Background: an optimization exercise with open tools, aiming at small area, a short achievable clock period and few clock cycles. Do not read the settings as production practice. At most, simulation tests tie the RTL to the original design; equivalence was not proved. Some runs may be left out. An edit can pass the tests and still lose a function that they never use. Only the layout flow was run in runs 5 to 10; the RTL was not checked for function there.

==> design.v <==
module LMFE ( clk, reset, Din, in_en, busy, out_valid, Dout, mem_cen, mem_wen, mem_addr, mem_d, mem_q);
input   clk;
input   reset;
input   in_en;
output  busy;
output  out_valid;
input   [7:0]  Din;
output  [7:0]  Dout;
output  mem_cen;
output  mem_wen;
output  [9:0]  mem_addr;
output  [7:0]  mem_d;
input   [7:0]  mem_q;
wire [7:0] med_d_w;
wire med_en_w;
wire med_del_w;
wire newline_w;
control MainCT( .clk(clk), .rst(reset), .data_in(Din), .in_en(in_en), .busy(busy), .med_data(med_d_w), .med_en(med_en_w), .med_del(med_del_w), .cen(mem_cen), .wen(mem_wen), .addr(mem_addr), .memd(mem_d), .memq(mem_q), .out_valid(out_valid), .newline(newline_w));
insert_sort med(.clk(clk), .rst(reset) , .data_valid(med_en_w) , .data_in(med_d_w), .data_out(Dout), .del_valid(med_del_w), .newline(newline_w)); 
endmodule
module insert_sort(clk,rst,data_valid,data_in,data_out,del_valid,newline); 
input clk,rst,data_valid,del_valid,newline;
input [7:0]data_in;
output [7:0] data_out;
reg [7:0] in_r;
reg [6:0] counter_r;
wire [6:0] counter_w;
reg [1:0] state_r,state_w;
reg [7:0] list_r [48:0];
reg [7:0] list_w [48:0];
wire [48:0] pos_w;
integer i,k; 
parameter S_idle=3'd0;
parameter S_load=3'd1;
parameter S_done=3'd2;
parameter S_dele=3'd3;
assign pos_w[0]=(in_r>list_r[0]);
assign pos_w[1]=(in_r>list_r[1]);
assign pos_w[2]=(in_r>list_r[2]);
assign pos_w[3]=(in_r>list_r[3]);
assign pos_w[4]=(in_r>list_r[4]);
assign pos_w[5]=(in_r>list_r[5]);
assign pos_w[6]=(in_r>list_r[6]);
assign pos_w[7]=(in_r>list_r[7]);
assign pos_w[8]=(in_r>list_r[8]);
assign pos_w[9]=(in_r>list_r[9]);
assign pos_w[10]=(in_r>list_r[10]);
assign pos_w[11]=(in_r>list_r[11]);
assign pos_w[12]=(in_r>list_r[12]);
assign pos_w[13]=(in_r>list_r[13]);
assign pos_w[14]=(in_r>list_r[14]);
assign pos_w[15]=(in_r>list_r[15]);
assign pos_w[16]=(in_r>list_r[16]);
assign pos_w[17]=(in_r>list_r[17]);
assign pos_w[18]=(in_r>list_r[18]);
assign pos_w[19]=(in_r>list_r[19]);
assign pos_w[20]=(in_r>list_r[20]);
assign pos_w[21]=(in_r>list_r[21]);
assign pos_w[22]=(in_r>list_r[22]);
assign pos_w[23]=(in_r>list_r[23]);
assign pos_w[24]=(in_r>list_r[24]);
assign pos_w[25]=(in_r>list_r[25]);
assign pos_w[26]=(in_r>list_r[26]);
assign pos_w[27]=(in_r>list_r[27]);
assign pos_w[28]=(in_r>list_r[28]);
assign pos_w[29]=(in_r>list_r[29]);
assign pos_w[30]=(in_r>list_r[30]);
assign pos_w[31]=(in_r>list_r[31]);
assign pos_w[32]=(in_r>list_r[32]);
assign pos_w[33]=(in_r>list_r[33]);
assign pos_w[34]=(in_r>list_r[34]);
assign pos_w[35]=(in_r>list_r[35]);
assign pos_w[36]=(in_r>list_r[36]);
assign pos_w[37]=(in_r>list_r[37]);
assign pos_w[38]=(in_r>list_r[38]);
assign pos_w[39]=(in_r>list_r[39]);
assign pos_w[40]=(in_r>list_r[40]);
assign pos_w[41]=(in_r>list_r[41]);
assign pos_w[42]=(in_r>list_r[42]);
assign pos_w[43]=(in_r>list_r[43]);
assign pos_w[44]=(in_r>list_r[44]);
assign pos_w[45]=(in_r>list_r[45]);
assign pos_w[46]=(in_r>list_r[46]);
assign pos_w[47]=(in_r>list_r[47]);
assign pos_w[48]=(in_r>list_r[48]);
assign counter_w=(state_r==S_load)?counter_r+7'b1:7'b0;
assign data_out=list_r[24];
always@(*)
begin
	case(state_r)
		S_idle:  
		begin
			list_w[0]=list_r[0];
			list_w[1]=list_r[1];
			list_w[2]=list_r[2];
			list_w[3]=list_r[3];
			list_w[4]=list_r[4];
			list_w[5]=list_r[5];
			list_w[6]=list_r[6];
			list_w[7]=list_r[7];
			list_w[8]=list_r[8];
			list_w[9]=list_r[9];
			list_w[10]=list_r[10];
			list_w[11]=list_r[11];
			list_w[12]=list_r[12];
			list_w[13]=list_r[13];
			list_w[14]=list_r[14];
			list_w[15]=list_r[15];
			list_w[16]=list_r[16];
			list_w[17]=list_r[17];
			list_w[18]=list_r[18];
			list_w[19]=list_r[19];
			list_w[20]=list_r[20];
			list_w[21]=list_r[21];
			list_w[22]=list_r[22];
			list_w[23]=list_r[23];
			list_w[24]=list_r[24];
			list_w[25]=list_r[25];
			list_w[26]=list_r[26];
			list_w[27]=list_r[27];
			list_w[28]=list_r[28];
			list_w[29]=list_r[29];
			list_w[30]=list_r[30];
			list_w[31]=list_r[31];
			list_w[32]=list_r[32];
			list_w[33]=list_r[33];
			list_w[34]=list_r[34];
			list_w[35]=list_r[35];
			list_w[36]=list_r[36];
			list_w[37]=list_r[37];
			list_w[38]=list_r[38];
			list_w[39]=list_r[39];
			list_w[40]=list_r[40];
			list_w[41]=list_r[41];
			list_w[42]=list_r[42];
			list_w[43]=list_r[43];	
			list_w[44]=list_r[44];
			list_w[45]=list_r[45];
			list_w[46]=list_r[46];
			list_w[47]=list_r[47];
			list_w[48]=list_r[48];		
		end
		S_load:
		begin
			list_w[0]=((state_r==S_load)&&(pos_w[0]==1'b1))?list_r[0]:in_r;
			list_w[1]=(pos_w[1]==1'b1)?list_r[1]:((pos_w[0]==1'b1)&&(pos_w[1]==1'b0))?in_r:list_r[0];
			list_w[2]=(pos_w[2]==1'b1)?list_r[2]:((pos_w[1]==1'b1)&&(pos_w[2]==1'b0))?in_r:list_r[1];
			list_w[3]=(pos_w[3]==1'b1)?list_r[3]:((pos_w[2]==1'b1)&&(pos_w[3]==1'b0))?in_r:list_r[2];
			list_w[4]=(pos_w[4]==1'b1)?list_r[4]:((pos_w[3]==1'b1)&&(pos_w[4]==1'b0))?in_r:list_r[3];
			list_w[5]=(pos_w[5]==1'b1)?list_r[5]:((pos_w[4]==1'b1)&&(pos_w[5]==1'b0))?in_r:list_r[4];
			list_w[6]=(pos_w[6]==1'b1)?list_r[6]:((pos_w[5]==1'b1)&&(pos_w[6]==1'b0))?in_r:list_r[5];
			list_w[7]=(pos_w[7]==1'b1)?list_r[7]:((pos_w[6]==1'b1)&&(pos_w[7]==1'b0))?in_r:list_r[6];
			list_w[8]=(pos_w[8]==1'b1)?list_r[8]:((pos_w[7]==1'b1)&&(pos_w[8]==1'b0))?in_r:list_r[7];
			list_w[9]=(pos_w[9]==1'b1)?list_r[9]:((pos_w[8]==1'b1)&&(pos_w[9]==1'b0))?in_r:list_r[8];
			list_w[10]=(pos_w[10]==1'b1)?list_r[10]:((pos_w[9]==1'b1)&&(pos_w[10]==1'b0))?in_r:list_r[9];
			list_w[11]=(pos_w[11]==1'b1)?list_r[11]:((pos_w[10]==1'b1)&&(pos_w[11]==1'b0))?in_r:list_r[10];
			list_w[12]=(pos_w[12]==1'b1)?list_r[12]:((pos_w[11]==1'b1)&&(pos_w[12]==1'b0))?in_r:list_r[11];
			list_w[13]=(pos_w[13]==1'b1)?list_r[13]:((pos_w[12]==1'b1)&&(pos_w[13]==1'b0))?in_r:list_r[12];
			list_w[14]=(pos_w[14]==1'b1)?list_r[14]:((pos_w[13]==1'b1)&&(pos_w[14]==1'b0))?in_r:list_r[13];
			list_w[15]=(pos_w[15]==1'b1)?list_r[15]:((pos_w[14]==1'b1)&&(pos_w[15]==1'b0))?in_r:list_r[14];
			list_w[16]=(pos_w[16]==1'b1)?list_r[16]:((pos_w[15]==1'b1)&&(pos_w[16]==1'b0))?in_r:list_r[15];
			list_w[17]=(pos_w[17]==1'b1)?list_r[17]:((pos_w[16]==1'b1)&&(pos_w[17]==1'b0))?in_r:list_r[16];
			list_w[18]=(pos_w[18]==1'b1)?list_r[18]:((pos_w[17]==1'b1)&&(pos_w[18]==1'b0))?in_r:list_r[17];
			list_w[19]=(pos_w[19]==1'b1)?list_r[19]:((pos_w[18]==1'b1)&&(pos_w[19]==1'b0))?in_r:list_r[18];
			list_w[20]=(pos_w[20]==1'b1)?list_r[20]:((pos_w[19]==1'b1)&&(pos_w[20]==1'b0))?in_r:list_r[19];
			list_w[21]=(pos_w[21]==1'b1)?list_r[21]:((pos_w[20]==1'b1)&&(pos_w[21]==1'b0))?in_r:list_r[20];
			list_w[22]=(pos_w[22]==1'b1)?list_r[22]:((pos_w[21]==1'b1)&&(pos_w[22]==1'b0))?in_r:list_r[21];
			list_w[23]=(pos_w[23]==1'b1)?list_r[23]:((pos_w[22]==1'b1)&&(pos_w[23]==1'b0))?in_r:list_r[22];
			list_w[24]=(pos_w[24]==1'b1)?list_r[24]:((pos_w[23]==1'b1)&&(pos_w[24]==1'b0))?in_r:list_r[23];
			list_w[25]=(pos_w[25]==1'b1)?list_r[25]:((pos_w[24]==1'b1)&&(pos_w[25]==1'b0))?in_r:list_r[24];
			list_w[26]=(pos_w[26]==1'b1)?list_r[26]:((pos_w[25]==1'b1)&&(pos_w[26]==1'b0))?in_r:list_r[25];
			list_w[27]=(pos_w[27]==1'b1)?list_r[27]:((pos_w[26]==1'b1)&&(pos_w[27]==1'b0))?in_r:list_r[26];
			list_w[28]=(pos_w[28]==1'b1)?list_r[28]:((pos_w[27]==1'b1)&&(pos_w[28]==1'b0))?in_r:list_r[27];
			list_w[29]=(pos_w[29]==1'b1)?list_r[29]:((pos_w[28]==1'b1)&&(pos_w[29]==1'b0))?in_r:list_r[28];
			list_w[30]=(pos_w[30]==1'b1)?list_r[30]:((pos_w[29]==1'b1)&&(pos_w[30]==1'b0))?in_r:list_r[29];
			list_w[31]=(pos_w[31]==1'b1)?list_r[31]:((pos_w[30]==1'b1)&&(pos_w[31]==1'b0))?in_r:list_r[30];	
			list_w[32]=(pos_w[32]==1'b1)?list_r[32]:((pos_w[31]==1'b1)&&(pos_w[32]==1'b0))?in_r:list_r[31];
			list_w[33]=(pos_w[33]==1'b1)?list_r[33]:((pos_w[32]==1'b1)&&(pos_w[33]==1'b0))?in_r:list_r[32];	
			list_w[34]=(pos_w[34]==1'b1)?list_r[34]:((pos_w[33]==1'b1)&&(pos_w[34]==1'b0))?in_r:list_r[33];
			list_w[35]=(pos_w[35]==1'b1)?list_r[35]:((pos_w[34]==1'b1)&&(pos_w[35]==1'b0))?in_r:list_r[34];	
			list_w[36]=(pos_w[36]==1'b1)?list_r[36]:((pos_w[35]==1'b1)&&(pos_w[36]==1'b0))?in_r:list_r[35];
			list_w[37]=(pos_w[37]==1'b1)?list_r[37]:((pos_w[36]==1'b1)&&(pos_w[37]==1'b0))?in_r:list_r[36];	
			list_w[38]=(pos_w[38]==1'b1)?list_r[38]:((pos_w[37]==1'b1)&&(pos_w[38]==1'b0))?in_r:list_r[37];
			list_w[39]=(pos_w[39]==1'b1)?list_r[39]:((pos_w[38]==1'b1)&&(pos_w[39]==1'b0))?in_r:list_r[38];	
			list_w[40]=(pos_w[40]==1'b1)?list_r[40]:((pos_w[39]==1'b1)&&(pos_w[40]==1'b0))?in_r:list_r[39];
			list_w[41]=(pos_w[41]==1'b1)?list_r[41]:((pos_w[40]==1'b1)&&(pos_w[41]==1'b0))?in_r:list_r[40];	
			list_w[42]=(pos_w[42]==1'b1)?list_r[42]:((pos_w[41]==1'b1)&&(pos_w[42]==1'b0))?in_r:list_r[41];
			list_w[43]=(pos_w[43]==1'b1)?list_r[43]:((pos_w[42]==1'b1)&&(pos_w[43]==1'b0))?in_r:list_r[42];	
			list_w[44]=(pos_w[44]==1'b1)?list_r[44]:((pos_w[43]==1'b1)&&(pos_w[44]==1'b0))?in_r:list_r[43];
			list_w[45]=(pos_w[45]==1'b1)?list_r[45]:((pos_w[44]==1'b1)&&(pos_w[45]==1'b0))?in_r:list_r[44];	
			list_w[46]=(pos_w[46]==1'b1)?list_r[46]:((pos_w[45]==1'b1)&&(pos_w[46]==1'b0))?in_r:list_r[45];
			list_w[47]=(pos_w[47]==1'b1)?list_r[47]:((pos_w[46]==1'b1)&&(pos_w[47]==1'b0))?in_r:list_r[46];				
			list_w[48]=(pos_w[48]==1'b1)?list_r[48]:((pos_w[47]==1'b1)&&(pos_w[48]==1'b0))?in_r:list_r[47];					
		end
		S_done:
		begin
			list_w[0]=list_r[0];
			list_w[1]=list_r[1];
			list_w[2]=list_r[2];
			list_w[3]=list_r[3];
			list_w[4]=list_r[4];
			list_w[5]=list_r[5];
			list_w[6]=list_r[6];
			list_w[7]=list_r[7];
			list_w[8]=list_r[8];
			list_w[9]=list_r[9];
			list_w[10]=list_r[10];
			list_w[11]=list_r[11];
			list_w[12]=list_r[12];
			list_w[13]=list_r[13];
			list_w[14]=list_r[14];
			list_w[15]=list_r[15];
			list_w[16]=list_r[16];
			list_w[17]=list_r[17];
			list_w[18]=list_r[18];
			list_w[19]=list_r[19];
			list_w[20]=list_r[20];
			list_w[21]=list_r[21];
			list_w[22]=list_r[22];
			list_w[23]=list_r[23];
			list_w[24]=list_r[24];
			list_w[25]=list_r[25];
			list_w[26]=list_r[26];
			list_w[27]=list_r[27];
			list_w[28]=list_r[28];
			list_w[29]=list_r[29];
			list_w[30]=list_r[30];
			list_w[31]=list_r[31];
			list_w[32]=list_r[32];
			list_w[33]=list_r[33];
			list_w[34]=list_r[34];
			list_w[35]=list_r[35];
			list_w[36]=list_r[36];
			list_w[37]=list_r[37];
			list_w[38]=list_r[38];
			list_w[39]=list_r[39];
			list_w[40]=list_r[40];
			list_w[41]=list_r[41];
			list_w[42]=list_r[42];
			list_w[43]=list_r[43];	
			list_w[44]=list_r[44];
			list_w[45]=list_r[45];
			list_w[46]=list_r[46];
			list_w[47]=list_r[47];
			list_w[48]=list_r[48];					
		end
		S_dele:
		begin
			list_w[0]=(pos_w[0]==1'b1)?list_r[0]:list_r[1];
			list_w[1]=(pos_w[1]==1'b1)?list_r[1]:list_r[2];
			list_w[2]=(pos_w[2]==1'b1)?list_r[2]:list_r[3];
			list_w[3]=(pos_w[3]==1'b1)?list_r[3]:list_r[4];
			list_w[4]=(pos_w[4]==1'b1)?list_r[4]:list_r[5];
			list_w[5]=(pos_w[5]==1'b1)?list_r[5]:list_r[6];
			list_w[6]=(pos_w[6]==1'b1)?list_r[6]:list_r[7];
			list_w[7]=(pos_w[7]==1'b1)?list_r[7]:list_r[8];
			list_w[8]=(pos_w[8]==1'b1)?list_r[8]:list_r[9];
			list_w[9]=(pos_w[9]==1'b1)?list_r[9]:list_r[10];
			list_w[10]=(pos_w[10]==1'b1)?list_r[10]:list_r[11];
			list_w[11]=(pos_w[11]==1'b1)?list_r[11]:list_r[12];
			list_w[12]=(pos_w[12]==1'b1)?list_r[12]:list_r[13];
			list_w[13]=(pos_w[13]==1'b1)?list_r[13]:list_r[14];
			list_w[14]=(pos_w[14]==1'b1)?list_r[14]:list_r[15];
			list_w[15]=(pos_w[15]==1'b1)?list_r[15]:list_r[16];
			list_w[16]=(pos_w[16]==1'b1)?list_r[16]:list_r[17];
			list_w[17]=(pos_w[17]==1'b1)?list_r[17]:list_r[18];
			list_w[18]=(pos_w[18]==1'b1)?list_r[18]:list_r[19];
			list_w[19]=(pos_w[19]==1'b1)?list_r[19]:list_r[20];
			list_w[20]=(pos_w[20]==1'b1)?list_r[20]:list_r[21];
			list_w[21]=(pos_w[21]==1'b1)?list_r[21]:list_r[22];
			list_w[22]=(pos_w[22]==1'b1)?list_r[22]:list_r[23];
			list_w[23]=(pos_w[23]==1'b1)?list_r[23]:list_r[24];
			list_w[24]=(pos_w[24]==1'b1)?list_r[24]:list_r[25];
			list_w[25]=(pos_w[25]==1'b1)?list_r[25]:list_r[26];
			list_w[26]=(pos_w[26]==1'b1)?list_r[26]:list_r[27];
			list_w[27]=(pos_w[27]==1'b1)?list_r[27]:list_r[28];
			list_w[28]=(pos_w[28]==1'b1)?list_r[28]:list_r[29];
			list_w[29]=(pos_w[29]==1'b1)?list_r[29]:list_r[30];
			list_w[30]=(pos_w[30]==1'b1)?list_r[30]:list_r[31];
			list_w[31]=(pos_w[31]==1'b1)?list_r[31]:list_r[32];
			list_w[32]=(pos_w[32]==1'b1)?list_r[32]:list_r[33];
			list_w[33]=(pos_w[33]==1'b1)?list_r[33]:list_r[34];
			list_w[34]=(pos_w[34]==1'b1)?list_r[34]:list_r[35];
			list_w[35]=(pos_w[35]==1'b1)?list_r[35]:list_r[36];
			list_w[36]=(pos_w[36]==1'b1)?list_r[36]:list_r[37];
			list_w[37]=(pos_w[37]==1'b1)?list_r[37]:list_r[38];
			list_w[38]=(pos_w[38]==1'b1)?list_r[38]:list_r[39];
			list_w[39]=(pos_w[39]==1'b1)?list_r[39]:list_r[40];
			list_w[40]=(pos_w[40]==1'b1)?list_r[40]:list_r[41];
			list_w[41]=(pos_w[41]==1'b1)?list_r[41]:list_r[42];
			list_w[42]=(pos_w[42]==1'b1)?list_r[42]:list_r[43];
			list_w[43]=(pos_w[43]==1'b1)?list_r[43]:list_r[44];
			list_w[44]=(pos_w[44]==1'b1)?list_r[44]:list_r[45];
			list_w[45]=(pos_w[45]==1'b1)?list_r[45]:list_r[46];
			list_w[46]=(pos_w[46]==1'b1)?list_r[46]:list_r[47];
			list_w[47]=(pos_w[47]==1'b1)?list_r[47]:list_r[48];
			list_w[48]=(pos_w[48]==1'b1)?list_r[48]:8'd255;			
		end	
		default:
		begin
			list_w[0]=list_r[0];
			list_w[1]=list_r[1];
			list_w[2]=list_r[2];
			list_w[3]=list_r[3];
			list_w[4]=list_r[4];
			list_w[5]=list_r[5];
			list_w[6]=list_r[6];
			list_w[7]=list_r[7];
			list_w[8]=list_r[8];
			list_w[9]=list_r[9];
			list_w[10]=list_r[10];
			list_w[11]=list_r[11];
			list_w[12]=list_r[12];
			list_w[13]=list_r[13];
			list_w[14]=list_r[14];
			list_w[15]=list_r[15];
			list_w[16]=list_r[16];
			list_w[17]=list_r[17];
			list_w[18]=list_r[18];
			list_w[19]=list_r[19];
			list_w[20]=list_r[20];
			list_w[21]=list_r[21];
			list_w[22]=list_r[22];
			list_w[23]=list_r[23];
			list_w[24]=list_r[24];
			list_w[25]=list_r[25];
			list_w[26]=list_r[26];
			list_w[27]=list_r[27];
			list_w[28]=list_r[28];
			list_w[29]=list_r[29];
			list_w[30]=list_r[30];
			list_w[31]=list_r[31];
			list_w[32]=list_r[32];
			list_w[33]=list_r[33];
			list_w[34]=list_r[34];
			list_w[35]=list_r[35];
			list_w[36]=list_r[36];
			list_w[37]=list_r[37];
			list_w[38]=list_r[38];
			list_w[39]=list_r[39];
			list_w[40]=list_r[40];
			list_w[41]=list_r[41];
			list_w[42]=list_r[42];
			list_w[43]=list_r[43];	
			list_w[44]=list_r[44];
			list_w[45]=list_r[45];
			list_w[46]=list_r[46];
			list_w[47]=list_r[47];
			list_w[48]=list_r[48];
		end
	endcase		
end
always@(*)
begin
	case(state_r)
		S_idle: begin if(data_valid) state_w=S_load; else if(del_valid) state_w=S_dele; else state_w=S_idle; end
		S_load: begin if(data_valid) state_w=S_load; else state_w=S_done; end
		S_dele: begin if(del_valid) state_w=S_dele; else state_w=S_done; end
		S_done: begin if(del_valid) state_w=S_dele; else if(data_valid) state_w=S_load; else state_w=S_idle; end
		default: state_w=state_r;
	endcase
end
always@(posedge clk or posedge rst)
begin
	if(rst)
	begin
		in_r<=7'b0;
		counter_r<=7'b0;
        state_r<=2'b0;	
		list_r[0]<=8'd0;
		list_r[1]<=8'd0;		
		list_r[2]<=8'd0;		
		list_r[3]<=8'd0;		
		list_r[4]<=8'd0;		
		list_r[5]<=8'd0;		
		list_r[6]<=8'd0;		
		list_r[7]<=8'd0;		
		list_r[8]<=8'd0;		
		list_r[9]<=8'd0;		
		list_r[10]<=8'd0;		
		list_r[11]<=8'd0;		
		list_r[12]<=8'd0;		
		list_r[13]<=8'd0;		
		list_r[14]<=8'd0;		
		list_r[15]<=8'd0;		
		list_r[16]<=8'd0;		
		list_r[17]<=8'd0;		
		list_r[18]<=8'd0;		
		list_r[19]<=8'd0;		
		list_r[20]<=8'd0;		
		list_r[21]<=8'd255;		
		list_r[22]<=8'd255;		
		list_r[23]<=8'd255;		
		list_r[24]<=8'd255;		
		list_r[25]<=8'd255;		
		list_r[26]<=8'd255;		
		list_r[27]<=8'd255;		
		list_r[28]<=8'd255;		
		list_r[29]<=8'd255;		
		list_r[30]<=8'd255;		
		list_r[31]<=8'd255;		
		list_r[32]<=8'd255;		
		list_r[33]<=8'd255;		
		list_r[34]<=8'd255;		
		list_r[35]<=8'd255;		
		list_r[36]<=8'd255;		
		list_r[37]<=8'd255;		
		list_r[38]<=8'd255;		
		list_r[39]<=8'd255;		
		list_r[40]<=8'd255;		
		list_r[41]<=8'd255;		
		list_r[42]<=8'd255;		
		list_r[43]<=8'd255;		
		list_r[44]<=8'd255;		
		list_r[45]<=8'd255;		
		list_r[46]<=8'd255;		
		list_r[47]<=8'd255;		
		list_r[48]<=8'd255;		
	end
	else if(newline)
	begin
		in_r<=7'b0;
		counter_r<=7'b0;
        state_r<=2'b0;	
		list_r[0]<=8'd0;
		list_r[1]<=8'd0;		
		list_r[2]<=8'd0;		
		list_r[3]<=8'd0;		
		list_r[4]<=8'd0;		
		list_r[5]<=8'd0;		
		list_r[6]<=8'd0;		
		list_r[7]<=8'd0;		
		list_r[8]<=8'd0;		
		list_r[9]<=8'd0;		
		list_r[10]<=8'd0;		
		list_r[11]<=8'd0;		
		list_r[12]<=8'd0;		
		list_r[13]<=8'd0;		
		list_r[14]<=8'd0;		
		list_r[15]<=8'd0;		
		list_r[16]<=8'd0;		
		list_r[17]<=8'd0;		
		list_r[18]<=8'd0;		
		list_r[19]<=8'd0;		
		list_r[20]<=8'd0;		
		list_r[21]<=8'd255;		
		list_r[22]<=8'd255;		
		list_r[23]<=8'd255;		
		list_r[24]<=8'd255;		
		list_r[25]<=8'd255;		
		list_r[26]<=8'd255;		
		list_r[27]<=8'd255;		
		list_r[28]<=8'd255;		
		list_r[29]<=8'd255;		
		list_r[30]<=8'd255;		
		list_r[31]<=8'd255;		
		list_r[32]<=8'd255;		
		list_r[33]<=8'd255;		
		list_r[34]<=8'd255;		
		list_r[35]<=8'd255;		
		list_r[36]<=8'd255;		
		list_r[37]<=8'd255;		
		list_r[38]<=8'd255;		
		list_r[39]<=8'd255;		
		list_r[40]<=8'd255;		
		list_r[41]<=8'd255;		
		list_r[42]<=8'd255;		
		list_r[43]<=8'd255;		
		list_r[44]<=8'd255;		
		list_r[45]<=8'd255;		
		list_r[46]<=8'd255;		
		list_r[47]<=8'd255;		
		list_r[48]<=8'd255;		
	end	
	else
	begin	
		in_r<=data_in;
		counter_r<=counter_w;
        state_r<=state_w;	
		list_r[0]<=list_w[0];
		list_r[1]<=list_w[1];		
		list_r[2]<=list_w[2];		
		list_r[3]<=list_w[3];		
		list_r[4]<=list_w[4];		
		list_r[5]<=list_w[5];		
		list_r[6]<=list_w[6];		
		list_r[7]<=list_w[7];		
		list_r[8]<=list_w[8];		
		list_r[9]<=list_w[9];		
		list_r[10]<=list_w[10];
		list_r[11]<=list_w[11];
		list_r[12]<=list_w[12];
		list_r[13]<=list_w[13];
		list_r[14]<=list_w[14];
		list_r[15]<=list_w[15];
		list_r[16]<=list_w[16];
		list_r[17]<=list_w[17];
		list_r[18]<=list_w[18];
		list_r[19]<=list_w[19];
		list_r[20]<=list_w[20];
		list_r[21]<=list_w[21];
		list_r[22]<=list_w[22];
		list_r[23]<=list_w[23];
		list_r[24]<=list_w[24];
		list_r[25]<=list_w[25];
		list_r[26]<=list_w[26];
		list_r[27]<=list_w[27];
		list_r[28]<=list_w[28];
		list_r[29]<=list_w[29];
		list_r[30]<=list_w[30];
		list_r[31]<=list_w[31];
		list_r[32]<=list_w[32];
		list_r[33]<=list_w[33];
		list_r[34]<=list_w[34];
		list_r[35]<=list_w[35];
		list_r[36]<=list_w[36];
		list_r[37]<=list_w[37];
		list_r[38]<=list_w[38];
		list_r[39]<=list_w[39];
		list_r[40]<=list_w[40];
		list_r[41]<=list_w[41];
		list_r[42]<=list_w[42];
		list_r[43]<=list_w[43];
		list_r[44]<=list_w[44];
		list_r[45]<=list_w[45];
		list_r[46]<=list_w[46];
		list_r[47]<=list_w[47];
		list_r[48]<=list_w[48];	
	end
end
endmodule
module control ( clk, rst, data_in, in_en, busy, med_data, med_en, med_del, cen, wen, addr, memd, memq, out_valid, newline);
input   clk;
input   rst;
input   in_en;
input   [7:0] data_in;
input   [7:0] memq;
output  [7:0] memd;
output  cen;
output  wen;
output  busy;
output  med_en;
output  med_del;
output  newline;
output  out_valid;
output  [7:0] med_data;
output  [9:0] addr;
parameter S_init=3'd0;
parameter S_prep=3'd1;
parameter S_getw=3'd2;
parameter S_work=3'd3;
parameter S_endl=3'd4;
reg [2:0] state_r,state_w;
reg [6:0] counter_row_r;
wire [6:0] counter_row_w;
reg [6:0] counter_col_r;
wire [6:0] counter_col_w;
reg [6:0] countwin_row_r;
wire [6:0] countwin_row_w;
reg [6:0] countwin_col_r;
wire [6:0] countwin_col_w;
reg wen_r;
reg wen_w;
reg cen_r;
reg cen_w;
reg [9:0] addr_r;
reg [9:0] addr_w;
reg [7:0] work_counter;
reg [5:0] getw_counter;
wire [5:0] getw_counter_w;
reg busy_r;
reg busy_w;
reg out_v_r;
reg out_v_w;
reg med_en_r,med_en_w;
reg med_del_r,med_del_w;
reg [7:0] med_data_r,med_data_w;
integer k;
reg [7:0] data_r;
wire [7:0] data_w;
reg readfin;
wire readfin_w;
wire [6:0] mask_row;
wire [2:0] addr_shift_0;
wire [2:0] addr_shift_1;
wire [2:0] addr_shift_2;
wire [2:0] addr_shift_3;
wire [2:0] addr_shift_4;
wire [2:0] addr_shift_5;
wire [2:0] addr_shift_6;
wire [2:0] addr_shift_7;
assign busy=busy_r;
assign wen=wen_r;
assign cen=cen_r;
assign memd=data_r;
assign med_data=med_data_r;
assign med_del=med_del_r;
assign med_en=med_en_r;
assign counter_col_w=(in_en)?counter_col_r+7'b1:counter_col_r;
assign counter_row_w=(in_en&&counter_col_r==7'd127)?counter_row_r+7'b1:counter_row_r;
assign countwin_col_w=(out_valid)?countwin_col_r+7'b1:countwin_col_r;
assign countwin_row_w=(countwin_col_w==7'd0 && out_valid)?countwin_row_r+7'b1:countwin_row_r;
assign mask_row=(countwin_row_w==7'd0)?7'b000_0_111:(countwin_row_w==7'd1)?7'b000_0_011:(countwin_row_w==7'd2)?7'b000_0_001:(countwin_row_w==7'd125)?7'b100_0_000:(countwin_row_w==7'd126)?7'b110_0_000:(countwin_row_w==7'd127)?7'b111_0_000:7'b0;
assign addr_shift_0=(countwin_row_w[2:0]==3'd5)?(countwin_row_w[5:3]+3'd1):(countwin_row_w[2:0]==3'd6)?(countwin_row_w[5:3]+3'd1):(countwin_row_w[2:0]==3'd7)?(countwin_row_w[5:3]+3'd1):countwin_row_w[5:3];
assign addr_shift_1=(countwin_row_w[2:0]==3'd6)?(countwin_row_w[5:3]+3'd1):(countwin_row_w[2:0]==3'd7)?(countwin_row_w[5:3]+3'd1):countwin_row_w[5:3];
assign addr_shift_2=(countwin_row_w[2:0]==3'd7)?(countwin_row_w[5:3]+3'd1):countwin_row_w[5:3];
assign addr_shift_3=countwin_row_w[5:3];
assign addr_shift_4=countwin_row_w[5:3];
assign addr_shift_5=(countwin_row_w[2:0]==3'd0)?(countwin_row_w[5:3]-3'd1):countwin_row_w[5:3];	
assign addr_shift_6=(countwin_row_w[2:0]==3'd1)?(countwin_row_w[5:3]-3'd1):(countwin_row_w[2:0]==3'd0)?(countwin_row_w[5:3]-3'd1):countwin_row_w[5:3];
assign addr_shift_7=(countwin_row_w[2:0]==3'd2)?(countwin_row_w[5:3]-3'd1):(countwin_row_w[2:0]==3'd1)?(countwin_row_w[5:3]-3'd1):(countwin_row_w[2:0]==3'd0)?(countwin_row_w[5:3]-3'd1):countwin_row_w[5:3];
assign out_valid=(work_counter==8'd34)?1'b1:(getw_counter==5'd19)?1'b1:1'b0;
assign newline=(state_r==S_endl)?1'b1:1'b0;
assign data_w=(in_en)?data_in:data_r;
assign getw_counter_w=(state_r==S_getw)?(getw_counter<19)?getw_counter+5'd1:5'd0:5'd0;
assign readfin_w=(counter_col_r==7'd127 && counter_row_r ==7'd127)?1'b1:readfin;
assign addr=addr_r;
always@(*)
begin
	case(state_r)
	S_endl:
	begin
		busy_w=1'b1;
		cen_w=1'b0;
		wen_w=(readfin==1'b0)?1'b0:1'b1;
		addr_w=(readfin==1'b0)?{counter_row_r[2:0],7'b0}:{countwin_row_r[2:0],countwin_col_r};
		med_en_w=1'd0;
		med_del_w=1'd0;
		med_data_w=8'd255;
	end
	S_prep:
	begin
		busy_w=1'b0;
		cen_w=1'b0;	
		wen_w=1'b0;	
		addr_w={counter_row_r[2:0],counter_col_r};
		med_en_w=1'd0;
		med_del_w=1'd0;
		med_data_w=8'd255;
	end
	S_init:
	begin
		busy_w=1'b0;
		cen_w=1'b0;
		wen_w=1'b0;	
		addr_w=10'd0;
		med_en_w=1'd0;
		med_del_w=1'd0;
		med_data_w=8'd255;		
	end
	S_getw:
	begin
		busy_w=1'b1;		
		cen_w=1'b0;
		wen_w=1'b1;	
		case(getw_counter)
			5'd0: begin addr_w={(countwin_row_r[2:0]-3'd3),countwin_col_r-7'd4}; end
			5'd1: begin addr_w={(countwin_row_r[2:0]-3'd2),countwin_col_r-7'd4}; end
			5'd2: begin addr_w={(countwin_row_r[2:0]-3'd1),countwin_col_r-7'd4}; end		
			5'd3: begin addr_w={(countwin_row_r[2:0]),countwin_col_r-7'd4}; end
			5'd4: begin addr_w={(countwin_row_r[2:0]+3'd1),countwin_col_r-7'd4}; end
			5'd5: begin addr_w={(countwin_row_r[2:0]+3'd2),countwin_col_r-7'd4}; end	
			5'd6: begin addr_w={(countwin_row_r[2:0]+3'd3),countwin_col_r-7'd4}; end
			5'd8: begin addr_w={(countwin_row_r[2:0]-3'd3),countwin_col_r+7'd3}; end
			5'd9: begin addr_w={(countwin_row_r[2:0]-3'd2),countwin_col_r+7'd3}; end
			5'd10: begin addr_w={(countwin_row_r[2:0]-3'd1),countwin_col_r+7'd3}; end
			5'd11: begin addr_w={(countwin_row_r[2:0]),countwin_col_r+7'd3}; end
			5'd12: begin addr_w={(countwin_row_r[2:0]+3'd1),countwin_col_r+7'd3}; end
			5'd13: begin addr_w={(countwin_row_r[2:0]+3'd2),countwin_col_r+7'd3}; end
			5'd14: begin addr_w={(countwin_row_r[2:0]+3'd3),countwin_col_r+7'd3}; end
			default: begin addr_w=addr_r; end
		endcase
		case(getw_counter)	
			5'd1: begin med_data_w=(mask_row[0])?8'd0:(countwin_col_r>3)?memq:8'd0; med_en_w=1'd0; med_del_w=1'd1; end
			5'd2: begin med_data_w=(mask_row[1])?8'd0:(countwin_col_r>3)?memq:8'd0; med_en_w=1'd0; med_del_w=1'd1; end
			5'd3: begin med_data_w=(mask_row[2])?8'd0:(countwin_col_r>3)?memq:8'd0; med_en_w=1'd0; med_del_w=1'd1; end	
			5'd4: begin med_data_w=(mask_row[3])?8'd0:(countwin_col_r>3)?memq:8'd0; med_en_w=1'd0; med_del_w=1'd1; end
			5'd5: begin med_data_w=(mask_row[4])?8'd0:(countwin_col_r>3)?memq:8'd0; med_en_w=1'd0; med_del_w=1'd1; end
			5'd6: begin med_data_w=(mask_row[5])?8'd0:(countwin_col_r>3)?memq:8'd0; med_en_w=1'd0; med_del_w=1'd1; end
			5'd7: begin med_data_w=(mask_row[6])?8'd0:(countwin_col_r>3)?memq:8'd0; med_en_w=1'd0; med_del_w=1'd1; end
			5'd9: begin med_data_w=(mask_row[0])?8'd0:(countwin_col_r<=124)?memq:8'd0; med_en_w=1'd1; med_del_w=1'd0; end
			5'd10: begin med_data_w=(mask_row[1])?8'd0:(countwin_col_r<=124)?memq:8'd0; med_en_w=1'd1; med_del_w=1'd0; end
			5'd11: begin med_data_w=(mask_row[2])?8'd0:(countwin_col_r<=124)?memq:8'd0; med_en_w=1'd1; med_del_w=1'd0; end
			5'd12: begin med_data_w=(mask_row[3])?8'd0:(countwin_col_r<=124)?memq:8'd0; med_en_w=1'd1; med_del_w=1'd0; end
			5'd13: begin med_data_w=(mask_row[4])?8'd0:(countwin_col_r<=124)?memq:8'd0; med_en_w=1'd1; med_del_w=1'd0; end
			5'd14: begin med_data_w=(mask_row[5])?8'd0:(countwin_col_r<=124)?memq:8'd0; med_en_w=1'd1; med_del_w=1'd0; end
			5'd15: begin med_data_w=(mask_row[6])?8'd0:(countwin_col_r<=124)?memq:8'd0; med_en_w=1'd1; med_del_w=1'd0; end	
			default: begin med_data_w=8'd255; med_en_w=1'd0; med_del_w=1'd0; end
		endcase
	end
	S_work:
	begin	
		busy_w=1'b1;	
		cen_w=1'b0;
		wen_w=1'b1;
		med_del_w=1'b0;	
		case(work_counter)
			8'd0: begin addr_w={(countwin_row_r[2:0]-3'd3),countwin_col_r}; end
			8'd1: begin addr_w={(countwin_row_r[2:0]-3'd2),countwin_col_r}; end
			8'd2: begin addr_w={(countwin_row_r[2:0]-3'd1),countwin_col_r}; end		
			8'd3: begin addr_w={(countwin_row_r[2:0]),countwin_col_r}; end
			8'd4: begin addr_w={(countwin_row_r[2:0]+3'd1),countwin_col_r}; end
			8'd5: begin addr_w={(countwin_row_r[2:0]+3'd2),countwin_col_r}; end	
			8'd6: begin addr_w={(countwin_row_r[2:0]+3'd3),countwin_col_r}; end
			8'd8: begin addr_w={(countwin_row_r[2:0]-3'd3),countwin_col_r+7'd1}; end
			8'd9: begin addr_w={(countwin_row_r[2:0]-3'd2),countwin_col_r+7'd1}; end
			8'd10: begin addr_w={(countwin_row_r[2:0]-3'd1),countwin_col_r+7'd1}; end
			8'd11: begin addr_w={(countwin_row_r[2:0]),countwin_col_r+7'd1}; end
			8'd12: begin addr_w={(countwin_row_r[2:0]+3'd1),countwin_col_r+7'd1}; end
			8'd13: begin addr_w={(countwin_row_r[2:0]+3'd2),countwin_col_r+7'd1}; end
			8'd14: begin addr_w={(countwin_row_r[2:0]+3'd3),countwin_col_r+7'd1}; end
			8'd16: begin addr_w={(countwin_row_r[2:0]-3'd3),countwin_col_r+7'd2}; end
			8'd17: begin addr_w={(countwin_row_r[2:0]-3'd2),countwin_col_r+7'd2}; end
			8'd18: begin addr_w={(countwin_row_r[2:0]-3'd1),countwin_col_r+7'd2}; end
			8'd19: begin addr_w={(countwin_row_r[2:0]),countwin_col_r+7'd2}; end
			8'd20: begin addr_w={(countwin_row_r[2:0]+3'd1),countwin_col_r+7'd2}; end
			8'd21: begin addr_w={(countwin_row_r[2:0]+3'd2),countwin_col_r+7'd2}; end
			8'd22: begin addr_w={(countwin_row_r[2:0]+3'd3),countwin_col_r+7'd2}; end	
			8'd24: begin addr_w={(countwin_row_r[2:0]-3'd3),countwin_col_r+7'd3}; end
			8'd25: begin addr_w={(countwin_row_r[2:0]-3'd2),countwin_col_r+7'd3}; end
			8'd26: begin addr_w={(countwin_row_r[2:0]-3'd1),countwin_col_r+7'd3}; end
			8'd27: begin addr_w={(countwin_row_r[2:0]),countwin_col_r+7'd3}; end
			8'd28: begin addr_w={(countwin_row_r[2:0]+3'd1),countwin_col_r+7'd3}; end
			8'd29: begin addr_w={(countwin_row_r[2:0]+3'd2),countwin_col_r+7'd3}; end
			8'd30: begin addr_w={(countwin_row_r[2:0]+3'd3),countwin_col_r+7'd3}; end
			default: begin addr_w=addr_r; end
		endcase
		case(work_counter)	
			8'd1: begin med_data_w=(mask_row[0])?8'd0:memq; med_en_w=1'd1; end
			8'd2: begin med_data_w=(mask_row[1])?8'd0:memq; med_en_w=1'd1; end
			8'd3: begin med_data_w=(mask_row[2])?8'd0:memq; med_en_w=1'd1; end	
			8'd4: begin med_data_w=(mask_row[3])?8'd0:memq; med_en_w=1'd1; end
			8'd5: begin med_data_w=(mask_row[4])?8'd0:memq; med_en_w=1'd1; end
			8'd6: begin med_data_w=(mask_row[5])?8'd0:memq; med_en_w=1'd1; end
			8'd7: begin med_data_w=(mask_row[6])?8'd0:memq; med_en_w=1'd1; end
			8'd9: begin med_data_w=(mask_row[0])?8'd0:memq; med_en_w=1'd1; end
			8'd10: begin med_data_w=(mask_row[1])?8'd0:memq; med_en_w=1'd1; end
			8'd11: begin med_data_w=(mask_row[2])?8'd0:memq; med_en_w=1'd1; end
			8'd12: begin med_data_w=(mask_row[3])?8'd0:memq; med_en_w=1'd1; end
			8'd13: begin med_data_w=(mask_row[4])?8'd0:memq; med_en_w=1'd1; end
			8'd14: begin med_data_w=(mask_row[5])?8'd0:memq; med_en_w=1'd1; end
			8'd15: begin med_data_w=(mask_row[6])?8'd0:memq; med_en_w=1'd1; end	
			8'd17: begin med_data_w=(mask_row[0])?8'd0:memq; med_en_w=1'd1; end
			8'd18: begin med_data_w=(mask_row[1])?8'd0:memq; med_en_w=1'd1; end
			8'd19: begin med_data_w=(mask_row[2])?8'd0:memq; med_en_w=1'd1; end
			8'd20: begin med_data_w=(mask_row[3])?8'd0:memq; med_en_w=1'd1; end
			8'd21: begin med_data_w=(mask_row[4])?8'd0:memq; med_en_w=1'd1; end
			8'd22: begin med_data_w=(mask_row[5])?8'd0:memq; med_en_w=1'd1; end
			8'd23: begin med_data_w=(mask_row[6])?8'd0:memq; med_en_w=1'd1; end	
			8'd25: begin med_data_w=(mask_row[0])?8'd0:memq; med_en_w=1'd1; end
			8'd26: begin med_data_w=(mask_row[1])?8'd0:memq; med_en_w=1'd1; end
			8'd27: begin med_data_w=(mask_row[2])?8'd0:memq; med_en_w=1'd1; end
			8'd28: begin med_data_w=(mask_row[3])?8'd0:memq; med_en_w=1'd1; end
			8'd29: begin med_data_w=(mask_row[4])?8'd0:memq; med_en_w=1'd1; end
			8'd30: begin med_data_w=(mask_row[5])?8'd0:memq; med_en_w=1'd1; end
			8'd31: begin med_data_w=(mask_row[6])?8'd0:memq; med_en_w=1'd1; end
			default: begin med_data_w=8'd255; med_en_w=1'd0; end
		endcase	
	end
	default:
	begin
		busy_w=1'b0;
		cen_w=1'b1;
		wen_w=1'b0;
		addr_w=10'd0;
		med_en_w=1'd0;
		med_del_w=1'd0;
		med_data_w=8'd255;					
	end
	endcase
end
always@(*)
begin
	case(state_r)
		S_init: begin if(in_en) state_w=S_prep; else state_w=S_init; end
		S_prep: begin if(counter_col_r==7'd127 && counter_row_r>7'd3) state_w=S_work; else state_w=S_prep;end
		S_getw: 
		begin 
			if(countwin_col_r==7'd127 && countwin_row_r<7'd127 && getw_counter==5'd19) state_w=S_endl; 
			else if(countwin_col_r==7'd127 && countwin_row_r==7'd127 && getw_counter==5'd19) state_w=S_init; 
			else state_w=S_getw; 
		end
		S_work: begin if(work_counter==8'd33) state_w=S_getw; else state_w=S_work; end
		S_endl: begin if(readfin==1'b0)state_w=S_prep; else state_w=S_work; end
		default:state_w=state_r;
	endcase
end
always@(posedge clk or posedge rst)
begin
	if(rst)
	begin
		readfin<=1'b0;
		state_r<=S_init;
		addr_r<=10'd0;
		out_v_r<=1'b0;
		cen_r<=8'd0;
		wen_r<=8'd0;
		med_en_r<=1'b0;
		med_del_r<=1'b0;
		med_data_r<=8'd0;
		work_counter<=8'd0;
		getw_counter<=5'd0;
		busy_r<=1'b0;
		data_r<=8'd0;
		counter_col_r<=7'b0;
		counter_row_r<=7'b0;
		countwin_col_r<=7'b0;
		countwin_row_r<=7'b0;		
	end
	else
	begin
		readfin<=readfin_w;	
		state_r<=state_w;
		addr_r<=addr_w;
		out_v_r<=1'b0;
		med_data_r<=med_data_w;
		cen_r<=cen_w;
		wen_r<=wen_w;
		med_en_r<=med_en_w;		
		med_del_r<=med_del_w;		
		work_counter<=(state_r==S_work && !in_en)?work_counter+8'd1:8'd0;	
		getw_counter<=getw_counter_w;
		busy_r<=busy_w;
		data_r<=data_w;
		counter_col_r<=counter_col_w;
		counter_row_r<=counter_row_w;		
		countwin_col_r<=countwin_col_w;
		countwin_row_r<=countwin_row_w;	
	end
end
endmodule
==> run.sh <==
#!/bin/bash
# synth_recipe.tcl (not shown) runs the flow's synth.tcl, then flattens the netlist and writes it again
# the make line also repeats each setting of config.mk as NAME=value (left out here)
make -C /OpenROAD-flow-scripts/flow DESIGN_CONFIG=/design/flow/config.mk WORK_HOME=/design/flow/orfs CLKGATE_MAP_FILE= SYNTH_SCRIPT=/design/flow/synth_recipe.tcl finish
==> config.mk <==
export PLATFORM = sky130hd
export DESIGN_NAME = LMFE
export DESIGN_NICKNAME = LMFE
export VERILOG_FILES = /design/flow/design.v
export SDC_FILE = /design/flow/constraint.sdc
export NUM_CORES = 4
export LEC_CHECK = 0
export CAP_MARGIN = 20
export CORE_MARGIN = 2
export CORE_UTILIZATION = 40
export SLEW_MARGIN = 20
==> constraint.sdc <==
create_clock -name core_clock -period 6.0 [get_ports {clk}]
set_input_delay 1.2000 -clock core_clock [delete_from_list [all_inputs] [get_ports {clk}]]
set_output_delay 1.2000 -clock core_clock [all_outputs]
set_load 0.01 [all_outputs]
### Supply voltage drop heat map, run 1

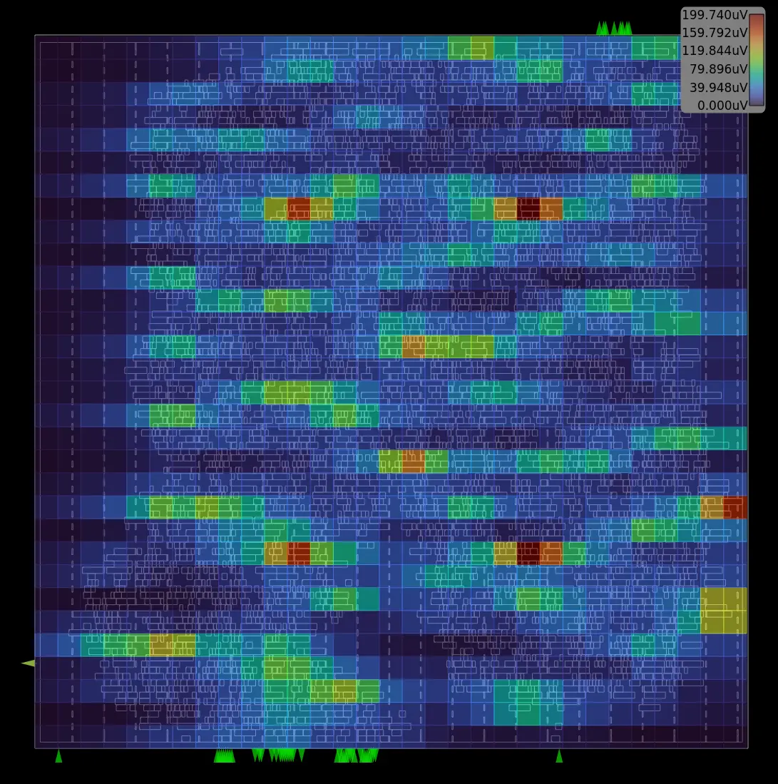

### Flops by top-level scope, run 1

Other cells in grey.
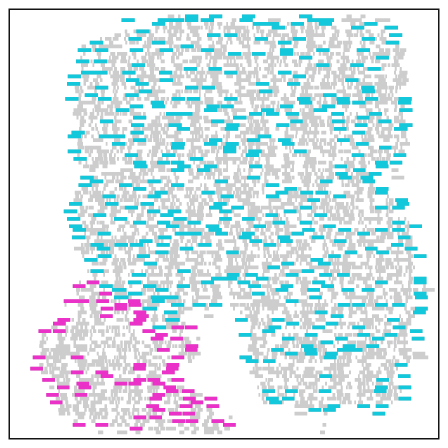
legend:
  `med`:
    colour: cyan
    sequential_cells: 402
    where: widely spread
  `MainCT`:
    colour: magenta
    sequential_cells: 77
Die ar.: 0.09649 sq mm
fin cells: 5583
post-layout util: 0.4431

### Sequential cells grouped by signal name, run 1

Other sequential cells in the stronger grey, the rest of the logic in the fainter grey.
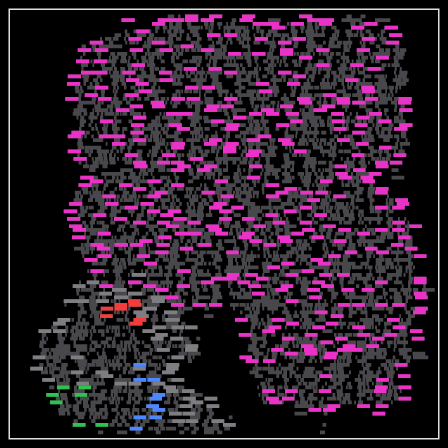
legend:
  `MainCT.med_data_r`:
    colour: red
    sequential_cells: 8
  `MainCT.countwin_col_r`:
    colour: green
    sequential_cells: 7
    where: lower left
  `med.list_r`:
    colour: magenta
    sequential_cells: 392
    where: widely spread
  `MainCT.addr_r`:
    colour: blue
    sequential_cells: 10
not coloured: 62

==> summary.md, run 1 <==
| Metric | Value |
|---|---|
| Outcome | finished clean |
| Final Max Tran Viols | 0 |
| CP bufs+invs | 1 |
| Post-synth cell types | 81 |
| Cell area after layout | 0.04129 sq mm |
| 1st-iter DRT viols | 2245 |
| Max-cap violations | 0 |
| Top Ports | 49 |
| CP arrival | 4.84 ns |
| Synth Register Bits | 479 |
| Synth area leaders | dfrtp_1, dfstp_2, ha_1 |
| DR vias | 32250 |
| R2R depth | 12 |
| Die height | 310.6 um |
| Fmax | 230.3 MHz |
| Sequential fraction of the synthesis area | 0.3262 |
| I/O Buffers | 48 |
| Hold path endpoint | med.in_r[4]$_DFF_PP0_ |
| RD Place Congestion | 0.8535 |
| Site Rows | 112 |
| Setup repair bufs after CTS | 0 |
| Remaining DRCs | 0 |
| Vias per cell | 5.777 |
| Syn-to-layout area delta | 9.788% |
| Post-synth EDFFs | 0 |
| Synth Area in Simple Gates | 0.1340 |
| Die Span X | 310.6 um |
| Fin crit period | 4.341 ns |
| Fin crit share | 0.7235 |
| Initial antenna violation count | 1 |
| Critical Path Most Common Cell | nor4_4 |
| Worst slew pin tran | 1.046 ns |
| GRT Total Usage | 0.2159 |
| Placed cells | 5475 |
| Combinational family with the most area after synthesis | compound AO/OA/AOI/OAI gates |
| Final WS setup | 1.659 ns |
| CTS-repair resized insts | 0 |
| Worst EP required | 6.50 ns |
| Synth Area in XOR/XNOR | 0.01001 |
| Htree depth | 2 |
Testbench counts for the RTL of run 1, summed over its fixed seeds: cycles 4,153,260.
run 1: area by class of cell:
cell class | count | area [sq um]
Timing Repair Buffer | 95 | 958.4
Fill cell | 9146 | 51900
Multi-Input combinational cell | 3251 | 23020
Clock buffer | 83 | 1699
Tap cell | 1254 | 1569
Inverter | 396 | 1491
Clock inverter | 25 | 255.2
Sequential cell | 479 | 12300
run 1: worst register-to-register path, delay by kind of cell (launching register included):
family | cells | cell delay [ns]
adders and majority gates | 1 | 0.30
DFF | 1 | 0.42
AOI/OAI and AO/OA | 4 | 1.21
muxes | 1 | 0.47
buffers and inverters | 1 | 0.11
and+or+nand+nor | 5 | 1.70
run 1: registers in the layout (all words and copies together), names as in the netlist, 2 cells and up:
name and count:
MainCT.addr_r 10, MainCT.counter_col_r 7, MainCT.counter_row_r 7, MainCT.countwin_col_r 7, MainCT.countwin_row_r 7, MainCT.data_r 8, MainCT.getw_counter 6, MainCT.med_data_r 8
MainCT.state_r 3, MainCT.work_counter 8, med.in_r 8, med.list_r 392, med.state_r 2
run 1: Yosys cell counts, drive strengths merged (4+ instances only):
master,number
a211oi,4
a21o,44
a21oi,391
a221oi,7
a22o,124
a22oi,8
a311oi,11
a31oi,60
a32o,31
and2,28
and3,11
buf,24
clkbuf,202
dfrtp,255
dfstp,224
ha,415
inv,395
mux2,10
mux2i,326
nand2,333
nand2b,28
nand3,129
nand4,55
nor2,383
nor2b,80
nor3,19
nor4,10
nor4b,4
o211ai,17
o21a,76
o21ai,286
o21bai,7
o22a,216
o22ai,12
o31ai,28
or2,5
or3,9
xnor2,26
xor2,17
run 1: layer usage:
| layer | vias to the layer above | share of wire | track usage |
|---|---|---|---|
| met5 | - | 0 | 0 |
| met4 | 0 | 0.022 | 0.05196 |
| met3 | 163 | 0.046 | 0.02386 |
| met2 | 751 | 0.45 | 0.3474 |
| met1 | 15770 | 0.48 | 0.3091 |
| li1 | 15570 | - | - |
### I/O pins on the die edge, run 1

Pins as bars across the die edge, other pins in grey.
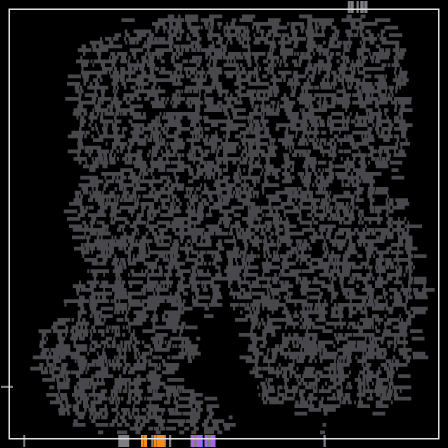

--- run 2 (changed files replaced; the others as in run 1) ---
==> design.v <==
module LMFE ( clk, reset, Din, in_en, busy, out_valid, Dout, mem_cen, mem_wen, mem_addr, mem_d, mem_q);
input   clk;
input   reset;
input   in_en;
output  busy;
output  out_valid;
input   [7:0]  Din;
output  [7:0]  Dout;
output  mem_cen;
output  mem_wen;
output  [9:0]  mem_addr;
output  [7:0]  mem_d;
input   [7:0]  mem_q;
localparam S_PRE = 2'd0, S_RUN = 2'd1, S_FIN = 2'd2;
reg  [1:0]  state;
reg  [14:0] ldpos;       
reg  [2:0]  k;           
reg         busy_r, outv_r, cen_r, wen_r;
reg  [9:0]  addr_r;
reg  [7:0]  din_r, dout_r;
reg  [6:0]  res;
reg  [4:0]  kreg;
reg  [62:0] F;
reg         seldin_r;
assign busy      = busy_r;
assign out_valid = outv_r;
assign Dout      = dout_r;
assign mem_cen   = cen_r;
assign mem_wen   = wen_r;
assign mem_addr  = addr_r;
assign mem_d     = din_r;
wire [7:0] row6  = ldpos[14:7];
wire [6:0] ldcol = ldpos[6:0];
wire run = (state == S_RUN);
wire pre = (state == S_PRE);
wire [8:0] rr = {1'b0, row6} + {6'b0, k} - 9'd7;
wire rr_ok = ~rr[8] & ~rr[7];
  reg [7:0] P0;
  reg [7:0] P1;
  reg [7:0] P2;
  reg [7:0] P3;
  reg [7:0] P4;
  reg [7:0] P5;
  reg [7:0] P6;
  reg [7:0] P7;
  reg [7:0] P8;
  reg [7:0] P9;
  reg [7:0] P10;
  reg [7:0] P11;
  reg [7:0] P12;
  reg [7:0] P13;
  reg [7:0] P14;
  reg [7:0] P15;
  reg [7:0] P16;
  reg [7:0] P17;
  reg [7:0] P18;
  reg [7:0] P19;
  reg [7:0] P20;
  reg [7:0] P21;
  reg [7:0] P22;
  reg [7:0] P23;
  reg [7:0] P24;
  reg [7:0] P25;
  reg [7:0] P26;
  reg [7:0] P27;
  reg [7:0] P28;
  reg [7:0] P29;
  reg [7:0] P30;
  reg [7:0] P31;
  reg [7:0] P32;
  reg [7:0] P33;
  reg [7:0] P34;
  reg [7:0] P35;
  reg [7:0] P36;
  reg [7:0] P37;
  reg [7:0] P38;
  reg [7:0] P39;
  reg [7:0] P40;
  reg [7:0] P41;
  reg [7:0] P42;
  reg [7:0] P43;
  reg [7:0] P44;
  reg [7:0] P45;
  reg [7:0] P46;
  reg [7:0] P47;
  reg [7:0] P48;
  reg [7:0] P49;
  reg [7:0] P50;
  reg [7:0] P51;
  reg [7:0] P52;
  reg [7:0] P53;
  reg [7:0] P54;
  reg [7:0] P55;
  reg [7:0] P56;
  reg [7:0] P57;
  reg [7:0] P58;
  reg [7:0] P59;
  reg [7:0] P60;
  reg [7:0] P61;
  reg [7:0] P62;
wire [7:0] bus = seldin_r ? (in_en ? Din : 8'd0) : (cen_r ? 8'd0 : mem_q);
wire [2:0] rot = 3'd6 - k;
wire [15:0] bus2 = {bus, bus};
wire [7:0] bus_rot = bus2[rot +: 8];
always @(posedge clk) begin
    P0 <= bus_rot;
    P1 <= P0;
    P2 <= P1;
    P3 <= P2;
    P4 <= P3;
    P5 <= P4;
    P6 <= P5;
    P7 <= P6;
    P8 <= P7;
    P9 <= P8;
    P10 <= P9;
    P11 <= P10;
    P12 <= P11;
    P13 <= P12;
    P14 <= P13;
    P15 <= P14;
    P16 <= P15;
    P17 <= P16;
    P18 <= P17;
    P19 <= P18;
    P20 <= P19;
    P21 <= P20;
    P22 <= P21;
    P23 <= P22;
    P24 <= P23;
    P25 <= P24;
    P26 <= P25;
    P27 <= P26;
    P28 <= P27;
    P29 <= P28;
    P30 <= P29;
    P31 <= P30;
    P32 <= P31;
    P33 <= P32;
    P34 <= P33;
    P35 <= P34;
    P36 <= P35;
    P37 <= P36;
    P38 <= P37;
    P39 <= P38;
    P40 <= P39;
    P41 <= P40;
    P42 <= P41;
    P43 <= P42;
    P44 <= P43;
    P45 <= P44;
    P46 <= P45;
    P47 <= P46;
    P48 <= P47;
    P49 <= P48;
    P50 <= P49;
    P51 <= P50;
    P52 <= P51;
    P53 <= P52;
    P54 <= P53;
    P55 <= P54;
    P56 <= P55;
    P57 <= P56;
    P58 <= P57;
    P59 <= P58;
    P60 <= P59;
    P61 <= P60;
    P62 <= P61;
end
wire [62:0] bitrd;
  assign bitrd[0] = P0[0];
  assign bitrd[1] = P1[7];
  assign bitrd[2] = P2[6];
  assign bitrd[3] = P3[5];
  assign bitrd[4] = P4[4];
  assign bitrd[5] = P5[3];
  assign bitrd[6] = P6[2];
  assign bitrd[7] = P7[1];
  assign bitrd[8] = P8[0];
  assign bitrd[9] = P9[7];
  assign bitrd[10] = P10[6];
  assign bitrd[11] = P11[5];
  assign bitrd[12] = P12[4];
  assign bitrd[13] = P13[3];
  assign bitrd[14] = P14[2];
  assign bitrd[15] = P15[1];
  assign bitrd[16] = P16[0];
  assign bitrd[17] = P17[7];
  assign bitrd[18] = P18[6];
  assign bitrd[19] = P19[5];
  assign bitrd[20] = P20[4];
  assign bitrd[21] = P21[3];
  assign bitrd[22] = P22[2];
  assign bitrd[23] = P23[1];
  assign bitrd[24] = P24[0];
  assign bitrd[25] = P25[7];
  assign bitrd[26] = P26[6];
  assign bitrd[27] = P27[5];
  assign bitrd[28] = P28[4];
  assign bitrd[29] = P29[3];
  assign bitrd[30] = P30[2];
  assign bitrd[31] = P31[1];
  assign bitrd[32] = P32[0];
  assign bitrd[33] = P33[7];
  assign bitrd[34] = P34[6];
  assign bitrd[35] = P35[5];
  assign bitrd[36] = P36[4];
  assign bitrd[37] = P37[3];
  assign bitrd[38] = P38[2];
  assign bitrd[39] = P39[1];
  assign bitrd[40] = P40[0];
  assign bitrd[41] = P41[7];
  assign bitrd[42] = P42[6];
  assign bitrd[43] = P43[5];
  assign bitrd[44] = P44[4];
  assign bitrd[45] = P45[3];
  assign bitrd[46] = P46[2];
  assign bitrd[47] = P47[1];
  assign bitrd[48] = P48[0];
  assign bitrd[49] = P49[7];
  assign bitrd[50] = P50[6];
  assign bitrd[51] = P51[5];
  assign bitrd[52] = P52[4];
  assign bitrd[53] = P53[3];
  assign bitrd[54] = P54[2];
  assign bitrd[55] = P55[1];
  assign bitrd[56] = P56[0];
  assign bitrd[57] = P57[7];
  assign bitrd[58] = P58[6];
  assign bitrd[59] = P59[5];
  assign bitrd[60] = P60[4];
  assign bitrd[61] = P61[3];
  assign bitrd[62] = P62[2];
wire [5:0] z;
lmfe_pop63 u_pop (.x(F & ~bitrd), .s(z));
wire d = (z < {1'b0, kreg});
wire [6:0] fcn = ldcol - 7'd3;      
reg  [6:0] colact;
reg  [4:0] k0;
always @(*) begin
  case (fcn)
    7'd0:   begin colact = 7'b0001111; k0 = 5'd4;  end
    7'd1:   begin colact = 7'b0011111; k0 = 5'd11; end
    7'd2:   begin colact = 7'b0111111; k0 = 5'd18; end
    7'd125: begin colact = 7'b1111110; k0 = 5'd18; end
    7'd126: begin colact = 7'b1111100; k0 = 5'd11; end
    7'd127: begin colact = 7'b1111000; k0 = 5'd4;  end
    default: begin colact = 7'b1111111; k0 = 5'd25; end
  endcase
end
wire [55:0] act;
  assign act[0] = colact[0];
  assign act[1] = colact[0];
  assign act[2] = colact[0];
  assign act[3] = colact[0];
  assign act[4] = colact[0];
  assign act[5] = colact[0];
  assign act[6] = 1'b0;
  assign act[7] = colact[0];
  assign act[8] = colact[1];
  assign act[9] = colact[1];
  assign act[10] = colact[1];
  assign act[11] = colact[1];
  assign act[12] = colact[1];
  assign act[13] = colact[1];
  assign act[14] = 1'b0;
  assign act[15] = colact[1];
  assign act[16] = colact[2];
  assign act[17] = colact[2];
  assign act[18] = colact[2];
  assign act[19] = colact[2];
  assign act[20] = colact[2];
  assign act[21] = colact[2];
  assign act[22] = 1'b0;
  assign act[23] = colact[2];
  assign act[24] = colact[3];
  assign act[25] = colact[3];
  assign act[26] = colact[3];
  assign act[27] = colact[3];
  assign act[28] = colact[3];
  assign act[29] = colact[3];
  assign act[30] = 1'b0;
  assign act[31] = colact[3];
  assign act[32] = colact[4];
  assign act[33] = colact[4];
  assign act[34] = colact[4];
  assign act[35] = colact[4];
  assign act[36] = colact[4];
  assign act[37] = colact[4];
  assign act[38] = 1'b0;
  assign act[39] = colact[4];
  assign act[40] = colact[5];
  assign act[41] = colact[5];
  assign act[42] = colact[5];
  assign act[43] = colact[5];
  assign act[44] = colact[5];
  assign act[45] = colact[5];
  assign act[46] = 1'b0;
  assign act[47] = colact[5];
  assign act[48] = colact[6];
  assign act[49] = colact[6];
  assign act[50] = colact[6];
  assign act[51] = colact[6];
  assign act[52] = colact[6];
  assign act[53] = colact[6];
  assign act[54] = 1'b0;
  assign act[55] = colact[6];
always @(posedge clk) begin
  res <= {res[5:0], d};
  if (k == 3'd7) begin
    F    <= {7'b0, act};
    kreg <= k0;
  end else begin
    F    <= {F[61:0] & ~(bitrd[61:0] ^ {62{d}}), 1'b0};
    if (d) kreg <= kreg - z[4:0];
  end
  if (k == 3'd7) dout_r <= {res, d};
end
always @(posedge clk or posedge reset) begin
  if (reset) begin
    state    <= S_PRE;
    ldpos    <= 15'd0;
    k        <= 3'd0;
    busy_r   <= 1'b0;
    outv_r   <= 1'b0;
    cen_r    <= 1'b1;
    wen_r    <= 1'b1;
    seldin_r <= 1'b0;
  end else begin
    outv_r   <= 1'b0;
    seldin_r <= 1'b0;
    case (state)
      S_PRE: begin
        busy_r <= 1'b0;
        cen_r  <= ~in_en;
        wen_r  <= 1'b0;
        if (in_en) begin
          ldpos <= ldpos + 15'd1;
          if (ldpos == 15'd383) begin
            state    <= S_RUN;
            k        <= 3'd0;
            seldin_r <= 1'b1;
          end
        end
      end
      S_RUN: begin
        k <= k + 3'd1;
        busy_r <= ~((k == 3'd7) && (ldpos < 15'd16383));
        seldin_r <= (k == 3'd7);
        if (k == 3'd0) begin
          cen_r <= ~in_en;
          wen_r <= 1'b0;
        end else if (k == 3'd7) begin
          cen_r <= 1'b1;
          wen_r <= 1'b1;
        end else begin
          cen_r <= ~rr_ok;
          wen_r <= 1'b1;
        end
        if (k == 3'd7) begin
          outv_r <= (ldpos >= 15'd388);
          ldpos  <= ldpos + 15'd1;
          if (ldpos == 15'd16771) state <= S_FIN;
        end
      end
      default: begin
        busy_r <= 1'b1;
        cen_r  <= 1'b1;
        wen_r  <= 1'b1;
      end
    endcase
  end
end
always @(posedge clk) begin
  if ((pre || (run && k == 3'd0)) && in_en) begin
    din_r  <= Din;
    addr_r <= ldpos[9:0];
  end else if (run) begin
    addr_r <= {rr[2:0], ldcol};
  end
end
endmodule
module lmfe_pop63 (input [62:0] x, output [5:0] s);
  wire t1;
  wire t2;
  assign t1 = x[0] ^ x[1] ^ x[2];
  assign t2 = (x[0] & x[1]) | (x[0] & x[2]) | (x[1] & x[2]);
  wire t3;
  wire t4;
  assign t3 = x[3] ^ x[4] ^ x[5];
  assign t4 = (x[3] & x[4]) | (x[3] & x[5]) | (x[4] & x[5]);
  wire t5;
  wire t6;
  assign t5 = x[6] ^ x[7] ^ x[8];
  assign t6 = (x[6] & x[7]) | (x[6] & x[8]) | (x[7] & x[8]);
  wire t7;
  wire t8;
  assign t7 = x[9] ^ x[10] ^ x[11];
  assign t8 = (x[9] & x[10]) | (x[9] & x[11]) | (x[10] & x[11]);
  wire t9;
  wire t10;
  assign t9 = x[12] ^ x[13] ^ x[14];
  assign t10 = (x[12] & x[13]) | (x[12] & x[14]) | (x[13] & x[14]);
  wire t11;
  wire t12;
  assign t11 = x[15] ^ x[16] ^ x[17];
  assign t12 = (x[15] & x[16]) | (x[15] & x[17]) | (x[16] & x[17]);
  wire t13;
  wire t14;
  assign t13 = x[18] ^ x[19] ^ x[20];
  assign t14 = (x[18] & x[19]) | (x[18] & x[20]) | (x[19] & x[20]);
  wire t15;
  wire t16;
  assign t15 = x[21] ^ x[22] ^ x[23];
  assign t16 = (x[21] & x[22]) | (x[21] & x[23]) | (x[22] & x[23]);
  wire t17;
  wire t18;
  assign t17 = x[24] ^ x[25] ^ x[26];
  assign t18 = (x[24] & x[25]) | (x[24] & x[26]) | (x[25] & x[26]);
  wire t19;
  wire t20;
  assign t19 = x[27] ^ x[28] ^ x[29];
  assign t20 = (x[27] & x[28]) | (x[27] & x[29]) | (x[28] & x[29]);
  wire t21;
  wire t22;
  assign t21 = x[30] ^ x[31] ^ x[32];
  assign t22 = (x[30] & x[31]) | (x[30] & x[32]) | (x[31] & x[32]);
  wire t23;
  wire t24;
  assign t23 = x[33] ^ x[34] ^ x[35];
  assign t24 = (x[33] & x[34]) | (x[33] & x[35]) | (x[34] & x[35]);
  wire t25;
  wire t26;
  assign t25 = x[36] ^ x[37] ^ x[38];
  assign t26 = (x[36] & x[37]) | (x[36] & x[38]) | (x[37] & x[38]);
  wire t27;
  wire t28;
  assign t27 = x[39] ^ x[40] ^ x[41];
  assign t28 = (x[39] & x[40]) | (x[39] & x[41]) | (x[40] & x[41]);
  wire t29;
  wire t30;
  assign t29 = x[42] ^ x[43] ^ x[44];
  assign t30 = (x[42] & x[43]) | (x[42] & x[44]) | (x[43] & x[44]);
  wire t31;
  wire t32;
  assign t31 = x[45] ^ x[46] ^ x[47];
  assign t32 = (x[45] & x[46]) | (x[45] & x[47]) | (x[46] & x[47]);
  wire t33;
  wire t34;
  assign t33 = x[48] ^ x[49] ^ x[50];
  assign t34 = (x[48] & x[49]) | (x[48] & x[50]) | (x[49] & x[50]);
  wire t35;
  wire t36;
  assign t35 = x[51] ^ x[52] ^ x[53];
  assign t36 = (x[51] & x[52]) | (x[51] & x[53]) | (x[52] & x[53]);
  wire t37;
  wire t38;
  assign t37 = x[54] ^ x[55] ^ x[56];
  assign t38 = (x[54] & x[55]) | (x[54] & x[56]) | (x[55] & x[56]);
  wire t39;
  wire t40;
  assign t39 = x[57] ^ x[58] ^ x[59];
  assign t40 = (x[57] & x[58]) | (x[57] & x[59]) | (x[58] & x[59]);
  wire t41;
  wire t42;
  assign t41 = x[60] ^ x[61] ^ x[62];
  assign t42 = (x[60] & x[61]) | (x[60] & x[62]) | (x[61] & x[62]);
  wire t43;
  wire t44;
  assign t43 = t1 ^ t3 ^ t5;
  assign t44 = (t1 & t3) | (t1 & t5) | (t3 & t5);
  wire t45;
  wire t46;
  assign t45 = t7 ^ t9 ^ t11;
  assign t46 = (t7 & t9) | (t7 & t11) | (t9 & t11);
  wire t47;
  wire t48;
  assign t47 = t13 ^ t15 ^ t17;
  assign t48 = (t13 & t15) | (t13 & t17) | (t15 & t17);
  wire t49;
  wire t50;
  assign t49 = t19 ^ t21 ^ t23;
  assign t50 = (t19 & t21) | (t19 & t23) | (t21 & t23);
  wire t51;
  wire t52;
  assign t51 = t25 ^ t27 ^ t29;
  assign t52 = (t25 & t27) | (t25 & t29) | (t27 & t29);
  wire t53;
  wire t54;
  assign t53 = t31 ^ t33 ^ t35;
  assign t54 = (t31 & t33) | (t31 & t35) | (t33 & t35);
  wire t55;
  wire t56;
  assign t55 = t37 ^ t39 ^ t41;
  assign t56 = (t37 & t39) | (t37 & t41) | (t39 & t41);
  wire t57;
  wire t58;
  assign t57 = t2 ^ t4 ^ t6;
  assign t58 = (t2 & t4) | (t2 & t6) | (t4 & t6);
  wire t59;
  wire t60;
  assign t59 = t8 ^ t10 ^ t12;
  assign t60 = (t8 & t10) | (t8 & t12) | (t10 & t12);
  wire t61;
  wire t62;
  assign t61 = t14 ^ t16 ^ t18;
  assign t62 = (t14 & t16) | (t14 & t18) | (t16 & t18);
  wire t63;
  wire t64;
  assign t63 = t20 ^ t22 ^ t24;
  assign t64 = (t20 & t22) | (t20 & t24) | (t22 & t24);
  wire t65;
  wire t66;
  assign t65 = t26 ^ t28 ^ t30;
  assign t66 = (t26 & t28) | (t26 & t30) | (t28 & t30);
  wire t67;
  wire t68;
  assign t67 = t32 ^ t34 ^ t36;
  assign t68 = (t32 & t34) | (t32 & t36) | (t34 & t36);
  wire t69;
  wire t70;
  assign t69 = t38 ^ t40 ^ t42;
  assign t70 = (t38 & t40) | (t38 & t42) | (t40 & t42);
  wire t71;
  wire t72;
  assign t71 = t43 ^ t45 ^ t47;
  assign t72 = (t43 & t45) | (t43 & t47) | (t45 & t47);
  wire t73;
  wire t74;
  assign t73 = t49 ^ t51 ^ t53;
  assign t74 = (t49 & t51) | (t49 & t53) | (t51 & t53);
  wire t75;
  wire t76;
  assign t75 = t44 ^ t46 ^ t48;
  assign t76 = (t44 & t46) | (t44 & t48) | (t46 & t48);
  wire t77;
  wire t78;
  assign t77 = t50 ^ t52 ^ t54;
  assign t78 = (t50 & t52) | (t50 & t54) | (t52 & t54);
  wire t79;
  wire t80;
  assign t79 = t56 ^ t57 ^ t59;
  assign t80 = (t56 & t57) | (t56 & t59) | (t57 & t59);
  wire t81;
  wire t82;
  assign t81 = t61 ^ t63 ^ t65;
  assign t82 = (t61 & t63) | (t61 & t65) | (t63 & t65);
  wire t83;
  wire t84;
  assign t83 = t67 ^ t69;
  assign t84 = t67 & t69;
  wire t85;
  wire t86;
  assign t85 = t58 ^ t60 ^ t62;
  assign t86 = (t58 & t60) | (t58 & t62) | (t60 & t62);
  wire t87;
  wire t88;
  assign t87 = t64 ^ t66 ^ t68;
  assign t88 = (t64 & t66) | (t64 & t68) | (t66 & t68);
  wire t89;
  wire t90;
  assign t89 = t71 ^ t73 ^ t55;
  assign t90 = (t71 & t73) | (t71 & t55) | (t73 & t55);
  wire t91;
  wire t92;
  assign t91 = t72 ^ t74 ^ t75;
  assign t92 = (t72 & t74) | (t72 & t75) | (t74 & t75);
  wire t93;
  wire t94;
  assign t93 = t77 ^ t79 ^ t81;
  assign t94 = (t77 & t79) | (t77 & t81) | (t79 & t81);
  wire t95;
  wire t96;
  assign t95 = t76 ^ t78 ^ t80;
  assign t96 = (t76 & t78) | (t76 & t80) | (t78 & t80);
  wire t97;
  wire t98;
  assign t97 = t82 ^ t84 ^ t85;
  assign t98 = (t82 & t84) | (t82 & t85) | (t84 & t85);
  wire t99;
  wire t100;
  assign t99 = t87 ^ t70;
  assign t100 = t87 & t70;
  wire t101;
  wire t102;
  assign t101 = t90 ^ t91 ^ t93;
  assign t102 = (t90 & t91) | (t90 & t93) | (t91 & t93);
  wire t103;
  wire t104;
  assign t103 = t92 ^ t94 ^ t95;
  assign t104 = (t92 & t94) | (t92 & t95) | (t94 & t95);
  wire t105;
  wire t106;
  assign t105 = t97 ^ t99;
  assign t106 = t97 & t99;
  wire t107;
  wire t108;
  assign t107 = t96 ^ t98 ^ t100;
  assign t108 = (t96 & t98) | (t96 & t100) | (t98 & t100);
  wire t109;
  wire t110;
  assign t109 = t86 ^ t88;
  assign t110 = t86 & t88;
  wire t111;
  wire t112;
  assign t111 = t102 ^ t103 ^ t105;
  assign t112 = (t102 & t103) | (t102 & t105) | (t103 & t105);
  wire t113;
  wire t114;
  assign t113 = t104 ^ t106 ^ t107;
  assign t114 = (t104 & t106) | (t104 & t107) | (t106 & t107);
  wire t115;
  wire t116;
  assign t115 = t112 ^ t113 ^ t109;
  assign t116 = (t112 & t113) | (t112 & t109) | (t113 & t109);
  wire t117;
  wire t118;
  assign t117 = t114 ^ t108 ^ t110;
  assign t118 = (t114 & t108) | (t114 & t110) | (t108 & t110);
  wire [5:0] ra = {t118, t116, t115, t111, t101, t89};
  wire [5:0] rb = {1'b0, t117, 1'b0, 1'b0, t83, 1'b0};
  assign s = ra + rb;
endmodule
### I/O pins on the die edge, run 2

Pins as bars across the die edge, other pins in grey.
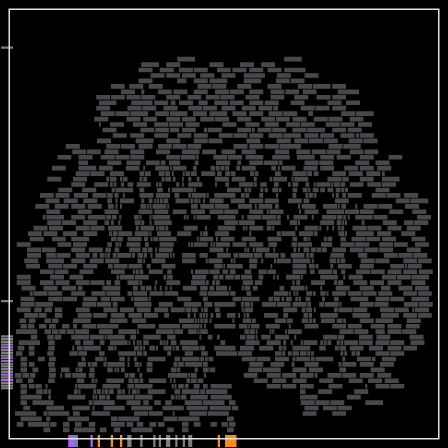
legend:
  `mem_addr`:
    colour: orange
    pins: 10
    direction: output
    edge: bottom
  `mem_d`:
    colour: purple
    pins: 8
    direction: output
    edge: 4 bottom, 4 left
  `in_en`:
    colour: blue
    pins: 1
    direction: input
    edge: bottom
all pins by edge: 27 bottom, 22 left
Die Span X: 213.6 um
die height: 213.6 um
I/O Buffers: 48

### Sizing map, run 2

Scale bar: 50 um.
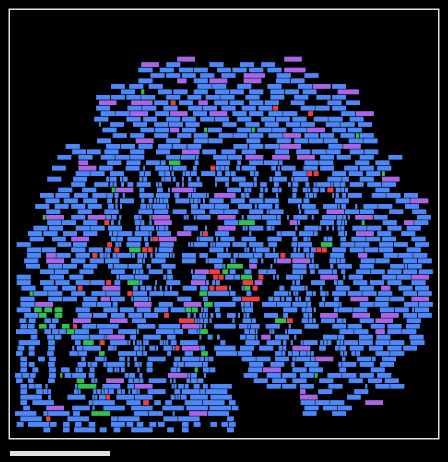
legend:
  _3 and _4 cells:
    colour: red
    cells: 39
  _2 cells:
    colour: green
    cells: 41
  _6 and larger:
    colour: purple
    cells: 89
  _0 and _1 cells:
    colour: blue
    cells: 1260
cell area after layout: 0.02107 sq mm
Final WS setup: 0.2158 ns
Syn-to-layout area delta: 19.93%
number of non-clock buffers: 83

### Supply voltage drop heat map, run 2

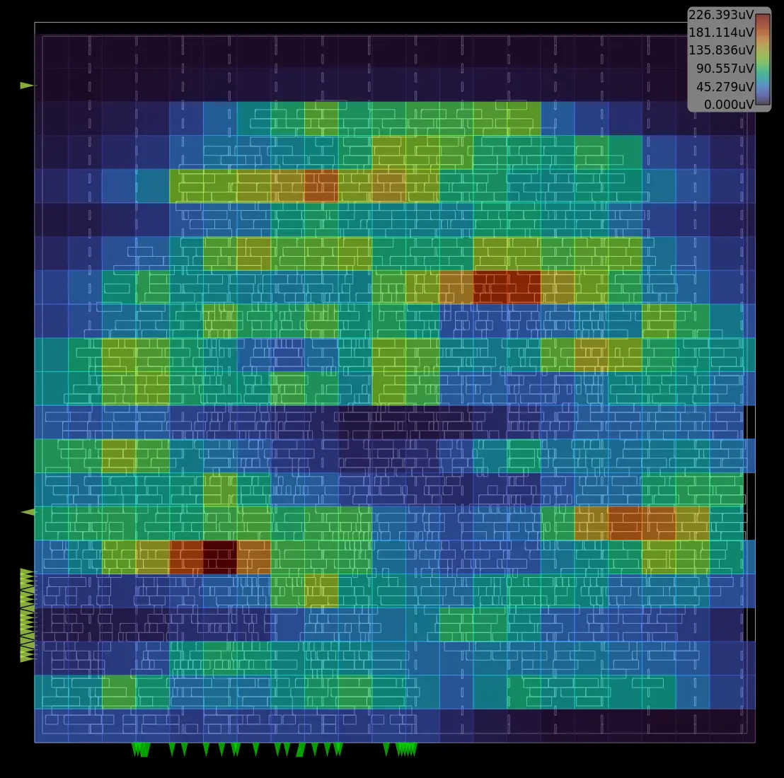

==> run 2 against run 1 <==
  * Still clean
  * Cell area decreased by 49%
  * Clock skew increased by 0.0043 ns
  * Setup slack got worse by 1.4 ns
  * Hold slack got worse by 0.13 ns
  * Fmax decreased by 25%
  * Sequential share of layout area increased by 30 points
  * Critical path type unchanged
  * Highest routed layer unchanged
==> summary.md, run 2 <==
| Metric | Value |
|---|---|
| Yosys top cell by area | dfxtp_1 |
| Fin crit period | 5.784 ns (+1.443 ns) |
| Largest Register | F |
| Combinational family with the most area after synthesis | adder cells |
| CP arrival | 6.24 ns (+1.40 ns) |
| Remaining DRCs | 0 (unchanged) |
| Filler instances | 3793 (-59%) |
| Die ar. | 0.04561 sq mm (-53%) |
| Post-placement setup slack | 0.007331 ns |
| Worst Setup Path Type | flip-flop to flip-flop |
| Outcome | finished clean |
| Fin crit share | 0.9640 (+0.2405) |
| Placed cells | 1899 (-65%) |
| 1st-iter DRT viols | 494 (-78%) |
| Top Ports | 49 (unchanged) |
| Synth Area in XOR/XNOR | 0.01097 (+0.0009551) |
| Cell with the most instances after synthesis | dfxtp_1 |
| RSZ-0062 raised after global routing | true |
| Max incr delay on CP | 0.55 ns |
| CTS buffer count | 55 |
| Sequential fraction of the synthesis area | 0.7110 (+0.3848) |
| Fmax | 172.9 MHz (-25%) |
| Htree depth | 2 (unchanged) |
| CP Capture Type | flip-flop |
| DP Wirelength | 18.28 mm |
| Site Rows | 76 (-32%) |
| Max-cap violations | 0 (unchanged) |
| Fin cells | 2014 (-64%) |
| Biggest regs | F x63, ldpos x15, addr_r x10 |
| Vias per cell | 4.519 (-22%) |
| Post-synth EDFFs | 31 (+31) |
| Final Max Tran Viols | 0 (unchanged) |
| Synth area leaders | dfxtp_1, fa_1, edfxtp_1 |
| Worst r2r dst | F[21]$_DFF_P_ |
| DR vias | 9102 (-72%) |
| Synth Area in Simple Gates | 0.06838 (-0.06566) |
| Worst EP required | 6.46 ns (-0.04 ns) |
| Post-layout util | 0.4880 (+0.04491) |
| RD Place Congestion | 0.7811 (-8.5%) |
| R2R depth | 19 (+7) |
| Post-synth cell types | 58 (-28%) |
| Largest net degree at the start of global routing | 65 |
| Layout cell share with drive strength beyond 1 | 0.1183 |
| GRT Total Usage | 0.1288 (-0.08711) |
| Hold path endpoint | P59[3]$_DFF_P_ |
| Top post-synthesis cells by count | dfxtp_1, inv_1, nor3_1 |
| Critical Path Most Common Cell | fa_1 |
| Initial antenna violation count | 0 (-1) |
| Synth Register Bits | 602 (+26%) |
| Max FFs per register | 63 (-84%) |
| Worst slew pin tran | 1.030 ns (-0.01587 ns) |
Testbench counts for the RTL of run 2, summed over its fixed seeds: cycles 1,577,856.
-- run 2: cell types whose count changed after synthesis, sizes merged, moves of 216 or more --
cell	change
a21oi	-382
dfrtp	-232
dfstp	-222
dfxtp	+546
ha	-388
inv	-270
mux2i	-308
nand2	-319
nor2	-337
o21ai	-258
o22a	-216
-- run 2: worst max path at each step --
stage / startpoint / endpoint / slack [ns] / cells past startpoint
3_5_place_dp: P30[2]$_DFF_P_ / F[21]$_DFF_P_ / 0.007 / 19
5_1_grt: P30[2]$_DFF_P_ / F[26]$_SDFF_PP1_ / -0.01 / 19
3_3_place_gp: P12[4]$_DFF_P_ / F[27]$_SDFF_PP1_ / 0.15 / 21
6_report: P30[2]$_DFF_P_ / F[21]$_DFF_P_ / 0.22 / 19
4_1_cts: P30[2]$_DFF_P_ / F[21]$_DFF_P_ / 0.02 / 19
2_1_floorplan: P30[2]$_DFF_P_ / kreg[0]$_DFFE_PP_ / 0.1 / 19
-- run 2: routing by layer --
metal	track usage	vias up	wire, um
met5	0	-	0
met4	0.04262	0	642
met3	0.03251	51	1194
met2	0.2094	143	13640
met1	0.1685	4430	13270
li1	-	4478	-
-- run 2: area by class of cell --
| class | instances | area [sq um] | area share |
|---|---|---|---|
| Sequential cell | 602 | 12490 | 0.5929 |
| Multi-Input combinational cell | 516 | 4508 | 0.2140 |
| Clock inverter | 30 | 359.1 | 0.01705 |
| Clock buffer | 73 | 1618 | 0.07679 |
| Timing Repair Buffer | 83 | 890.9 | 0.04229 |
| Inverter | 125 | 469.2 | 0.02227 |
| Tap cell | 585 | 732.0 | 0.03474 |
-- run 2: repair_timing --
item,in CTS,in global routing
endpoints found under the setup margin,1,66
gates cloned,0,5
pin swaps,0,7
endpoints found under the hold margin,0,0
gates resized for setup,1,12
setup buffers,0,6
hold buffers,0,0
-- run 2: critical path, delay by kind of cell (launching register included) --
kind | cells | cell delay (ns)
simple gates | 3 | 0.46
compound gates | 2 | 0.68
fa+ha+maj | 8 | 3.67
xor+xnor | 1 | 0.14
flops | 1 | 0.32
buf+inv | 5 | 0.38
### Clock distribution, run 2

Scale bar: 50 um.
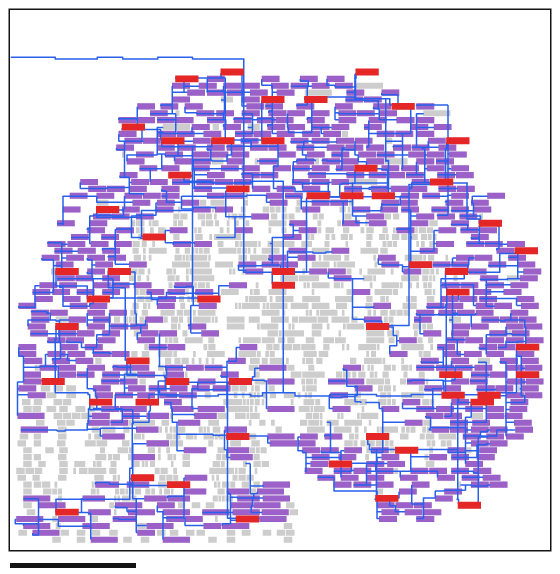

## Run 3: files that changed since run 2, shown whole
==> design.v <==
module LMFE ( clk, reset, Din, in_en, busy, out_valid, Dout, mem_cen, mem_wen, mem_addr, mem_d, mem_q);
input   clk;
input   reset;
input   in_en;
output  busy;
output  out_valid;
input   [7:0]  Din;
output  [7:0]  Dout;
output  mem_cen;
output  mem_wen;
output  [9:0]  mem_addr;
output  [7:0]  mem_d;
input   [7:0]  mem_q;
localparam S_PRE = 2'd0, S_RUN = 2'd1, S_FIN = 2'd2;
reg  [1:0]  state;
reg  [14:0] ldpos;       
reg  [2:0]  k;           
reg         busy_r, outv_r, cen_r, wen_r;
reg  [9:0]  addr_r;
reg  [7:0]  din_r, dout_r;
reg         seldin_r;
assign busy      = busy_r;
assign out_valid = outv_r;
assign Dout      = dout_r;
assign mem_cen   = cen_r;
assign mem_wen   = wen_r;
assign mem_addr  = addr_r;
assign mem_d     = din_r;
wire [7:0] row6  = ldpos[14:7];
wire [6:0] ldcol = ldpos[6:0];
wire run = (state == S_RUN);
wire pre = (state == S_PRE);
wire [8:0] rr = {1'b0, row6} + {6'b0, k} - 9'd7;
wire rr_ok = ~rr[8] & ~rr[7];
  reg [7:0] P0;
  reg [7:0] P1;
  reg [7:0] P2;
  reg [7:0] P3;
  reg [7:0] P4;
  reg [7:0] P5;
  reg [7:0] P6;
  reg [7:0] P7;
  reg [7:0] P8;
  reg [7:0] P9;
  reg [7:0] P10;
  reg [7:0] P11;
  reg [7:0] P12;
  reg [7:0] P13;
  reg [7:0] P14;
  reg [7:0] P15;
  reg [7:0] P16;
  reg [7:0] P17;
  reg [7:0] P18;
  reg [7:0] P19;
  reg [7:0] P20;
  reg [7:0] P21;
  reg [7:0] P22;
  reg [7:0] P23;
  reg [7:0] P24;
  reg [7:0] P25;
  reg [7:0] P26;
  reg [7:0] P27;
  reg [7:0] P28;
  reg [7:0] P29;
  reg [7:0] P30;
  reg [7:0] P31;
  reg [7:0] P32;
  reg [7:0] P33;
  reg [7:0] P34;
  reg [7:0] P35;
  reg [7:0] P36;
  reg [7:0] P37;
  reg [7:0] P38;
  reg [7:0] P39;
  reg [7:0] P40;
  reg [7:0] P41;
  reg [7:0] P42;
  reg [7:0] P43;
  reg [7:0] P44;
  reg [7:0] P45;
  reg [7:0] P46;
  reg [7:0] P47;
  reg [7:0] P48;
  reg [7:0] P49;
  reg [7:0] P50;
  reg [7:0] P51;
  reg [7:0] P52;
  reg [7:0] P53;
  reg [7:0] P54;
  reg [7:0] P55;
  reg [7:0] P56;
  reg [7:0] P57;
  reg [7:0] P58;
  reg [7:0] P59;
  reg [7:0] P60;
  reg [7:0] P61;
  reg [7:0] P62;
  reg [7:0] P63;
  reg [7:0] P64;
  reg [7:0] P65;
  reg [7:0] P66;
  reg [7:0] P67;
  reg [7:0] P68;
  reg [7:0] P69;
  reg [7:0] P70;
  reg [7:0] P71;
wire [7:0] bus = seldin_r ? (in_en ? Din : 8'd0) : (cen_r ? 8'd0 : mem_q);
wire [2:0] rot = 3'd0 - {ldpos[0], k[2:1]};
wire [15:0] bus2 = {bus, bus};
wire [7:0] bus_rot = bus2[rot +: 8];
always @(posedge clk) begin
    P0 <= bus_rot;
    P1 <= P0;
    P2 <= P1;
    P3 <= P2;
    P4 <= P3;
    P5 <= P4;
    P6 <= P5;
    P7 <= P6;
    P8 <= P7;
    P9 <= P8;
    P10 <= P9;
    P11 <= P10;
    P12 <= P11;
    P13 <= P12;
    P14 <= P13;
    P15 <= P14;
    P16 <= P15;
    P17 <= P16;
    P18 <= P17;
    P19 <= P18;
    P20 <= P19;
    P21 <= P20;
    P22 <= P21;
    P23 <= P22;
    P24 <= P23;
    P25 <= P24;
    P26 <= P25;
    P27 <= P26;
    P28 <= P27;
    P29 <= P28;
    P30 <= P29;
    P31 <= P30;
    P32 <= P31;
    P33 <= P32;
    P34 <= P33;
    P35 <= P34;
    P36 <= P35;
    P37 <= P36;
    P38 <= P37;
    P39 <= P38;
    P40 <= P39;
    P41 <= P40;
    P42 <= P41;
    P43 <= P42;
    P44 <= P43;
    P45 <= P44;
    P46 <= P45;
    P47 <= P46;
    P48 <= P47;
    P49 <= P48;
    P50 <= P49;
    P51 <= P50;
    P52 <= P51;
    P53 <= P52;
    P54 <= P53;
    P55 <= P54;
    P56 <= P55;
    P57 <= P56;
    P58 <= P57;
    P59 <= P58;
    P60 <= P59;
    P61 <= P60;
    P62 <= P61;
    P63 <= P62;
    P64 <= P63;
    P65 <= P64;
    P66 <= P65;
    P67 <= P66;
    P68 <= P67;
    P69 <= P68;
    P70 <= P69;
    P71 <= P70;
end
wire par = k[0];
wire [70:0] tap;
  assign tap[0] = par ? P0[3] : P0[6];
  assign tap[1] = par ? P1[2] : P1[6];
  assign tap[2] = par ? P2[2] : P2[5];
  assign tap[3] = par ? P3[1] : P3[5];
  assign tap[4] = par ? P4[1] : P4[4];
  assign tap[5] = par ? P5[0] : P5[4];
  assign tap[6] = par ? P6[0] : P6[3];
  assign tap[7] = par ? P7[7] : P7[3];
  assign tap[8] = par ? P8[7] : P8[2];
  assign tap[9] = par ? P9[6] : P9[2];
  assign tap[10] = par ? P10[6] : P10[1];
  assign tap[11] = par ? P11[5] : P11[1];
  assign tap[12] = par ? P12[5] : P12[0];
  assign tap[13] = par ? P13[4] : P13[0];
  assign tap[14] = par ? P14[4] : P14[7];
  assign tap[15] = par ? P15[3] : P15[7];
  assign tap[16] = par ? P16[3] : P16[6];
  assign tap[17] = par ? P17[2] : P17[6];
  assign tap[18] = par ? P18[2] : P18[5];
  assign tap[19] = par ? P19[1] : P19[5];
  assign tap[20] = par ? P20[1] : P20[4];
  assign tap[21] = par ? P21[0] : P21[4];
  assign tap[22] = par ? P22[0] : P22[3];
  assign tap[23] = par ? P23[7] : P23[3];
  assign tap[24] = par ? P24[7] : P24[2];
  assign tap[25] = par ? P25[6] : P25[2];
  assign tap[26] = par ? P26[6] : P26[1];
  assign tap[27] = par ? P27[5] : P27[1];
  assign tap[28] = par ? P28[5] : P28[0];
  assign tap[29] = par ? P29[4] : P29[0];
  assign tap[30] = par ? P30[4] : P30[7];
  assign tap[31] = par ? P31[3] : P31[7];
  assign tap[32] = par ? P32[3] : P32[6];
  assign tap[33] = par ? P33[2] : P33[6];
  assign tap[34] = par ? P34[2] : P34[5];
  assign tap[35] = par ? P35[1] : P35[5];
  assign tap[36] = par ? P36[1] : P36[4];
  assign tap[37] = par ? P37[0] : P37[4];
  assign tap[38] = par ? P38[0] : P38[3];
  assign tap[39] = par ? P39[7] : P39[3];
  assign tap[40] = par ? P40[7] : P40[2];
  assign tap[41] = par ? P41[6] : P41[2];
  assign tap[42] = par ? P42[6] : P42[1];
  assign tap[43] = par ? P43[5] : P43[1];
  assign tap[44] = par ? P44[5] : P44[0];
  assign tap[45] = par ? P45[4] : P45[0];
  assign tap[46] = par ? P46[4] : P46[7];
  assign tap[47] = par ? P47[3] : P47[7];
  assign tap[48] = par ? P48[3] : P48[6];
  assign tap[49] = par ? P49[2] : P49[6];
  assign tap[50] = par ? P50[2] : P50[5];
  assign tap[51] = par ? P51[1] : P51[5];
  assign tap[52] = par ? P52[1] : P52[4];
  assign tap[53] = par ? P53[0] : P53[4];
  assign tap[54] = par ? P54[0] : P54[3];
  assign tap[55] = par ? P55[7] : P55[3];
  assign tap[56] = par ? P56[7] : P56[2];
  assign tap[57] = par ? P57[6] : P57[2];
  assign tap[58] = par ? P58[6] : P58[1];
  assign tap[59] = par ? P59[5] : P59[1];
  assign tap[60] = par ? P60[5] : P60[0];
  assign tap[61] = par ? P61[4] : P61[0];
  assign tap[62] = par ? P62[4] : P62[7];
  assign tap[63] = par ? P63[3] : P63[7];
  assign tap[64] = par ? P64[3] : P64[6];
  assign tap[65] = par ? P65[2] : P65[6];
  assign tap[66] = par ? P66[2] : P66[5];
  assign tap[67] = par ? P67[1] : P67[5];
  assign tap[68] = par ? P68[1] : P68[4];
  assign tap[69] = par ? P69[0] : P69[4];
  assign tap[70] = par ? P70[0] : P70[3];
reg  [71:0] F1, F2;
wire [71:0] tap2;      
  assign tap2[0] = 1'b0;
  assign tap2[1] = par ? P1[6] : P1[3];
  assign tap2[2] = par ? P2[6] : P2[2];
  assign tap2[3] = par ? P3[5] : P3[2];
  assign tap2[4] = par ? P4[5] : P4[1];
  assign tap2[5] = par ? P5[4] : P5[1];
  assign tap2[6] = par ? P6[4] : P6[0];
  assign tap2[7] = par ? P7[3] : P7[0];
  assign tap2[8] = par ? P8[3] : P8[7];
  assign tap2[9] = par ? P9[2] : P9[7];
  assign tap2[10] = par ? P10[2] : P10[6];
  assign tap2[11] = par ? P11[1] : P11[6];
  assign tap2[12] = par ? P12[1] : P12[5];
  assign tap2[13] = par ? P13[0] : P13[5];
  assign tap2[14] = par ? P14[0] : P14[4];
  assign tap2[15] = par ? P15[7] : P15[4];
  assign tap2[16] = par ? P16[7] : P16[3];
  assign tap2[17] = par ? P17[6] : P17[3];
  assign tap2[18] = par ? P18[6] : P18[2];
  assign tap2[19] = par ? P19[5] : P19[2];
  assign tap2[20] = par ? P20[5] : P20[1];
  assign tap2[21] = par ? P21[4] : P21[1];
  assign tap2[22] = par ? P22[4] : P22[0];
  assign tap2[23] = par ? P23[3] : P23[0];
  assign tap2[24] = par ? P24[3] : P24[7];
  assign tap2[25] = par ? P25[2] : P25[7];
  assign tap2[26] = par ? P26[2] : P26[6];
  assign tap2[27] = par ? P27[1] : P27[6];
  assign tap2[28] = par ? P28[1] : P28[5];
  assign tap2[29] = par ? P29[0] : P29[5];
  assign tap2[30] = par ? P30[0] : P30[4];
  assign tap2[31] = par ? P31[7] : P31[4];
  assign tap2[32] = par ? P32[7] : P32[3];
  assign tap2[33] = par ? P33[6] : P33[3];
  assign tap2[34] = par ? P34[6] : P34[2];
  assign tap2[35] = par ? P35[5] : P35[2];
  assign tap2[36] = par ? P36[5] : P36[1];
  assign tap2[37] = par ? P37[4] : P37[1];
  assign tap2[38] = par ? P38[4] : P38[0];
  assign tap2[39] = par ? P39[3] : P39[0];
  assign tap2[40] = par ? P40[3] : P40[7];
  assign tap2[41] = par ? P41[2] : P41[7];
  assign tap2[42] = par ? P42[2] : P42[6];
  assign tap2[43] = par ? P43[1] : P43[6];
  assign tap2[44] = par ? P44[1] : P44[5];
  assign tap2[45] = par ? P45[0] : P45[5];
  assign tap2[46] = par ? P46[0] : P46[4];
  assign tap2[47] = par ? P47[7] : P47[4];
  assign tap2[48] = par ? P48[7] : P48[3];
  assign tap2[49] = par ? P49[6] : P49[3];
  assign tap2[50] = par ? P50[6] : P50[2];
  assign tap2[51] = par ? P51[5] : P51[2];
  assign tap2[52] = par ? P52[5] : P52[1];
  assign tap2[53] = par ? P53[4] : P53[1];
  assign tap2[54] = par ? P54[4] : P54[0];
  assign tap2[55] = par ? P55[3] : P55[0];
  assign tap2[56] = par ? P56[3] : P56[7];
  assign tap2[57] = par ? P57[2] : P57[7];
  assign tap2[58] = par ? P58[2] : P58[6];
  assign tap2[59] = par ? P59[1] : P59[6];
  assign tap2[60] = par ? P60[1] : P60[5];
  assign tap2[61] = par ? P61[0] : P61[5];
  assign tap2[62] = par ? P62[0] : P62[4];
  assign tap2[63] = par ? P63[7] : P63[4];
  assign tap2[64] = par ? P64[7] : P64[3];
  assign tap2[65] = par ? P65[6] : P65[3];
  assign tap2[66] = par ? P66[6] : P66[2];
  assign tap2[67] = par ? P67[5] : P67[2];
  assign tap2[68] = par ? P68[5] : P68[1];
  assign tap2[69] = par ? P69[4] : P69[1];
  assign tap2[70] = par ? P70[4] : P70[0];
  assign tap2[71] = par ? P71[3] : P71[0];
reg  [5:0]  M1, M2;
reg  [6:0]  R1, R2;
wire [70:0] xc = F1[70:0] & ~tap;
wire [6:0]  y;
wire [5:0]  m2 = M2;
  wire ca1;
  wire ca2;
  assign ca1 = xc[0] ^ xc[1] ^ xc[2];
  assign ca2 = (xc[0] & xc[1]) | (xc[0] & xc[2]) | (xc[1] & xc[2]);
  wire ca3;
  wire ca4;
  assign ca3 = xc[3] ^ xc[4] ^ xc[5];
  assign ca4 = (xc[3] & xc[4]) | (xc[3] & xc[5]) | (xc[4] & xc[5]);
  wire ca5;
  wire ca6;
  assign ca5 = xc[6] ^ xc[7] ^ xc[8];
  assign ca6 = (xc[6] & xc[7]) | (xc[6] & xc[8]) | (xc[7] & xc[8]);
  wire ca7;
  wire ca8;
  assign ca7 = xc[9] ^ xc[10] ^ xc[11];
  assign ca8 = (xc[9] & xc[10]) | (xc[9] & xc[11]) | (xc[10] & xc[11]);
  wire ca9;
  wire ca10;
  assign ca9 = xc[12] ^ xc[13] ^ xc[14];
  assign ca10 = (xc[12] & xc[13]) | (xc[12] & xc[14]) | (xc[13] & xc[14]);
  wire ca11;
  wire ca12;
  assign ca11 = xc[15] ^ xc[16] ^ xc[17];
  assign ca12 = (xc[15] & xc[16]) | (xc[15] & xc[17]) | (xc[16] & xc[17]);
  wire ca13;
  wire ca14;
  assign ca13 = xc[18] ^ xc[19] ^ xc[20];
  assign ca14 = (xc[18] & xc[19]) | (xc[18] & xc[20]) | (xc[19] & xc[20]);
  wire ca15;
  wire ca16;
  assign ca15 = xc[21] ^ xc[22] ^ xc[23];
  assign ca16 = (xc[21] & xc[22]) | (xc[21] & xc[23]) | (xc[22] & xc[23]);
  wire ca17;
  wire ca18;
  assign ca17 = xc[24] ^ xc[25] ^ xc[26];
  assign ca18 = (xc[24] & xc[25]) | (xc[24] & xc[26]) | (xc[25] & xc[26]);
  wire ca19;
  wire ca20;
  assign ca19 = xc[27] ^ xc[28] ^ xc[29];
  assign ca20 = (xc[27] & xc[28]) | (xc[27] & xc[29]) | (xc[28] & xc[29]);
  wire ca21;
  wire ca22;
  assign ca21 = xc[30] ^ xc[31] ^ xc[32];
  assign ca22 = (xc[30] & xc[31]) | (xc[30] & xc[32]) | (xc[31] & xc[32]);
  wire ca23;
  wire ca24;
  assign ca23 = xc[33] ^ xc[34] ^ xc[35];
  assign ca24 = (xc[33] & xc[34]) | (xc[33] & xc[35]) | (xc[34] & xc[35]);
  wire ca25;
  wire ca26;
  assign ca25 = xc[36] ^ xc[37] ^ xc[38];
  assign ca26 = (xc[36] & xc[37]) | (xc[36] & xc[38]) | (xc[37] & xc[38]);
  wire ca27;
  wire ca28;
  assign ca27 = xc[39] ^ xc[40] ^ xc[41];
  assign ca28 = (xc[39] & xc[40]) | (xc[39] & xc[41]) | (xc[40] & xc[41]);
  wire ca29;
  wire ca30;
  assign ca29 = xc[42] ^ xc[43] ^ xc[44];
  assign ca30 = (xc[42] & xc[43]) | (xc[42] & xc[44]) | (xc[43] & xc[44]);
  wire ca31;
  wire ca32;
  assign ca31 = xc[45] ^ xc[46] ^ xc[47];
  assign ca32 = (xc[45] & xc[46]) | (xc[45] & xc[47]) | (xc[46] & xc[47]);
  wire ca33;
  wire ca34;
  assign ca33 = xc[48] ^ xc[49] ^ xc[50];
  assign ca34 = (xc[48] & xc[49]) | (xc[48] & xc[50]) | (xc[49] & xc[50]);
  wire ca35;
  wire ca36;
  assign ca35 = xc[51] ^ xc[52] ^ xc[53];
  assign ca36 = (xc[51] & xc[52]) | (xc[51] & xc[53]) | (xc[52] & xc[53]);
  wire ca37;
  wire ca38;
  assign ca37 = xc[54] ^ xc[55] ^ xc[56];
  assign ca38 = (xc[54] & xc[55]) | (xc[54] & xc[56]) | (xc[55] & xc[56]);
  wire ca39;
  wire ca40;
  assign ca39 = xc[57] ^ xc[58] ^ xc[59];
  assign ca40 = (xc[57] & xc[58]) | (xc[57] & xc[59]) | (xc[58] & xc[59]);
  wire ca41;
  wire ca42;
  assign ca41 = xc[60] ^ xc[61] ^ xc[62];
  assign ca42 = (xc[60] & xc[61]) | (xc[60] & xc[62]) | (xc[61] & xc[62]);
  wire ca43;
  wire ca44;
  assign ca43 = xc[63] ^ xc[64] ^ xc[65];
  assign ca44 = (xc[63] & xc[64]) | (xc[63] & xc[65]) | (xc[64] & xc[65]);
  wire ca45;
  wire ca46;
  assign ca45 = xc[66] ^ xc[67] ^ xc[68];
  assign ca46 = (xc[66] & xc[67]) | (xc[66] & xc[68]) | (xc[67] & xc[68]);
  wire ca47;
  wire ca48;
  assign ca47 = xc[69] ^ xc[70];
  assign ca48 = xc[69] & xc[70];
  wire ca49;
  wire ca50;
  assign ca49 = ca1 ^ ca3 ^ ca5;
  assign ca50 = (ca1 & ca3) | (ca1 & ca5) | (ca3 & ca5);
  wire ca51;
  wire ca52;
  assign ca51 = ca7 ^ ca9 ^ ca11;
  assign ca52 = (ca7 & ca9) | (ca7 & ca11) | (ca9 & ca11);
  wire ca53;
  wire ca54;
  assign ca53 = ca13 ^ ca15 ^ ca17;
  assign ca54 = (ca13 & ca15) | (ca13 & ca17) | (ca15 & ca17);
  wire ca55;
  wire ca56;
  assign ca55 = ca19 ^ ca21 ^ ca23;
  assign ca56 = (ca19 & ca21) | (ca19 & ca23) | (ca21 & ca23);
  wire ca57;
  wire ca58;
  assign ca57 = ca25 ^ ca27 ^ ca29;
  assign ca58 = (ca25 & ca27) | (ca25 & ca29) | (ca27 & ca29);
  wire ca59;
  wire ca60;
  assign ca59 = ca31 ^ ca33 ^ ca35;
  assign ca60 = (ca31 & ca33) | (ca31 & ca35) | (ca33 & ca35);
  wire ca61;
  wire ca62;
  assign ca61 = ca37 ^ ca39 ^ ca41;
  assign ca62 = (ca37 & ca39) | (ca37 & ca41) | (ca39 & ca41);
  wire ca63;
  wire ca64;
  assign ca63 = ca43 ^ ca45 ^ ca47;
  assign ca64 = (ca43 & ca45) | (ca43 & ca47) | (ca45 & ca47);
  wire ca65;
  wire ca66;
  assign ca65 = ca2 ^ ca4 ^ ca6;
  assign ca66 = (ca2 & ca4) | (ca2 & ca6) | (ca4 & ca6);
  wire ca67;
  wire ca68;
  assign ca67 = ca8 ^ ca10 ^ ca12;
  assign ca68 = (ca8 & ca10) | (ca8 & ca12) | (ca10 & ca12);
  wire ca69;
  wire ca70;
  assign ca69 = ca14 ^ ca16 ^ ca18;
  assign ca70 = (ca14 & ca16) | (ca14 & ca18) | (ca16 & ca18);
  wire ca71;
  wire ca72;
  assign ca71 = ca20 ^ ca22 ^ ca24;
  assign ca72 = (ca20 & ca22) | (ca20 & ca24) | (ca22 & ca24);
  wire ca73;
  wire ca74;
  assign ca73 = ca26 ^ ca28 ^ ca30;
  assign ca74 = (ca26 & ca28) | (ca26 & ca30) | (ca28 & ca30);
  wire ca75;
  wire ca76;
  assign ca75 = ca32 ^ ca34 ^ ca36;
  assign ca76 = (ca32 & ca34) | (ca32 & ca36) | (ca34 & ca36);
  wire ca77;
  wire ca78;
  assign ca77 = ca38 ^ ca40 ^ ca42;
  assign ca78 = (ca38 & ca40) | (ca38 & ca42) | (ca40 & ca42);
  wire ca79;
  wire ca80;
  assign ca79 = ca44 ^ ca46 ^ ca48;
  assign ca80 = (ca44 & ca46) | (ca44 & ca48) | (ca46 & ca48);
  wire ca81;
  wire ca82;
  assign ca81 = ca49 ^ ca51 ^ ca53;
  assign ca82 = (ca49 & ca51) | (ca49 & ca53) | (ca51 & ca53);
  wire ca83;
  wire ca84;
  assign ca83 = ca55 ^ ca57 ^ ca59;
  assign ca84 = (ca55 & ca57) | (ca55 & ca59) | (ca57 & ca59);
  wire ca85;
  wire ca86;
  assign ca85 = ca61 ^ ca63;
  assign ca86 = ca61 & ca63;
  wire ca87;
  wire ca88;
  assign ca87 = ca50 ^ ca52 ^ ca54;
  assign ca88 = (ca50 & ca52) | (ca50 & ca54) | (ca52 & ca54);
  wire ca89;
  wire ca90;
  assign ca89 = ca56 ^ ca58 ^ ca60;
  assign ca90 = (ca56 & ca58) | (ca56 & ca60) | (ca58 & ca60);
  wire ca91;
  wire ca92;
  assign ca91 = ca62 ^ ca64 ^ ca65;
  assign ca92 = (ca62 & ca64) | (ca62 & ca65) | (ca64 & ca65);
  wire ca93;
  wire ca94;
  assign ca93 = ca67 ^ ca69 ^ ca71;
  assign ca94 = (ca67 & ca69) | (ca67 & ca71) | (ca69 & ca71);
  wire ca95;
  wire ca96;
  assign ca95 = ca73 ^ ca75 ^ ca77;
  assign ca96 = (ca73 & ca75) | (ca73 & ca77) | (ca75 & ca77);
  wire ca97;
  wire ca98;
  assign ca97 = ca66 ^ ca68 ^ ca70;
  assign ca98 = (ca66 & ca68) | (ca66 & ca70) | (ca68 & ca70);
  wire ca99;
  wire ca100;
  assign ca99 = ca72 ^ ca74 ^ ca76;
  assign ca100 = (ca72 & ca74) | (ca72 & ca76) | (ca74 & ca76);
  wire ca101;
  wire ca102;
  assign ca101 = ca78 ^ ca80;
  assign ca102 = ca78 & ca80;
  wire ca103;
  wire ca104;
  assign ca103 = ca81 ^ ca83 ^ ca85;
  assign ca104 = (ca81 & ca83) | (ca81 & ca85) | (ca83 & ca85);
  wire ca105;
  wire ca106;
  assign ca105 = ca82 ^ ca84 ^ ca86;
  assign ca106 = (ca82 & ca84) | (ca82 & ca86) | (ca84 & ca86);
  wire ca107;
  wire ca108;
  assign ca107 = ca87 ^ ca89 ^ ca91;
  assign ca108 = (ca87 & ca89) | (ca87 & ca91) | (ca89 & ca91);
  wire ca109;
  wire ca110;
  assign ca109 = ca93 ^ ca95 ^ ca79;
  assign ca110 = (ca93 & ca95) | (ca93 & ca79) | (ca95 & ca79);
  wire ca111;
  wire ca112;
  assign ca111 = ca88 ^ ca90 ^ ca92;
  assign ca112 = (ca88 & ca90) | (ca88 & ca92) | (ca90 & ca92);
  wire ca113;
  wire ca114;
  assign ca113 = ca94 ^ ca96 ^ ca97;
  assign ca114 = (ca94 & ca96) | (ca94 & ca97) | (ca96 & ca97);
  wire ca115;
  wire ca116;
  assign ca115 = ca99 ^ ca101;
  assign ca116 = ca99 & ca101;
  wire ca117;
  wire ca118;
  assign ca117 = ca98 ^ ca100 ^ ca102;
  assign ca118 = (ca98 & ca100) | (ca98 & ca102) | (ca100 & ca102);
  reg [15:0] pr;
  always @(posedge clk) pr <= {ca118, ca117, ca116, ca114, ca112, ca115, ca113, ca111, ca110, ca108, ca106, ca109, ca107, ca105, ca104, ca103};
  wire cb1;
  wire cb2;
  assign cb1 = pr[1] ^ pr[2] ^ pr[3];
  assign cb2 = (pr[1] & pr[2]) | (pr[1] & pr[3]) | (pr[2] & pr[3]);
  wire cb3;
  wire cb4;
  assign cb3 = pr[4] ^ m2[1];
  assign cb4 = pr[4] & m2[1];
  wire cb5;
  wire cb6;
  assign cb5 = pr[5] ^ pr[6] ^ pr[7];
  assign cb6 = (pr[5] & pr[6]) | (pr[5] & pr[7]) | (pr[6] & pr[7]);
  wire cb7;
  wire cb8;
  assign cb7 = pr[8] ^ pr[9] ^ pr[10];
  assign cb8 = (pr[8] & pr[9]) | (pr[8] & pr[10]) | (pr[9] & pr[10]);
  wire cb9;
  wire cb10;
  assign cb9 = pr[11] ^ pr[12] ^ pr[13];
  assign cb10 = (pr[11] & pr[12]) | (pr[11] & pr[13]) | (pr[12] & pr[13]);
  wire cb11;
  wire cb12;
  assign cb11 = pr[14] ^ m2[3];
  assign cb12 = pr[14] & m2[3];
  wire cb13;
  wire cb14;
  assign cb13 = cb2 ^ cb4 ^ cb5;
  assign cb14 = (cb2 & cb4) | (cb2 & cb5) | (cb4 & cb5);
  wire cb15;
  wire cb16;
  assign cb15 = cb7 ^ m2[2];
  assign cb16 = cb7 & m2[2];
  wire cb17;
  wire cb18;
  assign cb17 = cb6 ^ cb8 ^ cb9;
  assign cb18 = (cb6 & cb8) | (cb6 & cb9) | (cb8 & cb9);
  wire cb19;
  wire cb20;
  assign cb19 = cb10 ^ cb12 ^ pr[15];
  assign cb20 = (cb10 & cb12) | (cb10 & pr[15]) | (cb12 & pr[15]);
  wire cb21;
  wire cb22;
  assign cb21 = cb14 ^ cb16 ^ cb17;
  assign cb22 = (cb14 & cb16) | (cb14 & cb17) | (cb16 & cb17);
  wire cb23;
  wire cb24;
  assign cb23 = cb18 ^ cb19 ^ m2[4];
  assign cb24 = (cb18 & cb19) | (cb18 & m2[4]) | (cb19 & m2[4]);
  wire cb25;
  wire cb26;
  assign cb25 = cb24 ^ cb20 ^ m2[5];
  assign cb26 = (cb24 & cb20) | (cb24 & m2[5]) | (cb20 & m2[5]);
  wire [6:0] ya = {cb26, cb25, cb22, cb21, cb13, cb1, pr[0]};
  wire [6:0] yb = {1'b0, 1'b0, cb23, cb11, cb15, cb3, m2[0]};
  assign y = ya + yb;
wire d = ~y[6];
wire [71:0] Fu = F2 & ~(tap2 ^ {72{d}});
wire loadA = run & ldpos[0] & (k == 3'd7);    
wire loadB = run & ldpos[0] & (k == 3'd0);    
wire [6:0] fcn = ldcol - (loadA ? 7'd3 : 7'd4);   
reg  [6:0] colact;
reg  [4:0] k0;
always @(*) begin
  case (fcn)
    7'd0:   begin colact = 7'b0001111; k0 = 5'd4;  end
    7'd1:   begin colact = 7'b0011111; k0 = 5'd11; end
    7'd2:   begin colact = 7'b0111111; k0 = 5'd18; end
    7'd125: begin colact = 7'b1111110; k0 = 5'd18; end
    7'd126: begin colact = 7'b1111100; k0 = 5'd11; end
    7'd127: begin colact = 7'b1111000; k0 = 5'd4;  end
    default: begin colact = 7'b1111111; k0 = 5'd25; end
  endcase
end
wire [55:0] act;
  assign act[0] = colact[0];
  assign act[1] = colact[0];
  assign act[2] = colact[0];
  assign act[3] = colact[0];
  assign act[4] = colact[0];
  assign act[5] = colact[0];
  assign act[6] = 1'b0;
  assign act[7] = colact[0];
  assign act[8] = colact[1];
  assign act[9] = colact[1];
  assign act[10] = colact[1];
  assign act[11] = colact[1];
  assign act[12] = colact[1];
  assign act[13] = colact[1];
  assign act[14] = 1'b0;
  assign act[15] = colact[1];
  assign act[16] = colact[2];
  assign act[17] = colact[2];
  assign act[18] = colact[2];
  assign act[19] = colact[2];
  assign act[20] = colact[2];
  assign act[21] = colact[2];
  assign act[22] = 1'b0;
  assign act[23] = colact[2];
  assign act[24] = colact[3];
  assign act[25] = colact[3];
  assign act[26] = colact[3];
  assign act[27] = colact[3];
  assign act[28] = colact[3];
  assign act[29] = colact[3];
  assign act[30] = 1'b0;
  assign act[31] = colact[3];
  assign act[32] = colact[4];
  assign act[33] = colact[4];
  assign act[34] = colact[4];
  assign act[35] = colact[4];
  assign act[36] = colact[4];
  assign act[37] = colact[4];
  assign act[38] = 1'b0;
  assign act[39] = colact[4];
  assign act[40] = colact[5];
  assign act[41] = colact[5];
  assign act[42] = colact[5];
  assign act[43] = colact[5];
  assign act[44] = colact[5];
  assign act[45] = colact[5];
  assign act[46] = 1'b0;
  assign act[47] = colact[5];
  assign act[48] = colact[6];
  assign act[49] = colact[6];
  assign act[50] = colact[6];
  assign act[51] = colact[6];
  assign act[52] = colact[6];
  assign act[53] = colact[6];
  assign act[54] = 1'b0;
  assign act[55] = colact[6];
always @(posedge clk) begin
  F2 <= {F1[70:0], 1'b0};
  M2 <= M1;
  R2 <= R1;
  R1 <= {R2[5:0], d};
  if (loadA) begin
    F1 <= {16'b0, act};
    M1 <= 6'd0 - {1'b0, k0};
  end else if (loadB) begin
    F1 <= {15'b0, act, 1'b0};
    M1 <= 6'd0 - {1'b0, k0};
  end else begin
    F1 <= {Fu[70:0], 1'b0};
    M1 <= d ? y[5:0] : M2;
  end
  if (loadA | loadB) dout_r <= {R2, d};
end
always @(posedge clk or posedge reset) begin
  if (reset) begin
    state    <= S_PRE;
    ldpos    <= 15'd0;
    k        <= 3'd0;
    busy_r   <= 1'b0;
    outv_r   <= 1'b0;
    cen_r    <= 1'b1;
    wen_r    <= 1'b1;
    seldin_r <= 1'b0;
  end else begin
    outv_r   <= 1'b0;
    seldin_r <= 1'b0;
    case (state)
      S_PRE: begin
        busy_r <= 1'b0;
        cen_r  <= ~in_en;
        wen_r  <= 1'b0;
        if (in_en) begin
          ldpos <= ldpos + 15'd1;
          if (ldpos == 15'd383) begin
            state    <= S_RUN;
            k        <= 3'd0;
            seldin_r <= 1'b1;
          end
        end
      end
      S_RUN: begin
        k <= k + 3'd1;
        busy_r <= ~((k == 3'd7) && (ldpos < 15'd16383));
        if (loadB) begin
          outv_r <= (ldpos >= 15'd390);
          if (ldpos == 15'd16773) state <= S_FIN;
        end
        seldin_r <= (k == 3'd7);
        if (k == 3'd0) begin
          cen_r <= ~in_en;
          wen_r <= 1'b0;
        end else if (k == 3'd7) begin
          cen_r <= 1'b1;
          wen_r <= 1'b1;
        end else begin
          cen_r <= ~rr_ok;
          wen_r <= 1'b1;
        end
        if (k == 3'd7) begin
          outv_r <= ldpos[0] && (ldpos >= 15'd389);
          ldpos  <= ldpos + 15'd1;
        end
      end
      default: begin
        busy_r <= 1'b1;
        cen_r  <= 1'b1;
        wen_r  <= 1'b1;
      end
    endcase
  end
end
always @(posedge clk) begin
  if ((pre || (run && k == 3'd0)) && in_en) begin
    din_r  <= Din;
    addr_r <= ldpos[9:0];
  end else if (run) begin
    addr_r <= {rr[2:0], ldcol};
  end
end
endmodule
==> config.mk <==
export PLATFORM = sky130hd
export DESIGN_NAME = LMFE
export DESIGN_NICKNAME = LMFE
export VERILOG_FILES = /design/flow/design.v
export SDC_FILE = /design/flow/constraint.sdc
export NUM_CORES = 4
export LEC_CHECK = 0
export CAP_MARGIN = 20
export CORE_MARGIN = 2
export CORE_UTILIZATION = 40
export SETUP_SLACK_MARGIN = 2.5
export SLEW_MARGIN = 20
### Clock distribution, run 3

Scale bar: 50 um.
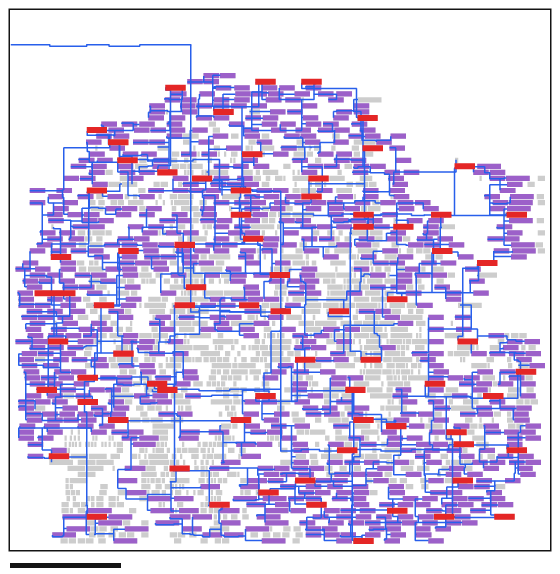
legend:
  flip-flops:
    colour: purple
    count: 784
  clock drivers:
    colour: red
    count: 74
  clock wires:
    colour: blue
    length: 8350 um
routed clock nets: 75
flops lie: widely spread
clk_skew: 0.02106 ns
Clock Latency Late Sink: 0.61 ns

### The metal 3 layer, run 3

Scale bar: 50 um. Cells faint in the background.
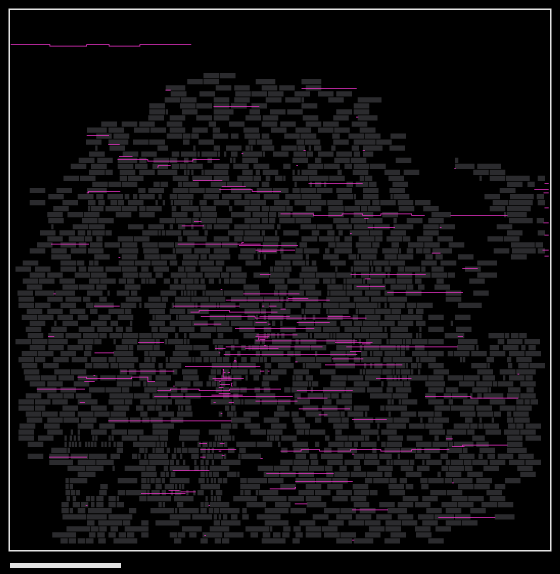
main direction: horizontal
wire length on this layer: 2160 um
met3 Track Usage GR: 0.03450
DR vias: 11660
wirelength, routed: 44.05 mm

==> run 3 against run 2 <==
  * Fmax rose by 56%
  * Setup slack improved by 2.1 ns
  * Sequential cell count rose by 182
  * Cell area rose by 35%
==> summary.md, run 3 <==
| Metric | Value |
|---|---|
| Post-placement setup slack | 1.475 ns (+1.467 ns) |
| Filler instances | 4672 (+23%) |
| RSZ-0062 raised after global routing | true |
| Final Max Tran Viols | 0 (unchanged) |
| Biggest regs | F1 x71, F2 x69, pr x16 |
| Top delay family on crit path | adder cells |
| Vias per cell | 4.549 (+0.66%) |
| Post-synth EDFFs | 26 (-16%) |
| Fin crit share | 0.6197 (-0.3443) |
| Post-layout util | 0.5038 (+0.01583) |
| Cell area after layout | 0.02846 sq mm (+35%) |
| Yosys top cell by area | dfxtp_1 |
| DP Wirelength | 24.20 mm (+32%) |
| Fin crit period | 3.718 ns (-2.066 ns) |
| CTS buffer count | 74 (+35%) |
| Critical Path Most Common Cell | fa_1 |
| Synth area leaders | dfxtp_1, mux2i_1, fa_1 |
| Post-synth cell types | 62 (+6.9%) |
| Synth Register Bits | 784 (+30%) |
| I/O Buffers | 48 (unchanged) |
| Max FFs per register | 71 (+13%) |
| GRT Total Usage | 0.1456 (+0.01679) |
| Layout cell share with drive strength beyond 1 | 0.1827 (+0.06446) |
| RD Place Congestion | 0.8188 (+4.8%) |
| Top post-synthesis cells by count | dfxtp_1, mux2i_1, inv_1 |
| Cell with the most instances after synthesis | dfxtp_1 |
| Outcome | finished clean |
| Fmax | 268.9 MHz (+56%) |
| Largest Register | F1 |
| Sequential fraction of the synthesis area | 0.7033 (-0.007693) |
| Die ar. | 0.05910 sq mm (+30%) |
| Initial antenna violation count | 1 (+1) |
| CTS Hold Bufs | 0 (unchanged) |
Testbench counts for the RTL of run 3, summed over its fixed seeds: cycles 1,577,964.
### Supply voltage drop heat map, run 3

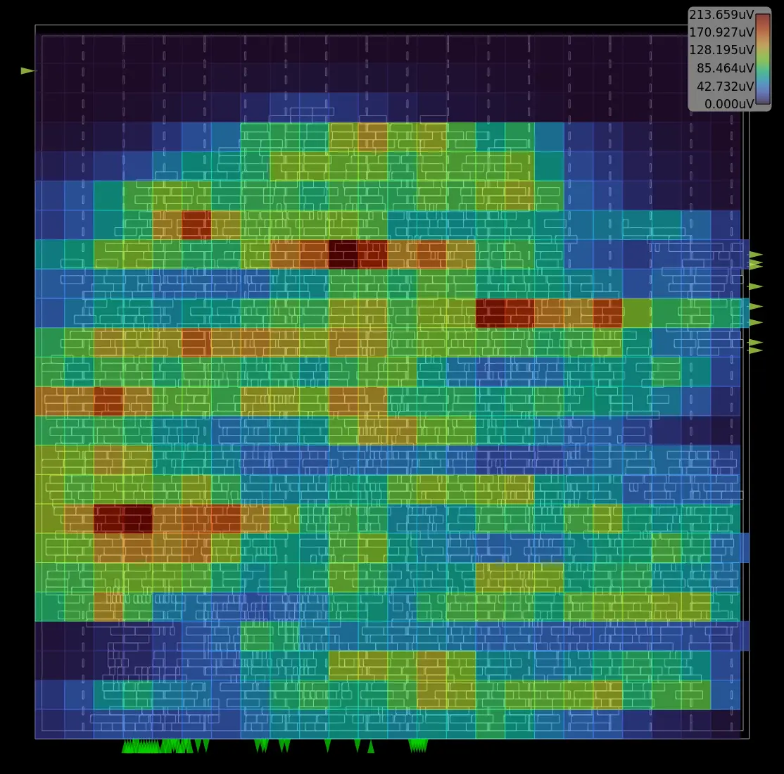

[run 3: changes by cell type in the layout (fill, tap and decap cells not counted), moves of 38 or more]
cell      change
nand2_1      +47
o41ai_1      -38
inv_1        -43
mux2i_1     +124
a21boi_0     -40
dfxtp_1     +186
xnor2_2      +43
nor3_1       -54
and2_1       +40
[run 3: final timing paths]
kind,startpoint,endpoint,slack (ns),cells after the start
worst max-delay path,pr[11]$_DFF_P_,F1[6]$_SDFF_PP0_,2.28,15
worst min-delay path,P25[1]$_DFF_P_,P26[1]$_DFF_P_,0.32,0
worst max register to register,pr[11]$_DFF_P_,F1[6]$_SDFF_PP0_,2.28,15
worst min register to register,P25[1]$_DFF_P_,P26[1]$_DFF_P_,0.32,0
max in group asynchronous,reset,k[0]$_DFFE_PP0P_,4.52,2
min in group asynchronous,reset,ldpos[6]$_DFFE_PP0P_,0.99,2
[run 3: logic make-up (layout without fill, tap and decap cells)]
kind of cell,count (synthesis),in the layout,synth area share
AO/OA/AOI/OAI,117,117,0.03775
XOR/XNOR,93,93,0.03595
adder cells (fa/ha/maj),92,92,0.07266
buffers and inverters,137,322,0.02402
flip-flops,784,784,0.7033
multiplexers,155,155,0.07250
other,1,1,0.0001640
AND/OR/NAND/NOR,241,242,0.05362
[run 3: per-layer routing]
layer | wire (um) | track usage
met1 | 20030 | 0.1925
met2 | 20330 | 0.2331
met3 | 2155 | 0.03450
met4 | 1535 | 0.05215
met5 | 0 | 0
[run 3: final cells by class]
| type | count | area (sq um) | area share |
|---|---|---|---|
| repair buffers | 105 | 1541 | 0.05416 |
| clock inverters | 24 | 375.4 | 0.01319 |
| inverters | 86 | 330.3 | 0.01161 |
| clock buffers | 107 | 2242 | 0.07878 |
| well taps | 756 | 945.9 | 0.03323 |
| multi-input cells | 700 | 6937 | 0.2437 |
| flip-flops and latches | 784 | 16090 | 0.5653 |
[run 3: repair_timing]
action	in CTS	in global routing
setup endpoints to repair	91	83
pin swaps	30	117
buffers inserted	16	12
gates resized for setup	47	91
gates cloned	15	12
### Sizing map, run 3

Scale bar: 50 um.
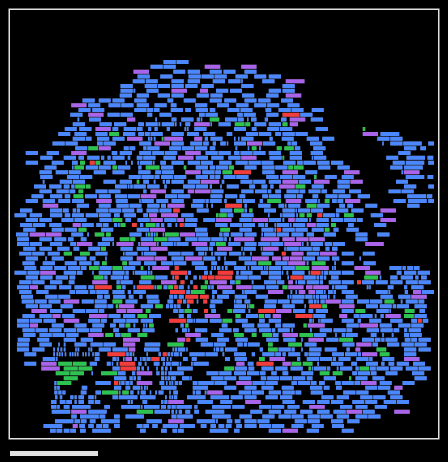

--- run 4 (diff from run 3) ---
--- a/config.mk
+++ b/config.mk
@@ -10,3 +10,2 @@
 export CORE_UTILIZATION = 40
-export SETUP_SLACK_MARGIN = 2.5
 export SLEW_MARGIN = 20
### Sizing map, run 4

Scale bar: 50 um.
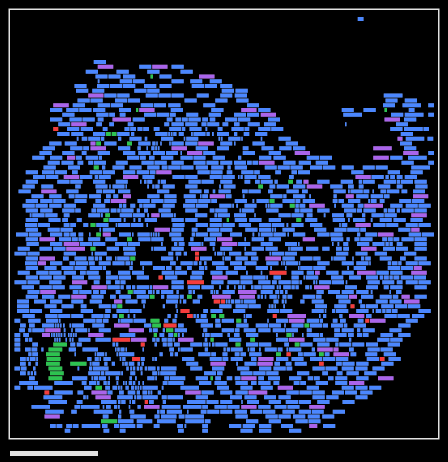
legend:
  _0 and _1 cells:
    colour: blue
    cells: 1573
  _3 and _4 cells:
    colour: red
    cells: 22
  _2 cells:
    colour: green
    cells: 54
  _6 and larger:
    colour: purple
    cells: 104

### I/O pins on the die edge, run 4

Pins as bars across the die edge, other pins in grey.
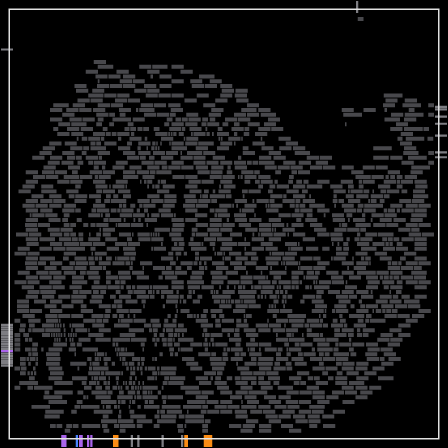
legend:
  `mem_d`:
    colour: purple
    pins: 8
    direction: output
    edge: 7 bottom, 1 left
  `in_en`:
    colour: blue
    pins: 1
    direction: input
    edge: bottom
  `mem_addr`:
    colour: orange
    pins: 10
    direction: output
    edge: bottom
all pins by edge: 22 bottom, 19 left, 7 right, 1 top

### The metal 3 layer, run 4

Scale bar: 50 um. Cells faint in the background.
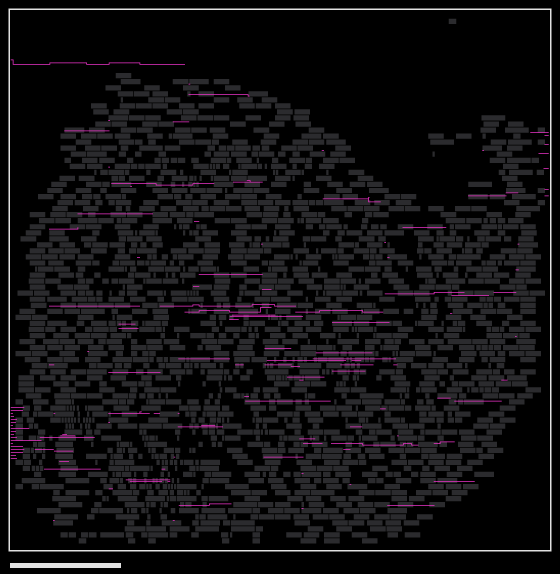
longest straight run: 40.7 um
share of all routed wire: 3.8%
main direction: horizontal
DR vias: 11090
wirelength, routed: 37.52 mm

==> run 4 against run 3 <==
  * Wire length shrank 15%
  * Die area is the same
  * Hold slack lost 0.0033 ns
  * Area after synthesis is the same
  * Register-to-register slack lost 0.91 ns
  * First-iteration DRC count shrank 39%
  * Fmax shrank 20%
==> summary.md, run 4 <==
| Metric | Value |
|---|---|
| Max FFs per register | 71 (unchanged) |
| Post-placement setup slack | 1.347 ns (-0.1280 ns) |
| Fin crit period | 4.627 ns (+0.9085 ns) |
| Met3 Track Usage GR | 0.03074 (-0.003759) |
| GRT Total Usage | 0.1326 (-0.01291) |
| CTS-repair resized insts | 0 (-100%) |
| Vias per cell | 4.420 (-2.8%) |
| RD Place Congestion | 0.8292 (+1.3%) |
| RSZ-0062 raised after global routing | false |
| Biggest regs | F1 x71, F2 x69, pr x16 |
| WL met1 | 17.52 mm (-13%) |
| Initial antenna violation count | 0 (-1) |
| Worst EP required | 6.47 ns |
| Clock Latency Late Sink | 0.60 ns (about the same) |
| Metal3 WL | 1.422 mm (-34%) |
| Synth Register Bits | 784 (unchanged) |
| Largest Register | F1 |
| DR top layer | met4 |
| Wire per inst | 14.95 um |
| Met1 usage | 0.1721 (-0.02045) |
| CP Max Fanout | 13 |
| Outcome | finished clean |
| Yosys warns | 1 |
| DP Wirelength | 25.26 mm (+4.4%) |
| Fin crit share | 0.7711 (+0.1514) |
| Slew margin rel. | 0.3080 |
| Post-synth EDFFs | 26 (unchanged) |
| Sequential fraction of the synthesis area | 0.7033 (unchanged) |
| Top post-synthesis cells by count | dfxtp_1, mux2i_1, inv_1 |
| Fmax | 216.1 MHz (-20%) |
| Cell area after layout | 0.02669 sq mm (-6.2%) |
| Synth area leaders | dfxtp_1, mux2i_1, fa_1 |
| Post-synth cell types | 62 (unchanged) |
| CTS Hold Bufs | 0 (unchanged) |
| I/O Buffers | 48 (unchanged) |
| Setup repair bufs after CTS | 0 (-16) |
| Yosys top cell by area | dfxtp_1 |
| Layout cell share with drive strength beyond 1 | 0.1027 (-0.08004) |
| Clk_skew | 0.02159 ns (+0.0005308 ns) |
| Met2 wire len | 17.51 mm (-14%) |
| Synth top area share | 0.6417 |
| Gr busiest metal | met2 |
| Final Max Tran Viols | 0 (unchanged) |
| Die ar. | 0.05910 sq mm (unchanged) |
| Multi-input gate area | 0.006254 sq mm (-9.8%) |
| CTS buffer count | 72 (-2.7%) |
| Met2 Track Usage GR | 0.2158 (-0.01731) |
| Register area | 0.01609 sq mm (about the same) |
[run 4: cell counts after synthesis]
Identical to the previous run, type by type.
[run 4: layout make-up]
cell class,instances,area share
sequential,784,0.6028
tap,756,0.03544
clock inverter,26,0.01482
multi-input combinational,699,0.2343
timing repair buffer,56,0.02072
inverter,86,0.01210
clock buffer,102,0.07980
[run 4: kinds of logic (layout without fill, tap and decap cells)]
logic type | count (synthesis) | in the layout | share of synthesized area
adders and majority gates | 92 | 92 | 0.07266
DFF | 784 | 784 | 0.7033
other | 1 | 1 | 0.0001640
AOI/OAI and AO/OA | 117 | 117 | 0.03775
and+or+nand+nor | 241 | 241 | 0.05362
buffers and inverters | 137 | 270 | 0.02402
xor gates and xnor gates | 93 | 93 | 0.03595
muxes | 155 | 155 | 0.07250
[run 4: critical path, cell delays in order, from the launching register on]
cell       delay [ns]
dfrtp_1          0.56
ha_1             0.29
ha_1             0.25
and4b_4          0.21
inv_1            0.44
ha_1             0.37
or2_2            0.33
a211o_1          0.29
a311oi_2         0.35
and3_1           0.41
nor2_1           0.08
or3_1            0.32
ha_1             0.24
a2111oi_4        0.32
a21oi_2          0.05
[run 4: per-stage QoR]
stage / util / std cells
finish: 0.4724 / 2509
detailed placement: 0.4277 / 2381
CTS: 0.4724 / 2509
global placement: 0.4277 / 2381
floorplan: - / 1620
global route: 0.4724 / 2509
[run 4: final timing paths]
kind	start	end	slack (ns)	cells after the start
min reg2reg	P21[2]$_DFF_P_	P22[2]$_DFF_P_	0.31	0
min	P21[2]$_DFF_P_	P22[2]$_DFF_P_	0.31	0
max reg2reg	k[1]$_DFFE_PP0P_	M1[4]$_DFF_P_	1.37	14
max in group asynchronous	reset	k[0]$_DFFE_PP0P_	4.52	2
max	k[1]$_DFFE_PP0P_	M1[4]$_DFF_P_	1.37	14
min in group asynchronous	reset	ldpos[0]$_DFFE_PP0P_	0.99	2
### Supply voltage drop heat map, run 4

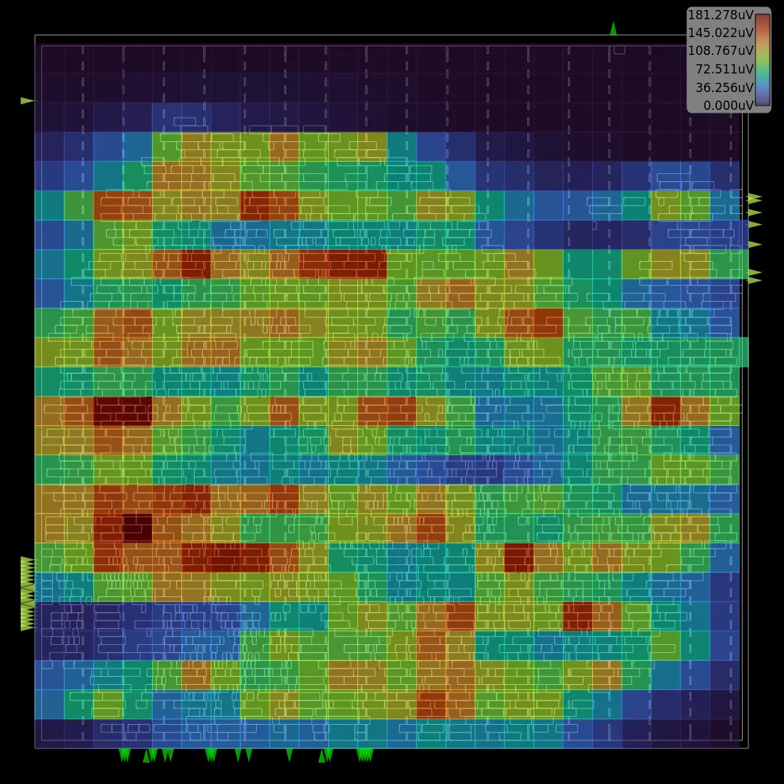

==> run 5: a larger rewrite; changed files in full <==
==> design.v <==
module LMFE ( clk, reset, Din, in_en, busy, out_valid, Dout, mem_cen, mem_wen, mem_addr, mem_d, mem_q);
input   clk;
input   reset;
input   in_en;
output  busy;
output  out_valid;
input   [7:0]  Din;
output  [7:0]  Dout;
output  mem_cen;
output  mem_wen;
output  [9:0]  mem_addr;
output  [7:0]  mem_d;
input   [7:0]  mem_q;
localparam S_PRE = 2'd0, S_RUN = 2'd1, S_FIN = 2'd2;
reg  [1:0]  state;
reg  [14:0] ldpos;       
reg  [2:0]  k;           
reg         busy_r, outv_r, cen_r, wen_r, seldin_r, accf;
reg  [9:0]  addr_r;
reg  [7:0]  din_r, dout_r;
assign busy      = busy_r;
assign out_valid = outv_r;
assign Dout      = dout_r;
assign mem_cen   = cen_r;
assign mem_wen   = wen_r;
assign mem_addr  = addr_r;
assign mem_d     = din_r;
wire [7:0] row6  = ldpos[14:7];
wire [6:0] ldcol = ldpos[6:0];
wire run = (state == S_RUN);
wire pre = (state == S_PRE);
wire [8:0] rr = {1'b0, row6} + {6'b0, k} - 9'd6;
wire rr_ok = ~rr[8] & ~rr[7];
  reg [7:0] P0;
  reg [7:0] P1;
  reg [7:0] P2;
  reg [7:0] P3;
  reg [7:0] P4;
  reg [7:0] P5;
  reg [7:0] P6;
  reg [7:0] P7;
  reg [7:0] P8;
  reg [7:0] P9;
  reg [7:0] P10;
  reg [7:0] P11;
  reg [7:0] P12;
  reg [7:0] P13;
  reg [7:0] P14;
  reg [7:0] P15;
  reg [7:0] P16;
  reg [7:0] P17;
  reg [7:0] P18;
  reg [7:0] P19;
  reg [7:0] P20;
  reg [7:0] P21;
  reg [7:0] P22;
  reg [7:0] P23;
  reg [7:0] P24;
  reg [7:0] P25;
  reg [7:0] P26;
  reg [7:0] P27;
  reg [7:0] P28;
  reg [7:0] P29;
  reg [7:0] P30;
  reg [7:0] P31;
  reg [7:0] P32;
  reg [7:0] P33;
  reg [7:0] P34;
  reg [7:0] P35;
  reg [7:0] P36;
  reg [7:0] P37;
  reg [7:0] P38;
  reg [7:0] P39;
  reg [7:0] P40;
  reg [7:0] P41;
  reg [7:0] P42;
  reg [7:0] P43;
  reg [7:0] P44;
  reg [7:0] P45;
  reg [7:0] P46;
  reg [7:0] P47;
  reg [7:0] P48;
  reg [7:0] P49;
  reg [7:0] P50;
  reg [7:0] P51;
  reg [7:0] P52;
  reg [7:0] P53;
  reg [7:0] P54;
  reg [7:0] P55;
  reg [7:0] P56;
  reg [7:0] P57;
  reg [7:0] P58;
  reg [7:0] P59;
  reg [7:0] P60;
  reg [7:0] P61;
  reg [7:0] P62;
wire [7:0] bus = seldin_r ? (in_en ? Din : 8'd0) : (cen_r ? 8'd0 : mem_q);
reg  [7:0] bus_rot;
always @(*) begin
  case (k)
      3'd0: bus_rot = {bus[7], bus[5], bus[4], bus[3], bus[2], bus[1], bus[0], bus[6]};
      3'd1: bus_rot = {bus[7], bus[1], bus[0], bus[6], bus[5], bus[4], bus[3], bus[2]};
      3'd2: bus_rot = {bus[7], bus[4], bus[3], bus[2], bus[1], bus[0], bus[6], bus[5]};
      3'd3: bus_rot = {bus[7], bus[0], bus[6], bus[5], bus[4], bus[3], bus[2], bus[1]};
      3'd4: bus_rot = {bus[7], bus[3], bus[2], bus[1], bus[0], bus[6], bus[5], bus[4]};
      3'd5: bus_rot = {bus[7], bus[6], bus[5], bus[4], bus[3], bus[2], bus[1], bus[0]};
      3'd6: bus_rot = {bus[7], bus[2], bus[1], bus[0], bus[6], bus[5], bus[4], bus[3]};
    default: bus_rot = bus;
  endcase
end
always @(posedge clk) begin
    P0 <= bus_rot;
    P1 <= P0;
    P2 <= P1;
    P3 <= P2;
    P4 <= P3;
    P5 <= P4;
    P6 <= P5;
    P7 <= P6;
    P8 <= P7;
    P9 <= P8;
    P10 <= P9;
    P11 <= P10;
    P12 <= P11;
    P13 <= P12;
    P14 <= P13;
    P15 <= P14;
    P16 <= P15;
    P17 <= P16;
    P18 <= P17;
    P19 <= P18;
    P20 <= P19;
    P21 <= P20;
    P22 <= P21;
    P23 <= P22;
    P24 <= P23;
    P25 <= P24;
    P26 <= P25;
    P27 <= P26;
    P28 <= P27;
    P29 <= P28;
    P30 <= P29;
    P31 <= P30;
    P32 <= P31;
    P33 <= P32;
    P34 <= P33;
    P35 <= P34;
    P36 <= P35;
    P37 <= P36;
    P38 <= P37;
    P39 <= P38;
    P40 <= P39;
    P41 <= P40;
    P42 <= P41;
    P43 <= P42;
    P44 <= P43;
    P45 <= P44;
    P46 <= P45;
    P47 <= P46;
    P48 <= P47;
    P49 <= P48;
    P50 <= P49;
    P51 <= P50;
    P52 <= P51;
    P53 <= P52;
    P54 <= P53;
    P55 <= P54;
    P56 <= P55;
    P57 <= P56;
    P58 <= P57;
    P59 <= P58;
    P60 <= P59;
    P61 <= P60;
    P62 <= P61;
end
wire [6:0] fcn = ldcol - 7'd3;      
reg  [6:0] colact;                  
reg  [4:0] k0;                      
always @(*) begin
  case (fcn)
    7'd0:   begin colact = 7'b0001111; k0 = 5'd4;  end
    7'd1:   begin colact = 7'b0011111; k0 = 5'd11; end
    7'd2:   begin colact = 7'b0111111; k0 = 5'd18; end
    7'd125: begin colact = 7'b1111110; k0 = 5'd18; end
    7'd126: begin colact = 7'b1111100; k0 = 5'd11; end
    7'd127: begin colact = 7'b1111000; k0 = 5'd4;  end
    default: begin colact = 7'b1111111; k0 = 5'd25; end
  endcase
end
wire [48:0] msb;
  assign msb[0] = P0[7];
  assign msb[1] = P1[7];
  assign msb[2] = P2[7];
  assign msb[3] = P3[7];
  assign msb[4] = P4[7];
  assign msb[5] = P5[7];
  assign msb[6] = P6[7];
  assign msb[7] = P7[7];
  assign msb[8] = P8[7];
  assign msb[9] = P9[7];
  assign msb[10] = P10[7];
  assign msb[11] = P11[7];
  assign msb[12] = P12[7];
  assign msb[13] = P13[7];
  assign msb[14] = P14[7];
  assign msb[15] = P15[7];
  assign msb[16] = P16[7];
  assign msb[17] = P17[7];
  assign msb[18] = P18[7];
  assign msb[19] = P19[7];
  assign msb[20] = P20[7];
  assign msb[21] = P21[7];
  assign msb[22] = P22[7];
  assign msb[23] = P23[7];
  assign msb[24] = P24[7];
  assign msb[25] = P25[7];
  assign msb[26] = P26[7];
  assign msb[27] = P27[7];
  assign msb[28] = P28[7];
  assign msb[29] = P29[7];
  assign msb[30] = P30[7];
  assign msb[31] = P31[7];
  assign msb[32] = P32[7];
  assign msb[33] = P33[7];
  assign msb[34] = P34[7];
  assign msb[35] = P35[7];
  assign msb[36] = P36[7];
  assign msb[37] = P37[7];
  assign msb[38] = P38[7];
  assign msb[39] = P39[7];
  assign msb[40] = P40[7];
  assign msb[41] = P41[7];
  assign msb[42] = P42[7];
  assign msb[43] = P43[7];
  assign msb[44] = P44[7];
  assign msb[45] = P45[7];
  assign msb[46] = P46[7];
  assign msb[47] = P47[7];
  assign msb[48] = P48[7];
wire [2:0] cnt6 = {2'b0, ~msb[0]} + {2'b0, ~msb[1]} + {2'b0, ~msb[2]} +
                  {2'b0, ~msb[3]} + {2'b0, ~msb[4]} + {2'b0, ~msb[5]};
wire [2:0] cnt7 = cnt6 + {2'b0, ~msb[6]};
reg  [2:0] CC0, CC1, CC2, CC3, CC4, CC5;    
reg  [5:0] sreg;
reg  [6:0] colact_r;
reg  [4:0] k0_r;
wire [5:0] sa = (colact[1] ? {3'b0, CC0} : 6'd0) + (colact[2] ? {3'b0, CC1} : 6'd0) +
                (colact[3] ? {3'b0, CC2} : 6'd0) + (colact[4] ? {3'b0, CC3} : 6'd0) +
                (colact[5] ? {3'b0, CC4} : 6'd0) + (colact[6] ? {3'b0, CC5} : 6'd0) +
                (colact[0] ? {3'b0, cnt6} : 6'd0);
always @(posedge clk) begin
  if (k == 3'd0) begin
    CC0 <= cnt7; CC1 <= CC0; CC2 <= CC1; CC3 <= CC2; CC4 <= CC3; CC5 <= CC4;
  end
  if (k == 3'd6) begin
    sreg     <= sa;
    colact_r <= colact;
    k0_r     <= k0;
  end
end
wire [5:0] z7 = sreg + {5'b0, colact_r[0] & ~msb[0]};
wire d7 = (z7 < {1'b0, k0_r});
wire [5:0] minit = d7 ? (z7 - {1'b0, k0_r}) : (6'd0 - {1'b0, k0_r});
wire [48:0] act;
  assign act[0] = colact_r[0];
  assign act[1] = colact_r[0];
  assign act[2] = colact_r[0];
  assign act[3] = colact_r[0];
  assign act[4] = colact_r[0];
  assign act[5] = colact_r[0];
  assign act[6] = colact_r[0];
  assign act[7] = colact_r[1];
  assign act[8] = colact_r[1];
  assign act[9] = colact_r[1];
  assign act[10] = colact_r[1];
  assign act[11] = colact_r[1];
  assign act[12] = colact_r[1];
  assign act[13] = colact_r[1];
  assign act[14] = colact_r[2];
  assign act[15] = colact_r[2];
  assign act[16] = colact_r[2];
  assign act[17] = colact_r[2];
  assign act[18] = colact_r[2];
  assign act[19] = colact_r[2];
  assign act[20] = colact_r[2];
  assign act[21] = colact_r[3];
  assign act[22] = colact_r[3];
  assign act[23] = colact_r[3];
  assign act[24] = colact_r[3];
  assign act[25] = colact_r[3];
  assign act[26] = colact_r[3];
  assign act[27] = colact_r[3];
  assign act[28] = colact_r[4];
  assign act[29] = colact_r[4];
  assign act[30] = colact_r[4];
  assign act[31] = colact_r[4];
  assign act[32] = colact_r[4];
  assign act[33] = colact_r[4];
  assign act[34] = colact_r[4];
  assign act[35] = colact_r[5];
  assign act[36] = colact_r[5];
  assign act[37] = colact_r[5];
  assign act[38] = colact_r[5];
  assign act[39] = colact_r[5];
  assign act[40] = colact_r[5];
  assign act[41] = colact_r[5];
  assign act[42] = colact_r[6];
  assign act[43] = colact_r[6];
  assign act[44] = colact_r[6];
  assign act[45] = colact_r[6];
  assign act[46] = colact_r[6];
  assign act[47] = colact_r[6];
  assign act[48] = colact_r[6];
wire [48:0] finit = act & ~(msb ^ {49{d7}});
wire init = run & (k == 3'd0);
wire [61:0] tap;
  assign tap[0] = P0[0];
  assign tap[1] = P1[3];
  assign tap[2] = P2[6];
  assign tap[3] = P3[2];
  assign tap[4] = P4[5];
  assign tap[5] = P5[1];
  assign tap[6] = P6[4];
  assign tap[7] = P7[0];
  assign tap[8] = P8[3];
  assign tap[9] = P9[6];
  assign tap[10] = P10[2];
  assign tap[11] = P11[5];
  assign tap[12] = P12[1];
  assign tap[13] = P13[4];
  assign tap[14] = P14[0];
  assign tap[15] = P15[3];
  assign tap[16] = P16[6];
  assign tap[17] = P17[2];
  assign tap[18] = P18[5];
  assign tap[19] = P19[1];
  assign tap[20] = P20[4];
  assign tap[21] = P21[0];
  assign tap[22] = P22[3];
  assign tap[23] = P23[6];
  assign tap[24] = P24[2];
  assign tap[25] = P25[5];
  assign tap[26] = P26[1];
  assign tap[27] = P27[4];
  assign tap[28] = P28[0];
  assign tap[29] = P29[3];
  assign tap[30] = P30[6];
  assign tap[31] = P31[2];
  assign tap[32] = P32[5];
  assign tap[33] = P33[1];
  assign tap[34] = P34[4];
  assign tap[35] = P35[0];
  assign tap[36] = P36[3];
  assign tap[37] = P37[6];
  assign tap[38] = P38[2];
  assign tap[39] = P39[5];
  assign tap[40] = P40[1];
  assign tap[41] = P41[4];
  assign tap[42] = P42[0];
  assign tap[43] = P43[3];
  assign tap[44] = P44[6];
  assign tap[45] = P45[2];
  assign tap[46] = P46[5];
  assign tap[47] = P47[1];
  assign tap[48] = P48[4];
  assign tap[49] = P49[0];
  assign tap[50] = P50[3];
  assign tap[51] = P51[6];
  assign tap[52] = P52[2];
  assign tap[53] = P53[5];
  assign tap[54] = P54[1];
  assign tap[55] = P55[4];
  assign tap[56] = P56[0];
  assign tap[57] = P57[3];
  assign tap[58] = P58[6];
  assign tap[59] = P59[2];
  assign tap[60] = P60[5];
  assign tap[61] = P61[1];
wire [62:0] tapl;
  assign tapl[0] = 1'b0;
  assign tapl[1] = P1[0];
  assign tapl[2] = P2[3];
  assign tapl[3] = P3[6];
  assign tapl[4] = P4[2];
  assign tapl[5] = P5[5];
  assign tapl[6] = P6[1];
  assign tapl[7] = P7[4];
  assign tapl[8] = P8[0];
  assign tapl[9] = P9[3];
  assign tapl[10] = P10[6];
  assign tapl[11] = P11[2];
  assign tapl[12] = P12[5];
  assign tapl[13] = P13[1];
  assign tapl[14] = P14[4];
  assign tapl[15] = P15[0];
  assign tapl[16] = P16[3];
  assign tapl[17] = P17[6];
  assign tapl[18] = P18[2];
  assign tapl[19] = P19[5];
  assign tapl[20] = P20[1];
  assign tapl[21] = P21[4];
  assign tapl[22] = P22[0];
  assign tapl[23] = P23[3];
  assign tapl[24] = P24[6];
  assign tapl[25] = P25[2];
  assign tapl[26] = P26[5];
  assign tapl[27] = P27[1];
  assign tapl[28] = P28[4];
  assign tapl[29] = P29[0];
  assign tapl[30] = P30[3];
  assign tapl[31] = P31[6];
  assign tapl[32] = P32[2];
  assign tapl[33] = P33[5];
  assign tapl[34] = P34[1];
  assign tapl[35] = P35[4];
  assign tapl[36] = P36[0];
  assign tapl[37] = P37[3];
  assign tapl[38] = P38[6];
  assign tapl[39] = P39[2];
  assign tapl[40] = P40[5];
  assign tapl[41] = P41[1];
  assign tapl[42] = P42[4];
  assign tapl[43] = P43[0];
  assign tapl[44] = P44[3];
  assign tapl[45] = P45[6];
  assign tapl[46] = P46[2];
  assign tapl[47] = P47[5];
  assign tapl[48] = P48[1];
  assign tapl[49] = P49[4];
  assign tapl[50] = P50[0];
  assign tapl[51] = P51[3];
  assign tapl[52] = P52[6];
  assign tapl[53] = P53[2];
  assign tapl[54] = P54[5];
  assign tapl[55] = P55[1];
  assign tapl[56] = P56[4];
  assign tapl[57] = P57[0];
  assign tapl[58] = P58[3];
  assign tapl[59] = P59[6];
  assign tapl[60] = P60[2];
  assign tapl[61] = P61[5];
  assign tapl[62] = P62[1];
reg  [62:0] F0;
reg  [5:0] M0;
reg  [6:0] R0;
reg  [62:0] F1;
reg  [5:0] M1;
reg  [6:0] R1;
wire [62:0] Flast = F1;
wire [5:0] mlast = M1;
wire [6:0] Rlast = R1;
wire [61:0] xc = F0[61:0] & ~tap;
wire [6:0] y;
  wire c0_1;
  wire c0_2;
  assign c0_1 = xc[0] ^ xc[1] ^ xc[2];
  assign c0_2 = (xc[0] & xc[1]) | (xc[0] & xc[2]) | (xc[1] & xc[2]);
  wire c0_3;
  wire c0_4;
  assign c0_3 = xc[3] ^ xc[4] ^ xc[5];
  assign c0_4 = (xc[3] & xc[4]) | (xc[3] & xc[5]) | (xc[4] & xc[5]);
  wire c0_5;
  wire c0_6;
  assign c0_5 = xc[6] ^ xc[7] ^ xc[8];
  assign c0_6 = (xc[6] & xc[7]) | (xc[6] & xc[8]) | (xc[7] & xc[8]);
  wire c0_7;
  wire c0_8;
  assign c0_7 = xc[9] ^ xc[10] ^ xc[11];
  assign c0_8 = (xc[9] & xc[10]) | (xc[9] & xc[11]) | (xc[10] & xc[11]);
  wire c0_9;
  wire c0_10;
  assign c0_9 = xc[12] ^ xc[13] ^ xc[14];
  assign c0_10 = (xc[12] & xc[13]) | (xc[12] & xc[14]) | (xc[13] & xc[14]);
  wire c0_11;
  wire c0_12;
  assign c0_11 = xc[15] ^ xc[16] ^ xc[17];
  assign c0_12 = (xc[15] & xc[16]) | (xc[15] & xc[17]) | (xc[16] & xc[17]);
  wire c0_13;
  wire c0_14;
  assign c0_13 = xc[18] ^ xc[19] ^ xc[20];
  assign c0_14 = (xc[18] & xc[19]) | (xc[18] & xc[20]) | (xc[19] & xc[20]);
  wire c0_15;
  wire c0_16;
  assign c0_15 = xc[21] ^ xc[22] ^ xc[23];
  assign c0_16 = (xc[21] & xc[22]) | (xc[21] & xc[23]) | (xc[22] & xc[23]);
  wire c0_17;
  wire c0_18;
  assign c0_17 = xc[24] ^ xc[25] ^ xc[26];
  assign c0_18 = (xc[24] & xc[25]) | (xc[24] & xc[26]) | (xc[25] & xc[26]);
  wire c0_19;
  wire c0_20;
  assign c0_19 = xc[27] ^ xc[28] ^ xc[29];
  assign c0_20 = (xc[27] & xc[28]) | (xc[27] & xc[29]) | (xc[28] & xc[29]);
  wire c0_21;
  wire c0_22;
  assign c0_21 = xc[30] ^ xc[31] ^ xc[32];
  assign c0_22 = (xc[30] & xc[31]) | (xc[30] & xc[32]) | (xc[31] & xc[32]);
  wire c0_23;
  wire c0_24;
  assign c0_23 = xc[33] ^ xc[34] ^ xc[35];
  assign c0_24 = (xc[33] & xc[34]) | (xc[33] & xc[35]) | (xc[34] & xc[35]);
  wire c0_25;
  wire c0_26;
  assign c0_25 = xc[36] ^ xc[37] ^ xc[38];
  assign c0_26 = (xc[36] & xc[37]) | (xc[36] & xc[38]) | (xc[37] & xc[38]);
  wire c0_27;
  wire c0_28;
  assign c0_27 = xc[39] ^ xc[40] ^ xc[41];
  assign c0_28 = (xc[39] & xc[40]) | (xc[39] & xc[41]) | (xc[40] & xc[41]);
  wire c0_29;
  wire c0_30;
  assign c0_29 = xc[42] ^ xc[43] ^ xc[44];
  assign c0_30 = (xc[42] & xc[43]) | (xc[42] & xc[44]) | (xc[43] & xc[44]);
  wire c0_31;
  wire c0_32;
  assign c0_31 = xc[45] ^ xc[46] ^ xc[47];
  assign c0_32 = (xc[45] & xc[46]) | (xc[45] & xc[47]) | (xc[46] & xc[47]);
  wire c0_33;
  wire c0_34;
  assign c0_33 = xc[48] ^ xc[49] ^ xc[50];
  assign c0_34 = (xc[48] & xc[49]) | (xc[48] & xc[50]) | (xc[49] & xc[50]);
  wire c0_35;
  wire c0_36;
  assign c0_35 = xc[51] ^ xc[52] ^ xc[53];
  assign c0_36 = (xc[51] & xc[52]) | (xc[51] & xc[53]) | (xc[52] & xc[53]);
  wire c0_37;
  wire c0_38;
  assign c0_37 = xc[54] ^ xc[55] ^ xc[56];
  assign c0_38 = (xc[54] & xc[55]) | (xc[54] & xc[56]) | (xc[55] & xc[56]);
  wire c0_39;
  wire c0_40;
  assign c0_39 = xc[57] ^ xc[58] ^ xc[59];
  assign c0_40 = (xc[57] & xc[58]) | (xc[57] & xc[59]) | (xc[58] & xc[59]);
  wire c0_41;
  wire c0_42;
  assign c0_41 = xc[60] ^ xc[61];
  assign c0_42 = xc[60] & xc[61];
  wire c0_43;
  wire c0_44;
  assign c0_43 = c0_1 ^ c0_3 ^ c0_5;
  assign c0_44 = (c0_1 & c0_3) | (c0_1 & c0_5) | (c0_3 & c0_5);
  wire c0_45;
  wire c0_46;
  assign c0_45 = c0_7 ^ c0_9 ^ c0_11;
  assign c0_46 = (c0_7 & c0_9) | (c0_7 & c0_11) | (c0_9 & c0_11);
  wire c0_47;
  wire c0_48;
  assign c0_47 = c0_13 ^ c0_15 ^ c0_17;
  assign c0_48 = (c0_13 & c0_15) | (c0_13 & c0_17) | (c0_15 & c0_17);
  wire c0_49;
  wire c0_50;
  assign c0_49 = c0_19 ^ c0_21 ^ c0_23;
  assign c0_50 = (c0_19 & c0_21) | (c0_19 & c0_23) | (c0_21 & c0_23);
  wire c0_51;
  wire c0_52;
  assign c0_51 = c0_25 ^ c0_27 ^ c0_29;
  assign c0_52 = (c0_25 & c0_27) | (c0_25 & c0_29) | (c0_27 & c0_29);
  wire c0_53;
  wire c0_54;
  assign c0_53 = c0_31 ^ c0_33 ^ c0_35;
  assign c0_54 = (c0_31 & c0_33) | (c0_31 & c0_35) | (c0_33 & c0_35);
  wire c0_55;
  wire c0_56;
  assign c0_55 = c0_37 ^ c0_39 ^ c0_41;
  assign c0_56 = (c0_37 & c0_39) | (c0_37 & c0_41) | (c0_39 & c0_41);
  wire c0_57;
  wire c0_58;
  assign c0_57 = c0_2 ^ c0_4 ^ c0_6;
  assign c0_58 = (c0_2 & c0_4) | (c0_2 & c0_6) | (c0_4 & c0_6);
  wire c0_59;
  wire c0_60;
  assign c0_59 = c0_8 ^ c0_10 ^ c0_12;
  assign c0_60 = (c0_8 & c0_10) | (c0_8 & c0_12) | (c0_10 & c0_12);
  wire c0_61;
  wire c0_62;
  assign c0_61 = c0_14 ^ c0_16 ^ c0_18;
  assign c0_62 = (c0_14 & c0_16) | (c0_14 & c0_18) | (c0_16 & c0_18);
  wire c0_63;
  wire c0_64;
  assign c0_63 = c0_20 ^ c0_22 ^ c0_24;
  assign c0_64 = (c0_20 & c0_22) | (c0_20 & c0_24) | (c0_22 & c0_24);
  wire c0_65;
  wire c0_66;
  assign c0_65 = c0_26 ^ c0_28 ^ c0_30;
  assign c0_66 = (c0_26 & c0_28) | (c0_26 & c0_30) | (c0_28 & c0_30);
  wire c0_67;
  wire c0_68;
  assign c0_67 = c0_32 ^ c0_34 ^ c0_36;
  assign c0_68 = (c0_32 & c0_34) | (c0_32 & c0_36) | (c0_34 & c0_36);
  wire c0_69;
  wire c0_70;
  assign c0_69 = c0_38 ^ c0_40 ^ c0_42;
  assign c0_70 = (c0_38 & c0_40) | (c0_38 & c0_42) | (c0_40 & c0_42);
  wire c0_71;
  wire c0_72;
  assign c0_71 = c0_43 ^ c0_45 ^ c0_47;
  assign c0_72 = (c0_43 & c0_45) | (c0_43 & c0_47) | (c0_45 & c0_47);
  wire c0_73;
  wire c0_74;
  assign c0_73 = c0_49 ^ c0_51 ^ c0_53;
  assign c0_74 = (c0_49 & c0_51) | (c0_49 & c0_53) | (c0_51 & c0_53);
  wire c0_75;
  wire c0_76;
  assign c0_75 = c0_44 ^ c0_46 ^ c0_48;
  assign c0_76 = (c0_44 & c0_46) | (c0_44 & c0_48) | (c0_46 & c0_48);
  wire c0_77;
  wire c0_78;
  assign c0_77 = c0_50 ^ c0_52 ^ c0_54;
  assign c0_78 = (c0_50 & c0_52) | (c0_50 & c0_54) | (c0_52 & c0_54);
  wire c0_79;
  wire c0_80;
  assign c0_79 = c0_56 ^ c0_57 ^ c0_59;
  assign c0_80 = (c0_56 & c0_57) | (c0_56 & c0_59) | (c0_57 & c0_59);
  wire c0_81;
  wire c0_82;
  assign c0_81 = c0_61 ^ c0_63 ^ c0_65;
  assign c0_82 = (c0_61 & c0_63) | (c0_61 & c0_65) | (c0_63 & c0_65);
  wire c0_83;
  wire c0_84;
  assign c0_83 = c0_67 ^ c0_69;
  assign c0_84 = c0_67 & c0_69;
  wire c0_85;
  wire c0_86;
  assign c0_85 = c0_58 ^ c0_60 ^ c0_62;
  assign c0_86 = (c0_58 & c0_60) | (c0_58 & c0_62) | (c0_60 & c0_62);
  wire c0_87;
  wire c0_88;
  assign c0_87 = c0_64 ^ c0_66 ^ c0_68;
  assign c0_88 = (c0_64 & c0_66) | (c0_64 & c0_68) | (c0_66 & c0_68);
  wire c0_89;
  wire c0_90;
  assign c0_89 = c0_71 ^ c0_73 ^ c0_55;
  assign c0_90 = (c0_71 & c0_73) | (c0_71 & c0_55) | (c0_73 & c0_55);
  wire c0_91;
  wire c0_92;
  assign c0_91 = c0_72 ^ c0_74 ^ c0_75;
  assign c0_92 = (c0_72 & c0_74) | (c0_72 & c0_75) | (c0_74 & c0_75);
  wire c0_93;
  wire c0_94;
  assign c0_93 = c0_77 ^ c0_79 ^ c0_81;
  assign c0_94 = (c0_77 & c0_79) | (c0_77 & c0_81) | (c0_79 & c0_81);
  wire c0_95;
  wire c0_96;
  assign c0_95 = c0_76 ^ c0_78 ^ c0_80;
  assign c0_96 = (c0_76 & c0_78) | (c0_76 & c0_80) | (c0_78 & c0_80);
  wire c0_97;
  wire c0_98;
  assign c0_97 = c0_82 ^ c0_84 ^ c0_85;
  assign c0_98 = (c0_82 & c0_84) | (c0_82 & c0_85) | (c0_84 & c0_85);
  wire c0_99;
  wire c0_100;
  assign c0_99 = c0_87 ^ c0_70;
  assign c0_100 = c0_87 & c0_70;
  reg [14:0] pr0;
  always @(posedge clk) pr0 <= {c0_88, c0_86, c0_100, c0_98, c0_96, c0_99, c0_97, c0_95, c0_94, c0_92, c0_83, c0_93, c0_91, c0_90, c0_89};
  wire cz_1;
  wire cz_2;
  assign cz_1 = pr0[1] ^ pr0[2] ^ pr0[3];
  assign cz_2 = (pr0[1] & pr0[2]) | (pr0[1] & pr0[3]) | (pr0[2] & pr0[3]);
  wire cz_3;
  wire cz_4;
  assign cz_3 = pr0[4] ^ mlast[1];
  assign cz_4 = pr0[4] & mlast[1];
  wire cz_5;
  wire cz_6;
  assign cz_5 = pr0[5] ^ pr0[6] ^ pr0[7];
  assign cz_6 = (pr0[5] & pr0[6]) | (pr0[5] & pr0[7]) | (pr0[6] & pr0[7]);
  wire cz_7;
  wire cz_8;
  assign cz_7 = pr0[8] ^ pr0[9] ^ mlast[2];
  assign cz_8 = (pr0[8] & pr0[9]) | (pr0[8] & mlast[2]) | (pr0[9] & mlast[2]);
  wire cz_9;
  wire cz_10;
  assign cz_9 = pr0[10] ^ pr0[11] ^ pr0[12];
  assign cz_10 = (pr0[10] & pr0[11]) | (pr0[10] & pr0[12]) | (pr0[11] & pr0[12]);
  wire cz_11;
  wire cz_12;
  assign cz_11 = pr0[13] ^ pr0[14] ^ mlast[3];
  assign cz_12 = (pr0[13] & pr0[14]) | (pr0[13] & mlast[3]) | (pr0[14] & mlast[3]);
  wire cz_13;
  wire cz_14;
  assign cz_13 = cz_2 ^ cz_4 ^ cz_5;
  assign cz_14 = (cz_2 & cz_4) | (cz_2 & cz_5) | (cz_4 & cz_5);
  wire cz_15;
  wire cz_16;
  assign cz_15 = cz_6 ^ cz_8 ^ cz_9;
  assign cz_16 = (cz_6 & cz_8) | (cz_6 & cz_9) | (cz_8 & cz_9);
  wire cz_17;
  wire cz_18;
  assign cz_17 = cz_10 ^ cz_12 ^ mlast[4];
  assign cz_18 = (cz_10 & cz_12) | (cz_10 & mlast[4]) | (cz_12 & mlast[4]);
  wire cz_19;
  wire cz_20;
  assign cz_19 = cz_14 ^ cz_15 ^ cz_11;
  assign cz_20 = (cz_14 & cz_15) | (cz_14 & cz_11) | (cz_15 & cz_11);
  wire cz_21;
  wire cz_22;
  assign cz_21 = cz_20 ^ cz_16 ^ cz_17;
  assign cz_22 = (cz_20 & cz_16) | (cz_20 & cz_17) | (cz_16 & cz_17);
  wire cz_23;
  wire cz_24;
  assign cz_23 = cz_22 ^ cz_18 ^ mlast[5];
  assign cz_24 = (cz_22 & cz_18) | (cz_22 & mlast[5]) | (cz_18 & mlast[5]);
  wire [6:0] ya = {cz_24, cz_23, cz_21, cz_19, cz_13, cz_1, pr0[0]};
  wire [6:0] yb = {1'b0, 1'b0, 1'b0, 1'b0, cz_7, cz_3, mlast[0]};
  assign y = ya + yb;
wire d = ~y[6];
wire [62:0] Fu = Flast & ~(tapl ^ {63{d}});
always @(posedge clk) begin
  F1 <= {F0[61:0], 1'b0};
  M1 <= M0;
  R1 <= R0;
  if (init) begin
    F0 <= {{(63-50){1'b0}}, finit, 1'b0};
    M0 <= minit;
    R0 <= {6'b0, d7};
    dout_r <= {Rlast, d};
  end else begin
    F0 <= {Fu[61:0], 1'b0};
    M0 <= d ? y[5:0] : mlast;
    R0 <= {Rlast[5:0], d};
  end
end
always @(posedge clk or posedge reset) begin
  if (reset) begin
    state    <= S_PRE;
    ldpos    <= 15'd0;
    k        <= 3'd0;
    busy_r   <= 1'b0;
    outv_r   <= 1'b0;
    cen_r    <= 1'b1;
    wen_r    <= 1'b1;
    seldin_r <= 1'b0;
  end else begin
    outv_r   <= 1'b0;
    seldin_r <= 1'b0;
    case (state)
      S_PRE: begin
        busy_r <= 1'b0;
        cen_r  <= ~in_en;
        wen_r  <= 1'b0;
        if (in_en) begin
          ldpos <= ldpos + 15'd1;
          if (ldpos == 15'd383) begin
            state    <= S_RUN;
            k        <= 3'd0;
            seldin_r <= 1'b1;
          end
        end
      end
      S_RUN: begin
        k        <= (k == 3'd6) ? 3'd0 : k + 3'd1;
        busy_r   <= ~((k == 3'd6) && (ldpos < 15'd16383));
        seldin_r <= (k == 3'd6);
        if (k == 3'd6) begin
          cen_r <= ~accf;
          wen_r <= 1'b0;
          ldpos <= ldpos + 15'd1;
        end else begin
          cen_r <= ~rr_ok;
          wen_r <= 1'b1;
        end
        if (k == 3'd0) begin
          outv_r <= (ldpos >= 15'd390);
          if (ldpos == 15'd16773) state <= S_FIN;
        end
      end
      default: begin
        busy_r <= 1'b1;
        cen_r  <= 1'b1;
        wen_r  <= 1'b1;
      end
    endcase
  end
end
always @(posedge clk) begin
  if ((pre || (run && k == 3'd0)) && in_en) din_r <= Din;
  if (run && k == 3'd0) accf <= in_en;
  if (pre || (run && k == 3'd6)) addr_r <= ldpos[9:0];
  else if (run) addr_r <= {rr[2:0], ldcol};
end
endmodule
==> config.mk <==
export PLATFORM = sky130hd
export DESIGN_NAME = LMFE
export DESIGN_NICKNAME = LMFE
export VERILOG_FILES = /design/flow/design.v
export SDC_FILE = /design/flow/constraint.sdc
export NUM_CORES = 4
export LEC_CHECK = 0
export CAP_MARGIN = 20
export CORE_MARGIN = 2
export CORE_UTILIZATION = 40
export SETUP_SLACK_MARGIN = 3.0
export SLEW_MARGIN = 20
### Supply voltage drop heat map, run 5

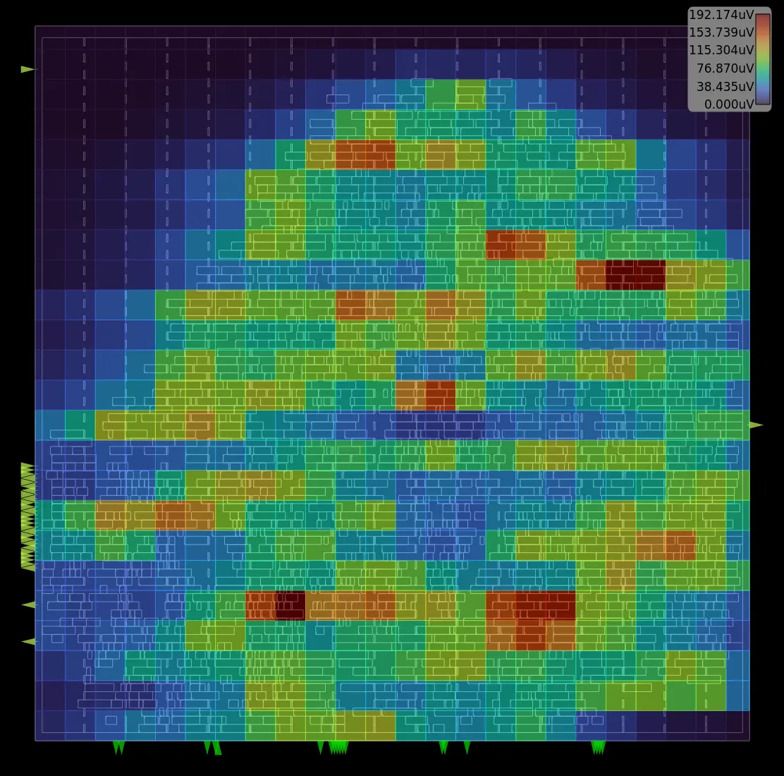

### The metal 3 layer, run 5

Scale bar: 50 um. Cells faint in the background.
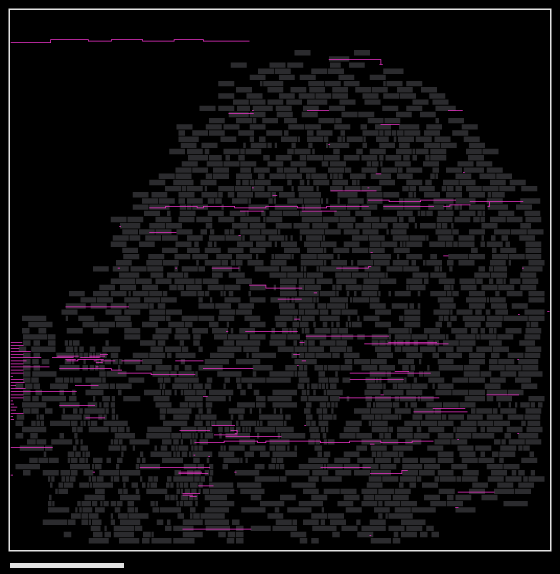
wire length on this layer: 1540 um
longest straight run: 43.7 um

### Clock distribution, run 5

Scale bar: 50 um.
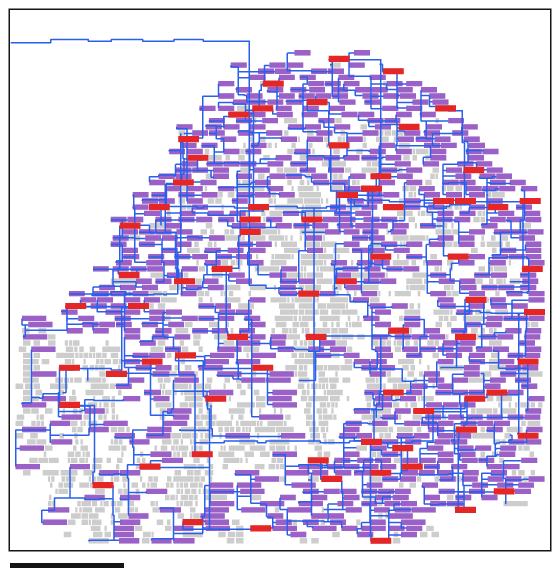
legend:
  flip-flops:
    colour: purple
    count: 714
  clock wires:
    colour: blue
    length: 7850 um
  clock drivers:
    colour: red
    count: 71
flops lie: widely spread
routed clock nets: 72
clk_skew: 0.02134 ns

==> run 5 against run 4 <==
  * Register-to-register slack got worse by 0.29 ns
  * Count of clock-buffer cells in the layout decreased by 2
  * Highest routed layer unchanged
  * Clock skew about the same
  * Still clean
==> summary.md, run 5 <==
| Metric | Value |
|---|---|
| Fin cells | 2462 (-1.9%) |
| Crit. path cell count | 15 (+1) |
| Synth area leaders | dfxtp_1, edfxtp_1, fa_1 |
| Top delay family on crit path | adder cells |
| Slew margin rel. | 0.3839 (+0.07590) |
| CP Max Fanout | 2 (-11) |
| Max FFs per register | 61 (-14%) |
| CP bufs+invs | 2 (+1) |
| Post-synth cell types | 70 (+13%) |
| CP max stage cell | fa_1 |
| Hold path cells | 0 (unchanged) |
| Fmax | 203.5 MHz (-5.8%) |
| Wire per inst | 15.62 um (+4.5%) |
| Worst EP required | 6.35 ns (-0.12 ns) |
| DR top layer | met4 |
| CTS Hold Bufs | 0 (unchanged) |
| Pre-antenna DRT Iters | 5 |
| Biggest regs | F0 x61, F1 x59 |
| DP Wirelength | 23.45 mm (-7.2%) |
| Yosys top cell by area | dfxtp_1 |
| R2R depth | 15 (+1) |
| Post-placement setup slack | 0.9516 ns (-0.3950 ns) |
| Synth Register Bits | 714 (-8.9%) |
| Synth top area share | 0.5751 (-0.06659) |
| Metal3 WL | 1.535 mm (+7.9%) |
| Placed cells | 2297 (-3.5%) |
| Met2 wire len | 18.59 mm (+6.2%) |
| Syn Nets | 1734 |
| RSZ-0062 raised after global routing | true |
| RD Place Congestion | 0.7897 (-4.8%) |
| Post-synth EDFFs | 61 (+130%) |
| Crit-path cells | inv_2 -> fa_1 -> fa_1 -> ha_2 -> fa_2 -> nand2_2 -> fa_1 -> fa_2 -> fa_1 -> inv_1 -> fa_1 -> ha_1 -> a21o_1 -> a21oi_2 -> xnor2_1 |
| Synth Area in Simple Gates | 0.06897 (+0.01535) |
| GRT Total Usage | 0.1381 (+0.005493) |
| Top Ports | 49 |
| Yosys warns | 1 (unchanged) |
| Die ar. | 0.05653 sq mm (-4.3%) |
| Wirelength, routed | 38.45 mm (+2.5%) |
| Top post-synthesis cells by count | dfxtp_1, inv_1, xor2_1 |
| Initial antenna violation count | 0 (unchanged) |
| Fin crit period | 4.914 ns (+0.2874 ns) |
| Synth Area in XOR/XNOR | 0.05569 (+0.01974) |
| Fin crit share | 0.8190 (+0.04791) |
| Post-layout util | 0.4908 (+0.01845) |
| Critical Path Most Common Cell | fa_1 |
| WL met1 | 17.36 mm (-0.95%) |
| Largest Register | F0 |
| Top_reg_cell synth | dfxtp_1 |
| I/O Buffers | 48 (unchanged) |
| Sequential fraction of the synthesis area | 0.6877 (-0.01567) |
| Outcome | finished clean |
| Vias per cell | 4.525 (+2.4%) |
| Multiplexer area fraction after synthesis | 0.009387 (-0.06311) |
| DR vias | 11140 (+0.45%) |
| CTS buffer count | 71 (-1.4%) |
| Layout Nets | 1856 |
| Max incr delay on CP | 0.56 ns (about the same) |
| Combinational family with the most area after synthesis | adder cells |
| Adder-cell share of the synthesized area | 0.09936 (+0.02670) |
-- run 5: cell types whose count changed after synthesis, moves of 12 or more --
cell and change:
a31o_2 -29, and2_1 -23, clkbuf_1 -12, dfxtp_1 -105
edfxtp_1 +35, ha_1 +28, inv_1 +34, mux2i_1 -138
nand2b_1 +13, nor2_1 -29, nor2b_1 +50, o22ai_1 +44
xnor2_1 -38, xor2_1 +85
-- run 5: layer usage --
layer / GRT usage / vias to the layer above
li1: - / 5428
met1: 0.1776 / 5449
met2: 0.2276 / 188
met3: 0.03275 / 76
met4: 0.04936 / 0
met5: 0 / -
-- run 5: per-stage QoR --
step | cell area [sq um] | hold slack, ns
final | 26470 | 0.3098
after global routing | 26470 | 0.3155
after CTS | 26110 | 0.3084
after detailed placement | 23140 | 0.3121
after global placement | 23140 | 0.3097
after floorplan | 21990 | 0.3096
-- run 5: worst paths after layout --
path,start,endpoint,slack [ns]
setup / recovery,P3[7]$_DFF_P_,sreg[4]$_DFFE_PP_,1.09
hold / removal,P19[6]$_DFF_P_,P20[6]$_DFF_P_,0.31
setup reg to reg,P3[7]$_DFF_P_,sreg[4]$_DFFE_PP_,1.09
hold reg to reg,P19[6]$_DFF_P_,P20[6]$_DFF_P_,0.31
max in group asynchronous,reset,ldpos[4]$_DFFE_PP0P_,4.54
min in group asynchronous,reset,ldpos[9]$_DFFE_PP0P_,0.99
-- run 5: timing repair --
action / in CTS / in global routing
pin swaps: 26 / 20
cloned: 6 / 2
gates resized for setup: 51 / 40
setup endpoints to repair: 75 / 76
setup buffers: 17 / 10
-- run 5: cells by family (layout without fill, tap and decap cells) --
logic type      count (synthesis)  in the layout
buf+inv                       161            340
flops                         714            714
compound gates                151            151
xor+xnor                      139            139
mux                            14             14
simple gates                  280            280
fa+ha+maj                     128            128
-- run 5: layout make-up --
| cell class | instances | area, sq um |
|---|---|---|
| multi-input cells | 712 | 6533 |
| clock buffers | 100 | 2100 |
| well taps | 696 | 870.8 |
| clock inverters | 30 | 382.9 |
| repair buffers | 89 | 1076 |
| fillers | 4604 | 27460 |
| flip-flops and latches | 714 | 15050 |
| inverters | 121 | 457.9 |
### Sizing map, run 5

Scale bar: 50 um.
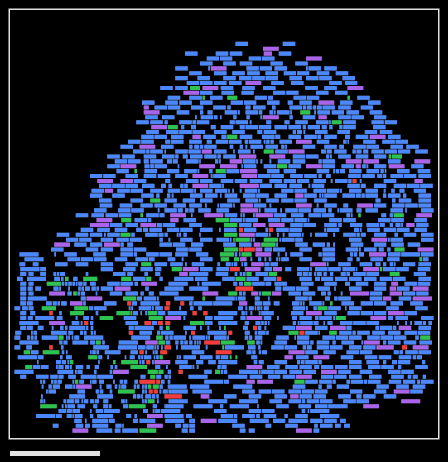

--- run 6 (diff from run 5) ---
--- a/config.mk
+++ b/config.mk
@@ -10,3 +10,3 @@
 export CORE_UTILIZATION = 40
-export SETUP_SLACK_MARGIN = 3.0
+export SETUP_SLACK_MARGIN = 2.5
 export SLEW_MARGIN = 20
### Sizing map, run 6

Scale bar: 50 um.
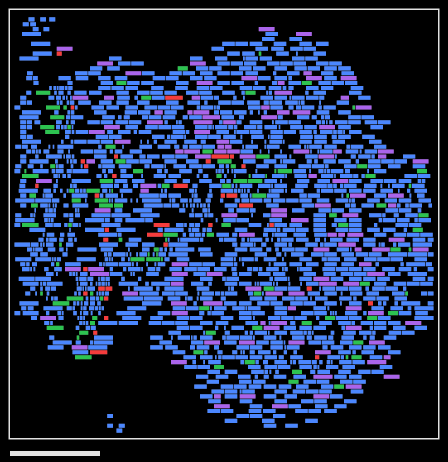
legend:
  _2 cells:
    colour: green
    cells: 102
  _0 and _1 cells:
    colour: blue
    cells: 1505
  _3 and _4 cells:
    colour: red
    cells: 35
  _6 and larger:
    colour: purple
    cells: 120
Final WS setup: 1.138 ns
number of non-clock buffers: 84

### The metal 3 layer, run 6

Scale bar: 50 um. Cells faint in the background.
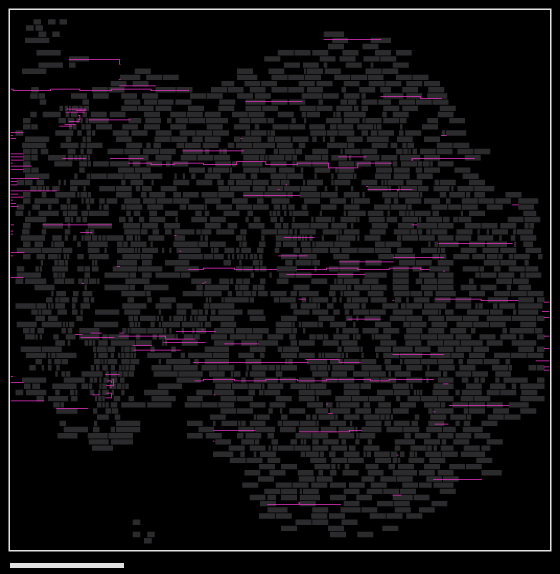
main direction: horizontal
wire length on this layer: 1530 um
share of all routed wire: 4.0%
nets with wire on the layer: 66
wirelength, routed: 38.47 mm
met3 Track Usage GR: 0.03670
DR vias: 11040

==> run 6 against run 5 <==
  * Synthesized cell count stayed put
  * Die area is the same
  * Highest routed layer unchanged
  * Still clean on timing, DRC and antenna
  * Non-clock buffer count decreased by 5
  * Critical path depth unchanged
  * Utilization decreased by 0.058 points
  * Cell area is 0.12% lower
  * Sequential cell count did not move
  * Global-route usage up 0.30 points
  * First-iteration DRC count shrank 0.40%
  * Critical path type unchanged
==> summary.md, run 6 <==
| Metric | Value |
|---|---|
| Outcome | finished clean |
| CTS buffer count | 71 (unchanged) |
| Sequential fraction of the synthesis area | 0.6877 (unchanged) |
| R2R Setup Slk | 1.14 ns (+0.05 ns) |
| Initial antenna violation count | 0 (unchanged) |
| RR Startpoint | P3[7]$_DFF_P_ |
| Synth area leaders | dfxtp_1, edfxtp_1, fa_1 |
| Top post-synthesis cells by count | dfxtp_1, inv_1, xor2_1 |
| Fin crit share | 0.8103 (-0.008703) |
| Placed cells | 2296 (-0.044%) |
| R2R depth | 15 (unchanged) |
| Worst EP required | 6.37 ns (+0.02 ns) |
| Largest Register | F0 |
| Slew margin rel. | 0.2984 (-0.08552) |
| Cell area after layout | 0.02643 sq mm (-0.12%) |
| Die ar. | 0.05653 sq mm (unchanged) |
| Max FFs per register | 61 (unchanged) |
| Hold path endpoint | P15[2]$_DFF_P_ |
| Top_reg_cell synth | dfxtp_1 |
| Post-layout util | 0.4902 (-0.0005810) |
| GRT Total Usage | 0.1411 (+0.002988) |
| Yosys warns | 1 (unchanged) |
| Post-placement setup slack | 0.9349 ns (-0.01673 ns) |
| Worst r2r dst | sreg[2]$_DFFE_PP_ |
| Hold Slack | 0.3104 ns (+0.0006130 ns) |
| Clk_skew | 0.02292 ns (+0.001586 ns) |
| Min-delay src | P14[2]$_DFF_P_ |
| Synth top area share | 0.5751 (unchanged) |
| Placed Area | 0.02309 sq mm (-0.23%) |
| RD Place Congestion | 0.8166 (+3.4%) |
| Layout Nets | 1851 (-0.27%) |
| RSZ-0062 raised after global routing | true |
| Fmax | 205.7 MHz (+1.1%) |
| Post-synth EDFFs | 61 (unchanged) |
| DP Wirelength | 23.66 mm (+0.89%) |
| Crit-path cells | inv_2 -> fa_1 -> fa_1 -> ha_2 -> fa_2 -> nand2_2 -> fa_1 -> fa_2 -> fa_2 -> inv_2 -> ha_4 -> ha_4 -> inv_2 -> fa_2 -> inv_1 |
| CP max stage cell | fa_2 |
| Pre-antenna DRT Iters | 6 (+1) |
| I/O Buffers | 48 (unchanged) |
| 1st-iter DRT viols | 501 |
| CP Max Fanout | 2 (unchanged) |
| Max incr delay on CP | 0.55 ns (about the same) |
| Hold path cells | 0 (unchanged) |
| Synth Register Bits | 714 (unchanged) |
| Fin crit period | 4.862 ns (-0.05222 ns) |
| CTS Hold Bufs | 0 (unchanged) |
| Wire per inst | 15.65 um (+0.21%) |
| Syn Nets | 1734 (unchanged) |
| Post-synth cell types | 70 (unchanged) |
| Critical Path Most Common Cell | fa_2 |
| Fin cells | 2458 (-0.16%) |
| Yosys top cell by area | dfxtp_1 |
| Biggest regs | F0 x61, F1 x59 |
| Vias per cell | 4.492 (-0.73%) |
### Supply voltage drop heat map, run 6

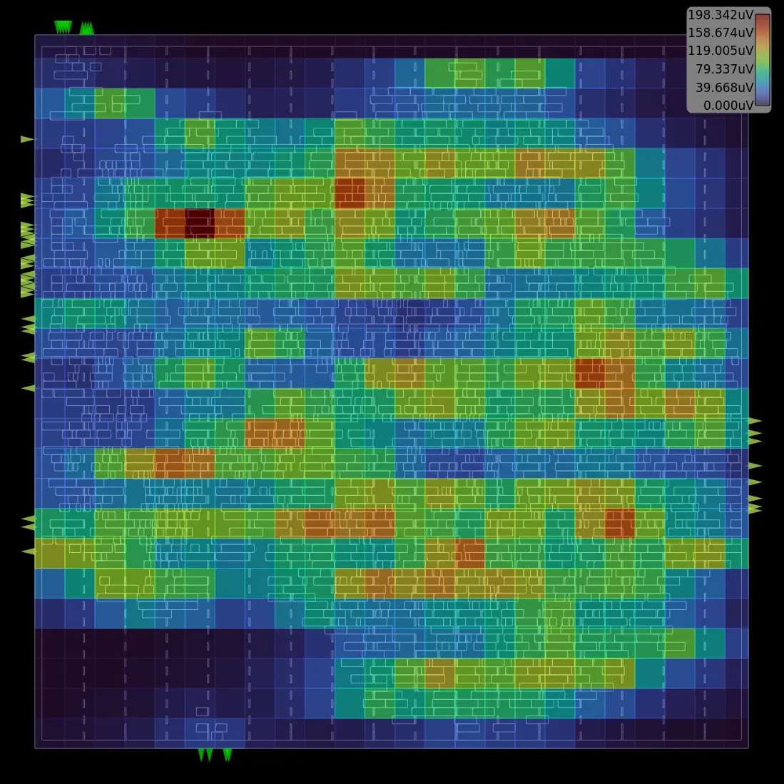

run 6: area by class of cell:
type / count / area (sq um)
repair buffers: 84 / 1050
fillers: 4581 / 27490
clock buffers: 99 / 2076
multi-input cells: 712 / 6584
flip-flops and latches: 714 / 15040
inverters: 121 / 454.2
clock inverters: 32 / 357.8
well taps: 696 / 870.8
run 6: how the worst max path moves through the flow:
stage	startpoint	to	slack, ns	cells after the start
2_1_floorplan	P3[7]$_DFF_P_	sreg[4]$_DFFE_PP_	1.17	15
3_3_place_gp	ldpos[0]$_DFFE_PP0P_	sreg[2]$_DFFE_PP_	1.02	12
3_5_place_dp	ldpos[0]$_DFFE_PP0P_	sreg[2]$_DFFE_PP_	0.93	12
4_1_cts	P3[7]$_DFF_P_	sreg[2]$_DFFE_PP_	1.11	13
5_1_grt	ldpos[1]$_DFFE_PP0P_	sreg[4]$_DFFE_PP_	0.95	14
6_report	P3[7]$_DFF_P_	sreg[2]$_DFFE_PP_	1.14	15
run 6: per-layer routing:
metal | up-vias | track usage | part of all wire
met5 | - | 0 | 0
met4 | 0 | 0.04727 | 0.024
met3 | 74 | 0.03670 | 0.040
met2 | 169 | 0.2425 | 0.50
met1 | 5386 | 0.1721 | 0.44
li1 | 5413 | - | -
run 6: timing repair:
action | in CTS | in global routing
pin swaps | 58 | 33
resized for setup | 53 | 40
gates cloned | 9 | 1
buffers inserted | 16 | 5
endpoints found under the setup margin | 71 | 72
run 6: logic make-up (layout without fill, tap and decap cells):
group	after synthesis	after routing	synth area share
flops	714	714	0.6877
buf+inv	161	336	0.03074
compound gates	151	151	0.04820
fa+ha+maj	128	128	0.09936
mux	14	14	0.009387
simple gates	280	280	0.06897
xor+xnor	139	139	0.05569
run 6: worst max-delay path, delay by kind of cell (launching register included):
family,cells,cell delay (ns)
adders and majority gates,10,4.10
buffers and inverters,4,0.15
and+or+nand+nor,1,0.06
DFF,1,0.33
### I/O pins on the die edge, run 6

Pins as bars across the die edge, other pins in grey.
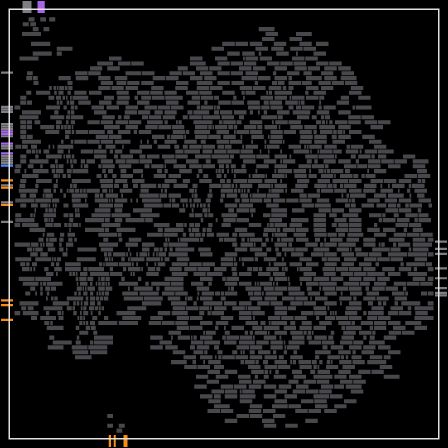

--- run 7 (diff from run 6) ---
--- a/design.v
+++ b/design.v
@@ -239,21 +239,33 @@
   assign msb[48] = P48[7];
-wire [2:0] cnt6 = {2'b0, ~msb[0]} + {2'b0, ~msb[1]} + {2'b0, ~msb[2]} +
-                  {2'b0, ~msb[3]} + {2'b0, ~msb[4]} + {2'b0, ~msb[5]};
-wire [2:0] cnt7 = cnt6 + {2'b0, ~msb[6]};
+reg  [2:0] ccr;                            
 reg  [2:0] CC0, CC1, CC2, CC3, CC4, CC5;    
-reg  [5:0] sreg;
-reg  [6:0] colact_r;
-reg  [4:0] k0_r;
-wire [5:0] sa = (colact[1] ? {3'b0, CC0} : 6'd0) + (colact[2] ? {3'b0, CC1} : 6'd0) +
-                (colact[3] ? {3'b0, CC2} : 6'd0) + (colact[4] ? {3'b0, CC3} : 6'd0) +
-                (colact[5] ? {3'b0, CC4} : 6'd0) + (colact[6] ? {3'b0, CC5} : 6'd0) +
-                (colact[0] ? {3'b0, cnt6} : 6'd0);
+reg  [5:0] sreg;                           
+reg  [6:0] colact_n, colact_r;            
+reg  [4:0] k0_n, k0_r;
+reg  [2:0] ccsel;
+always @(*) begin
+  case (k)
+    3'd1:    ccsel = colact_n[2] ? CC1 : 3'd0;
+    3'd2:    ccsel = colact_n[3] ? CC2 : 3'd0;
+    3'd3:    ccsel = colact_n[4] ? CC3 : 3'd0;
+    3'd4:    ccsel = colact_n[5] ? CC4 : 3'd0;
+    3'd5:    ccsel = colact_n[6] ? CC5 : 3'd0;
+    3'd6:    ccsel = colact_n[0] ? ccr : 3'd0;
+    default: ccsel = 3'd0;
+  endcase
+end
+wire [5:0] sbase = (k == 3'd1) ? (colact_n[1] ? {3'b0, CC0} : 6'd0) : sreg;
 always @(posedge clk) begin
+  ccr <= ((k == 3'd0) ? 3'd0 : ccr) + {2'b0, ~bus[7]};
+  if (k == 3'd0) begin
+    CC0 <= ccr; CC1 <= CC0; CC2 <= CC1; CC3 <= CC2; CC4 <= CC3; CC5 <= CC4;
+  end
+  sreg <= sbase + {3'b0, ccsel};
   if (k == 3'd0) begin
-    CC0 <= cnt7; CC1 <= CC0; CC2 <= CC1; CC3 <= CC2; CC4 <= CC3; CC5 <= CC4;
+    colact_n <= colact;
+    k0_n     <= k0;
   end
   if (k == 3'd6) begin
-    sreg     <= sa;
-    colact_r <= colact;
-    k0_r     <= k0;
+    colact_r <= colact_n;
+    k0_r     <= k0_n;
   end
@@ -653,32 +665,52 @@
   assign c0_100 = c0_87 & c0_70;
-  reg [14:0] pr0;
-  always @(posedge clk) pr0 <= {c0_88, c0_86, c0_100, c0_98, c0_96, c0_99, c0_97, c0_95, c0_94, c0_92, c0_83, c0_93, c0_91, c0_90, c0_89};
+  wire c0_101;
+  wire c0_102;
+  assign c0_101 = c0_90 ^ c0_91 ^ c0_93;
+  assign c0_102 = (c0_90 & c0_91) | (c0_90 & c0_93) | (c0_91 & c0_93);
+  wire c0_103;
+  wire c0_104;
+  assign c0_103 = c0_92 ^ c0_94 ^ c0_95;
+  assign c0_104 = (c0_92 & c0_94) | (c0_92 & c0_95) | (c0_94 & c0_95);
+  wire c0_105;
+  wire c0_106;
+  assign c0_105 = c0_97 ^ c0_99;
+  assign c0_106 = c0_97 & c0_99;
+  wire c0_107;
+  wire c0_108;
+  assign c0_107 = c0_96 ^ c0_98 ^ c0_100;
+  assign c0_108 = (c0_96 & c0_98) | (c0_96 & c0_100) | (c0_98 & c0_100);
+  wire c0_109;
+  wire c0_110;
+  assign c0_109 = c0_86 ^ c0_88;
+  assign c0_110 = c0_86 & c0_88;
+  reg [11:0] pr0;
+  always @(posedge clk) pr0 <= {c0_110, c0_108, c0_109, c0_107, c0_106, c0_104, c0_105, c0_103, c0_102, c0_83, c0_101, c0_89};
   wire cz_1;
   wire cz_2;
-  assign cz_1 = pr0[1] ^ pr0[2] ^ pr0[3];
-  assign cz_2 = (pr0[1] & pr0[2]) | (pr0[1] & pr0[3]) | (pr0[2] & pr0[3]);
+  assign cz_1 = pr0[1] ^ pr0[2] ^ mlast[1];
+  assign cz_2 = (pr0[1] & pr0[2]) | (pr0[1] & mlast[1]) | (pr0[2] & mlast[1]);
   wire cz_3;
   wire cz_4;
-  assign cz_3 = pr0[4] ^ mlast[1];
-  assign cz_4 = pr0[4] & mlast[1];
+  assign cz_3 = pr0[3] ^ pr0[4] ^ pr0[5];
+  assign cz_4 = (pr0[3] & pr0[4]) | (pr0[3] & pr0[5]) | (pr0[4] & pr0[5]);
   wire cz_5;
   wire cz_6;
-  assign cz_5 = pr0[5] ^ pr0[6] ^ pr0[7];
-  assign cz_6 = (pr0[5] & pr0[6]) | (pr0[5] & pr0[7]) | (pr0[6] & pr0[7]);
+  assign cz_5 = pr0[6] ^ pr0[7] ^ pr0[8];
+  assign cz_6 = (pr0[6] & pr0[7]) | (pr0[6] & pr0[8]) | (pr0[7] & pr0[8]);
   wire cz_7;
   wire cz_8;
-  assign cz_7 = pr0[8] ^ pr0[9] ^ mlast[2];
-  assign cz_8 = (pr0[8] & pr0[9]) | (pr0[8] & mlast[2]) | (pr0[9] & mlast[2]);
+  assign cz_7 = pr0[9] ^ mlast[3];
+  assign cz_8 = pr0[9] & mlast[3];
   wire cz_9;
   wire cz_10;
-  assign cz_9 = pr0[10] ^ pr0[11] ^ pr0[12];
-  assign cz_10 = (pr0[10] & pr0[11]) | (pr0[10] & pr0[12]) | (pr0[11] & pr0[12]);
+  assign cz_9 = pr0[10] ^ pr0[11] ^ mlast[4];
+  assign cz_10 = (pr0[10] & pr0[11]) | (pr0[10] & mlast[4]) | (pr0[11] & mlast[4]);
   wire cz_11;
   wire cz_12;
-  assign cz_11 = pr0[13] ^ pr0[14] ^ mlast[3];
-  assign cz_12 = (pr0[13] & pr0[14]) | (pr0[13] & mlast[3]) | (pr0[14] & mlast[3]);
+  assign cz_11 = cz_2 ^ cz_3 ^ mlast[2];
+  assign cz_12 = (cz_2 & cz_3) | (cz_2 & mlast[2]) | (cz_3 & mlast[2]);
   wire cz_13;
   wire cz_14;
-  assign cz_13 = cz_2 ^ cz_4 ^ cz_5;
-  assign cz_14 = (cz_2 & cz_4) | (cz_2 & cz_5) | (cz_4 & cz_5);
+  assign cz_13 = cz_4 ^ cz_5 ^ cz_7;
+  assign cz_14 = (cz_4 & cz_5) | (cz_4 & cz_7) | (cz_5 & cz_7);
   wire cz_15;
@@ -689,18 +721,6 @@
   wire cz_18;
-  assign cz_17 = cz_10 ^ cz_12 ^ mlast[4];
-  assign cz_18 = (cz_10 & cz_12) | (cz_10 & mlast[4]) | (cz_12 & mlast[4]);
-  wire cz_19;
-  wire cz_20;
-  assign cz_19 = cz_14 ^ cz_15 ^ cz_11;
-  assign cz_20 = (cz_14 & cz_15) | (cz_14 & cz_11) | (cz_15 & cz_11);
-  wire cz_21;
-  wire cz_22;
-  assign cz_21 = cz_20 ^ cz_16 ^ cz_17;
-  assign cz_22 = (cz_20 & cz_16) | (cz_20 & cz_17) | (cz_16 & cz_17);
-  wire cz_23;
-  wire cz_24;
-  assign cz_23 = cz_22 ^ cz_18 ^ mlast[5];
-  assign cz_24 = (cz_22 & cz_18) | (cz_22 & mlast[5]) | (cz_18 & mlast[5]);
-  wire [6:0] ya = {cz_24, cz_23, cz_21, cz_19, cz_13, cz_1, pr0[0]};
-  wire [6:0] yb = {1'b0, 1'b0, 1'b0, 1'b0, cz_7, cz_3, mlast[0]};
+  assign cz_17 = cz_16 ^ cz_10 ^ mlast[5];
+  assign cz_18 = (cz_16 & cz_10) | (cz_16 & mlast[5]) | (cz_10 & mlast[5]);
+  wire [6:0] ya = {cz_18, cz_17, cz_14, cz_12, cz_11, cz_1, pr0[0]};
+  wire [6:0] yb = {1'b0, 1'b0, cz_15, cz_13, 1'b0, 1'b0, mlast[0]};
   assign y = ya + yb;
--- a/config.mk
+++ b/config.mk
@@ -10,3 +10,3 @@
 export CORE_UTILIZATION = 40
-export SETUP_SLACK_MARGIN = 2.5
+export SETUP_SLACK_MARGIN = 3.0
 export SLEW_MARGIN = 20
### I/O pins on the die edge, run 7

Pins as bars across the die edge, other pins in grey.
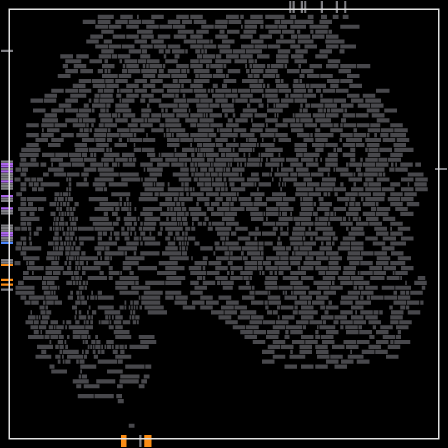
legend:
  `in_en`:
    colour: blue
    pins: 1
    direction: input
    edge: left
  `mem_addr`:
    colour: orange
    pins: 10
    direction: output
    edge: 7 bottom, 3 left
  `mem_d`:
    colour: purple
    pins: 8
    direction: output
    edge: left

### Sizing map, run 7

Scale bar: 50 um.
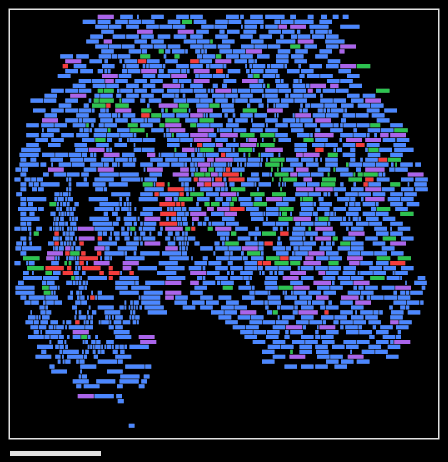
legend:
  _6 and larger:
    colour: purple
    cells: 138
  _2 cells:
    colour: green
    cells: 131
  _0 and _1 cells:
    colour: blue
    cells: 1465
  _3 and _4 cells:
    colour: red
    cells: 57
number of non-clock buffers: 107
cell area after layout: 0.02673 sq mm
Syn-to-layout area delta: 23.72%

==> run 7 against run 6 <==
  * Still clean on timing, DRC and antenna
  * Clock skew rose by 0.0017 ns
  * Wire length grew 5.2%
  * Utilization rose by 0.84 points
  * Critical endpoint is now pr0[1]$_DFF_P_
  * Highest routed layer unchanged
==> summary.md, run 7 <==
| Metric | Value |
|---|---|
| Slew margin rel. | 0.3623 (+0.06395) |
| I/O Buffers | 48 (unchanged) |
| CP max stage cell | fa_2 |
| CP bufs+invs | 3 (-1) |
| Filler instances | 4536 (-0.98%) |
| Post-synth EDFFs | 65 (+6.6%) |
| Fmax | 315.1 MHz (+53%) |
| Synth area leaders | dfxtp_1, edfxtp_1, fa_1 |
| Clk_skew | 0.02459 ns (+0.001665 ns) |
| Post-DRT Antenna Nets | 0 |
| RSZ-0062 raised after global routing | true |
| RD Place Congestion | 0.8289 (+1.5%) |
| CP Max Fanout | 2 (unchanged) |
| Initial antenna violation count | 0 (unchanged) |
| Vias per cell | 4.556 (+1.4%) |
| Pre-antenna DRT Iters | 5 (-1) |
| Top delay family on crit path | adder cells |
| Post-placement setup slack | 2.423 ns (+1.488 ns) |
| Synth Register Bits | 724 (+1.4%) |
| Max incr delay on CP | 0.59 ns (+0.04 ns) |
| Hold path cells | 0 (unchanged) |
| RR Startpoint | P27[4]$_DFF_P_ |
| Largest Register | F0 |
| DP Wirelength | 23.23 mm (-1.8%) |
| Yosys top cell by area | dfxtp_1 |
| Outcome | finished clean |
| CTS Hold Bufs | 0 (unchanged) |
| Fin cells | 2487 (+1.2%) |
| GRT Total Usage | 0.1447 (+0.003552) |
| Min-delay src | P46[3]$_DFF_P_ |
| Final WS setup | 2.826 ns (+1.688 ns) |
| Syn Nets | 1724 (-0.58%) |
| Post-layout util | 0.4986 (+0.008381) |
| Layout Nets | 1865 (+0.76%) |
| Synth top area share | 0.5875 (+0.01242) |
| Crit. path cell count | 9 (-6) |
| Max FFs per register | 61 (unchanged) |
| Sequential fraction of the synthesis area | 0.7070 (+0.01933) |
### The metal 3 layer, run 7

Scale bar: 50 um. Cells faint in the background.
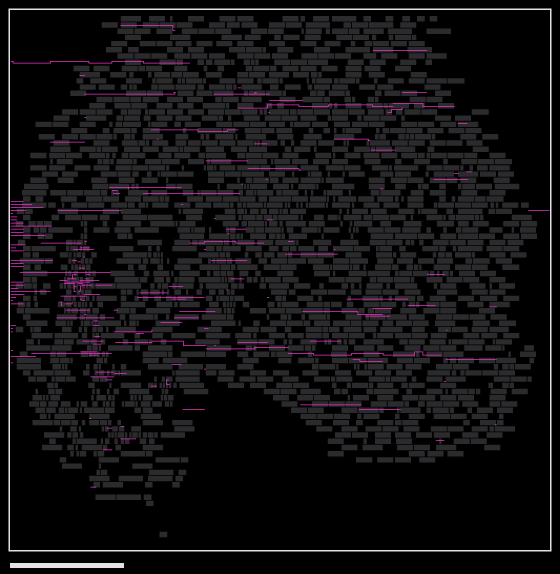
main direction: horizontal
longest straight run: 42.1 um
met3 Track Usage GR: 0.03183
wirelength, routed: 40.48 mm
DR vias: 11330

## run 7: changes by cell type in the layout (fill, tap and decap cells not counted), sizes merged, moves of 10 or more
cell,delta
inv,-24
fa,-16
and2,-13
xor2,+26
xnor2,-24
buf,+20
nor2b,-16
o22ai,-41
o21ai,+55
nand3,+58
nand2,-18
nor2,+16
clkbuf,+10
## run 7: repair_timing
action,4_1_cts,5_1_grt
cloned,15,4
gates resized for setup,116,86
pin swaps,85,76
setup buffers,20,16
endpoints found under the hold margin,0,0
setup endpoints to repair,80,77
## run 7: worst max path at each step
stage,from,end,slack [ns]
after global routing,pr0[11]$_DFF_P_,F0[52]$_SDFF_PP0_,2.74
after detailed placement,colact_r[0]$_DFFE_PP_,M0[3]$_DFF_P_,2.42
after CTS,P32[5]$_DFF_P_,pr0[1]$_DFF_P_,2.85
after floorplan,F0[42]$_DFF_P_,pr0[1]$_DFF_P_,2.97
after global placement,k[2]$_DFFE_PP0P_,sreg[4]$_DFF_P_,2.48
final,P27[4]$_DFF_P_,pr0[1]$_DFF_P_,2.83
## run 7: kinds of logic (layout without fill, tap and decap cells)
kind of cell             after synthesis  after routing  synth area share
adder cells (fa/ha/maj)              110            110           0.08456
AO/OA/AOI/OAI                        169            169           0.04871
XOR/XNOR                             141            141           0.05717
multiplexers                          11             11          0.005329
flip-flops                           724            724            0.7070
buffers and inverters                146            340           0.02664
AND/OR/NAND/NOR                      294            296           0.07061
## run 7: stage by stage
step                hold WS [ns]  instance area, sq um
finish                    0.3179                 26730
global route              0.3246                 26730
floorplan                 0.3096                 21660
CTS                       0.3196                 26160
global placement          0.3097                 22890
detailed placement        0.3121                 22890
## run 7: layer usage
metal  track usage  wire length [um]  vias to the layer above
met5             0                 0                        -
met4       0.05409              1121                        0
met3       0.03183              1686                       88
met2        0.2377             19300                      251
met1        0.1872             18380                     5492
li1              -                 -                     5499
## run 7: area by class of cell
class / instances / area (sq um) / share of cell area
Multi-Input combinational cell: 727 / 6287 / 0.2352
Timing Repair Buffer: 107 / 1408 / 0.05267
Tap cell: 696 / 870.8 / 0.03258
Sequential cell: 724 / 15310 / 0.5729
Clock buffer: 106 / 2143 / 0.08019
Inverter: 106 / 421.7 / 0.01578
Clock inverter: 21 / 285.3 / 0.01067
### Supply voltage drop heat map, run 7

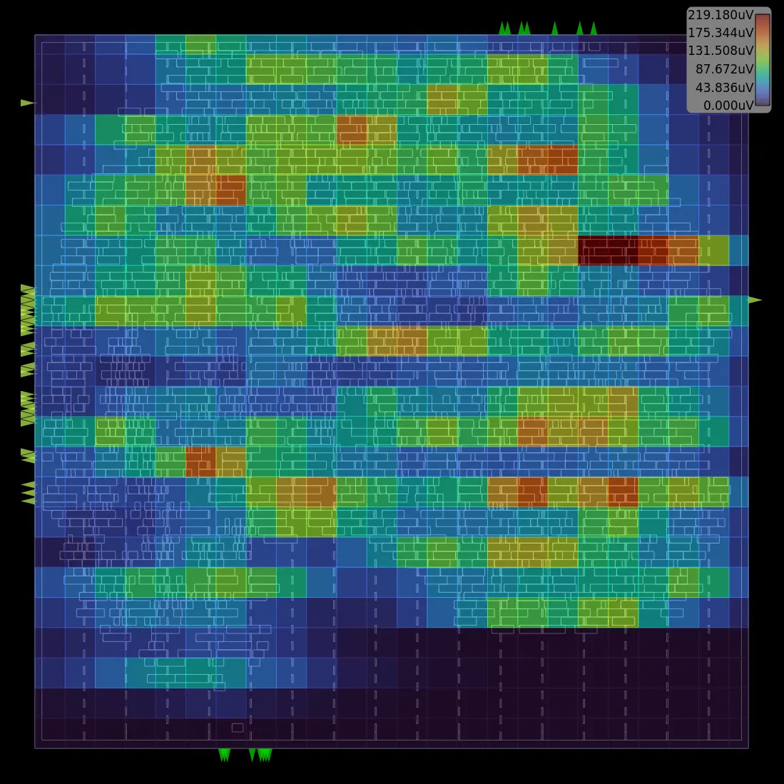

--- run 8 (diff from run 7) ---
--- a/config.mk
+++ b/config.mk
@@ -10,3 +10,3 @@
 export CORE_UTILIZATION = 40
-export SETUP_SLACK_MARGIN = 3.0
+export SETUP_SLACK_MARGIN = 3.5
 export SLEW_MARGIN = 20
### Supply voltage drop heat map, run 8

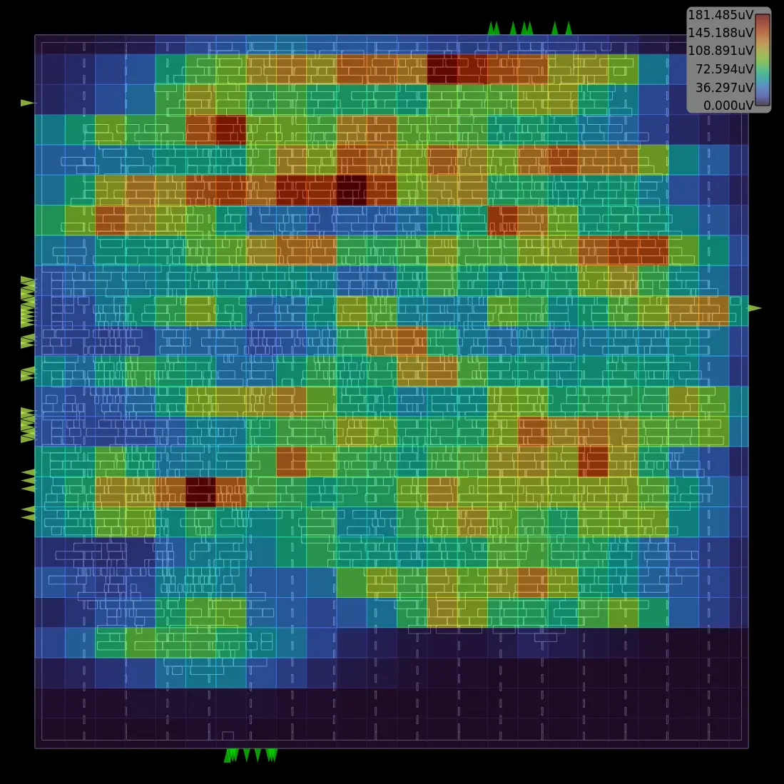

### Sizing map, run 8

Scale bar: 50 um.
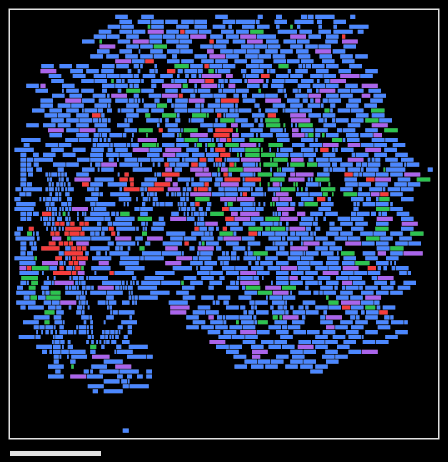
legend:
  _2 cells:
    colour: green
    cells: 126
  _3 and _4 cells:
    colour: red
    cells: 90
  _0 and _1 cells:
    colour: blue
    cells: 1449
  _6 and larger:
    colour: purple
    cells: 143

### I/O pins on the die edge, run 8

Pins as bars across the die edge, other pins in grey.
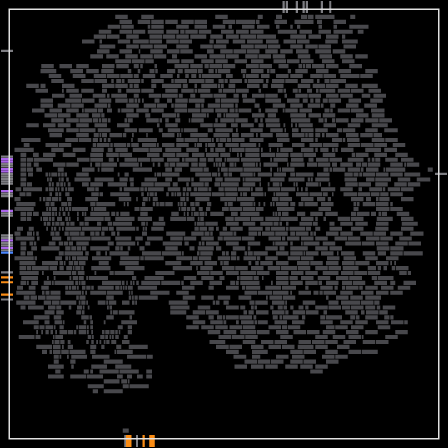
legend:
  `mem_addr`:
    colour: orange
    pins: 10
    direction: output
    edge: 7 bottom, 3 left
  `in_en`:
    colour: blue
    pins: 1
    direction: input
    edge: left
  `mem_d`:
    colour: purple
    pins: 8
    direction: output
    edge: left
all pins by edge: 32 left, 9 bottom, 7 top, 1 right
die height: 236.4 um
Die Span X: 236.4 um

==> run 8 against run 7 <==
  * Via count about the same
  * Highest routed layer unchanged
  * Sequential cell count unchanged
  * Die area unchanged
  * Critical endpoint unchanged
  * Non-clock buffer count increased by 14
  * Critical path depth unchanged
==> summary.md, run 8 <==
| Metric | Value |
|---|---|
| Global-route wire length before repair | 61.82 mm |
| Layout Nets | 1879 (+0.75%) |
| Post-layout util | 0.5029 (+0.004295) |
| CTS Hold Bufs | 0 (unchanged) |
| CP Max Fanout | 2 (unchanged) |
| Fmax | 312.4 MHz (-0.84%) |
| Pre-antenna DRT Iters | 5 (unchanged) |
| Post-DRT Antenna Nets | 0 (unchanged) |
| Outcome | finished clean |
| Synth area leaders | dfxtp_1, edfxtp_1, fa_1 |
| Largest Register | F0 |
| Largest net degree at the start of global routing | 48 |
| Layout cell share with drive strength beyond 1 | 0.1986 |
| RR Startpoint | P30[6]$_DFF_P_ |
| Vias per cell | 4.522 (-0.73%) |
| Top Ports | 49 |
| Min-delay src | P44[0]$_DFF_P_ |
| Fin cells | 2504 (+0.68%) |
| Hold path cells | 0 (unchanged) |
| HP Class | flip-flop to flip-flop |
| Yosys top cell by area | dfxtp_1 |
| Max FFs per register | 61 (unchanged) |
| Final WS setup | 2.799 ns (-0.02690 ns) |
| GRT Total Usage | 0.1410 (-0.003691) |
| Wirelength, routed | 38.66 mm (-4.5%) |
| Slew margin rel. | 0.6208 (+0.2585) |
| Synth Register Bits | 724 (unchanged) |
| Syn Nets | 1724 (unchanged) |
| Filler instances | 4589 (+1.2%) |
| Syn avg cell area | 13.54 sq um |
| Biggest regs | F0 x61, F1 x59, ldpos x15 |
| Sequential fraction of the synthesis area | 0.7070 (unchanged) |
| Post-placement setup slack | 2.354 ns (-0.06895 ns) |
| Synthesized cell area | 0.02160 sq mm |
| Final setup fails | 0 |
| CP startpoint kind | flip-flop |
| Clk_skew | 0.02245 ns (-0.002135 ns) |
| RSZ-0062 raised after global routing | true |
| Worst r2r dst | pr0[1]$_DFF_P_ |
| Cell area after layout | 0.02696 sq mm (+0.86%) |
| Post-synth cell types | 57 |
| CTS Buffer Depth | 3 |
| Syn-to-layout area delta | 24.79% |
| Hold Slack | 0.3074 ns (-0.01047 ns) |
| Vias in the first global route | 11700 |
| Initial antenna violation count | 0 (unchanged) |
| Cell with the most instances after synthesis | dfxtp_1 |
| CTS tree | done |
| Placed Area | 0.02307 sq mm (+0.77%) |
| Fin crit period | 3.201 ns |
| RD Place Congestion | 0.7701 (-7.1%) |
| Ys async rst share | 0.03453 |
| DR vias | 11320 (-0.053%) |
| I/O Buffers | 48 (unchanged) |
| CTS buffer count | 71 |
| Initial cell density of the core | 0.4030 |
| DP Wirelength | 23.53 mm (+1.3%) |
| Synth top area share | 0.5875 (unchanged) |
| Post-synth EDFFs | 65 (unchanged) |
-- run 8: cell types whose count changed in the layout (fill, tap and decap cells not counted), sizes merged, moves of 8 or more --
cell	before	now
buf	55	74
clkdlybuf4s50	48	17
clkdlybuf4s15	0	22
clkbuf	110	89
bufinv	4	12
-- run 8: repair_timing --
| item | 4_1_cts | 5_1_grt |
|---|---|---|
| gates cloned | 12 | 0 |
| gates resized for setup | 172 | 44 |
| setup buffers | 48 | 8 |
| endpoints found under the setup margin | 150 | 101 |
| pin swaps | 49 | 34 |
-- run 8: critical path, stage by stage, from the launching register on --
cell	delay [ns]
dfxtp_2	0.33
nand2b_4	0.14
fa_1	0.57
inv_2	0.05
fa_2	0.58
inv_2	0.04
fa_2	0.52
inv_2	0.04
fa_2	0.34
fa_2	0.56
-- run 8: area by class of cell --
class                      instances  area (sq um)  area share
timing repair buffer             121          1428     0.05296
clock inverter                    42         590.6     0.02191
sequential                       724         15310      0.5678
inverter                         106         427.9     0.01587
tap                              696         870.8     0.03230
clock buffer                      89          1988     0.07375
multi-input combinational        726          6346      0.2354
-- run 8: how the worst max path moves through the flow --
stage	from	end	cells past startpoint
floorplan	P32[5]$_DFF_P_	pr0[1]$_DFF_P_	9
global placement	pr0[3]$_DFF_P_	M0[1]$_DFF_P_	11
detailed placement	pr0[3]$_DFF_P_	F0[45]$_DFF_P_	12
CTS	P30[6]$_DFF_P_	pr0[1]$_DFF_P_	9
global route	pr0[8]$_DFF_P_	F0[4]$_DFF_P_	14
finish	P30[6]$_DFF_P_	pr0[1]$_DFF_P_	9
-- run 8: kinds of logic (layout without fill, tap and decap cells) --
kind of cell             Yosys count  count (layout)  synth area share
AO/OA/AOI/OAI                    169             169           0.04871
multiplexers                      11              11          0.005329
adder cells (fa/ha/maj)          110             110           0.08456
flip-flops                       724             724            0.7070
buffers and inverters            146             358           0.02664
XOR/XNOR                         141             142           0.05717
AND/OR/NAND/NOR                  294             294           0.07061
-- run 8: routing by layer --
layer / vias up / global-route usage / part of all wire
met5: - / 0 / 0
met4: 0 / 0.05255 / 0.027
met3: 85 / 0.03300 / 0.045
met2: 226 / 0.2312 / 0.48
met1: 5457 / 0.1816 / 0.45
li1: 5556 / - / -
### The metal 3 layer, run 8

Scale bar: 50 um. Cells faint in the background.
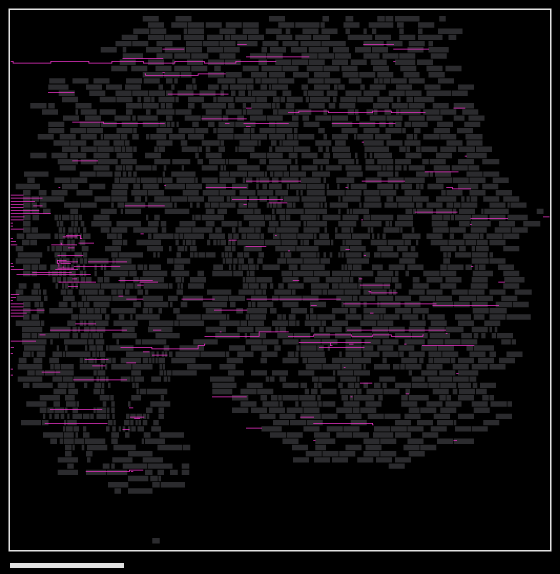

--- run 9 (diff from run 8) ---
--- a/config.mk
+++ b/config.mk
@@ -9,4 +9,5 @@
 export CORE_MARGIN = 2
-export CORE_UTILIZATION = 40
-export SETUP_SLACK_MARGIN = 3.5
+export CORE_UTILIZATION = 60
+export CTS_BUF_LIST = sky130_fd_sc_hd__clkbuf_8
+export SETUP_SLACK_MARGIN = 3.0
 export SLEW_MARGIN = 20
### The metal 3 layer, run 9

Scale bar: 50 um. Cells faint in the background.
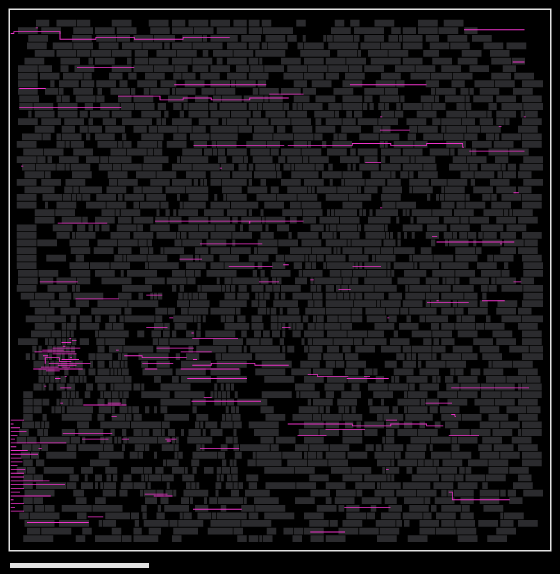
main direction: horizontal
nets with wire on the layer: 75
wire length on this layer: 1480 um

### Supply voltage drop heat map, run 9

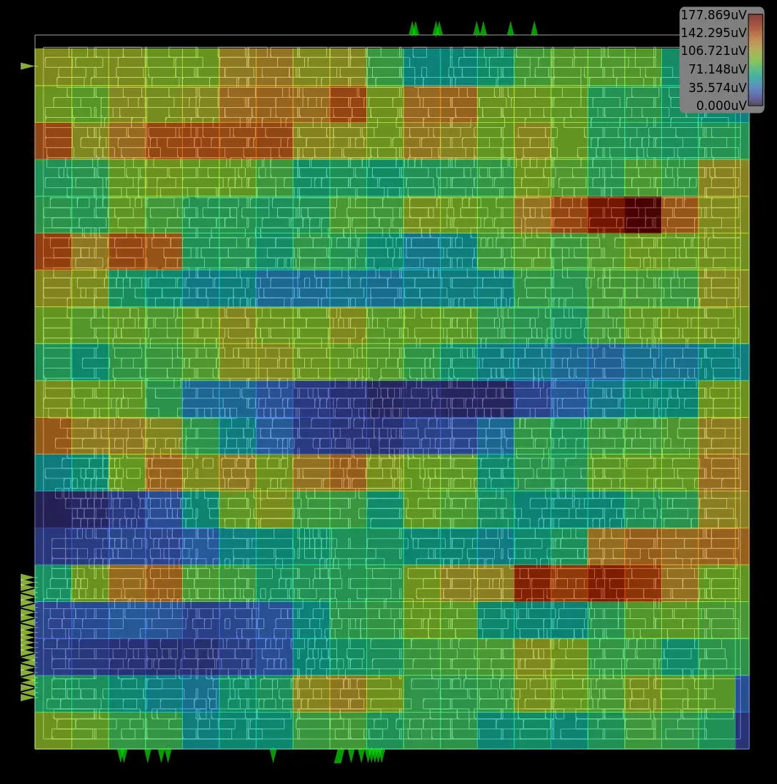

### I/O pins on the die edge, run 9

Pins as bars across the die edge, other pins in grey.
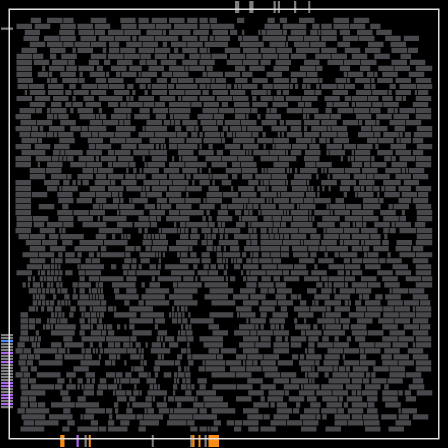
legend:
  `mem_addr`:
    colour: orange
    pins: 10
    direction: output
    edge: bottom
  `mem_d`:
    colour: purple
    pins: 8
    direction: output
    edge: 7 left, 1 bottom
  `in_en`:
    colour: blue
    pins: 1
    direction: input
    edge: left
all pins by edge: 26 left, 15 bottom, 8 top

==> run 9 against run 8 <==
  * Area after synthesis did not move
  * Final cell count fell by 7.0%
  * Sequential share of layout area rose by 1.0 points
  * Via count rose by 1.5%
  * Utilization rose by 24 points
==> summary.md, run 9 <==
| Metric | Value |
|---|---|
| Sequential fraction of the synthesis area | 0.7070 (unchanged) |
| Final WS setup | 2.772 ns (-0.02674 ns) |
| Slew margin rel. | 0.2700 (-0.3508) |
| Synth area leaders | dfxtp_1, edfxtp_1, fa_1 |
| DP Wirelength | 22.69 mm (-3.6%) |
| Layout Nets | 1912 (+1.8%) |
| Clk_skew | 0.02924 ns (+0.006783 ns) |
| Synthesized cell area | 0.02160 sq mm (unchanged) |
| DR vias | 11500 (+1.5%) |
| Syn avg cell area | 13.54 sq um (unchanged) |
| Syn Nets | 1724 (unchanged) |
| Outcome | finished clean |
| Synth top area share | 0.5875 (unchanged) |
| Initial antenna violation count | 0 (unchanged) |
| CTS tree | done |
| Ys async rst share | 0.03453 (unchanged) |
| Layout cell share with drive strength beyond 1 | 0.2024 (+0.003794) |
| Vias in the first global route | 11970 (+2.3%) |
| Vias per cell | 4.936 (+9.1%) |
| Filler instances | 2318 (-49%) |
| Worst EP required | 6.60 ns |
| CP Max Fanout | 7 (+5) |
| Largest net degree at the start of global routing | 83 (+73%) |
| Cell area after layout | 0.02648 sq mm (-1.8%) |
| Post-layout util | 0.7462 (+0.2433) |
| Cell with the most instances after synthesis | dfxtp_1 |
| Fin crit period | 3.228 ns (+0.02674 ns) |
| RSZ-0062 raised after global routing | true |
| Yosys top cell by area | dfxtp_1 |
| Largest Register | F0 |
| Post-placement setup slack | 2.347 ns (-0.006490 ns) |
| Top Ports | 49 (unchanged) |
| Post-synth cell types | 57 (unchanged) |
| Remaining DRCs | 0 |
| Final setup fails | 0 (unchanged) |
| CTS Buffer Depth | 3 (unchanged) |
| Wirelength, routed | 39.70 mm (+2.7%) |
| Fin cells | 2329 (-7.0%) |
| CTS Hold Bufs | 0 (unchanged) |
| CP startpoint kind | flip-flop |
| Initial cell density of the core | 0.6088 (+0.2058) |
| Clock Latency Late Sink | 0.67 ns |
| GRT Total Usage | 0.2138 (+0.07280) |
| Syn-to-layout area delta | 22.57% |
| Fmax | 309.8 MHz (-0.83%) |
| Post-synth EDFFs | 65 (unchanged) |
| Hold Slack | 0.3083 ns (+0.0009010 ns) |
| Global-route wire length before repair | 62.69 mm (+1.4%) |
run 9: cell counts after synthesis:
No cell type changed its count.
run 9: area by class of cell:
type                            count  area [sq um]  area share
Inverter                          106         415.4     0.01569
Clock inverter                     49         380.4     0.01437
Clock buffer                      143          1968     0.07433
Tap cell                          461         576.8     0.02178
Sequential cell                   724         15310      0.5782
Multi-Input combinational cell    725          6237      0.2356
Timing Repair Buffer              121          1592     0.06011
run 9: logic make-up (layout without fill, tap and decap cells):
| group | Yosys count | after routing | share of synthesized area |
|---|---|---|---|
| buffers and inverters | 146 | 419 | 0.02664 |
| AOI/OAI and AO/OA | 169 | 169 | 0.04871 |
| xor gates and xnor gates | 141 | 141 | 0.05717 |
| and+or+nand+nor | 294 | 294 | 0.07061 |
| muxes | 11 | 11 | 0.005329 |
| adders and majority gates | 110 | 110 | 0.08456 |
| DFF | 724 | 724 | 0.7070 |
run 9: final timing paths:
check / slack, ns / cells past startpoint / startpoint / to
worst max-delay path: 2.77 / 12 / pr0[11]$_DFF_P_ / F0[37]$_DFF_P_
worst min-delay path: 0.31 / 0 / P29[4]$_DFF_P_ / P30[4]$_DFF_P_
worst max register to register: 2.77 / 12 / pr0[11]$_DFF_P_ / F0[37]$_DFF_P_
worst min register to register: 0.31 / 0 / P29[4]$_DFF_P_ / P30[4]$_DFF_P_
max in group asynchronous: 4.65 / 2 / reset / k[2]$_DFFE_PP0P_
min in group asynchronous: 0.92 / 2 / reset / ldpos[4]$_DFFE_PP0P_
run 9: per-layer routing:
layer / vias up / global-route usage / routed length (um)
li1: 5621 / - / -
met1: 5586 / 0.2822 / 18170
met2: 222 / 0.3544 / 19270
met3: 67 / 0.04575 / 1483
met4: 0 / 0.06927 / 788
met5: - / 0 / 0
run 9: repair_timing:
item / in CTS / in global routing
gates cloned: 14 / 2
endpoints found under the hold margin: 0 / 0
setup endpoints to repair: 80 / 79
pin swaps: 81 / 54
gates resized for setup: 103 / 96
setup buffers: 28 / 23
run 9: critical path: stages, from the launching register on:
cell	delay (ns)
dfxtp_2	0.32
fa_1	0.55
fa_1	0.46
ha_4	0.32
nand4_1	0.17
a21oi_4	0.26
xnor2_4	0.17
buf_12	0.17
buf_4	0.16
buf_16	0.14
xor2_2	0.17
nand3_1	0.13
o21ai_1	0.14
### Sizing map, run 9

Scale bar: 50 um.
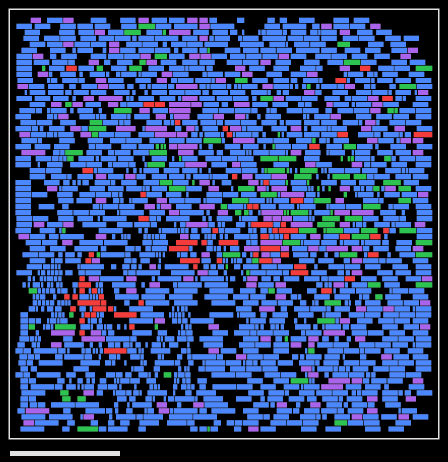

--- run 10 (diff from run 9) ---
--- a/config.mk
+++ b/config.mk
@@ -10,3 +10,4 @@
 export CORE_UTILIZATION = 60
-export CTS_BUF_LIST = sky130_fd_sc_hd__clkbuf_8
+export CTS_BUF_LIST = sky130_fd_sc_hd__clkbuf_4
+export CTS_CLUSTER_SIZE = 30
 export SETUP_SLACK_MARGIN = 3.0
### Sizing map, run 10

Scale bar: 50 um.
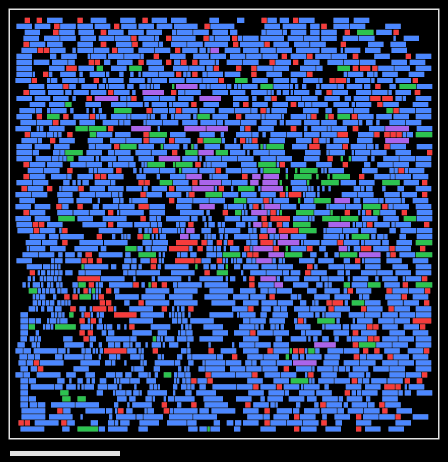
legend:
  _0 and _1 cells:
    colour: blue
    cells: 1502
  _6 and larger:
    colour: purple
    cells: 40
  _3 and _4 cells:
    colour: red
    cells: 305
  _2 cells:
    colour: green
    cells: 107

### The metal 3 layer, run 10

Scale bar: 50 um. Cells faint in the background.
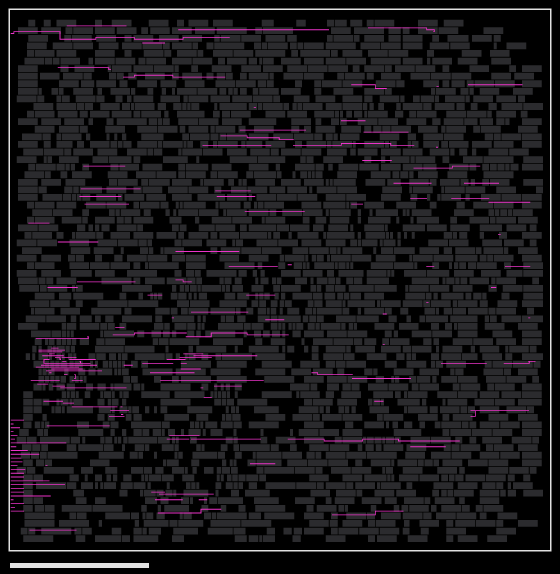
nets with wire on the layer: 85
longest straight run: 53.8 um
main direction: horizontal
share of all routed wire: 4.4%

### Supply voltage drop heat map, run 10

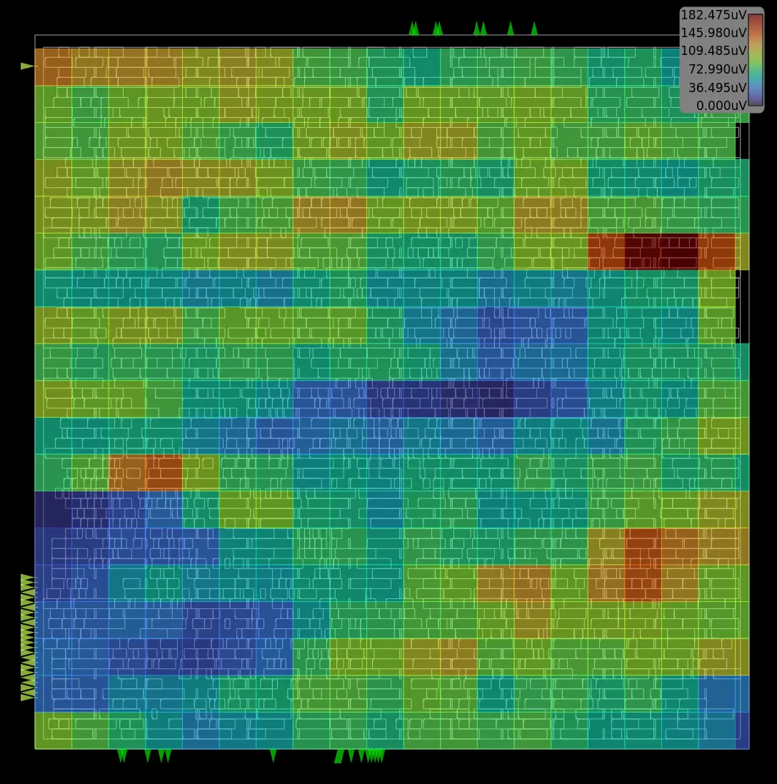

==> run 10 against run 9 <==
  * Still clean on timing, DRC and antenna
  * Wire length down 2.3%
  * Critical path depth shrank 3
  * Count of clock-buffer cells in the layout rose by 108
  * Highest routed layer unchanged
==> summary.md, run 10 <==
| Metric | Value |
|---|---|
| Clock Latency Late Sink | 0.84 ns (+0.17 ns) |
| Fin crit period | 3.199 ns (-0.02874 ns) |
| Worst EP required | 6.76 ns (+0.16 ns) |
| Outcome | finished clean |
| Post-synth cell types | 57 (unchanged) |
| Synth top area share | 0.5875 (unchanged) |
| CP startpoint kind | flip-flop |
| Top Ports | 49 (unchanged) |
| Syn-to-layout area delta | 20.41% |
| RSZ-0062 raised after global routing | true |
| Clk_skew | 0.06473 ns (+0.03549 ns) |
| CTS Buffer Depth | 3 (unchanged) |
| Worst Setup Path Type | flip-flop to flip-flop |
| Synthesized cell area | 0.02160 sq mm (unchanged) |
| Gr ovfl total | 0 |
| Layout cell share with drive strength beyond 1 | 0.2313 (+0.02896) |
| CTS tree | done |
| Largest net degree at the start of global routing | 83 (unchanged) |
| Final setup fails | 0 (unchanged) |
| DP Wirelength | 22.69 mm (unchanged) |
| Max FFs per register | 61 |
| Post-synth EDFFs | 65 (unchanged) |
| Cell area after layout | 0.02601 sq mm (-1.8%) |
| Syn Nets | 1724 (unchanged) |
| Htree depth | 4 |
| Multi-input gate area | 0.006145 sq mm (-1.5%) |
| Clock sinks | 724 |
| GRT Total Usage | 0.2145 (+0.0006669) |
| Slew margin rel. | 0.2782 (+0.008194) |
| Sequential fraction of the synthesis area | 0.7070 (unchanged) |
| Cell with the most instances after synthesis | dfxtp_1 |
| Initial antenna violation count | 1 (+1) |
| Initial cell density of the core | 0.6088 (unchanged) |
| Global-route wire length before repair | 63.27 mm (+0.93%) |
| Largest Register | F0 |
| Vias in the first global route | 12500 (+4.4%) |
| DR vias | 11810 (+2.8%) |
| Fin crit share | 0.5331 |
| Root Buffer | clkbuf_4 |
| Remaining DRCs | 0 (unchanged) |
| Synth area leaders | dfxtp_1, edfxtp_1, fa_1 |
| Yosys top cell by area | dfxtp_1 |
| Syn avg cell area | 13.54 sq um (unchanged) |
| Wirelength, routed | 38.78 mm (-2.3%) |
| Post-layout util | 0.7331 (-0.01315) |
| Layout Nets | 1962 (+2.6%) |
| Vias per cell | 4.889 (-0.94%) |
| Fmax | 312.6 MHz (+0.90%) |
| CP Max Fanout | 2 (-5) |
| Register area | 0.01530 sq mm (about the same) |
| Ys async rst share | 0.03453 (unchanged) |
| Fin cells | 2416 (+3.7%) |
| CTS Hold Bufs | 0 (unchanged) |
| Filler instances | 2485 (+7.2%) |
| I/O Buffers | 48 |
==> run 10: critical path, cell delays in order (launching register included) <==
cell      delay, ns
dfxtp_2        0.32
nand2b_4       0.14
fa_1           0.58
inv_2          0.05
fa_2           0.54
inv_2          0.04
fa_2           0.35
fa_1           0.51
inv_2          0.05
fa_2           0.57
==> run 10: what timing repair did <==
action                                  in CTS  in global routing
pin swaps                                   64                 57
endpoints found under the setup margin      87                 87
cloned                                      11                  2
resized for setup                          111                 70
buffers inserted                            26                 14
==> run 10: area by class of cell <==
class	instances	share of cell area
diodes	1	0.00009620
repair buffers	107	0.05421
clock inverters	41	0.01073
inverters	106	0.01573
well taps	461	0.02218
flip-flops and latches	724	0.5884
multi-input cells	725	0.2362
clock buffers	251	0.07244
==> run 10: per-stage QoR <==
step                setup WS (ns)  hold WS [ns]
floorplan                   2.971        0.3096
global placement            2.507        0.3099
detailed placement          2.347        0.3121
CTS                         2.832        0.2687
global route                2.680        0.2714
finish                      2.801        0.2859
==> run 10: logic make-up (layout without fill, tap and decap cells) <==
logic type,after synthesis,after routing,share of synthesized area
AOI/OAI and AO/OA,169,169,0.04871
other,0,1,0
xor gates and xnor gates,141,141,0.05717
muxes,11,11,0.005329
buffers and inverters,146,505,0.02664
DFF,724,724,0.7070
adders and majority gates,110,110,0.08456
and+or+nand+nor,294,294,0.07061
==> run 10: worst paths after layout <==
kind / cells after the start / endpoint / slack [ns] / from
setup / recovery: 9 / pr0[1]$_DFF_P_ / 2.80 / P31[2]$_DFF_P_
max in group asynchronous: 2 / k[0]$_DFFE_PP0P_ / 4.80 / reset
setup reg to reg: 9 / pr0[1]$_DFF_P_ / 2.80 / P31[2]$_DFF_P_
hold / removal: 0 / P11[5]$_DFF_P_ / 0.29 / P10[5]$_DFF_P_
min in group asynchronous: 2 / ldpos[11]$_DFFE_PP0P_ / 0.74 / reset
hold reg to reg: 0 / P11[5]$_DFF_P_ / 0.29 / P10[5]$_DFF_P_
==> run 10: metal layers <==
layer  track usage  vias to the layer above  part of all wire
li1              -                     5800                 -
met1        0.2776                     5709              0.46
met2        0.3489                      253              0.49
met3       0.05827                       51             0.044
met4       0.07662                        0             0.014
met5             0                        -                 0
### I/O pins on the die edge, run 10

Pins as bars across the die edge, other pins in grey.
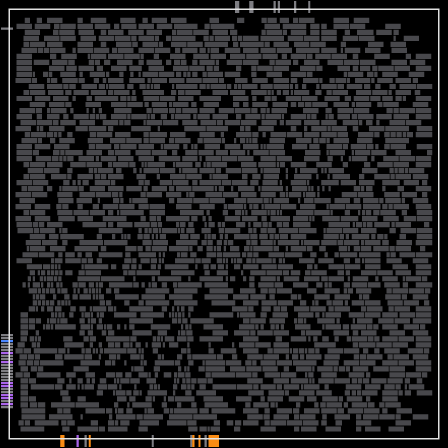

--- run 11 (diff from run 10) ---
--- a/design.v
+++ b/design.v
@@ -272,4 +272,7 @@
 end
-wire [5:0] z7 = sreg + {5'b0, colact_r[0] & ~msb[0]};
-wire d7 = (z7 < {1'b0, k0_r});
+wire e7 = colact_r[0] & ~msb[0];               
+wire [5:0] z7 = sreg + {5'b0, e7};
+wire lt0 = (sreg < {1'b0, k0_r});
+wire lt1 = (sreg < {1'b0, k0_r} - 6'd1);
+wire d7 = e7 ? lt1 : lt0;                       
 wire [5:0] minit = d7 ? (z7 - {1'b0, k0_r}) : (6'd0 - {1'b0, k0_r});
@@ -465,2 +468,3 @@
 wire [6:0] y;
+wire [5:0] mfirst = M0;
   wire c0_1;
@@ -547,4 +551,4 @@
   wire c0_42;
-  assign c0_41 = xc[60] ^ xc[61];
-  assign c0_42 = xc[60] & xc[61];
+  assign c0_41 = xc[60] ^ xc[61] ^ mfirst[0];
+  assign c0_42 = (xc[60] & xc[61]) | (xc[60] & mfirst[0]) | (xc[61] & mfirst[0]);
   wire c0_43;
@@ -631,4 +635,4 @@
   wire c0_84;
-  assign c0_83 = c0_67 ^ c0_69;
-  assign c0_84 = c0_67 & c0_69;
+  assign c0_83 = c0_67 ^ c0_69 ^ mfirst[1];
+  assign c0_84 = (c0_67 & c0_69) | (c0_67 & mfirst[1]) | (c0_69 & mfirst[1]);
   wire c0_85;
@@ -643,84 +647,80 @@
   wire c0_90;
-  assign c0_89 = c0_71 ^ c0_73 ^ c0_55;
-  assign c0_90 = (c0_71 & c0_73) | (c0_71 & c0_55) | (c0_73 & c0_55);
+  assign c0_89 = c0_70 ^ mfirst[2];
+  assign c0_90 = c0_70 & mfirst[2];
   wire c0_91;
   wire c0_92;
-  assign c0_91 = c0_72 ^ c0_74 ^ c0_75;
-  assign c0_92 = (c0_72 & c0_74) | (c0_72 & c0_75) | (c0_74 & c0_75);
+  assign c0_91 = c0_71 ^ c0_73 ^ c0_55;
+  assign c0_92 = (c0_71 & c0_73) | (c0_71 & c0_55) | (c0_73 & c0_55);
   wire c0_93;
   wire c0_94;
-  assign c0_93 = c0_77 ^ c0_79 ^ c0_81;
-  assign c0_94 = (c0_77 & c0_79) | (c0_77 & c0_81) | (c0_79 & c0_81);
+  assign c0_93 = c0_72 ^ c0_74 ^ c0_75;
+  assign c0_94 = (c0_72 & c0_74) | (c0_72 & c0_75) | (c0_74 & c0_75);
   wire c0_95;
   wire c0_96;
-  assign c0_95 = c0_76 ^ c0_78 ^ c0_80;
-  assign c0_96 = (c0_76 & c0_78) | (c0_76 & c0_80) | (c0_78 & c0_80);
+  assign c0_95 = c0_77 ^ c0_79 ^ c0_81;
+  assign c0_96 = (c0_77 & c0_79) | (c0_77 & c0_81) | (c0_79 & c0_81);
   wire c0_97;
   wire c0_98;
-  assign c0_97 = c0_82 ^ c0_84 ^ c0_85;
-  assign c0_98 = (c0_82 & c0_84) | (c0_82 & c0_85) | (c0_84 & c0_85);
+  assign c0_97 = c0_76 ^ c0_78 ^ c0_80;
+  assign c0_98 = (c0_76 & c0_78) | (c0_76 & c0_80) | (c0_78 & c0_80);
   wire c0_99;
   wire c0_100;
-  assign c0_99 = c0_87 ^ c0_70;
-  assign c0_100 = c0_87 & c0_70;
+  assign c0_99 = c0_82 ^ c0_84 ^ c0_85;
+  assign c0_100 = (c0_82 & c0_84) | (c0_82 & c0_85) | (c0_84 & c0_85);
   wire c0_101;
   wire c0_102;
-  assign c0_101 = c0_90 ^ c0_91 ^ c0_93;
-  assign c0_102 = (c0_90 & c0_91) | (c0_90 & c0_93) | (c0_91 & c0_93);
+  assign c0_101 = c0_87 ^ c0_89;
+  assign c0_102 = c0_87 & c0_89;
   wire c0_103;
   wire c0_104;
-  assign c0_103 = c0_92 ^ c0_94 ^ c0_95;
-  assign c0_104 = (c0_92 & c0_94) | (c0_92 & c0_95) | (c0_94 & c0_95);
+  assign c0_103 = c0_86 ^ c0_88 ^ c0_90;
+  assign c0_104 = (c0_86 & c0_88) | (c0_86 & c0_90) | (c0_88 & c0_90);
   wire c0_105;
   wire c0_106;
-  assign c0_105 = c0_97 ^ c0_99;
-  assign c0_106 = c0_97 & c0_99;
+  assign c0_105 = c0_92 ^ c0_93 ^ c0_95;
+  assign c0_106 = (c0_92 & c0_93) | (c0_92 & c0_95) | (c0_93 & c0_95);
   wire c0_107;
   wire c0_108;
-  assign c0_107 = c0_96 ^ c0_98 ^ c0_100;
-  assign c0_108 = (c0_96 & c0_98) | (c0_96 & c0_100) | (c0_98 & c0_100);
+  assign c0_107 = c0_94 ^ c0_96 ^ c0_97;
+  assign c0_108 = (c0_94 & c0_96) | (c0_94 & c0_97) | (c0_96 & c0_97);
   wire c0_109;
   wire c0_110;
-  assign c0_109 = c0_86 ^ c0_88;
-  assign c0_110 = c0_86 & c0_88;
-  reg [11:0] pr0;
-  always @(posedge clk) pr0 <= {c0_110, c0_108, c0_109, c0_107, c0_106, c0_104, c0_105, c0_103, c0_102, c0_83, c0_101, c0_89};
+  assign c0_109 = c0_99 ^ c0_101;
+  assign c0_110 = c0_99 & c0_101;
+  wire c0_111;
+  wire c0_112;
+  assign c0_111 = c0_98 ^ c0_100 ^ c0_102;
+  assign c0_112 = (c0_98 & c0_100) | (c0_98 & c0_102) | (c0_100 & c0_102);
+  wire c0_113;
+  wire c0_114;
+  assign c0_113 = c0_103 ^ mfirst[3];
+  assign c0_114 = c0_103 & mfirst[3];
+  reg [14:0] pr0;
+  always @(posedge clk) pr0 <= {mfirst[5], mfirst[4], c0_104, c0_114, c0_112, c0_113, c0_111, c0_110, c0_108, c0_109, c0_107, c0_106, c0_83, c0_105, c0_91};
   wire cz_1;
   wire cz_2;
-  assign cz_1 = pr0[1] ^ pr0[2] ^ mlast[1];
-  assign cz_2 = (pr0[1] & pr0[2]) | (pr0[1] & mlast[1]) | (pr0[2] & mlast[1]);
+  assign cz_1 = pr0[3] ^ pr0[4] ^ pr0[5];
+  assign cz_2 = (pr0[3] & pr0[4]) | (pr0[3] & pr0[5]) | (pr0[4] & pr0[5]);
   wire cz_3;
   wire cz_4;
-  assign cz_3 = pr0[3] ^ pr0[4] ^ pr0[5];
-  assign cz_4 = (pr0[3] & pr0[4]) | (pr0[3] & pr0[5]) | (pr0[4] & pr0[5]);
+  assign cz_3 = pr0[6] ^ pr0[7] ^ pr0[8];
+  assign cz_4 = (pr0[6] & pr0[7]) | (pr0[6] & pr0[8]) | (pr0[7] & pr0[8]);
   wire cz_5;
   wire cz_6;
-  assign cz_5 = pr0[6] ^ pr0[7] ^ pr0[8];
-  assign cz_6 = (pr0[6] & pr0[7]) | (pr0[6] & pr0[8]) | (pr0[7] & pr0[8]);
+  assign cz_5 = pr0[10] ^ pr0[11] ^ pr0[12];
+  assign cz_6 = (pr0[10] & pr0[11]) | (pr0[10] & pr0[12]) | (pr0[11] & pr0[12]);
   wire cz_7;
   wire cz_8;
-  assign cz_7 = pr0[9] ^ mlast[3];
-  assign cz_8 = pr0[9] & mlast[3];
+  assign cz_7 = cz_2 ^ cz_3 ^ pr0[9];
+  assign cz_8 = (cz_2 & cz_3) | (cz_2 & pr0[9]) | (cz_3 & pr0[9]);
   wire cz_9;
   wire cz_10;
-  assign cz_9 = pr0[10] ^ pr0[11] ^ mlast[4];
-  assign cz_10 = (pr0[10] & pr0[11]) | (pr0[10] & mlast[4]) | (pr0[11] & mlast[4]);
+  assign cz_9 = cz_4 ^ cz_5 ^ pr0[13];
+  assign cz_10 = (cz_4 & cz_5) | (cz_4 & pr0[13]) | (cz_5 & pr0[13]);
   wire cz_11;
   wire cz_12;
-  assign cz_11 = cz_2 ^ cz_3 ^ mlast[2];
-  assign cz_12 = (cz_2 & cz_3) | (cz_2 & mlast[2]) | (cz_3 & mlast[2]);
-  wire cz_13;
-  wire cz_14;
-  assign cz_13 = cz_4 ^ cz_5 ^ cz_7;
-  assign cz_14 = (cz_4 & cz_5) | (cz_4 & cz_7) | (cz_5 & cz_7);
-  wire cz_15;
-  wire cz_16;
-  assign cz_15 = cz_6 ^ cz_8 ^ cz_9;
-  assign cz_16 = (cz_6 & cz_8) | (cz_6 & cz_9) | (cz_8 & cz_9);
-  wire cz_17;
-  wire cz_18;
-  assign cz_17 = cz_16 ^ cz_10 ^ mlast[5];
-  assign cz_18 = (cz_16 & cz_10) | (cz_16 & mlast[5]) | (cz_10 & mlast[5]);
-  wire [6:0] ya = {cz_18, cz_17, cz_14, cz_12, cz_11, cz_1, pr0[0]};
-  wire [6:0] yb = {1'b0, 1'b0, cz_15, cz_13, 1'b0, 1'b0, mlast[0]};
+  assign cz_11 = cz_10 ^ cz_6 ^ pr0[14];
+  assign cz_12 = (cz_10 & cz_6) | (cz_10 & pr0[14]) | (cz_6 & pr0[14]);
+  wire [6:0] ya = {cz_12, cz_11, cz_8, cz_7, cz_1, pr0[1], pr0[0]};
+  wire [6:0] yb = {1'b0, 1'b0, cz_9, 1'b0, 1'b0, pr0[2], 1'b0};
   assign y = ya + yb;
--- a/config.mk
+++ b/config.mk
@@ -9,6 +9,4 @@
 export CORE_MARGIN = 2
-export CORE_UTILIZATION = 60
-export CTS_BUF_LIST = sky130_fd_sc_hd__clkbuf_4
-export CTS_CLUSTER_SIZE = 30
-export SETUP_SLACK_MARGIN = 3.0
+export CORE_UTILIZATION = 40
+export SETUP_SLACK_MARGIN = 2.7
 export SLEW_MARGIN = 20
### I/O pins on the die edge, run 11

Pins as bars across the die edge, other pins in grey.
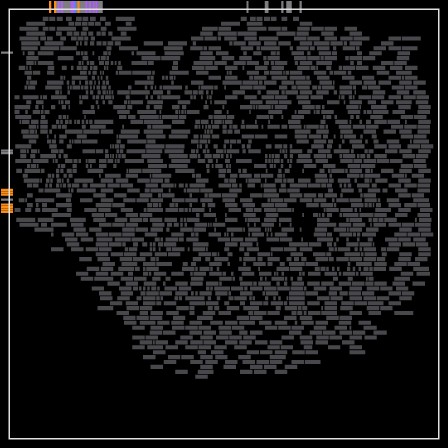
legend:
  `mem_addr`:
    colour: orange
    pins: 10
    direction: output
    edge: 7 left, 3 top
  `in_en`:
    colour: blue
    pins: 1
    direction: input
    edge: top
  `mem_d`:
    colour: purple
    pins: 8
    direction: output
    edge: top

### Sizing map, run 11

Scale bar: 50 um.
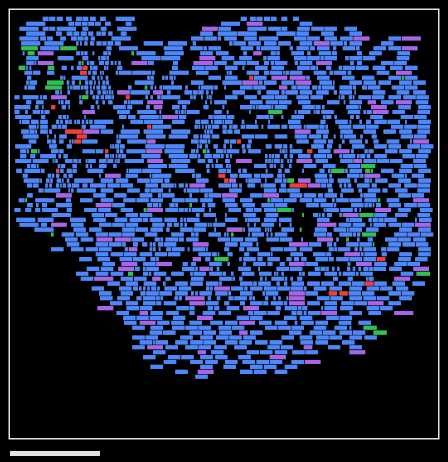
legend:
  _6 and larger:
    colour: purple
    cells: 99
  _3 and _4 cells:
    colour: red
    cells: 20
  _0 and _1 cells:
    colour: blue
    cells: 1583
  _2 cells:
    colour: green
    cells: 40

### Supply voltage drop heat map, run 11

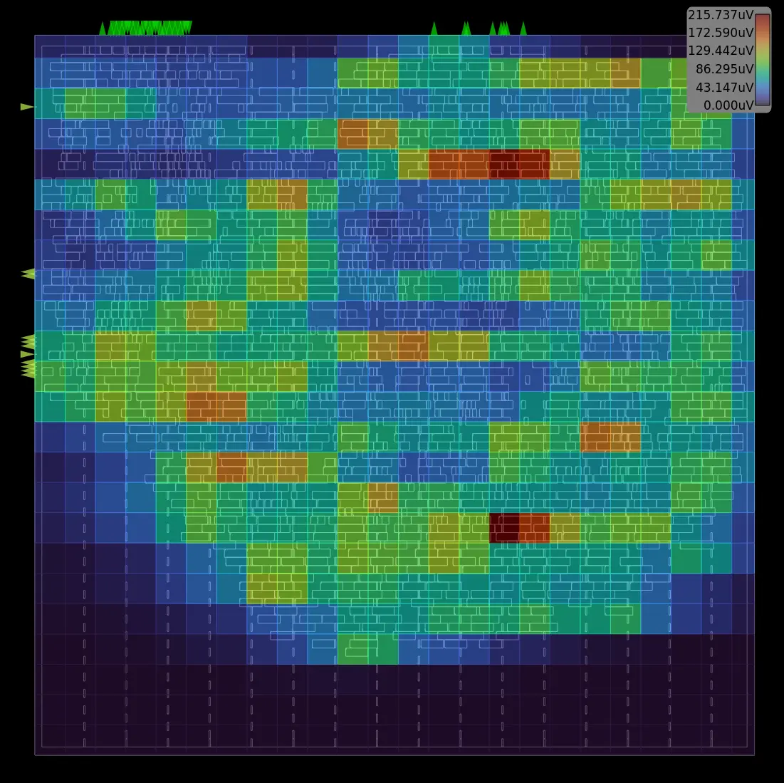

==> run 11 against run 10 <==
  * Count of clock-buffer cells in the layout shrank 153
  * Final cell count grew 0.91%
  * Hold slack gained 0.029 ns
  * Area after synthesis grew 0.96%
==> summary.md, run 11 <==
| Metric | Value |
|---|---|
| Vias per cell | 4.563 (-6.7%) |
| Post-synth cell types | 62 (+8.8%) |
| Fin crit share | 0.5360 (+0.002840) |
| Final setup fails | 0 (unchanged) |
| Syn-to-layout area delta | 17.19% |
| Fin crit period | 3.216 ns (+0.01704 ns) |
| Worst Setup Path Type | flip-flop to flip-flop |
| Synth top area share | 0.5829 (-0.004644) |
| I/O Buffers | 48 (unchanged) |
| Wirelength, routed | 36.36 mm (-6.2%) |
| Syn Nets | 1742 (+1.0%) |
| Syn avg cell area | 13.59 sq um (+0.33%) |
| Worst EP required | 6.46 ns (-0.30 ns) |
| Synth area leaders | dfxtp_1, edfxtp_1, fa_1 |
| Cell with the most instances after synthesis | dfxtp_1 |
| Metal3 WL | 1.274 mm (-26%) |
| Hold Slack | 0.3150 ns (+0.02907 ns) |
| Met2 wire len | 16.85 mm (-10%) |
| Clk_skew | 0.02399 ns (-0.04074 ns) |
| GRT Total Usage | 0.1330 (-0.08146) |
| Top Ports | 49 (unchanged) |
| Antenna diodes | 0 (-1) |
| DR top layer | met4 |
| Root Buffer | clkbuf_16 |
| Max FFs per register | 61 (unchanged) |
| Outcome | finished clean |
| DR vias | 11130 (-5.8%) |
| Global-route wire length before repair | 59.50 mm (-6.0%) |
Testbench counts for the RTL of run 11, summed over its fixed seeds: cycles 1,381,296.
==> run 11: cells by family (layout without fill, tap and decap cells) <==
| group | after synthesis | after routing | synth area share |
|---|---|---|---|
| xor+xnor | 137 | 137 | 0.05502 |
| compound gates | 186 | 186 | 0.05342 |
| fa+ha+maj | 118 | 118 | 0.08904 |
| buf+inv | 141 | 278 | 0.02542 |
| mux | 12 | 12 | 0.005737 |
| simple gates | 286 | 286 | 0.07017 |
| flops | 725 | 725 | 0.7012 |
==> run 11: per-layer routing <==
layer | global-route usage | up-vias
met5 | 0 | -
met1 | 0.1767 | 5400
met2 | 0.2142 | 192
met3 | 0.03077 | 72
met4 | 0.04593 | 0
li1 | - | 5461
==> run 11: final cells by class <==
type | count | area, sq um
inverter | 101 | 387.9
clock buffer | 98 | 2029
clock inverter | 24 | 344.1
sequential | 725 | 15300
multi-input combinational | 739 | 6066
tap | 696 | 870.8
timing repair inverter | 1 | 5.005
fill | 4705 | 28260
timing repair buffer | 54 | 554.3
==> run 11: worst max-delay path, stage by stage (launching register included) <==
cell     delay, ns
dfxtp_2       0.32
nor2b_2       0.15
fa_2          0.56
inv_2         0.04
fa_1          0.51
fa_2          0.62
inv_2         0.04
fa_2          0.34
fa_1          0.49
==> run 11: worst paths after layout <==
kind / to / slack [ns] / cells after the start
min in group asynchronous: busy_r$_DFF_PP0_ / 0.98 / 2
max in group asynchronous: k[2]$_DFFE_PP0P_ / 4.62 / 2
worst max register to register: pr0[1]$_DFF_P_ / 2.78 / 8
worst min register to register: P60[1]$_DFF_P_ / 0.31 / 0
worst max-delay path: pr0[1]$_DFF_P_ / 2.78 / 8
worst min-delay path: P60[1]$_DFF_P_ / 0.31 / 0
==> run 11: what timing repair did <==
action,in CTS,in global routing
setup endpoints to repair,91,72
gates resized for setup,12,27
endpoints found under the hold margin,0,0
pin swaps,2,10
cloned,1,0
==> run 11: metrics by stage <==
stage,std cells,setup WS (ns)
5_1_grt,2438,2.690
4_1_cts,2438,2.559
2_1_floorplan,1605,2.848
3_5_place_dp,2315,1.814
6_report,2438,2.784
3_3_place_gp,2315,2.041
### Clock distribution, run 11

Scale bar: 50 um.
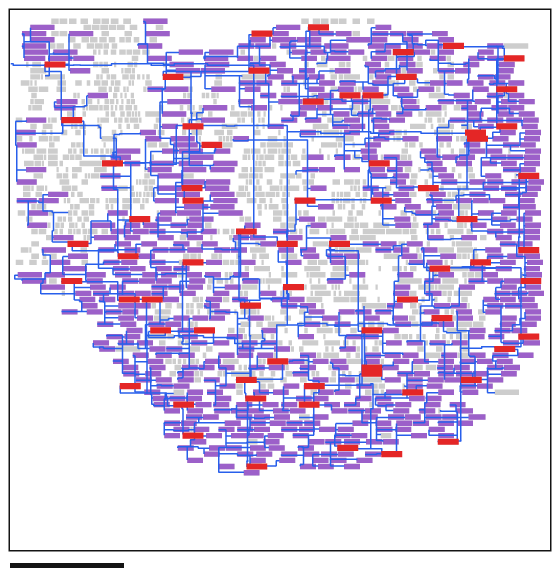

--- run 12 (diff from run 11) ---
--- a/config.mk
+++ b/config.mk
@@ -10,3 +10,3 @@
 export CORE_UTILIZATION = 40
-export SETUP_SLACK_MARGIN = 2.7
+export SETUP_SLACK_MARGIN = 3.0
 export SLEW_MARGIN = 20
### Clock distribution, run 12

Scale bar: 50 um.
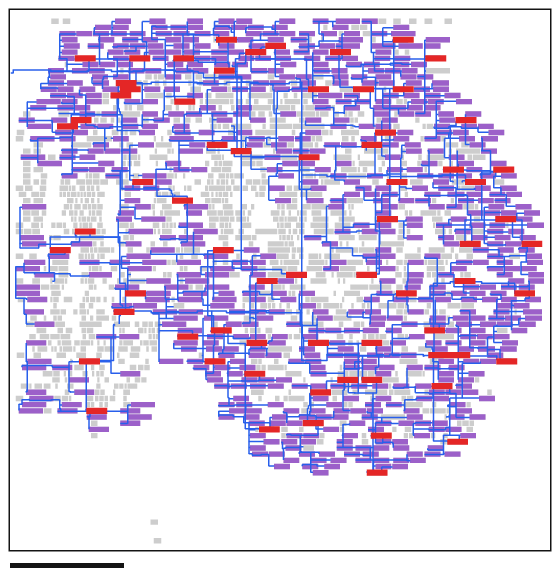
legend:
  clock drivers:
    colour: red
    count: 68
  clock wires:
    colour: blue
    length: 7460 um
  flip-flops:
    colour: purple
    count: 725
routed clock nets: 69
flops lie: widely spread

### The metal 3 layer, run 12

Scale bar: 50 um. Cells faint in the background.
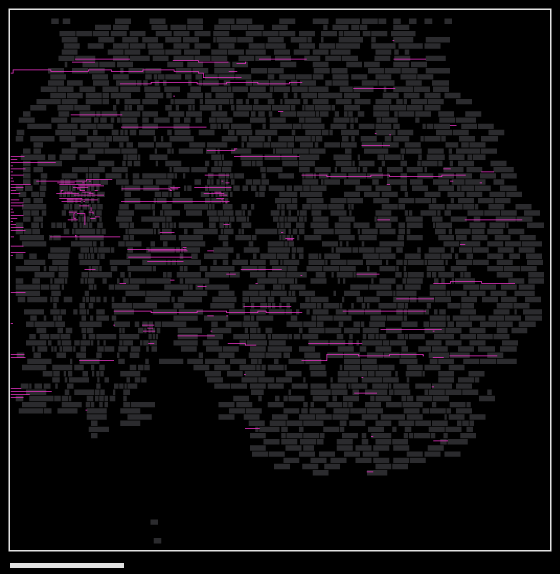
main direction: horizontal
nets with wire on the layer: 97

==> run 12 against run 11 <==
  * Synthesized cell count is the same
  * Non-clock buffer count up 27
  * Final cell count increased by 1.2%
  * Setup slack improved by 0.080 ns
  * Register-to-register slack improved by 0.08 ns
  * Global-route usage increased by 0.85 points
  * Clock skew fell by 0.0047 ns
  * Sequential share of layout area decreased by 1.8 points
  * Fmax grew 2.5%
  * Count of clock-buffer cells in the layout fell by 3
  * Critical endpoint unchanged
==> summary.md, run 12 <==
| Metric | Value |
|---|---|
| Outcome | finished clean |
| Worst EP required | 6.47 ns (about the same) |
| Worst Setup Path Type | flip-flop to flip-flop |
| Fin crit period | 3.136 ns (-0.07981 ns) |
| Wirelength, routed | 39.07 mm (+7.5%) |
| Fin cells | 2468 (+1.2%) |
| Max FFs per register | 61 (unchanged) |
| Met2 wire len | 18.10 mm (+7.4%) |
| Synth top area share | 0.5829 (unchanged) |
| Cell with the most instances after synthesis | dfxtp_1 |
| Met1 usage | 0.1859 (+0.009230) |
| Synth area leaders | dfxtp_1, edfxtp_1, fa_1 |
| Final setup fails | 0 (unchanged) |
| Metal3 WL | 1.617 mm (+27%) |
| GRT Total Usage | 0.1415 (+0.008484) |
| Met3 Track Usage GR | 0.03019 (-0.0005807) |
| Root Buffer | clkbuf_16 |
| Vias per cell | 4.554 (-0.19%) |
| Global-route wire length before repair | 62.29 mm (+4.7%) |
| Top Ports | 49 (unchanged) |
| Antenna diodes | 0 (unchanged) |
| DR vias | 11240 (+1.0%) |
| Syn avg cell area | 13.59 sq um (unchanged) |
| I/O Buffers | 48 (unchanged) |
| Placed cells | 2314 (-0.043%) |
| Fin crit share | 0.5227 (-0.01330) |
### Sizing map, run 12

Scale bar: 50 um.
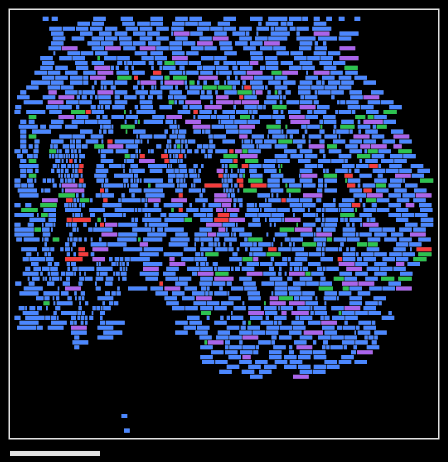
legend:
  _0 and _1 cells:
    colour: blue
    cells: 1511
  _3 and _4 cells:
    colour: red
    cells: 46
  _6 and larger:
    colour: purple
    cells: 118
  _2 cells:
    colour: green
    cells: 97
Syn-to-layout area delta: 20.88%
number of non-clock buffers: 81

-- run 12: final timing paths --
path	startpoint	slack, ns	depth (start not counted)	endpoint
min reg2reg	P56[6]$_DFF_P_	0.32	0	P57[6]$_DFF_P_
max in group asynchronous	reset	4.48	2	k[2]$_DFFE_PP0P_
max reg2reg	P30[6]$_DFF_P_	2.86	9	pr0[1]$_DFF_P_
min	P56[6]$_DFF_P_	0.32	0	P57[6]$_DFF_P_
min in group asynchronous	reset	1.01	2	ldpos[11]$_DFFE_PP0P_
max	P30[6]$_DFF_P_	2.86	9	pr0[1]$_DFF_P_
-- run 12: worst max-delay path, stage by stage, from the launching register on --
cell,delay [ns]
dfxtp_2,0.32
nand2b_4,0.14
fa_1,0.54
inv_2,0.04
fa_2,0.59
inv_2,0.04
fa_2,0.35
fa_1,0.52
inv_2,0.04
fa_1,0.44
-- run 12: repair_timing --
item,in CTS,in global routing
gates resized for setup,86,80
setup buffers,12,9
hold endpoints to repair,0,0
gates cloned,9,1
pin swaps,31,63
endpoints found under the setup margin,101,77
-- run 12: logic make-up after synthesis --
kind of cell	Yosys count	share of synthesized area
simple gates	286	0.07017
flops	725	0.7012
compound gates	186	0.05342
mux	12	0.005737
fa+ha+maj	118	0.08904
buf+inv	141	0.02542
xor+xnor	137	0.05502
-- run 12: metrics by stage --
step / utilization / hold WS, ns / area (sq um) / worst slack (ns)
floorplan: - / 0.3096 / 21870 / 2.973
global placement: 0.4294 / 0.3097 / 23110 / 2.289
detailed placement: 0.4299 / 0.3121 / 23130 / 2.109
CTS: 0.4843 / 0.3080 / 26060 / 2.813
global route: 0.4899 / 0.3258 / 26360 / 2.765
finish: 0.4899 / 0.3154 / 26360 / 2.864
-- run 12: final cells by class --
class | count | area [sq um]
Tap cell | 696 | 870.8
Clock inverter | 28 | 421.7
Sequential cell | 725 | 15320
Clock buffer | 95 | 1988
Inverter | 101 | 405.4
Timing Repair Buffer | 81 | 1007
Multi-Input combinational cell | 739 | 6332
Timing Repair inverter | 3 | 17.52
Fill cell | 4663 | 27450

==> notes/layouts.md <==
Pictures saved along the way, in no particular order.

Clock distribution.
Scale bar: 50 um.
(a)
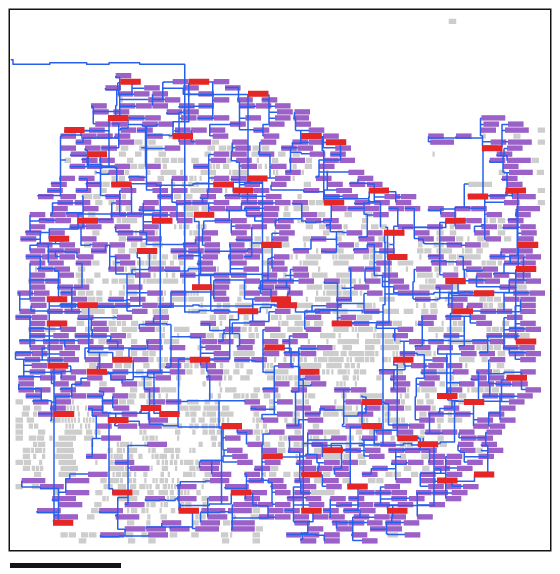
(b)
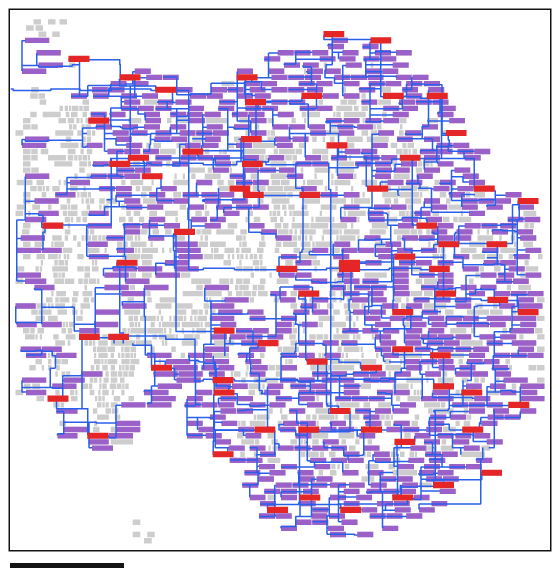
(c)
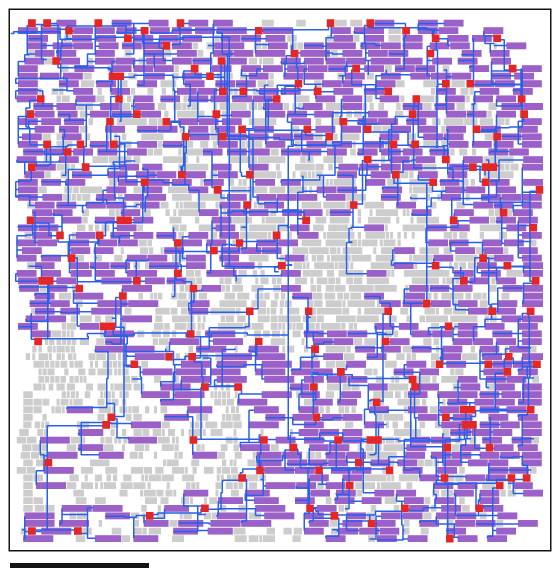
(d)
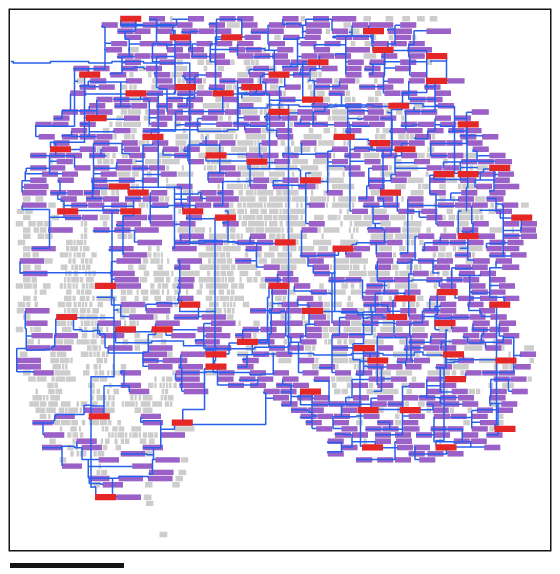
(c) is run 10.
(d) is run 7.
(a) is run 4.
(b) is run 6.
The one with the smallest die is (c).

Key to (c):
legend:
  flip-flops:
    colour: purple
    count: 724
  clock wires:
    colour: blue
    length: 7910 um
  clock drivers:
    colour: red
    count: 169
flops lie: widely spread


==> screenshots <==
I/O pins on the die edge.
Pins as bars across the die edge, other pins in grey.
picture 1
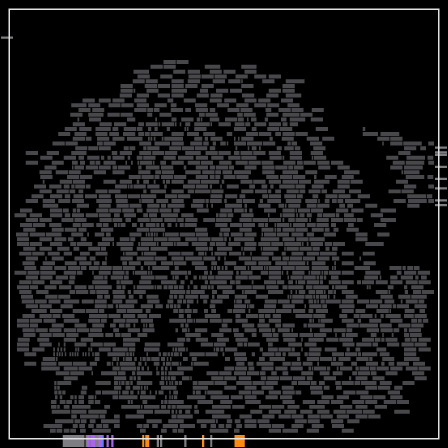
picture 2
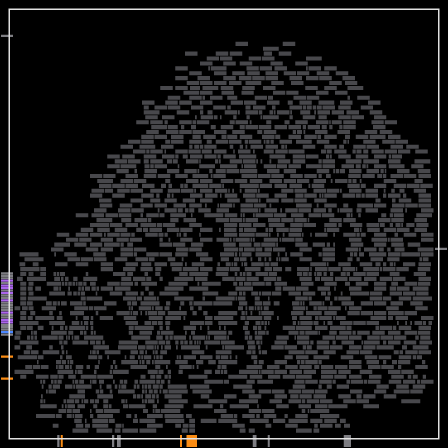
picture 3
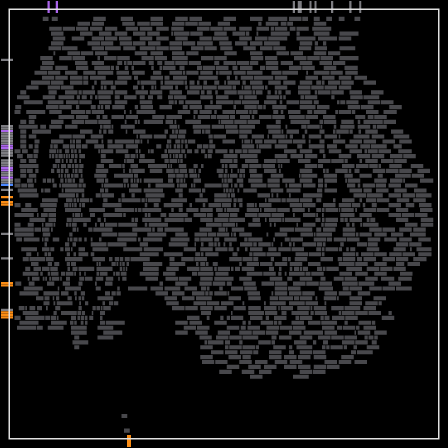
- picture 3 = run 12
- picture 1 = run 3
- picture 2 = run 5

Key to picture 1:
legend:
  `mem_d`:
    colour: purple
    pins: 8
    direction: output
    edge: bottom
  `in_en`:
    colour: blue
    pins: 1
    direction: input
    edge: bottom
  `mem_addr`:
    colour: orange
    pins: 10
    direction: output
    edge: bottom
all pins by edge: 40 bottom, 8 right, 1 left

-- what the ideal ports hide --
Ports are ideal in the flow. The routed layouts listed here were re-timed in OpenROAD.
Step 1: set_driving_cell puts a clkbuf_16 on clk and a buf_2 on each other input, an assumption about the parent block.
Step 2, shift: input delay + t, output delay - t, t = (earliest + latest rising clock arrival at the registers) / 2. This alone moves slack from input paths to output paths.
a / b / c = no drivers / after step 1 / after step 2; a / b = the first two.
run	shift t [ns]	setup slack, ns	latest minus earliest clock arrival (ns)	worst data-port slew with drivers (ns)	pins driven straight from the clock port
run 1	0.698	1.659 / 1.604 / 1.659	0.015 / 0.015	0.04	1
run 2	0.625	0.216 / 0.216 / 0.216	0.020 / 0.020	0.05	1
run 3	0.659	2.282 / 2.282 / 2.282	0.022 / 0.022	0.04	1
run 4	0.651	1.373 / 1.373 / 1.373	0.024 / 0.024	0.04	1
run 5	0.656	1.086 / 1.086 / 1.086	0.022 / 0.022	0.03	1
run 6	0.649	1.138 / 1.138 / 1.138	0.024 / 0.023	0.05	1
run 7	0.649	2.826 / 2.826 / 2.555	0.027 / 0.027	0.03	1
run 8	0.647	2.799 / 2.799 / 2.799	0.025 / 0.025	0.03	1
run 9	0.703	2.772 / 2.772 / 2.641	0.032 / 0.032	0.04	1
run 10	0.855	2.801 / 2.801 / 2.635	0.064 / 0.065	0.04	1
run 11	0.639	2.784 / 2.784 / 2.431	0.025 / 0.025	0.04	1
run 12	0.645	2.864 / 2.864 / 2.576	0.022 / 0.022	0.03	1
After both steps setup and hold are still met in every run listed. For run 11, which loses most, drivers alone change the setup slack by 0.000 ns; drivers and shift together by -0.353 ns.
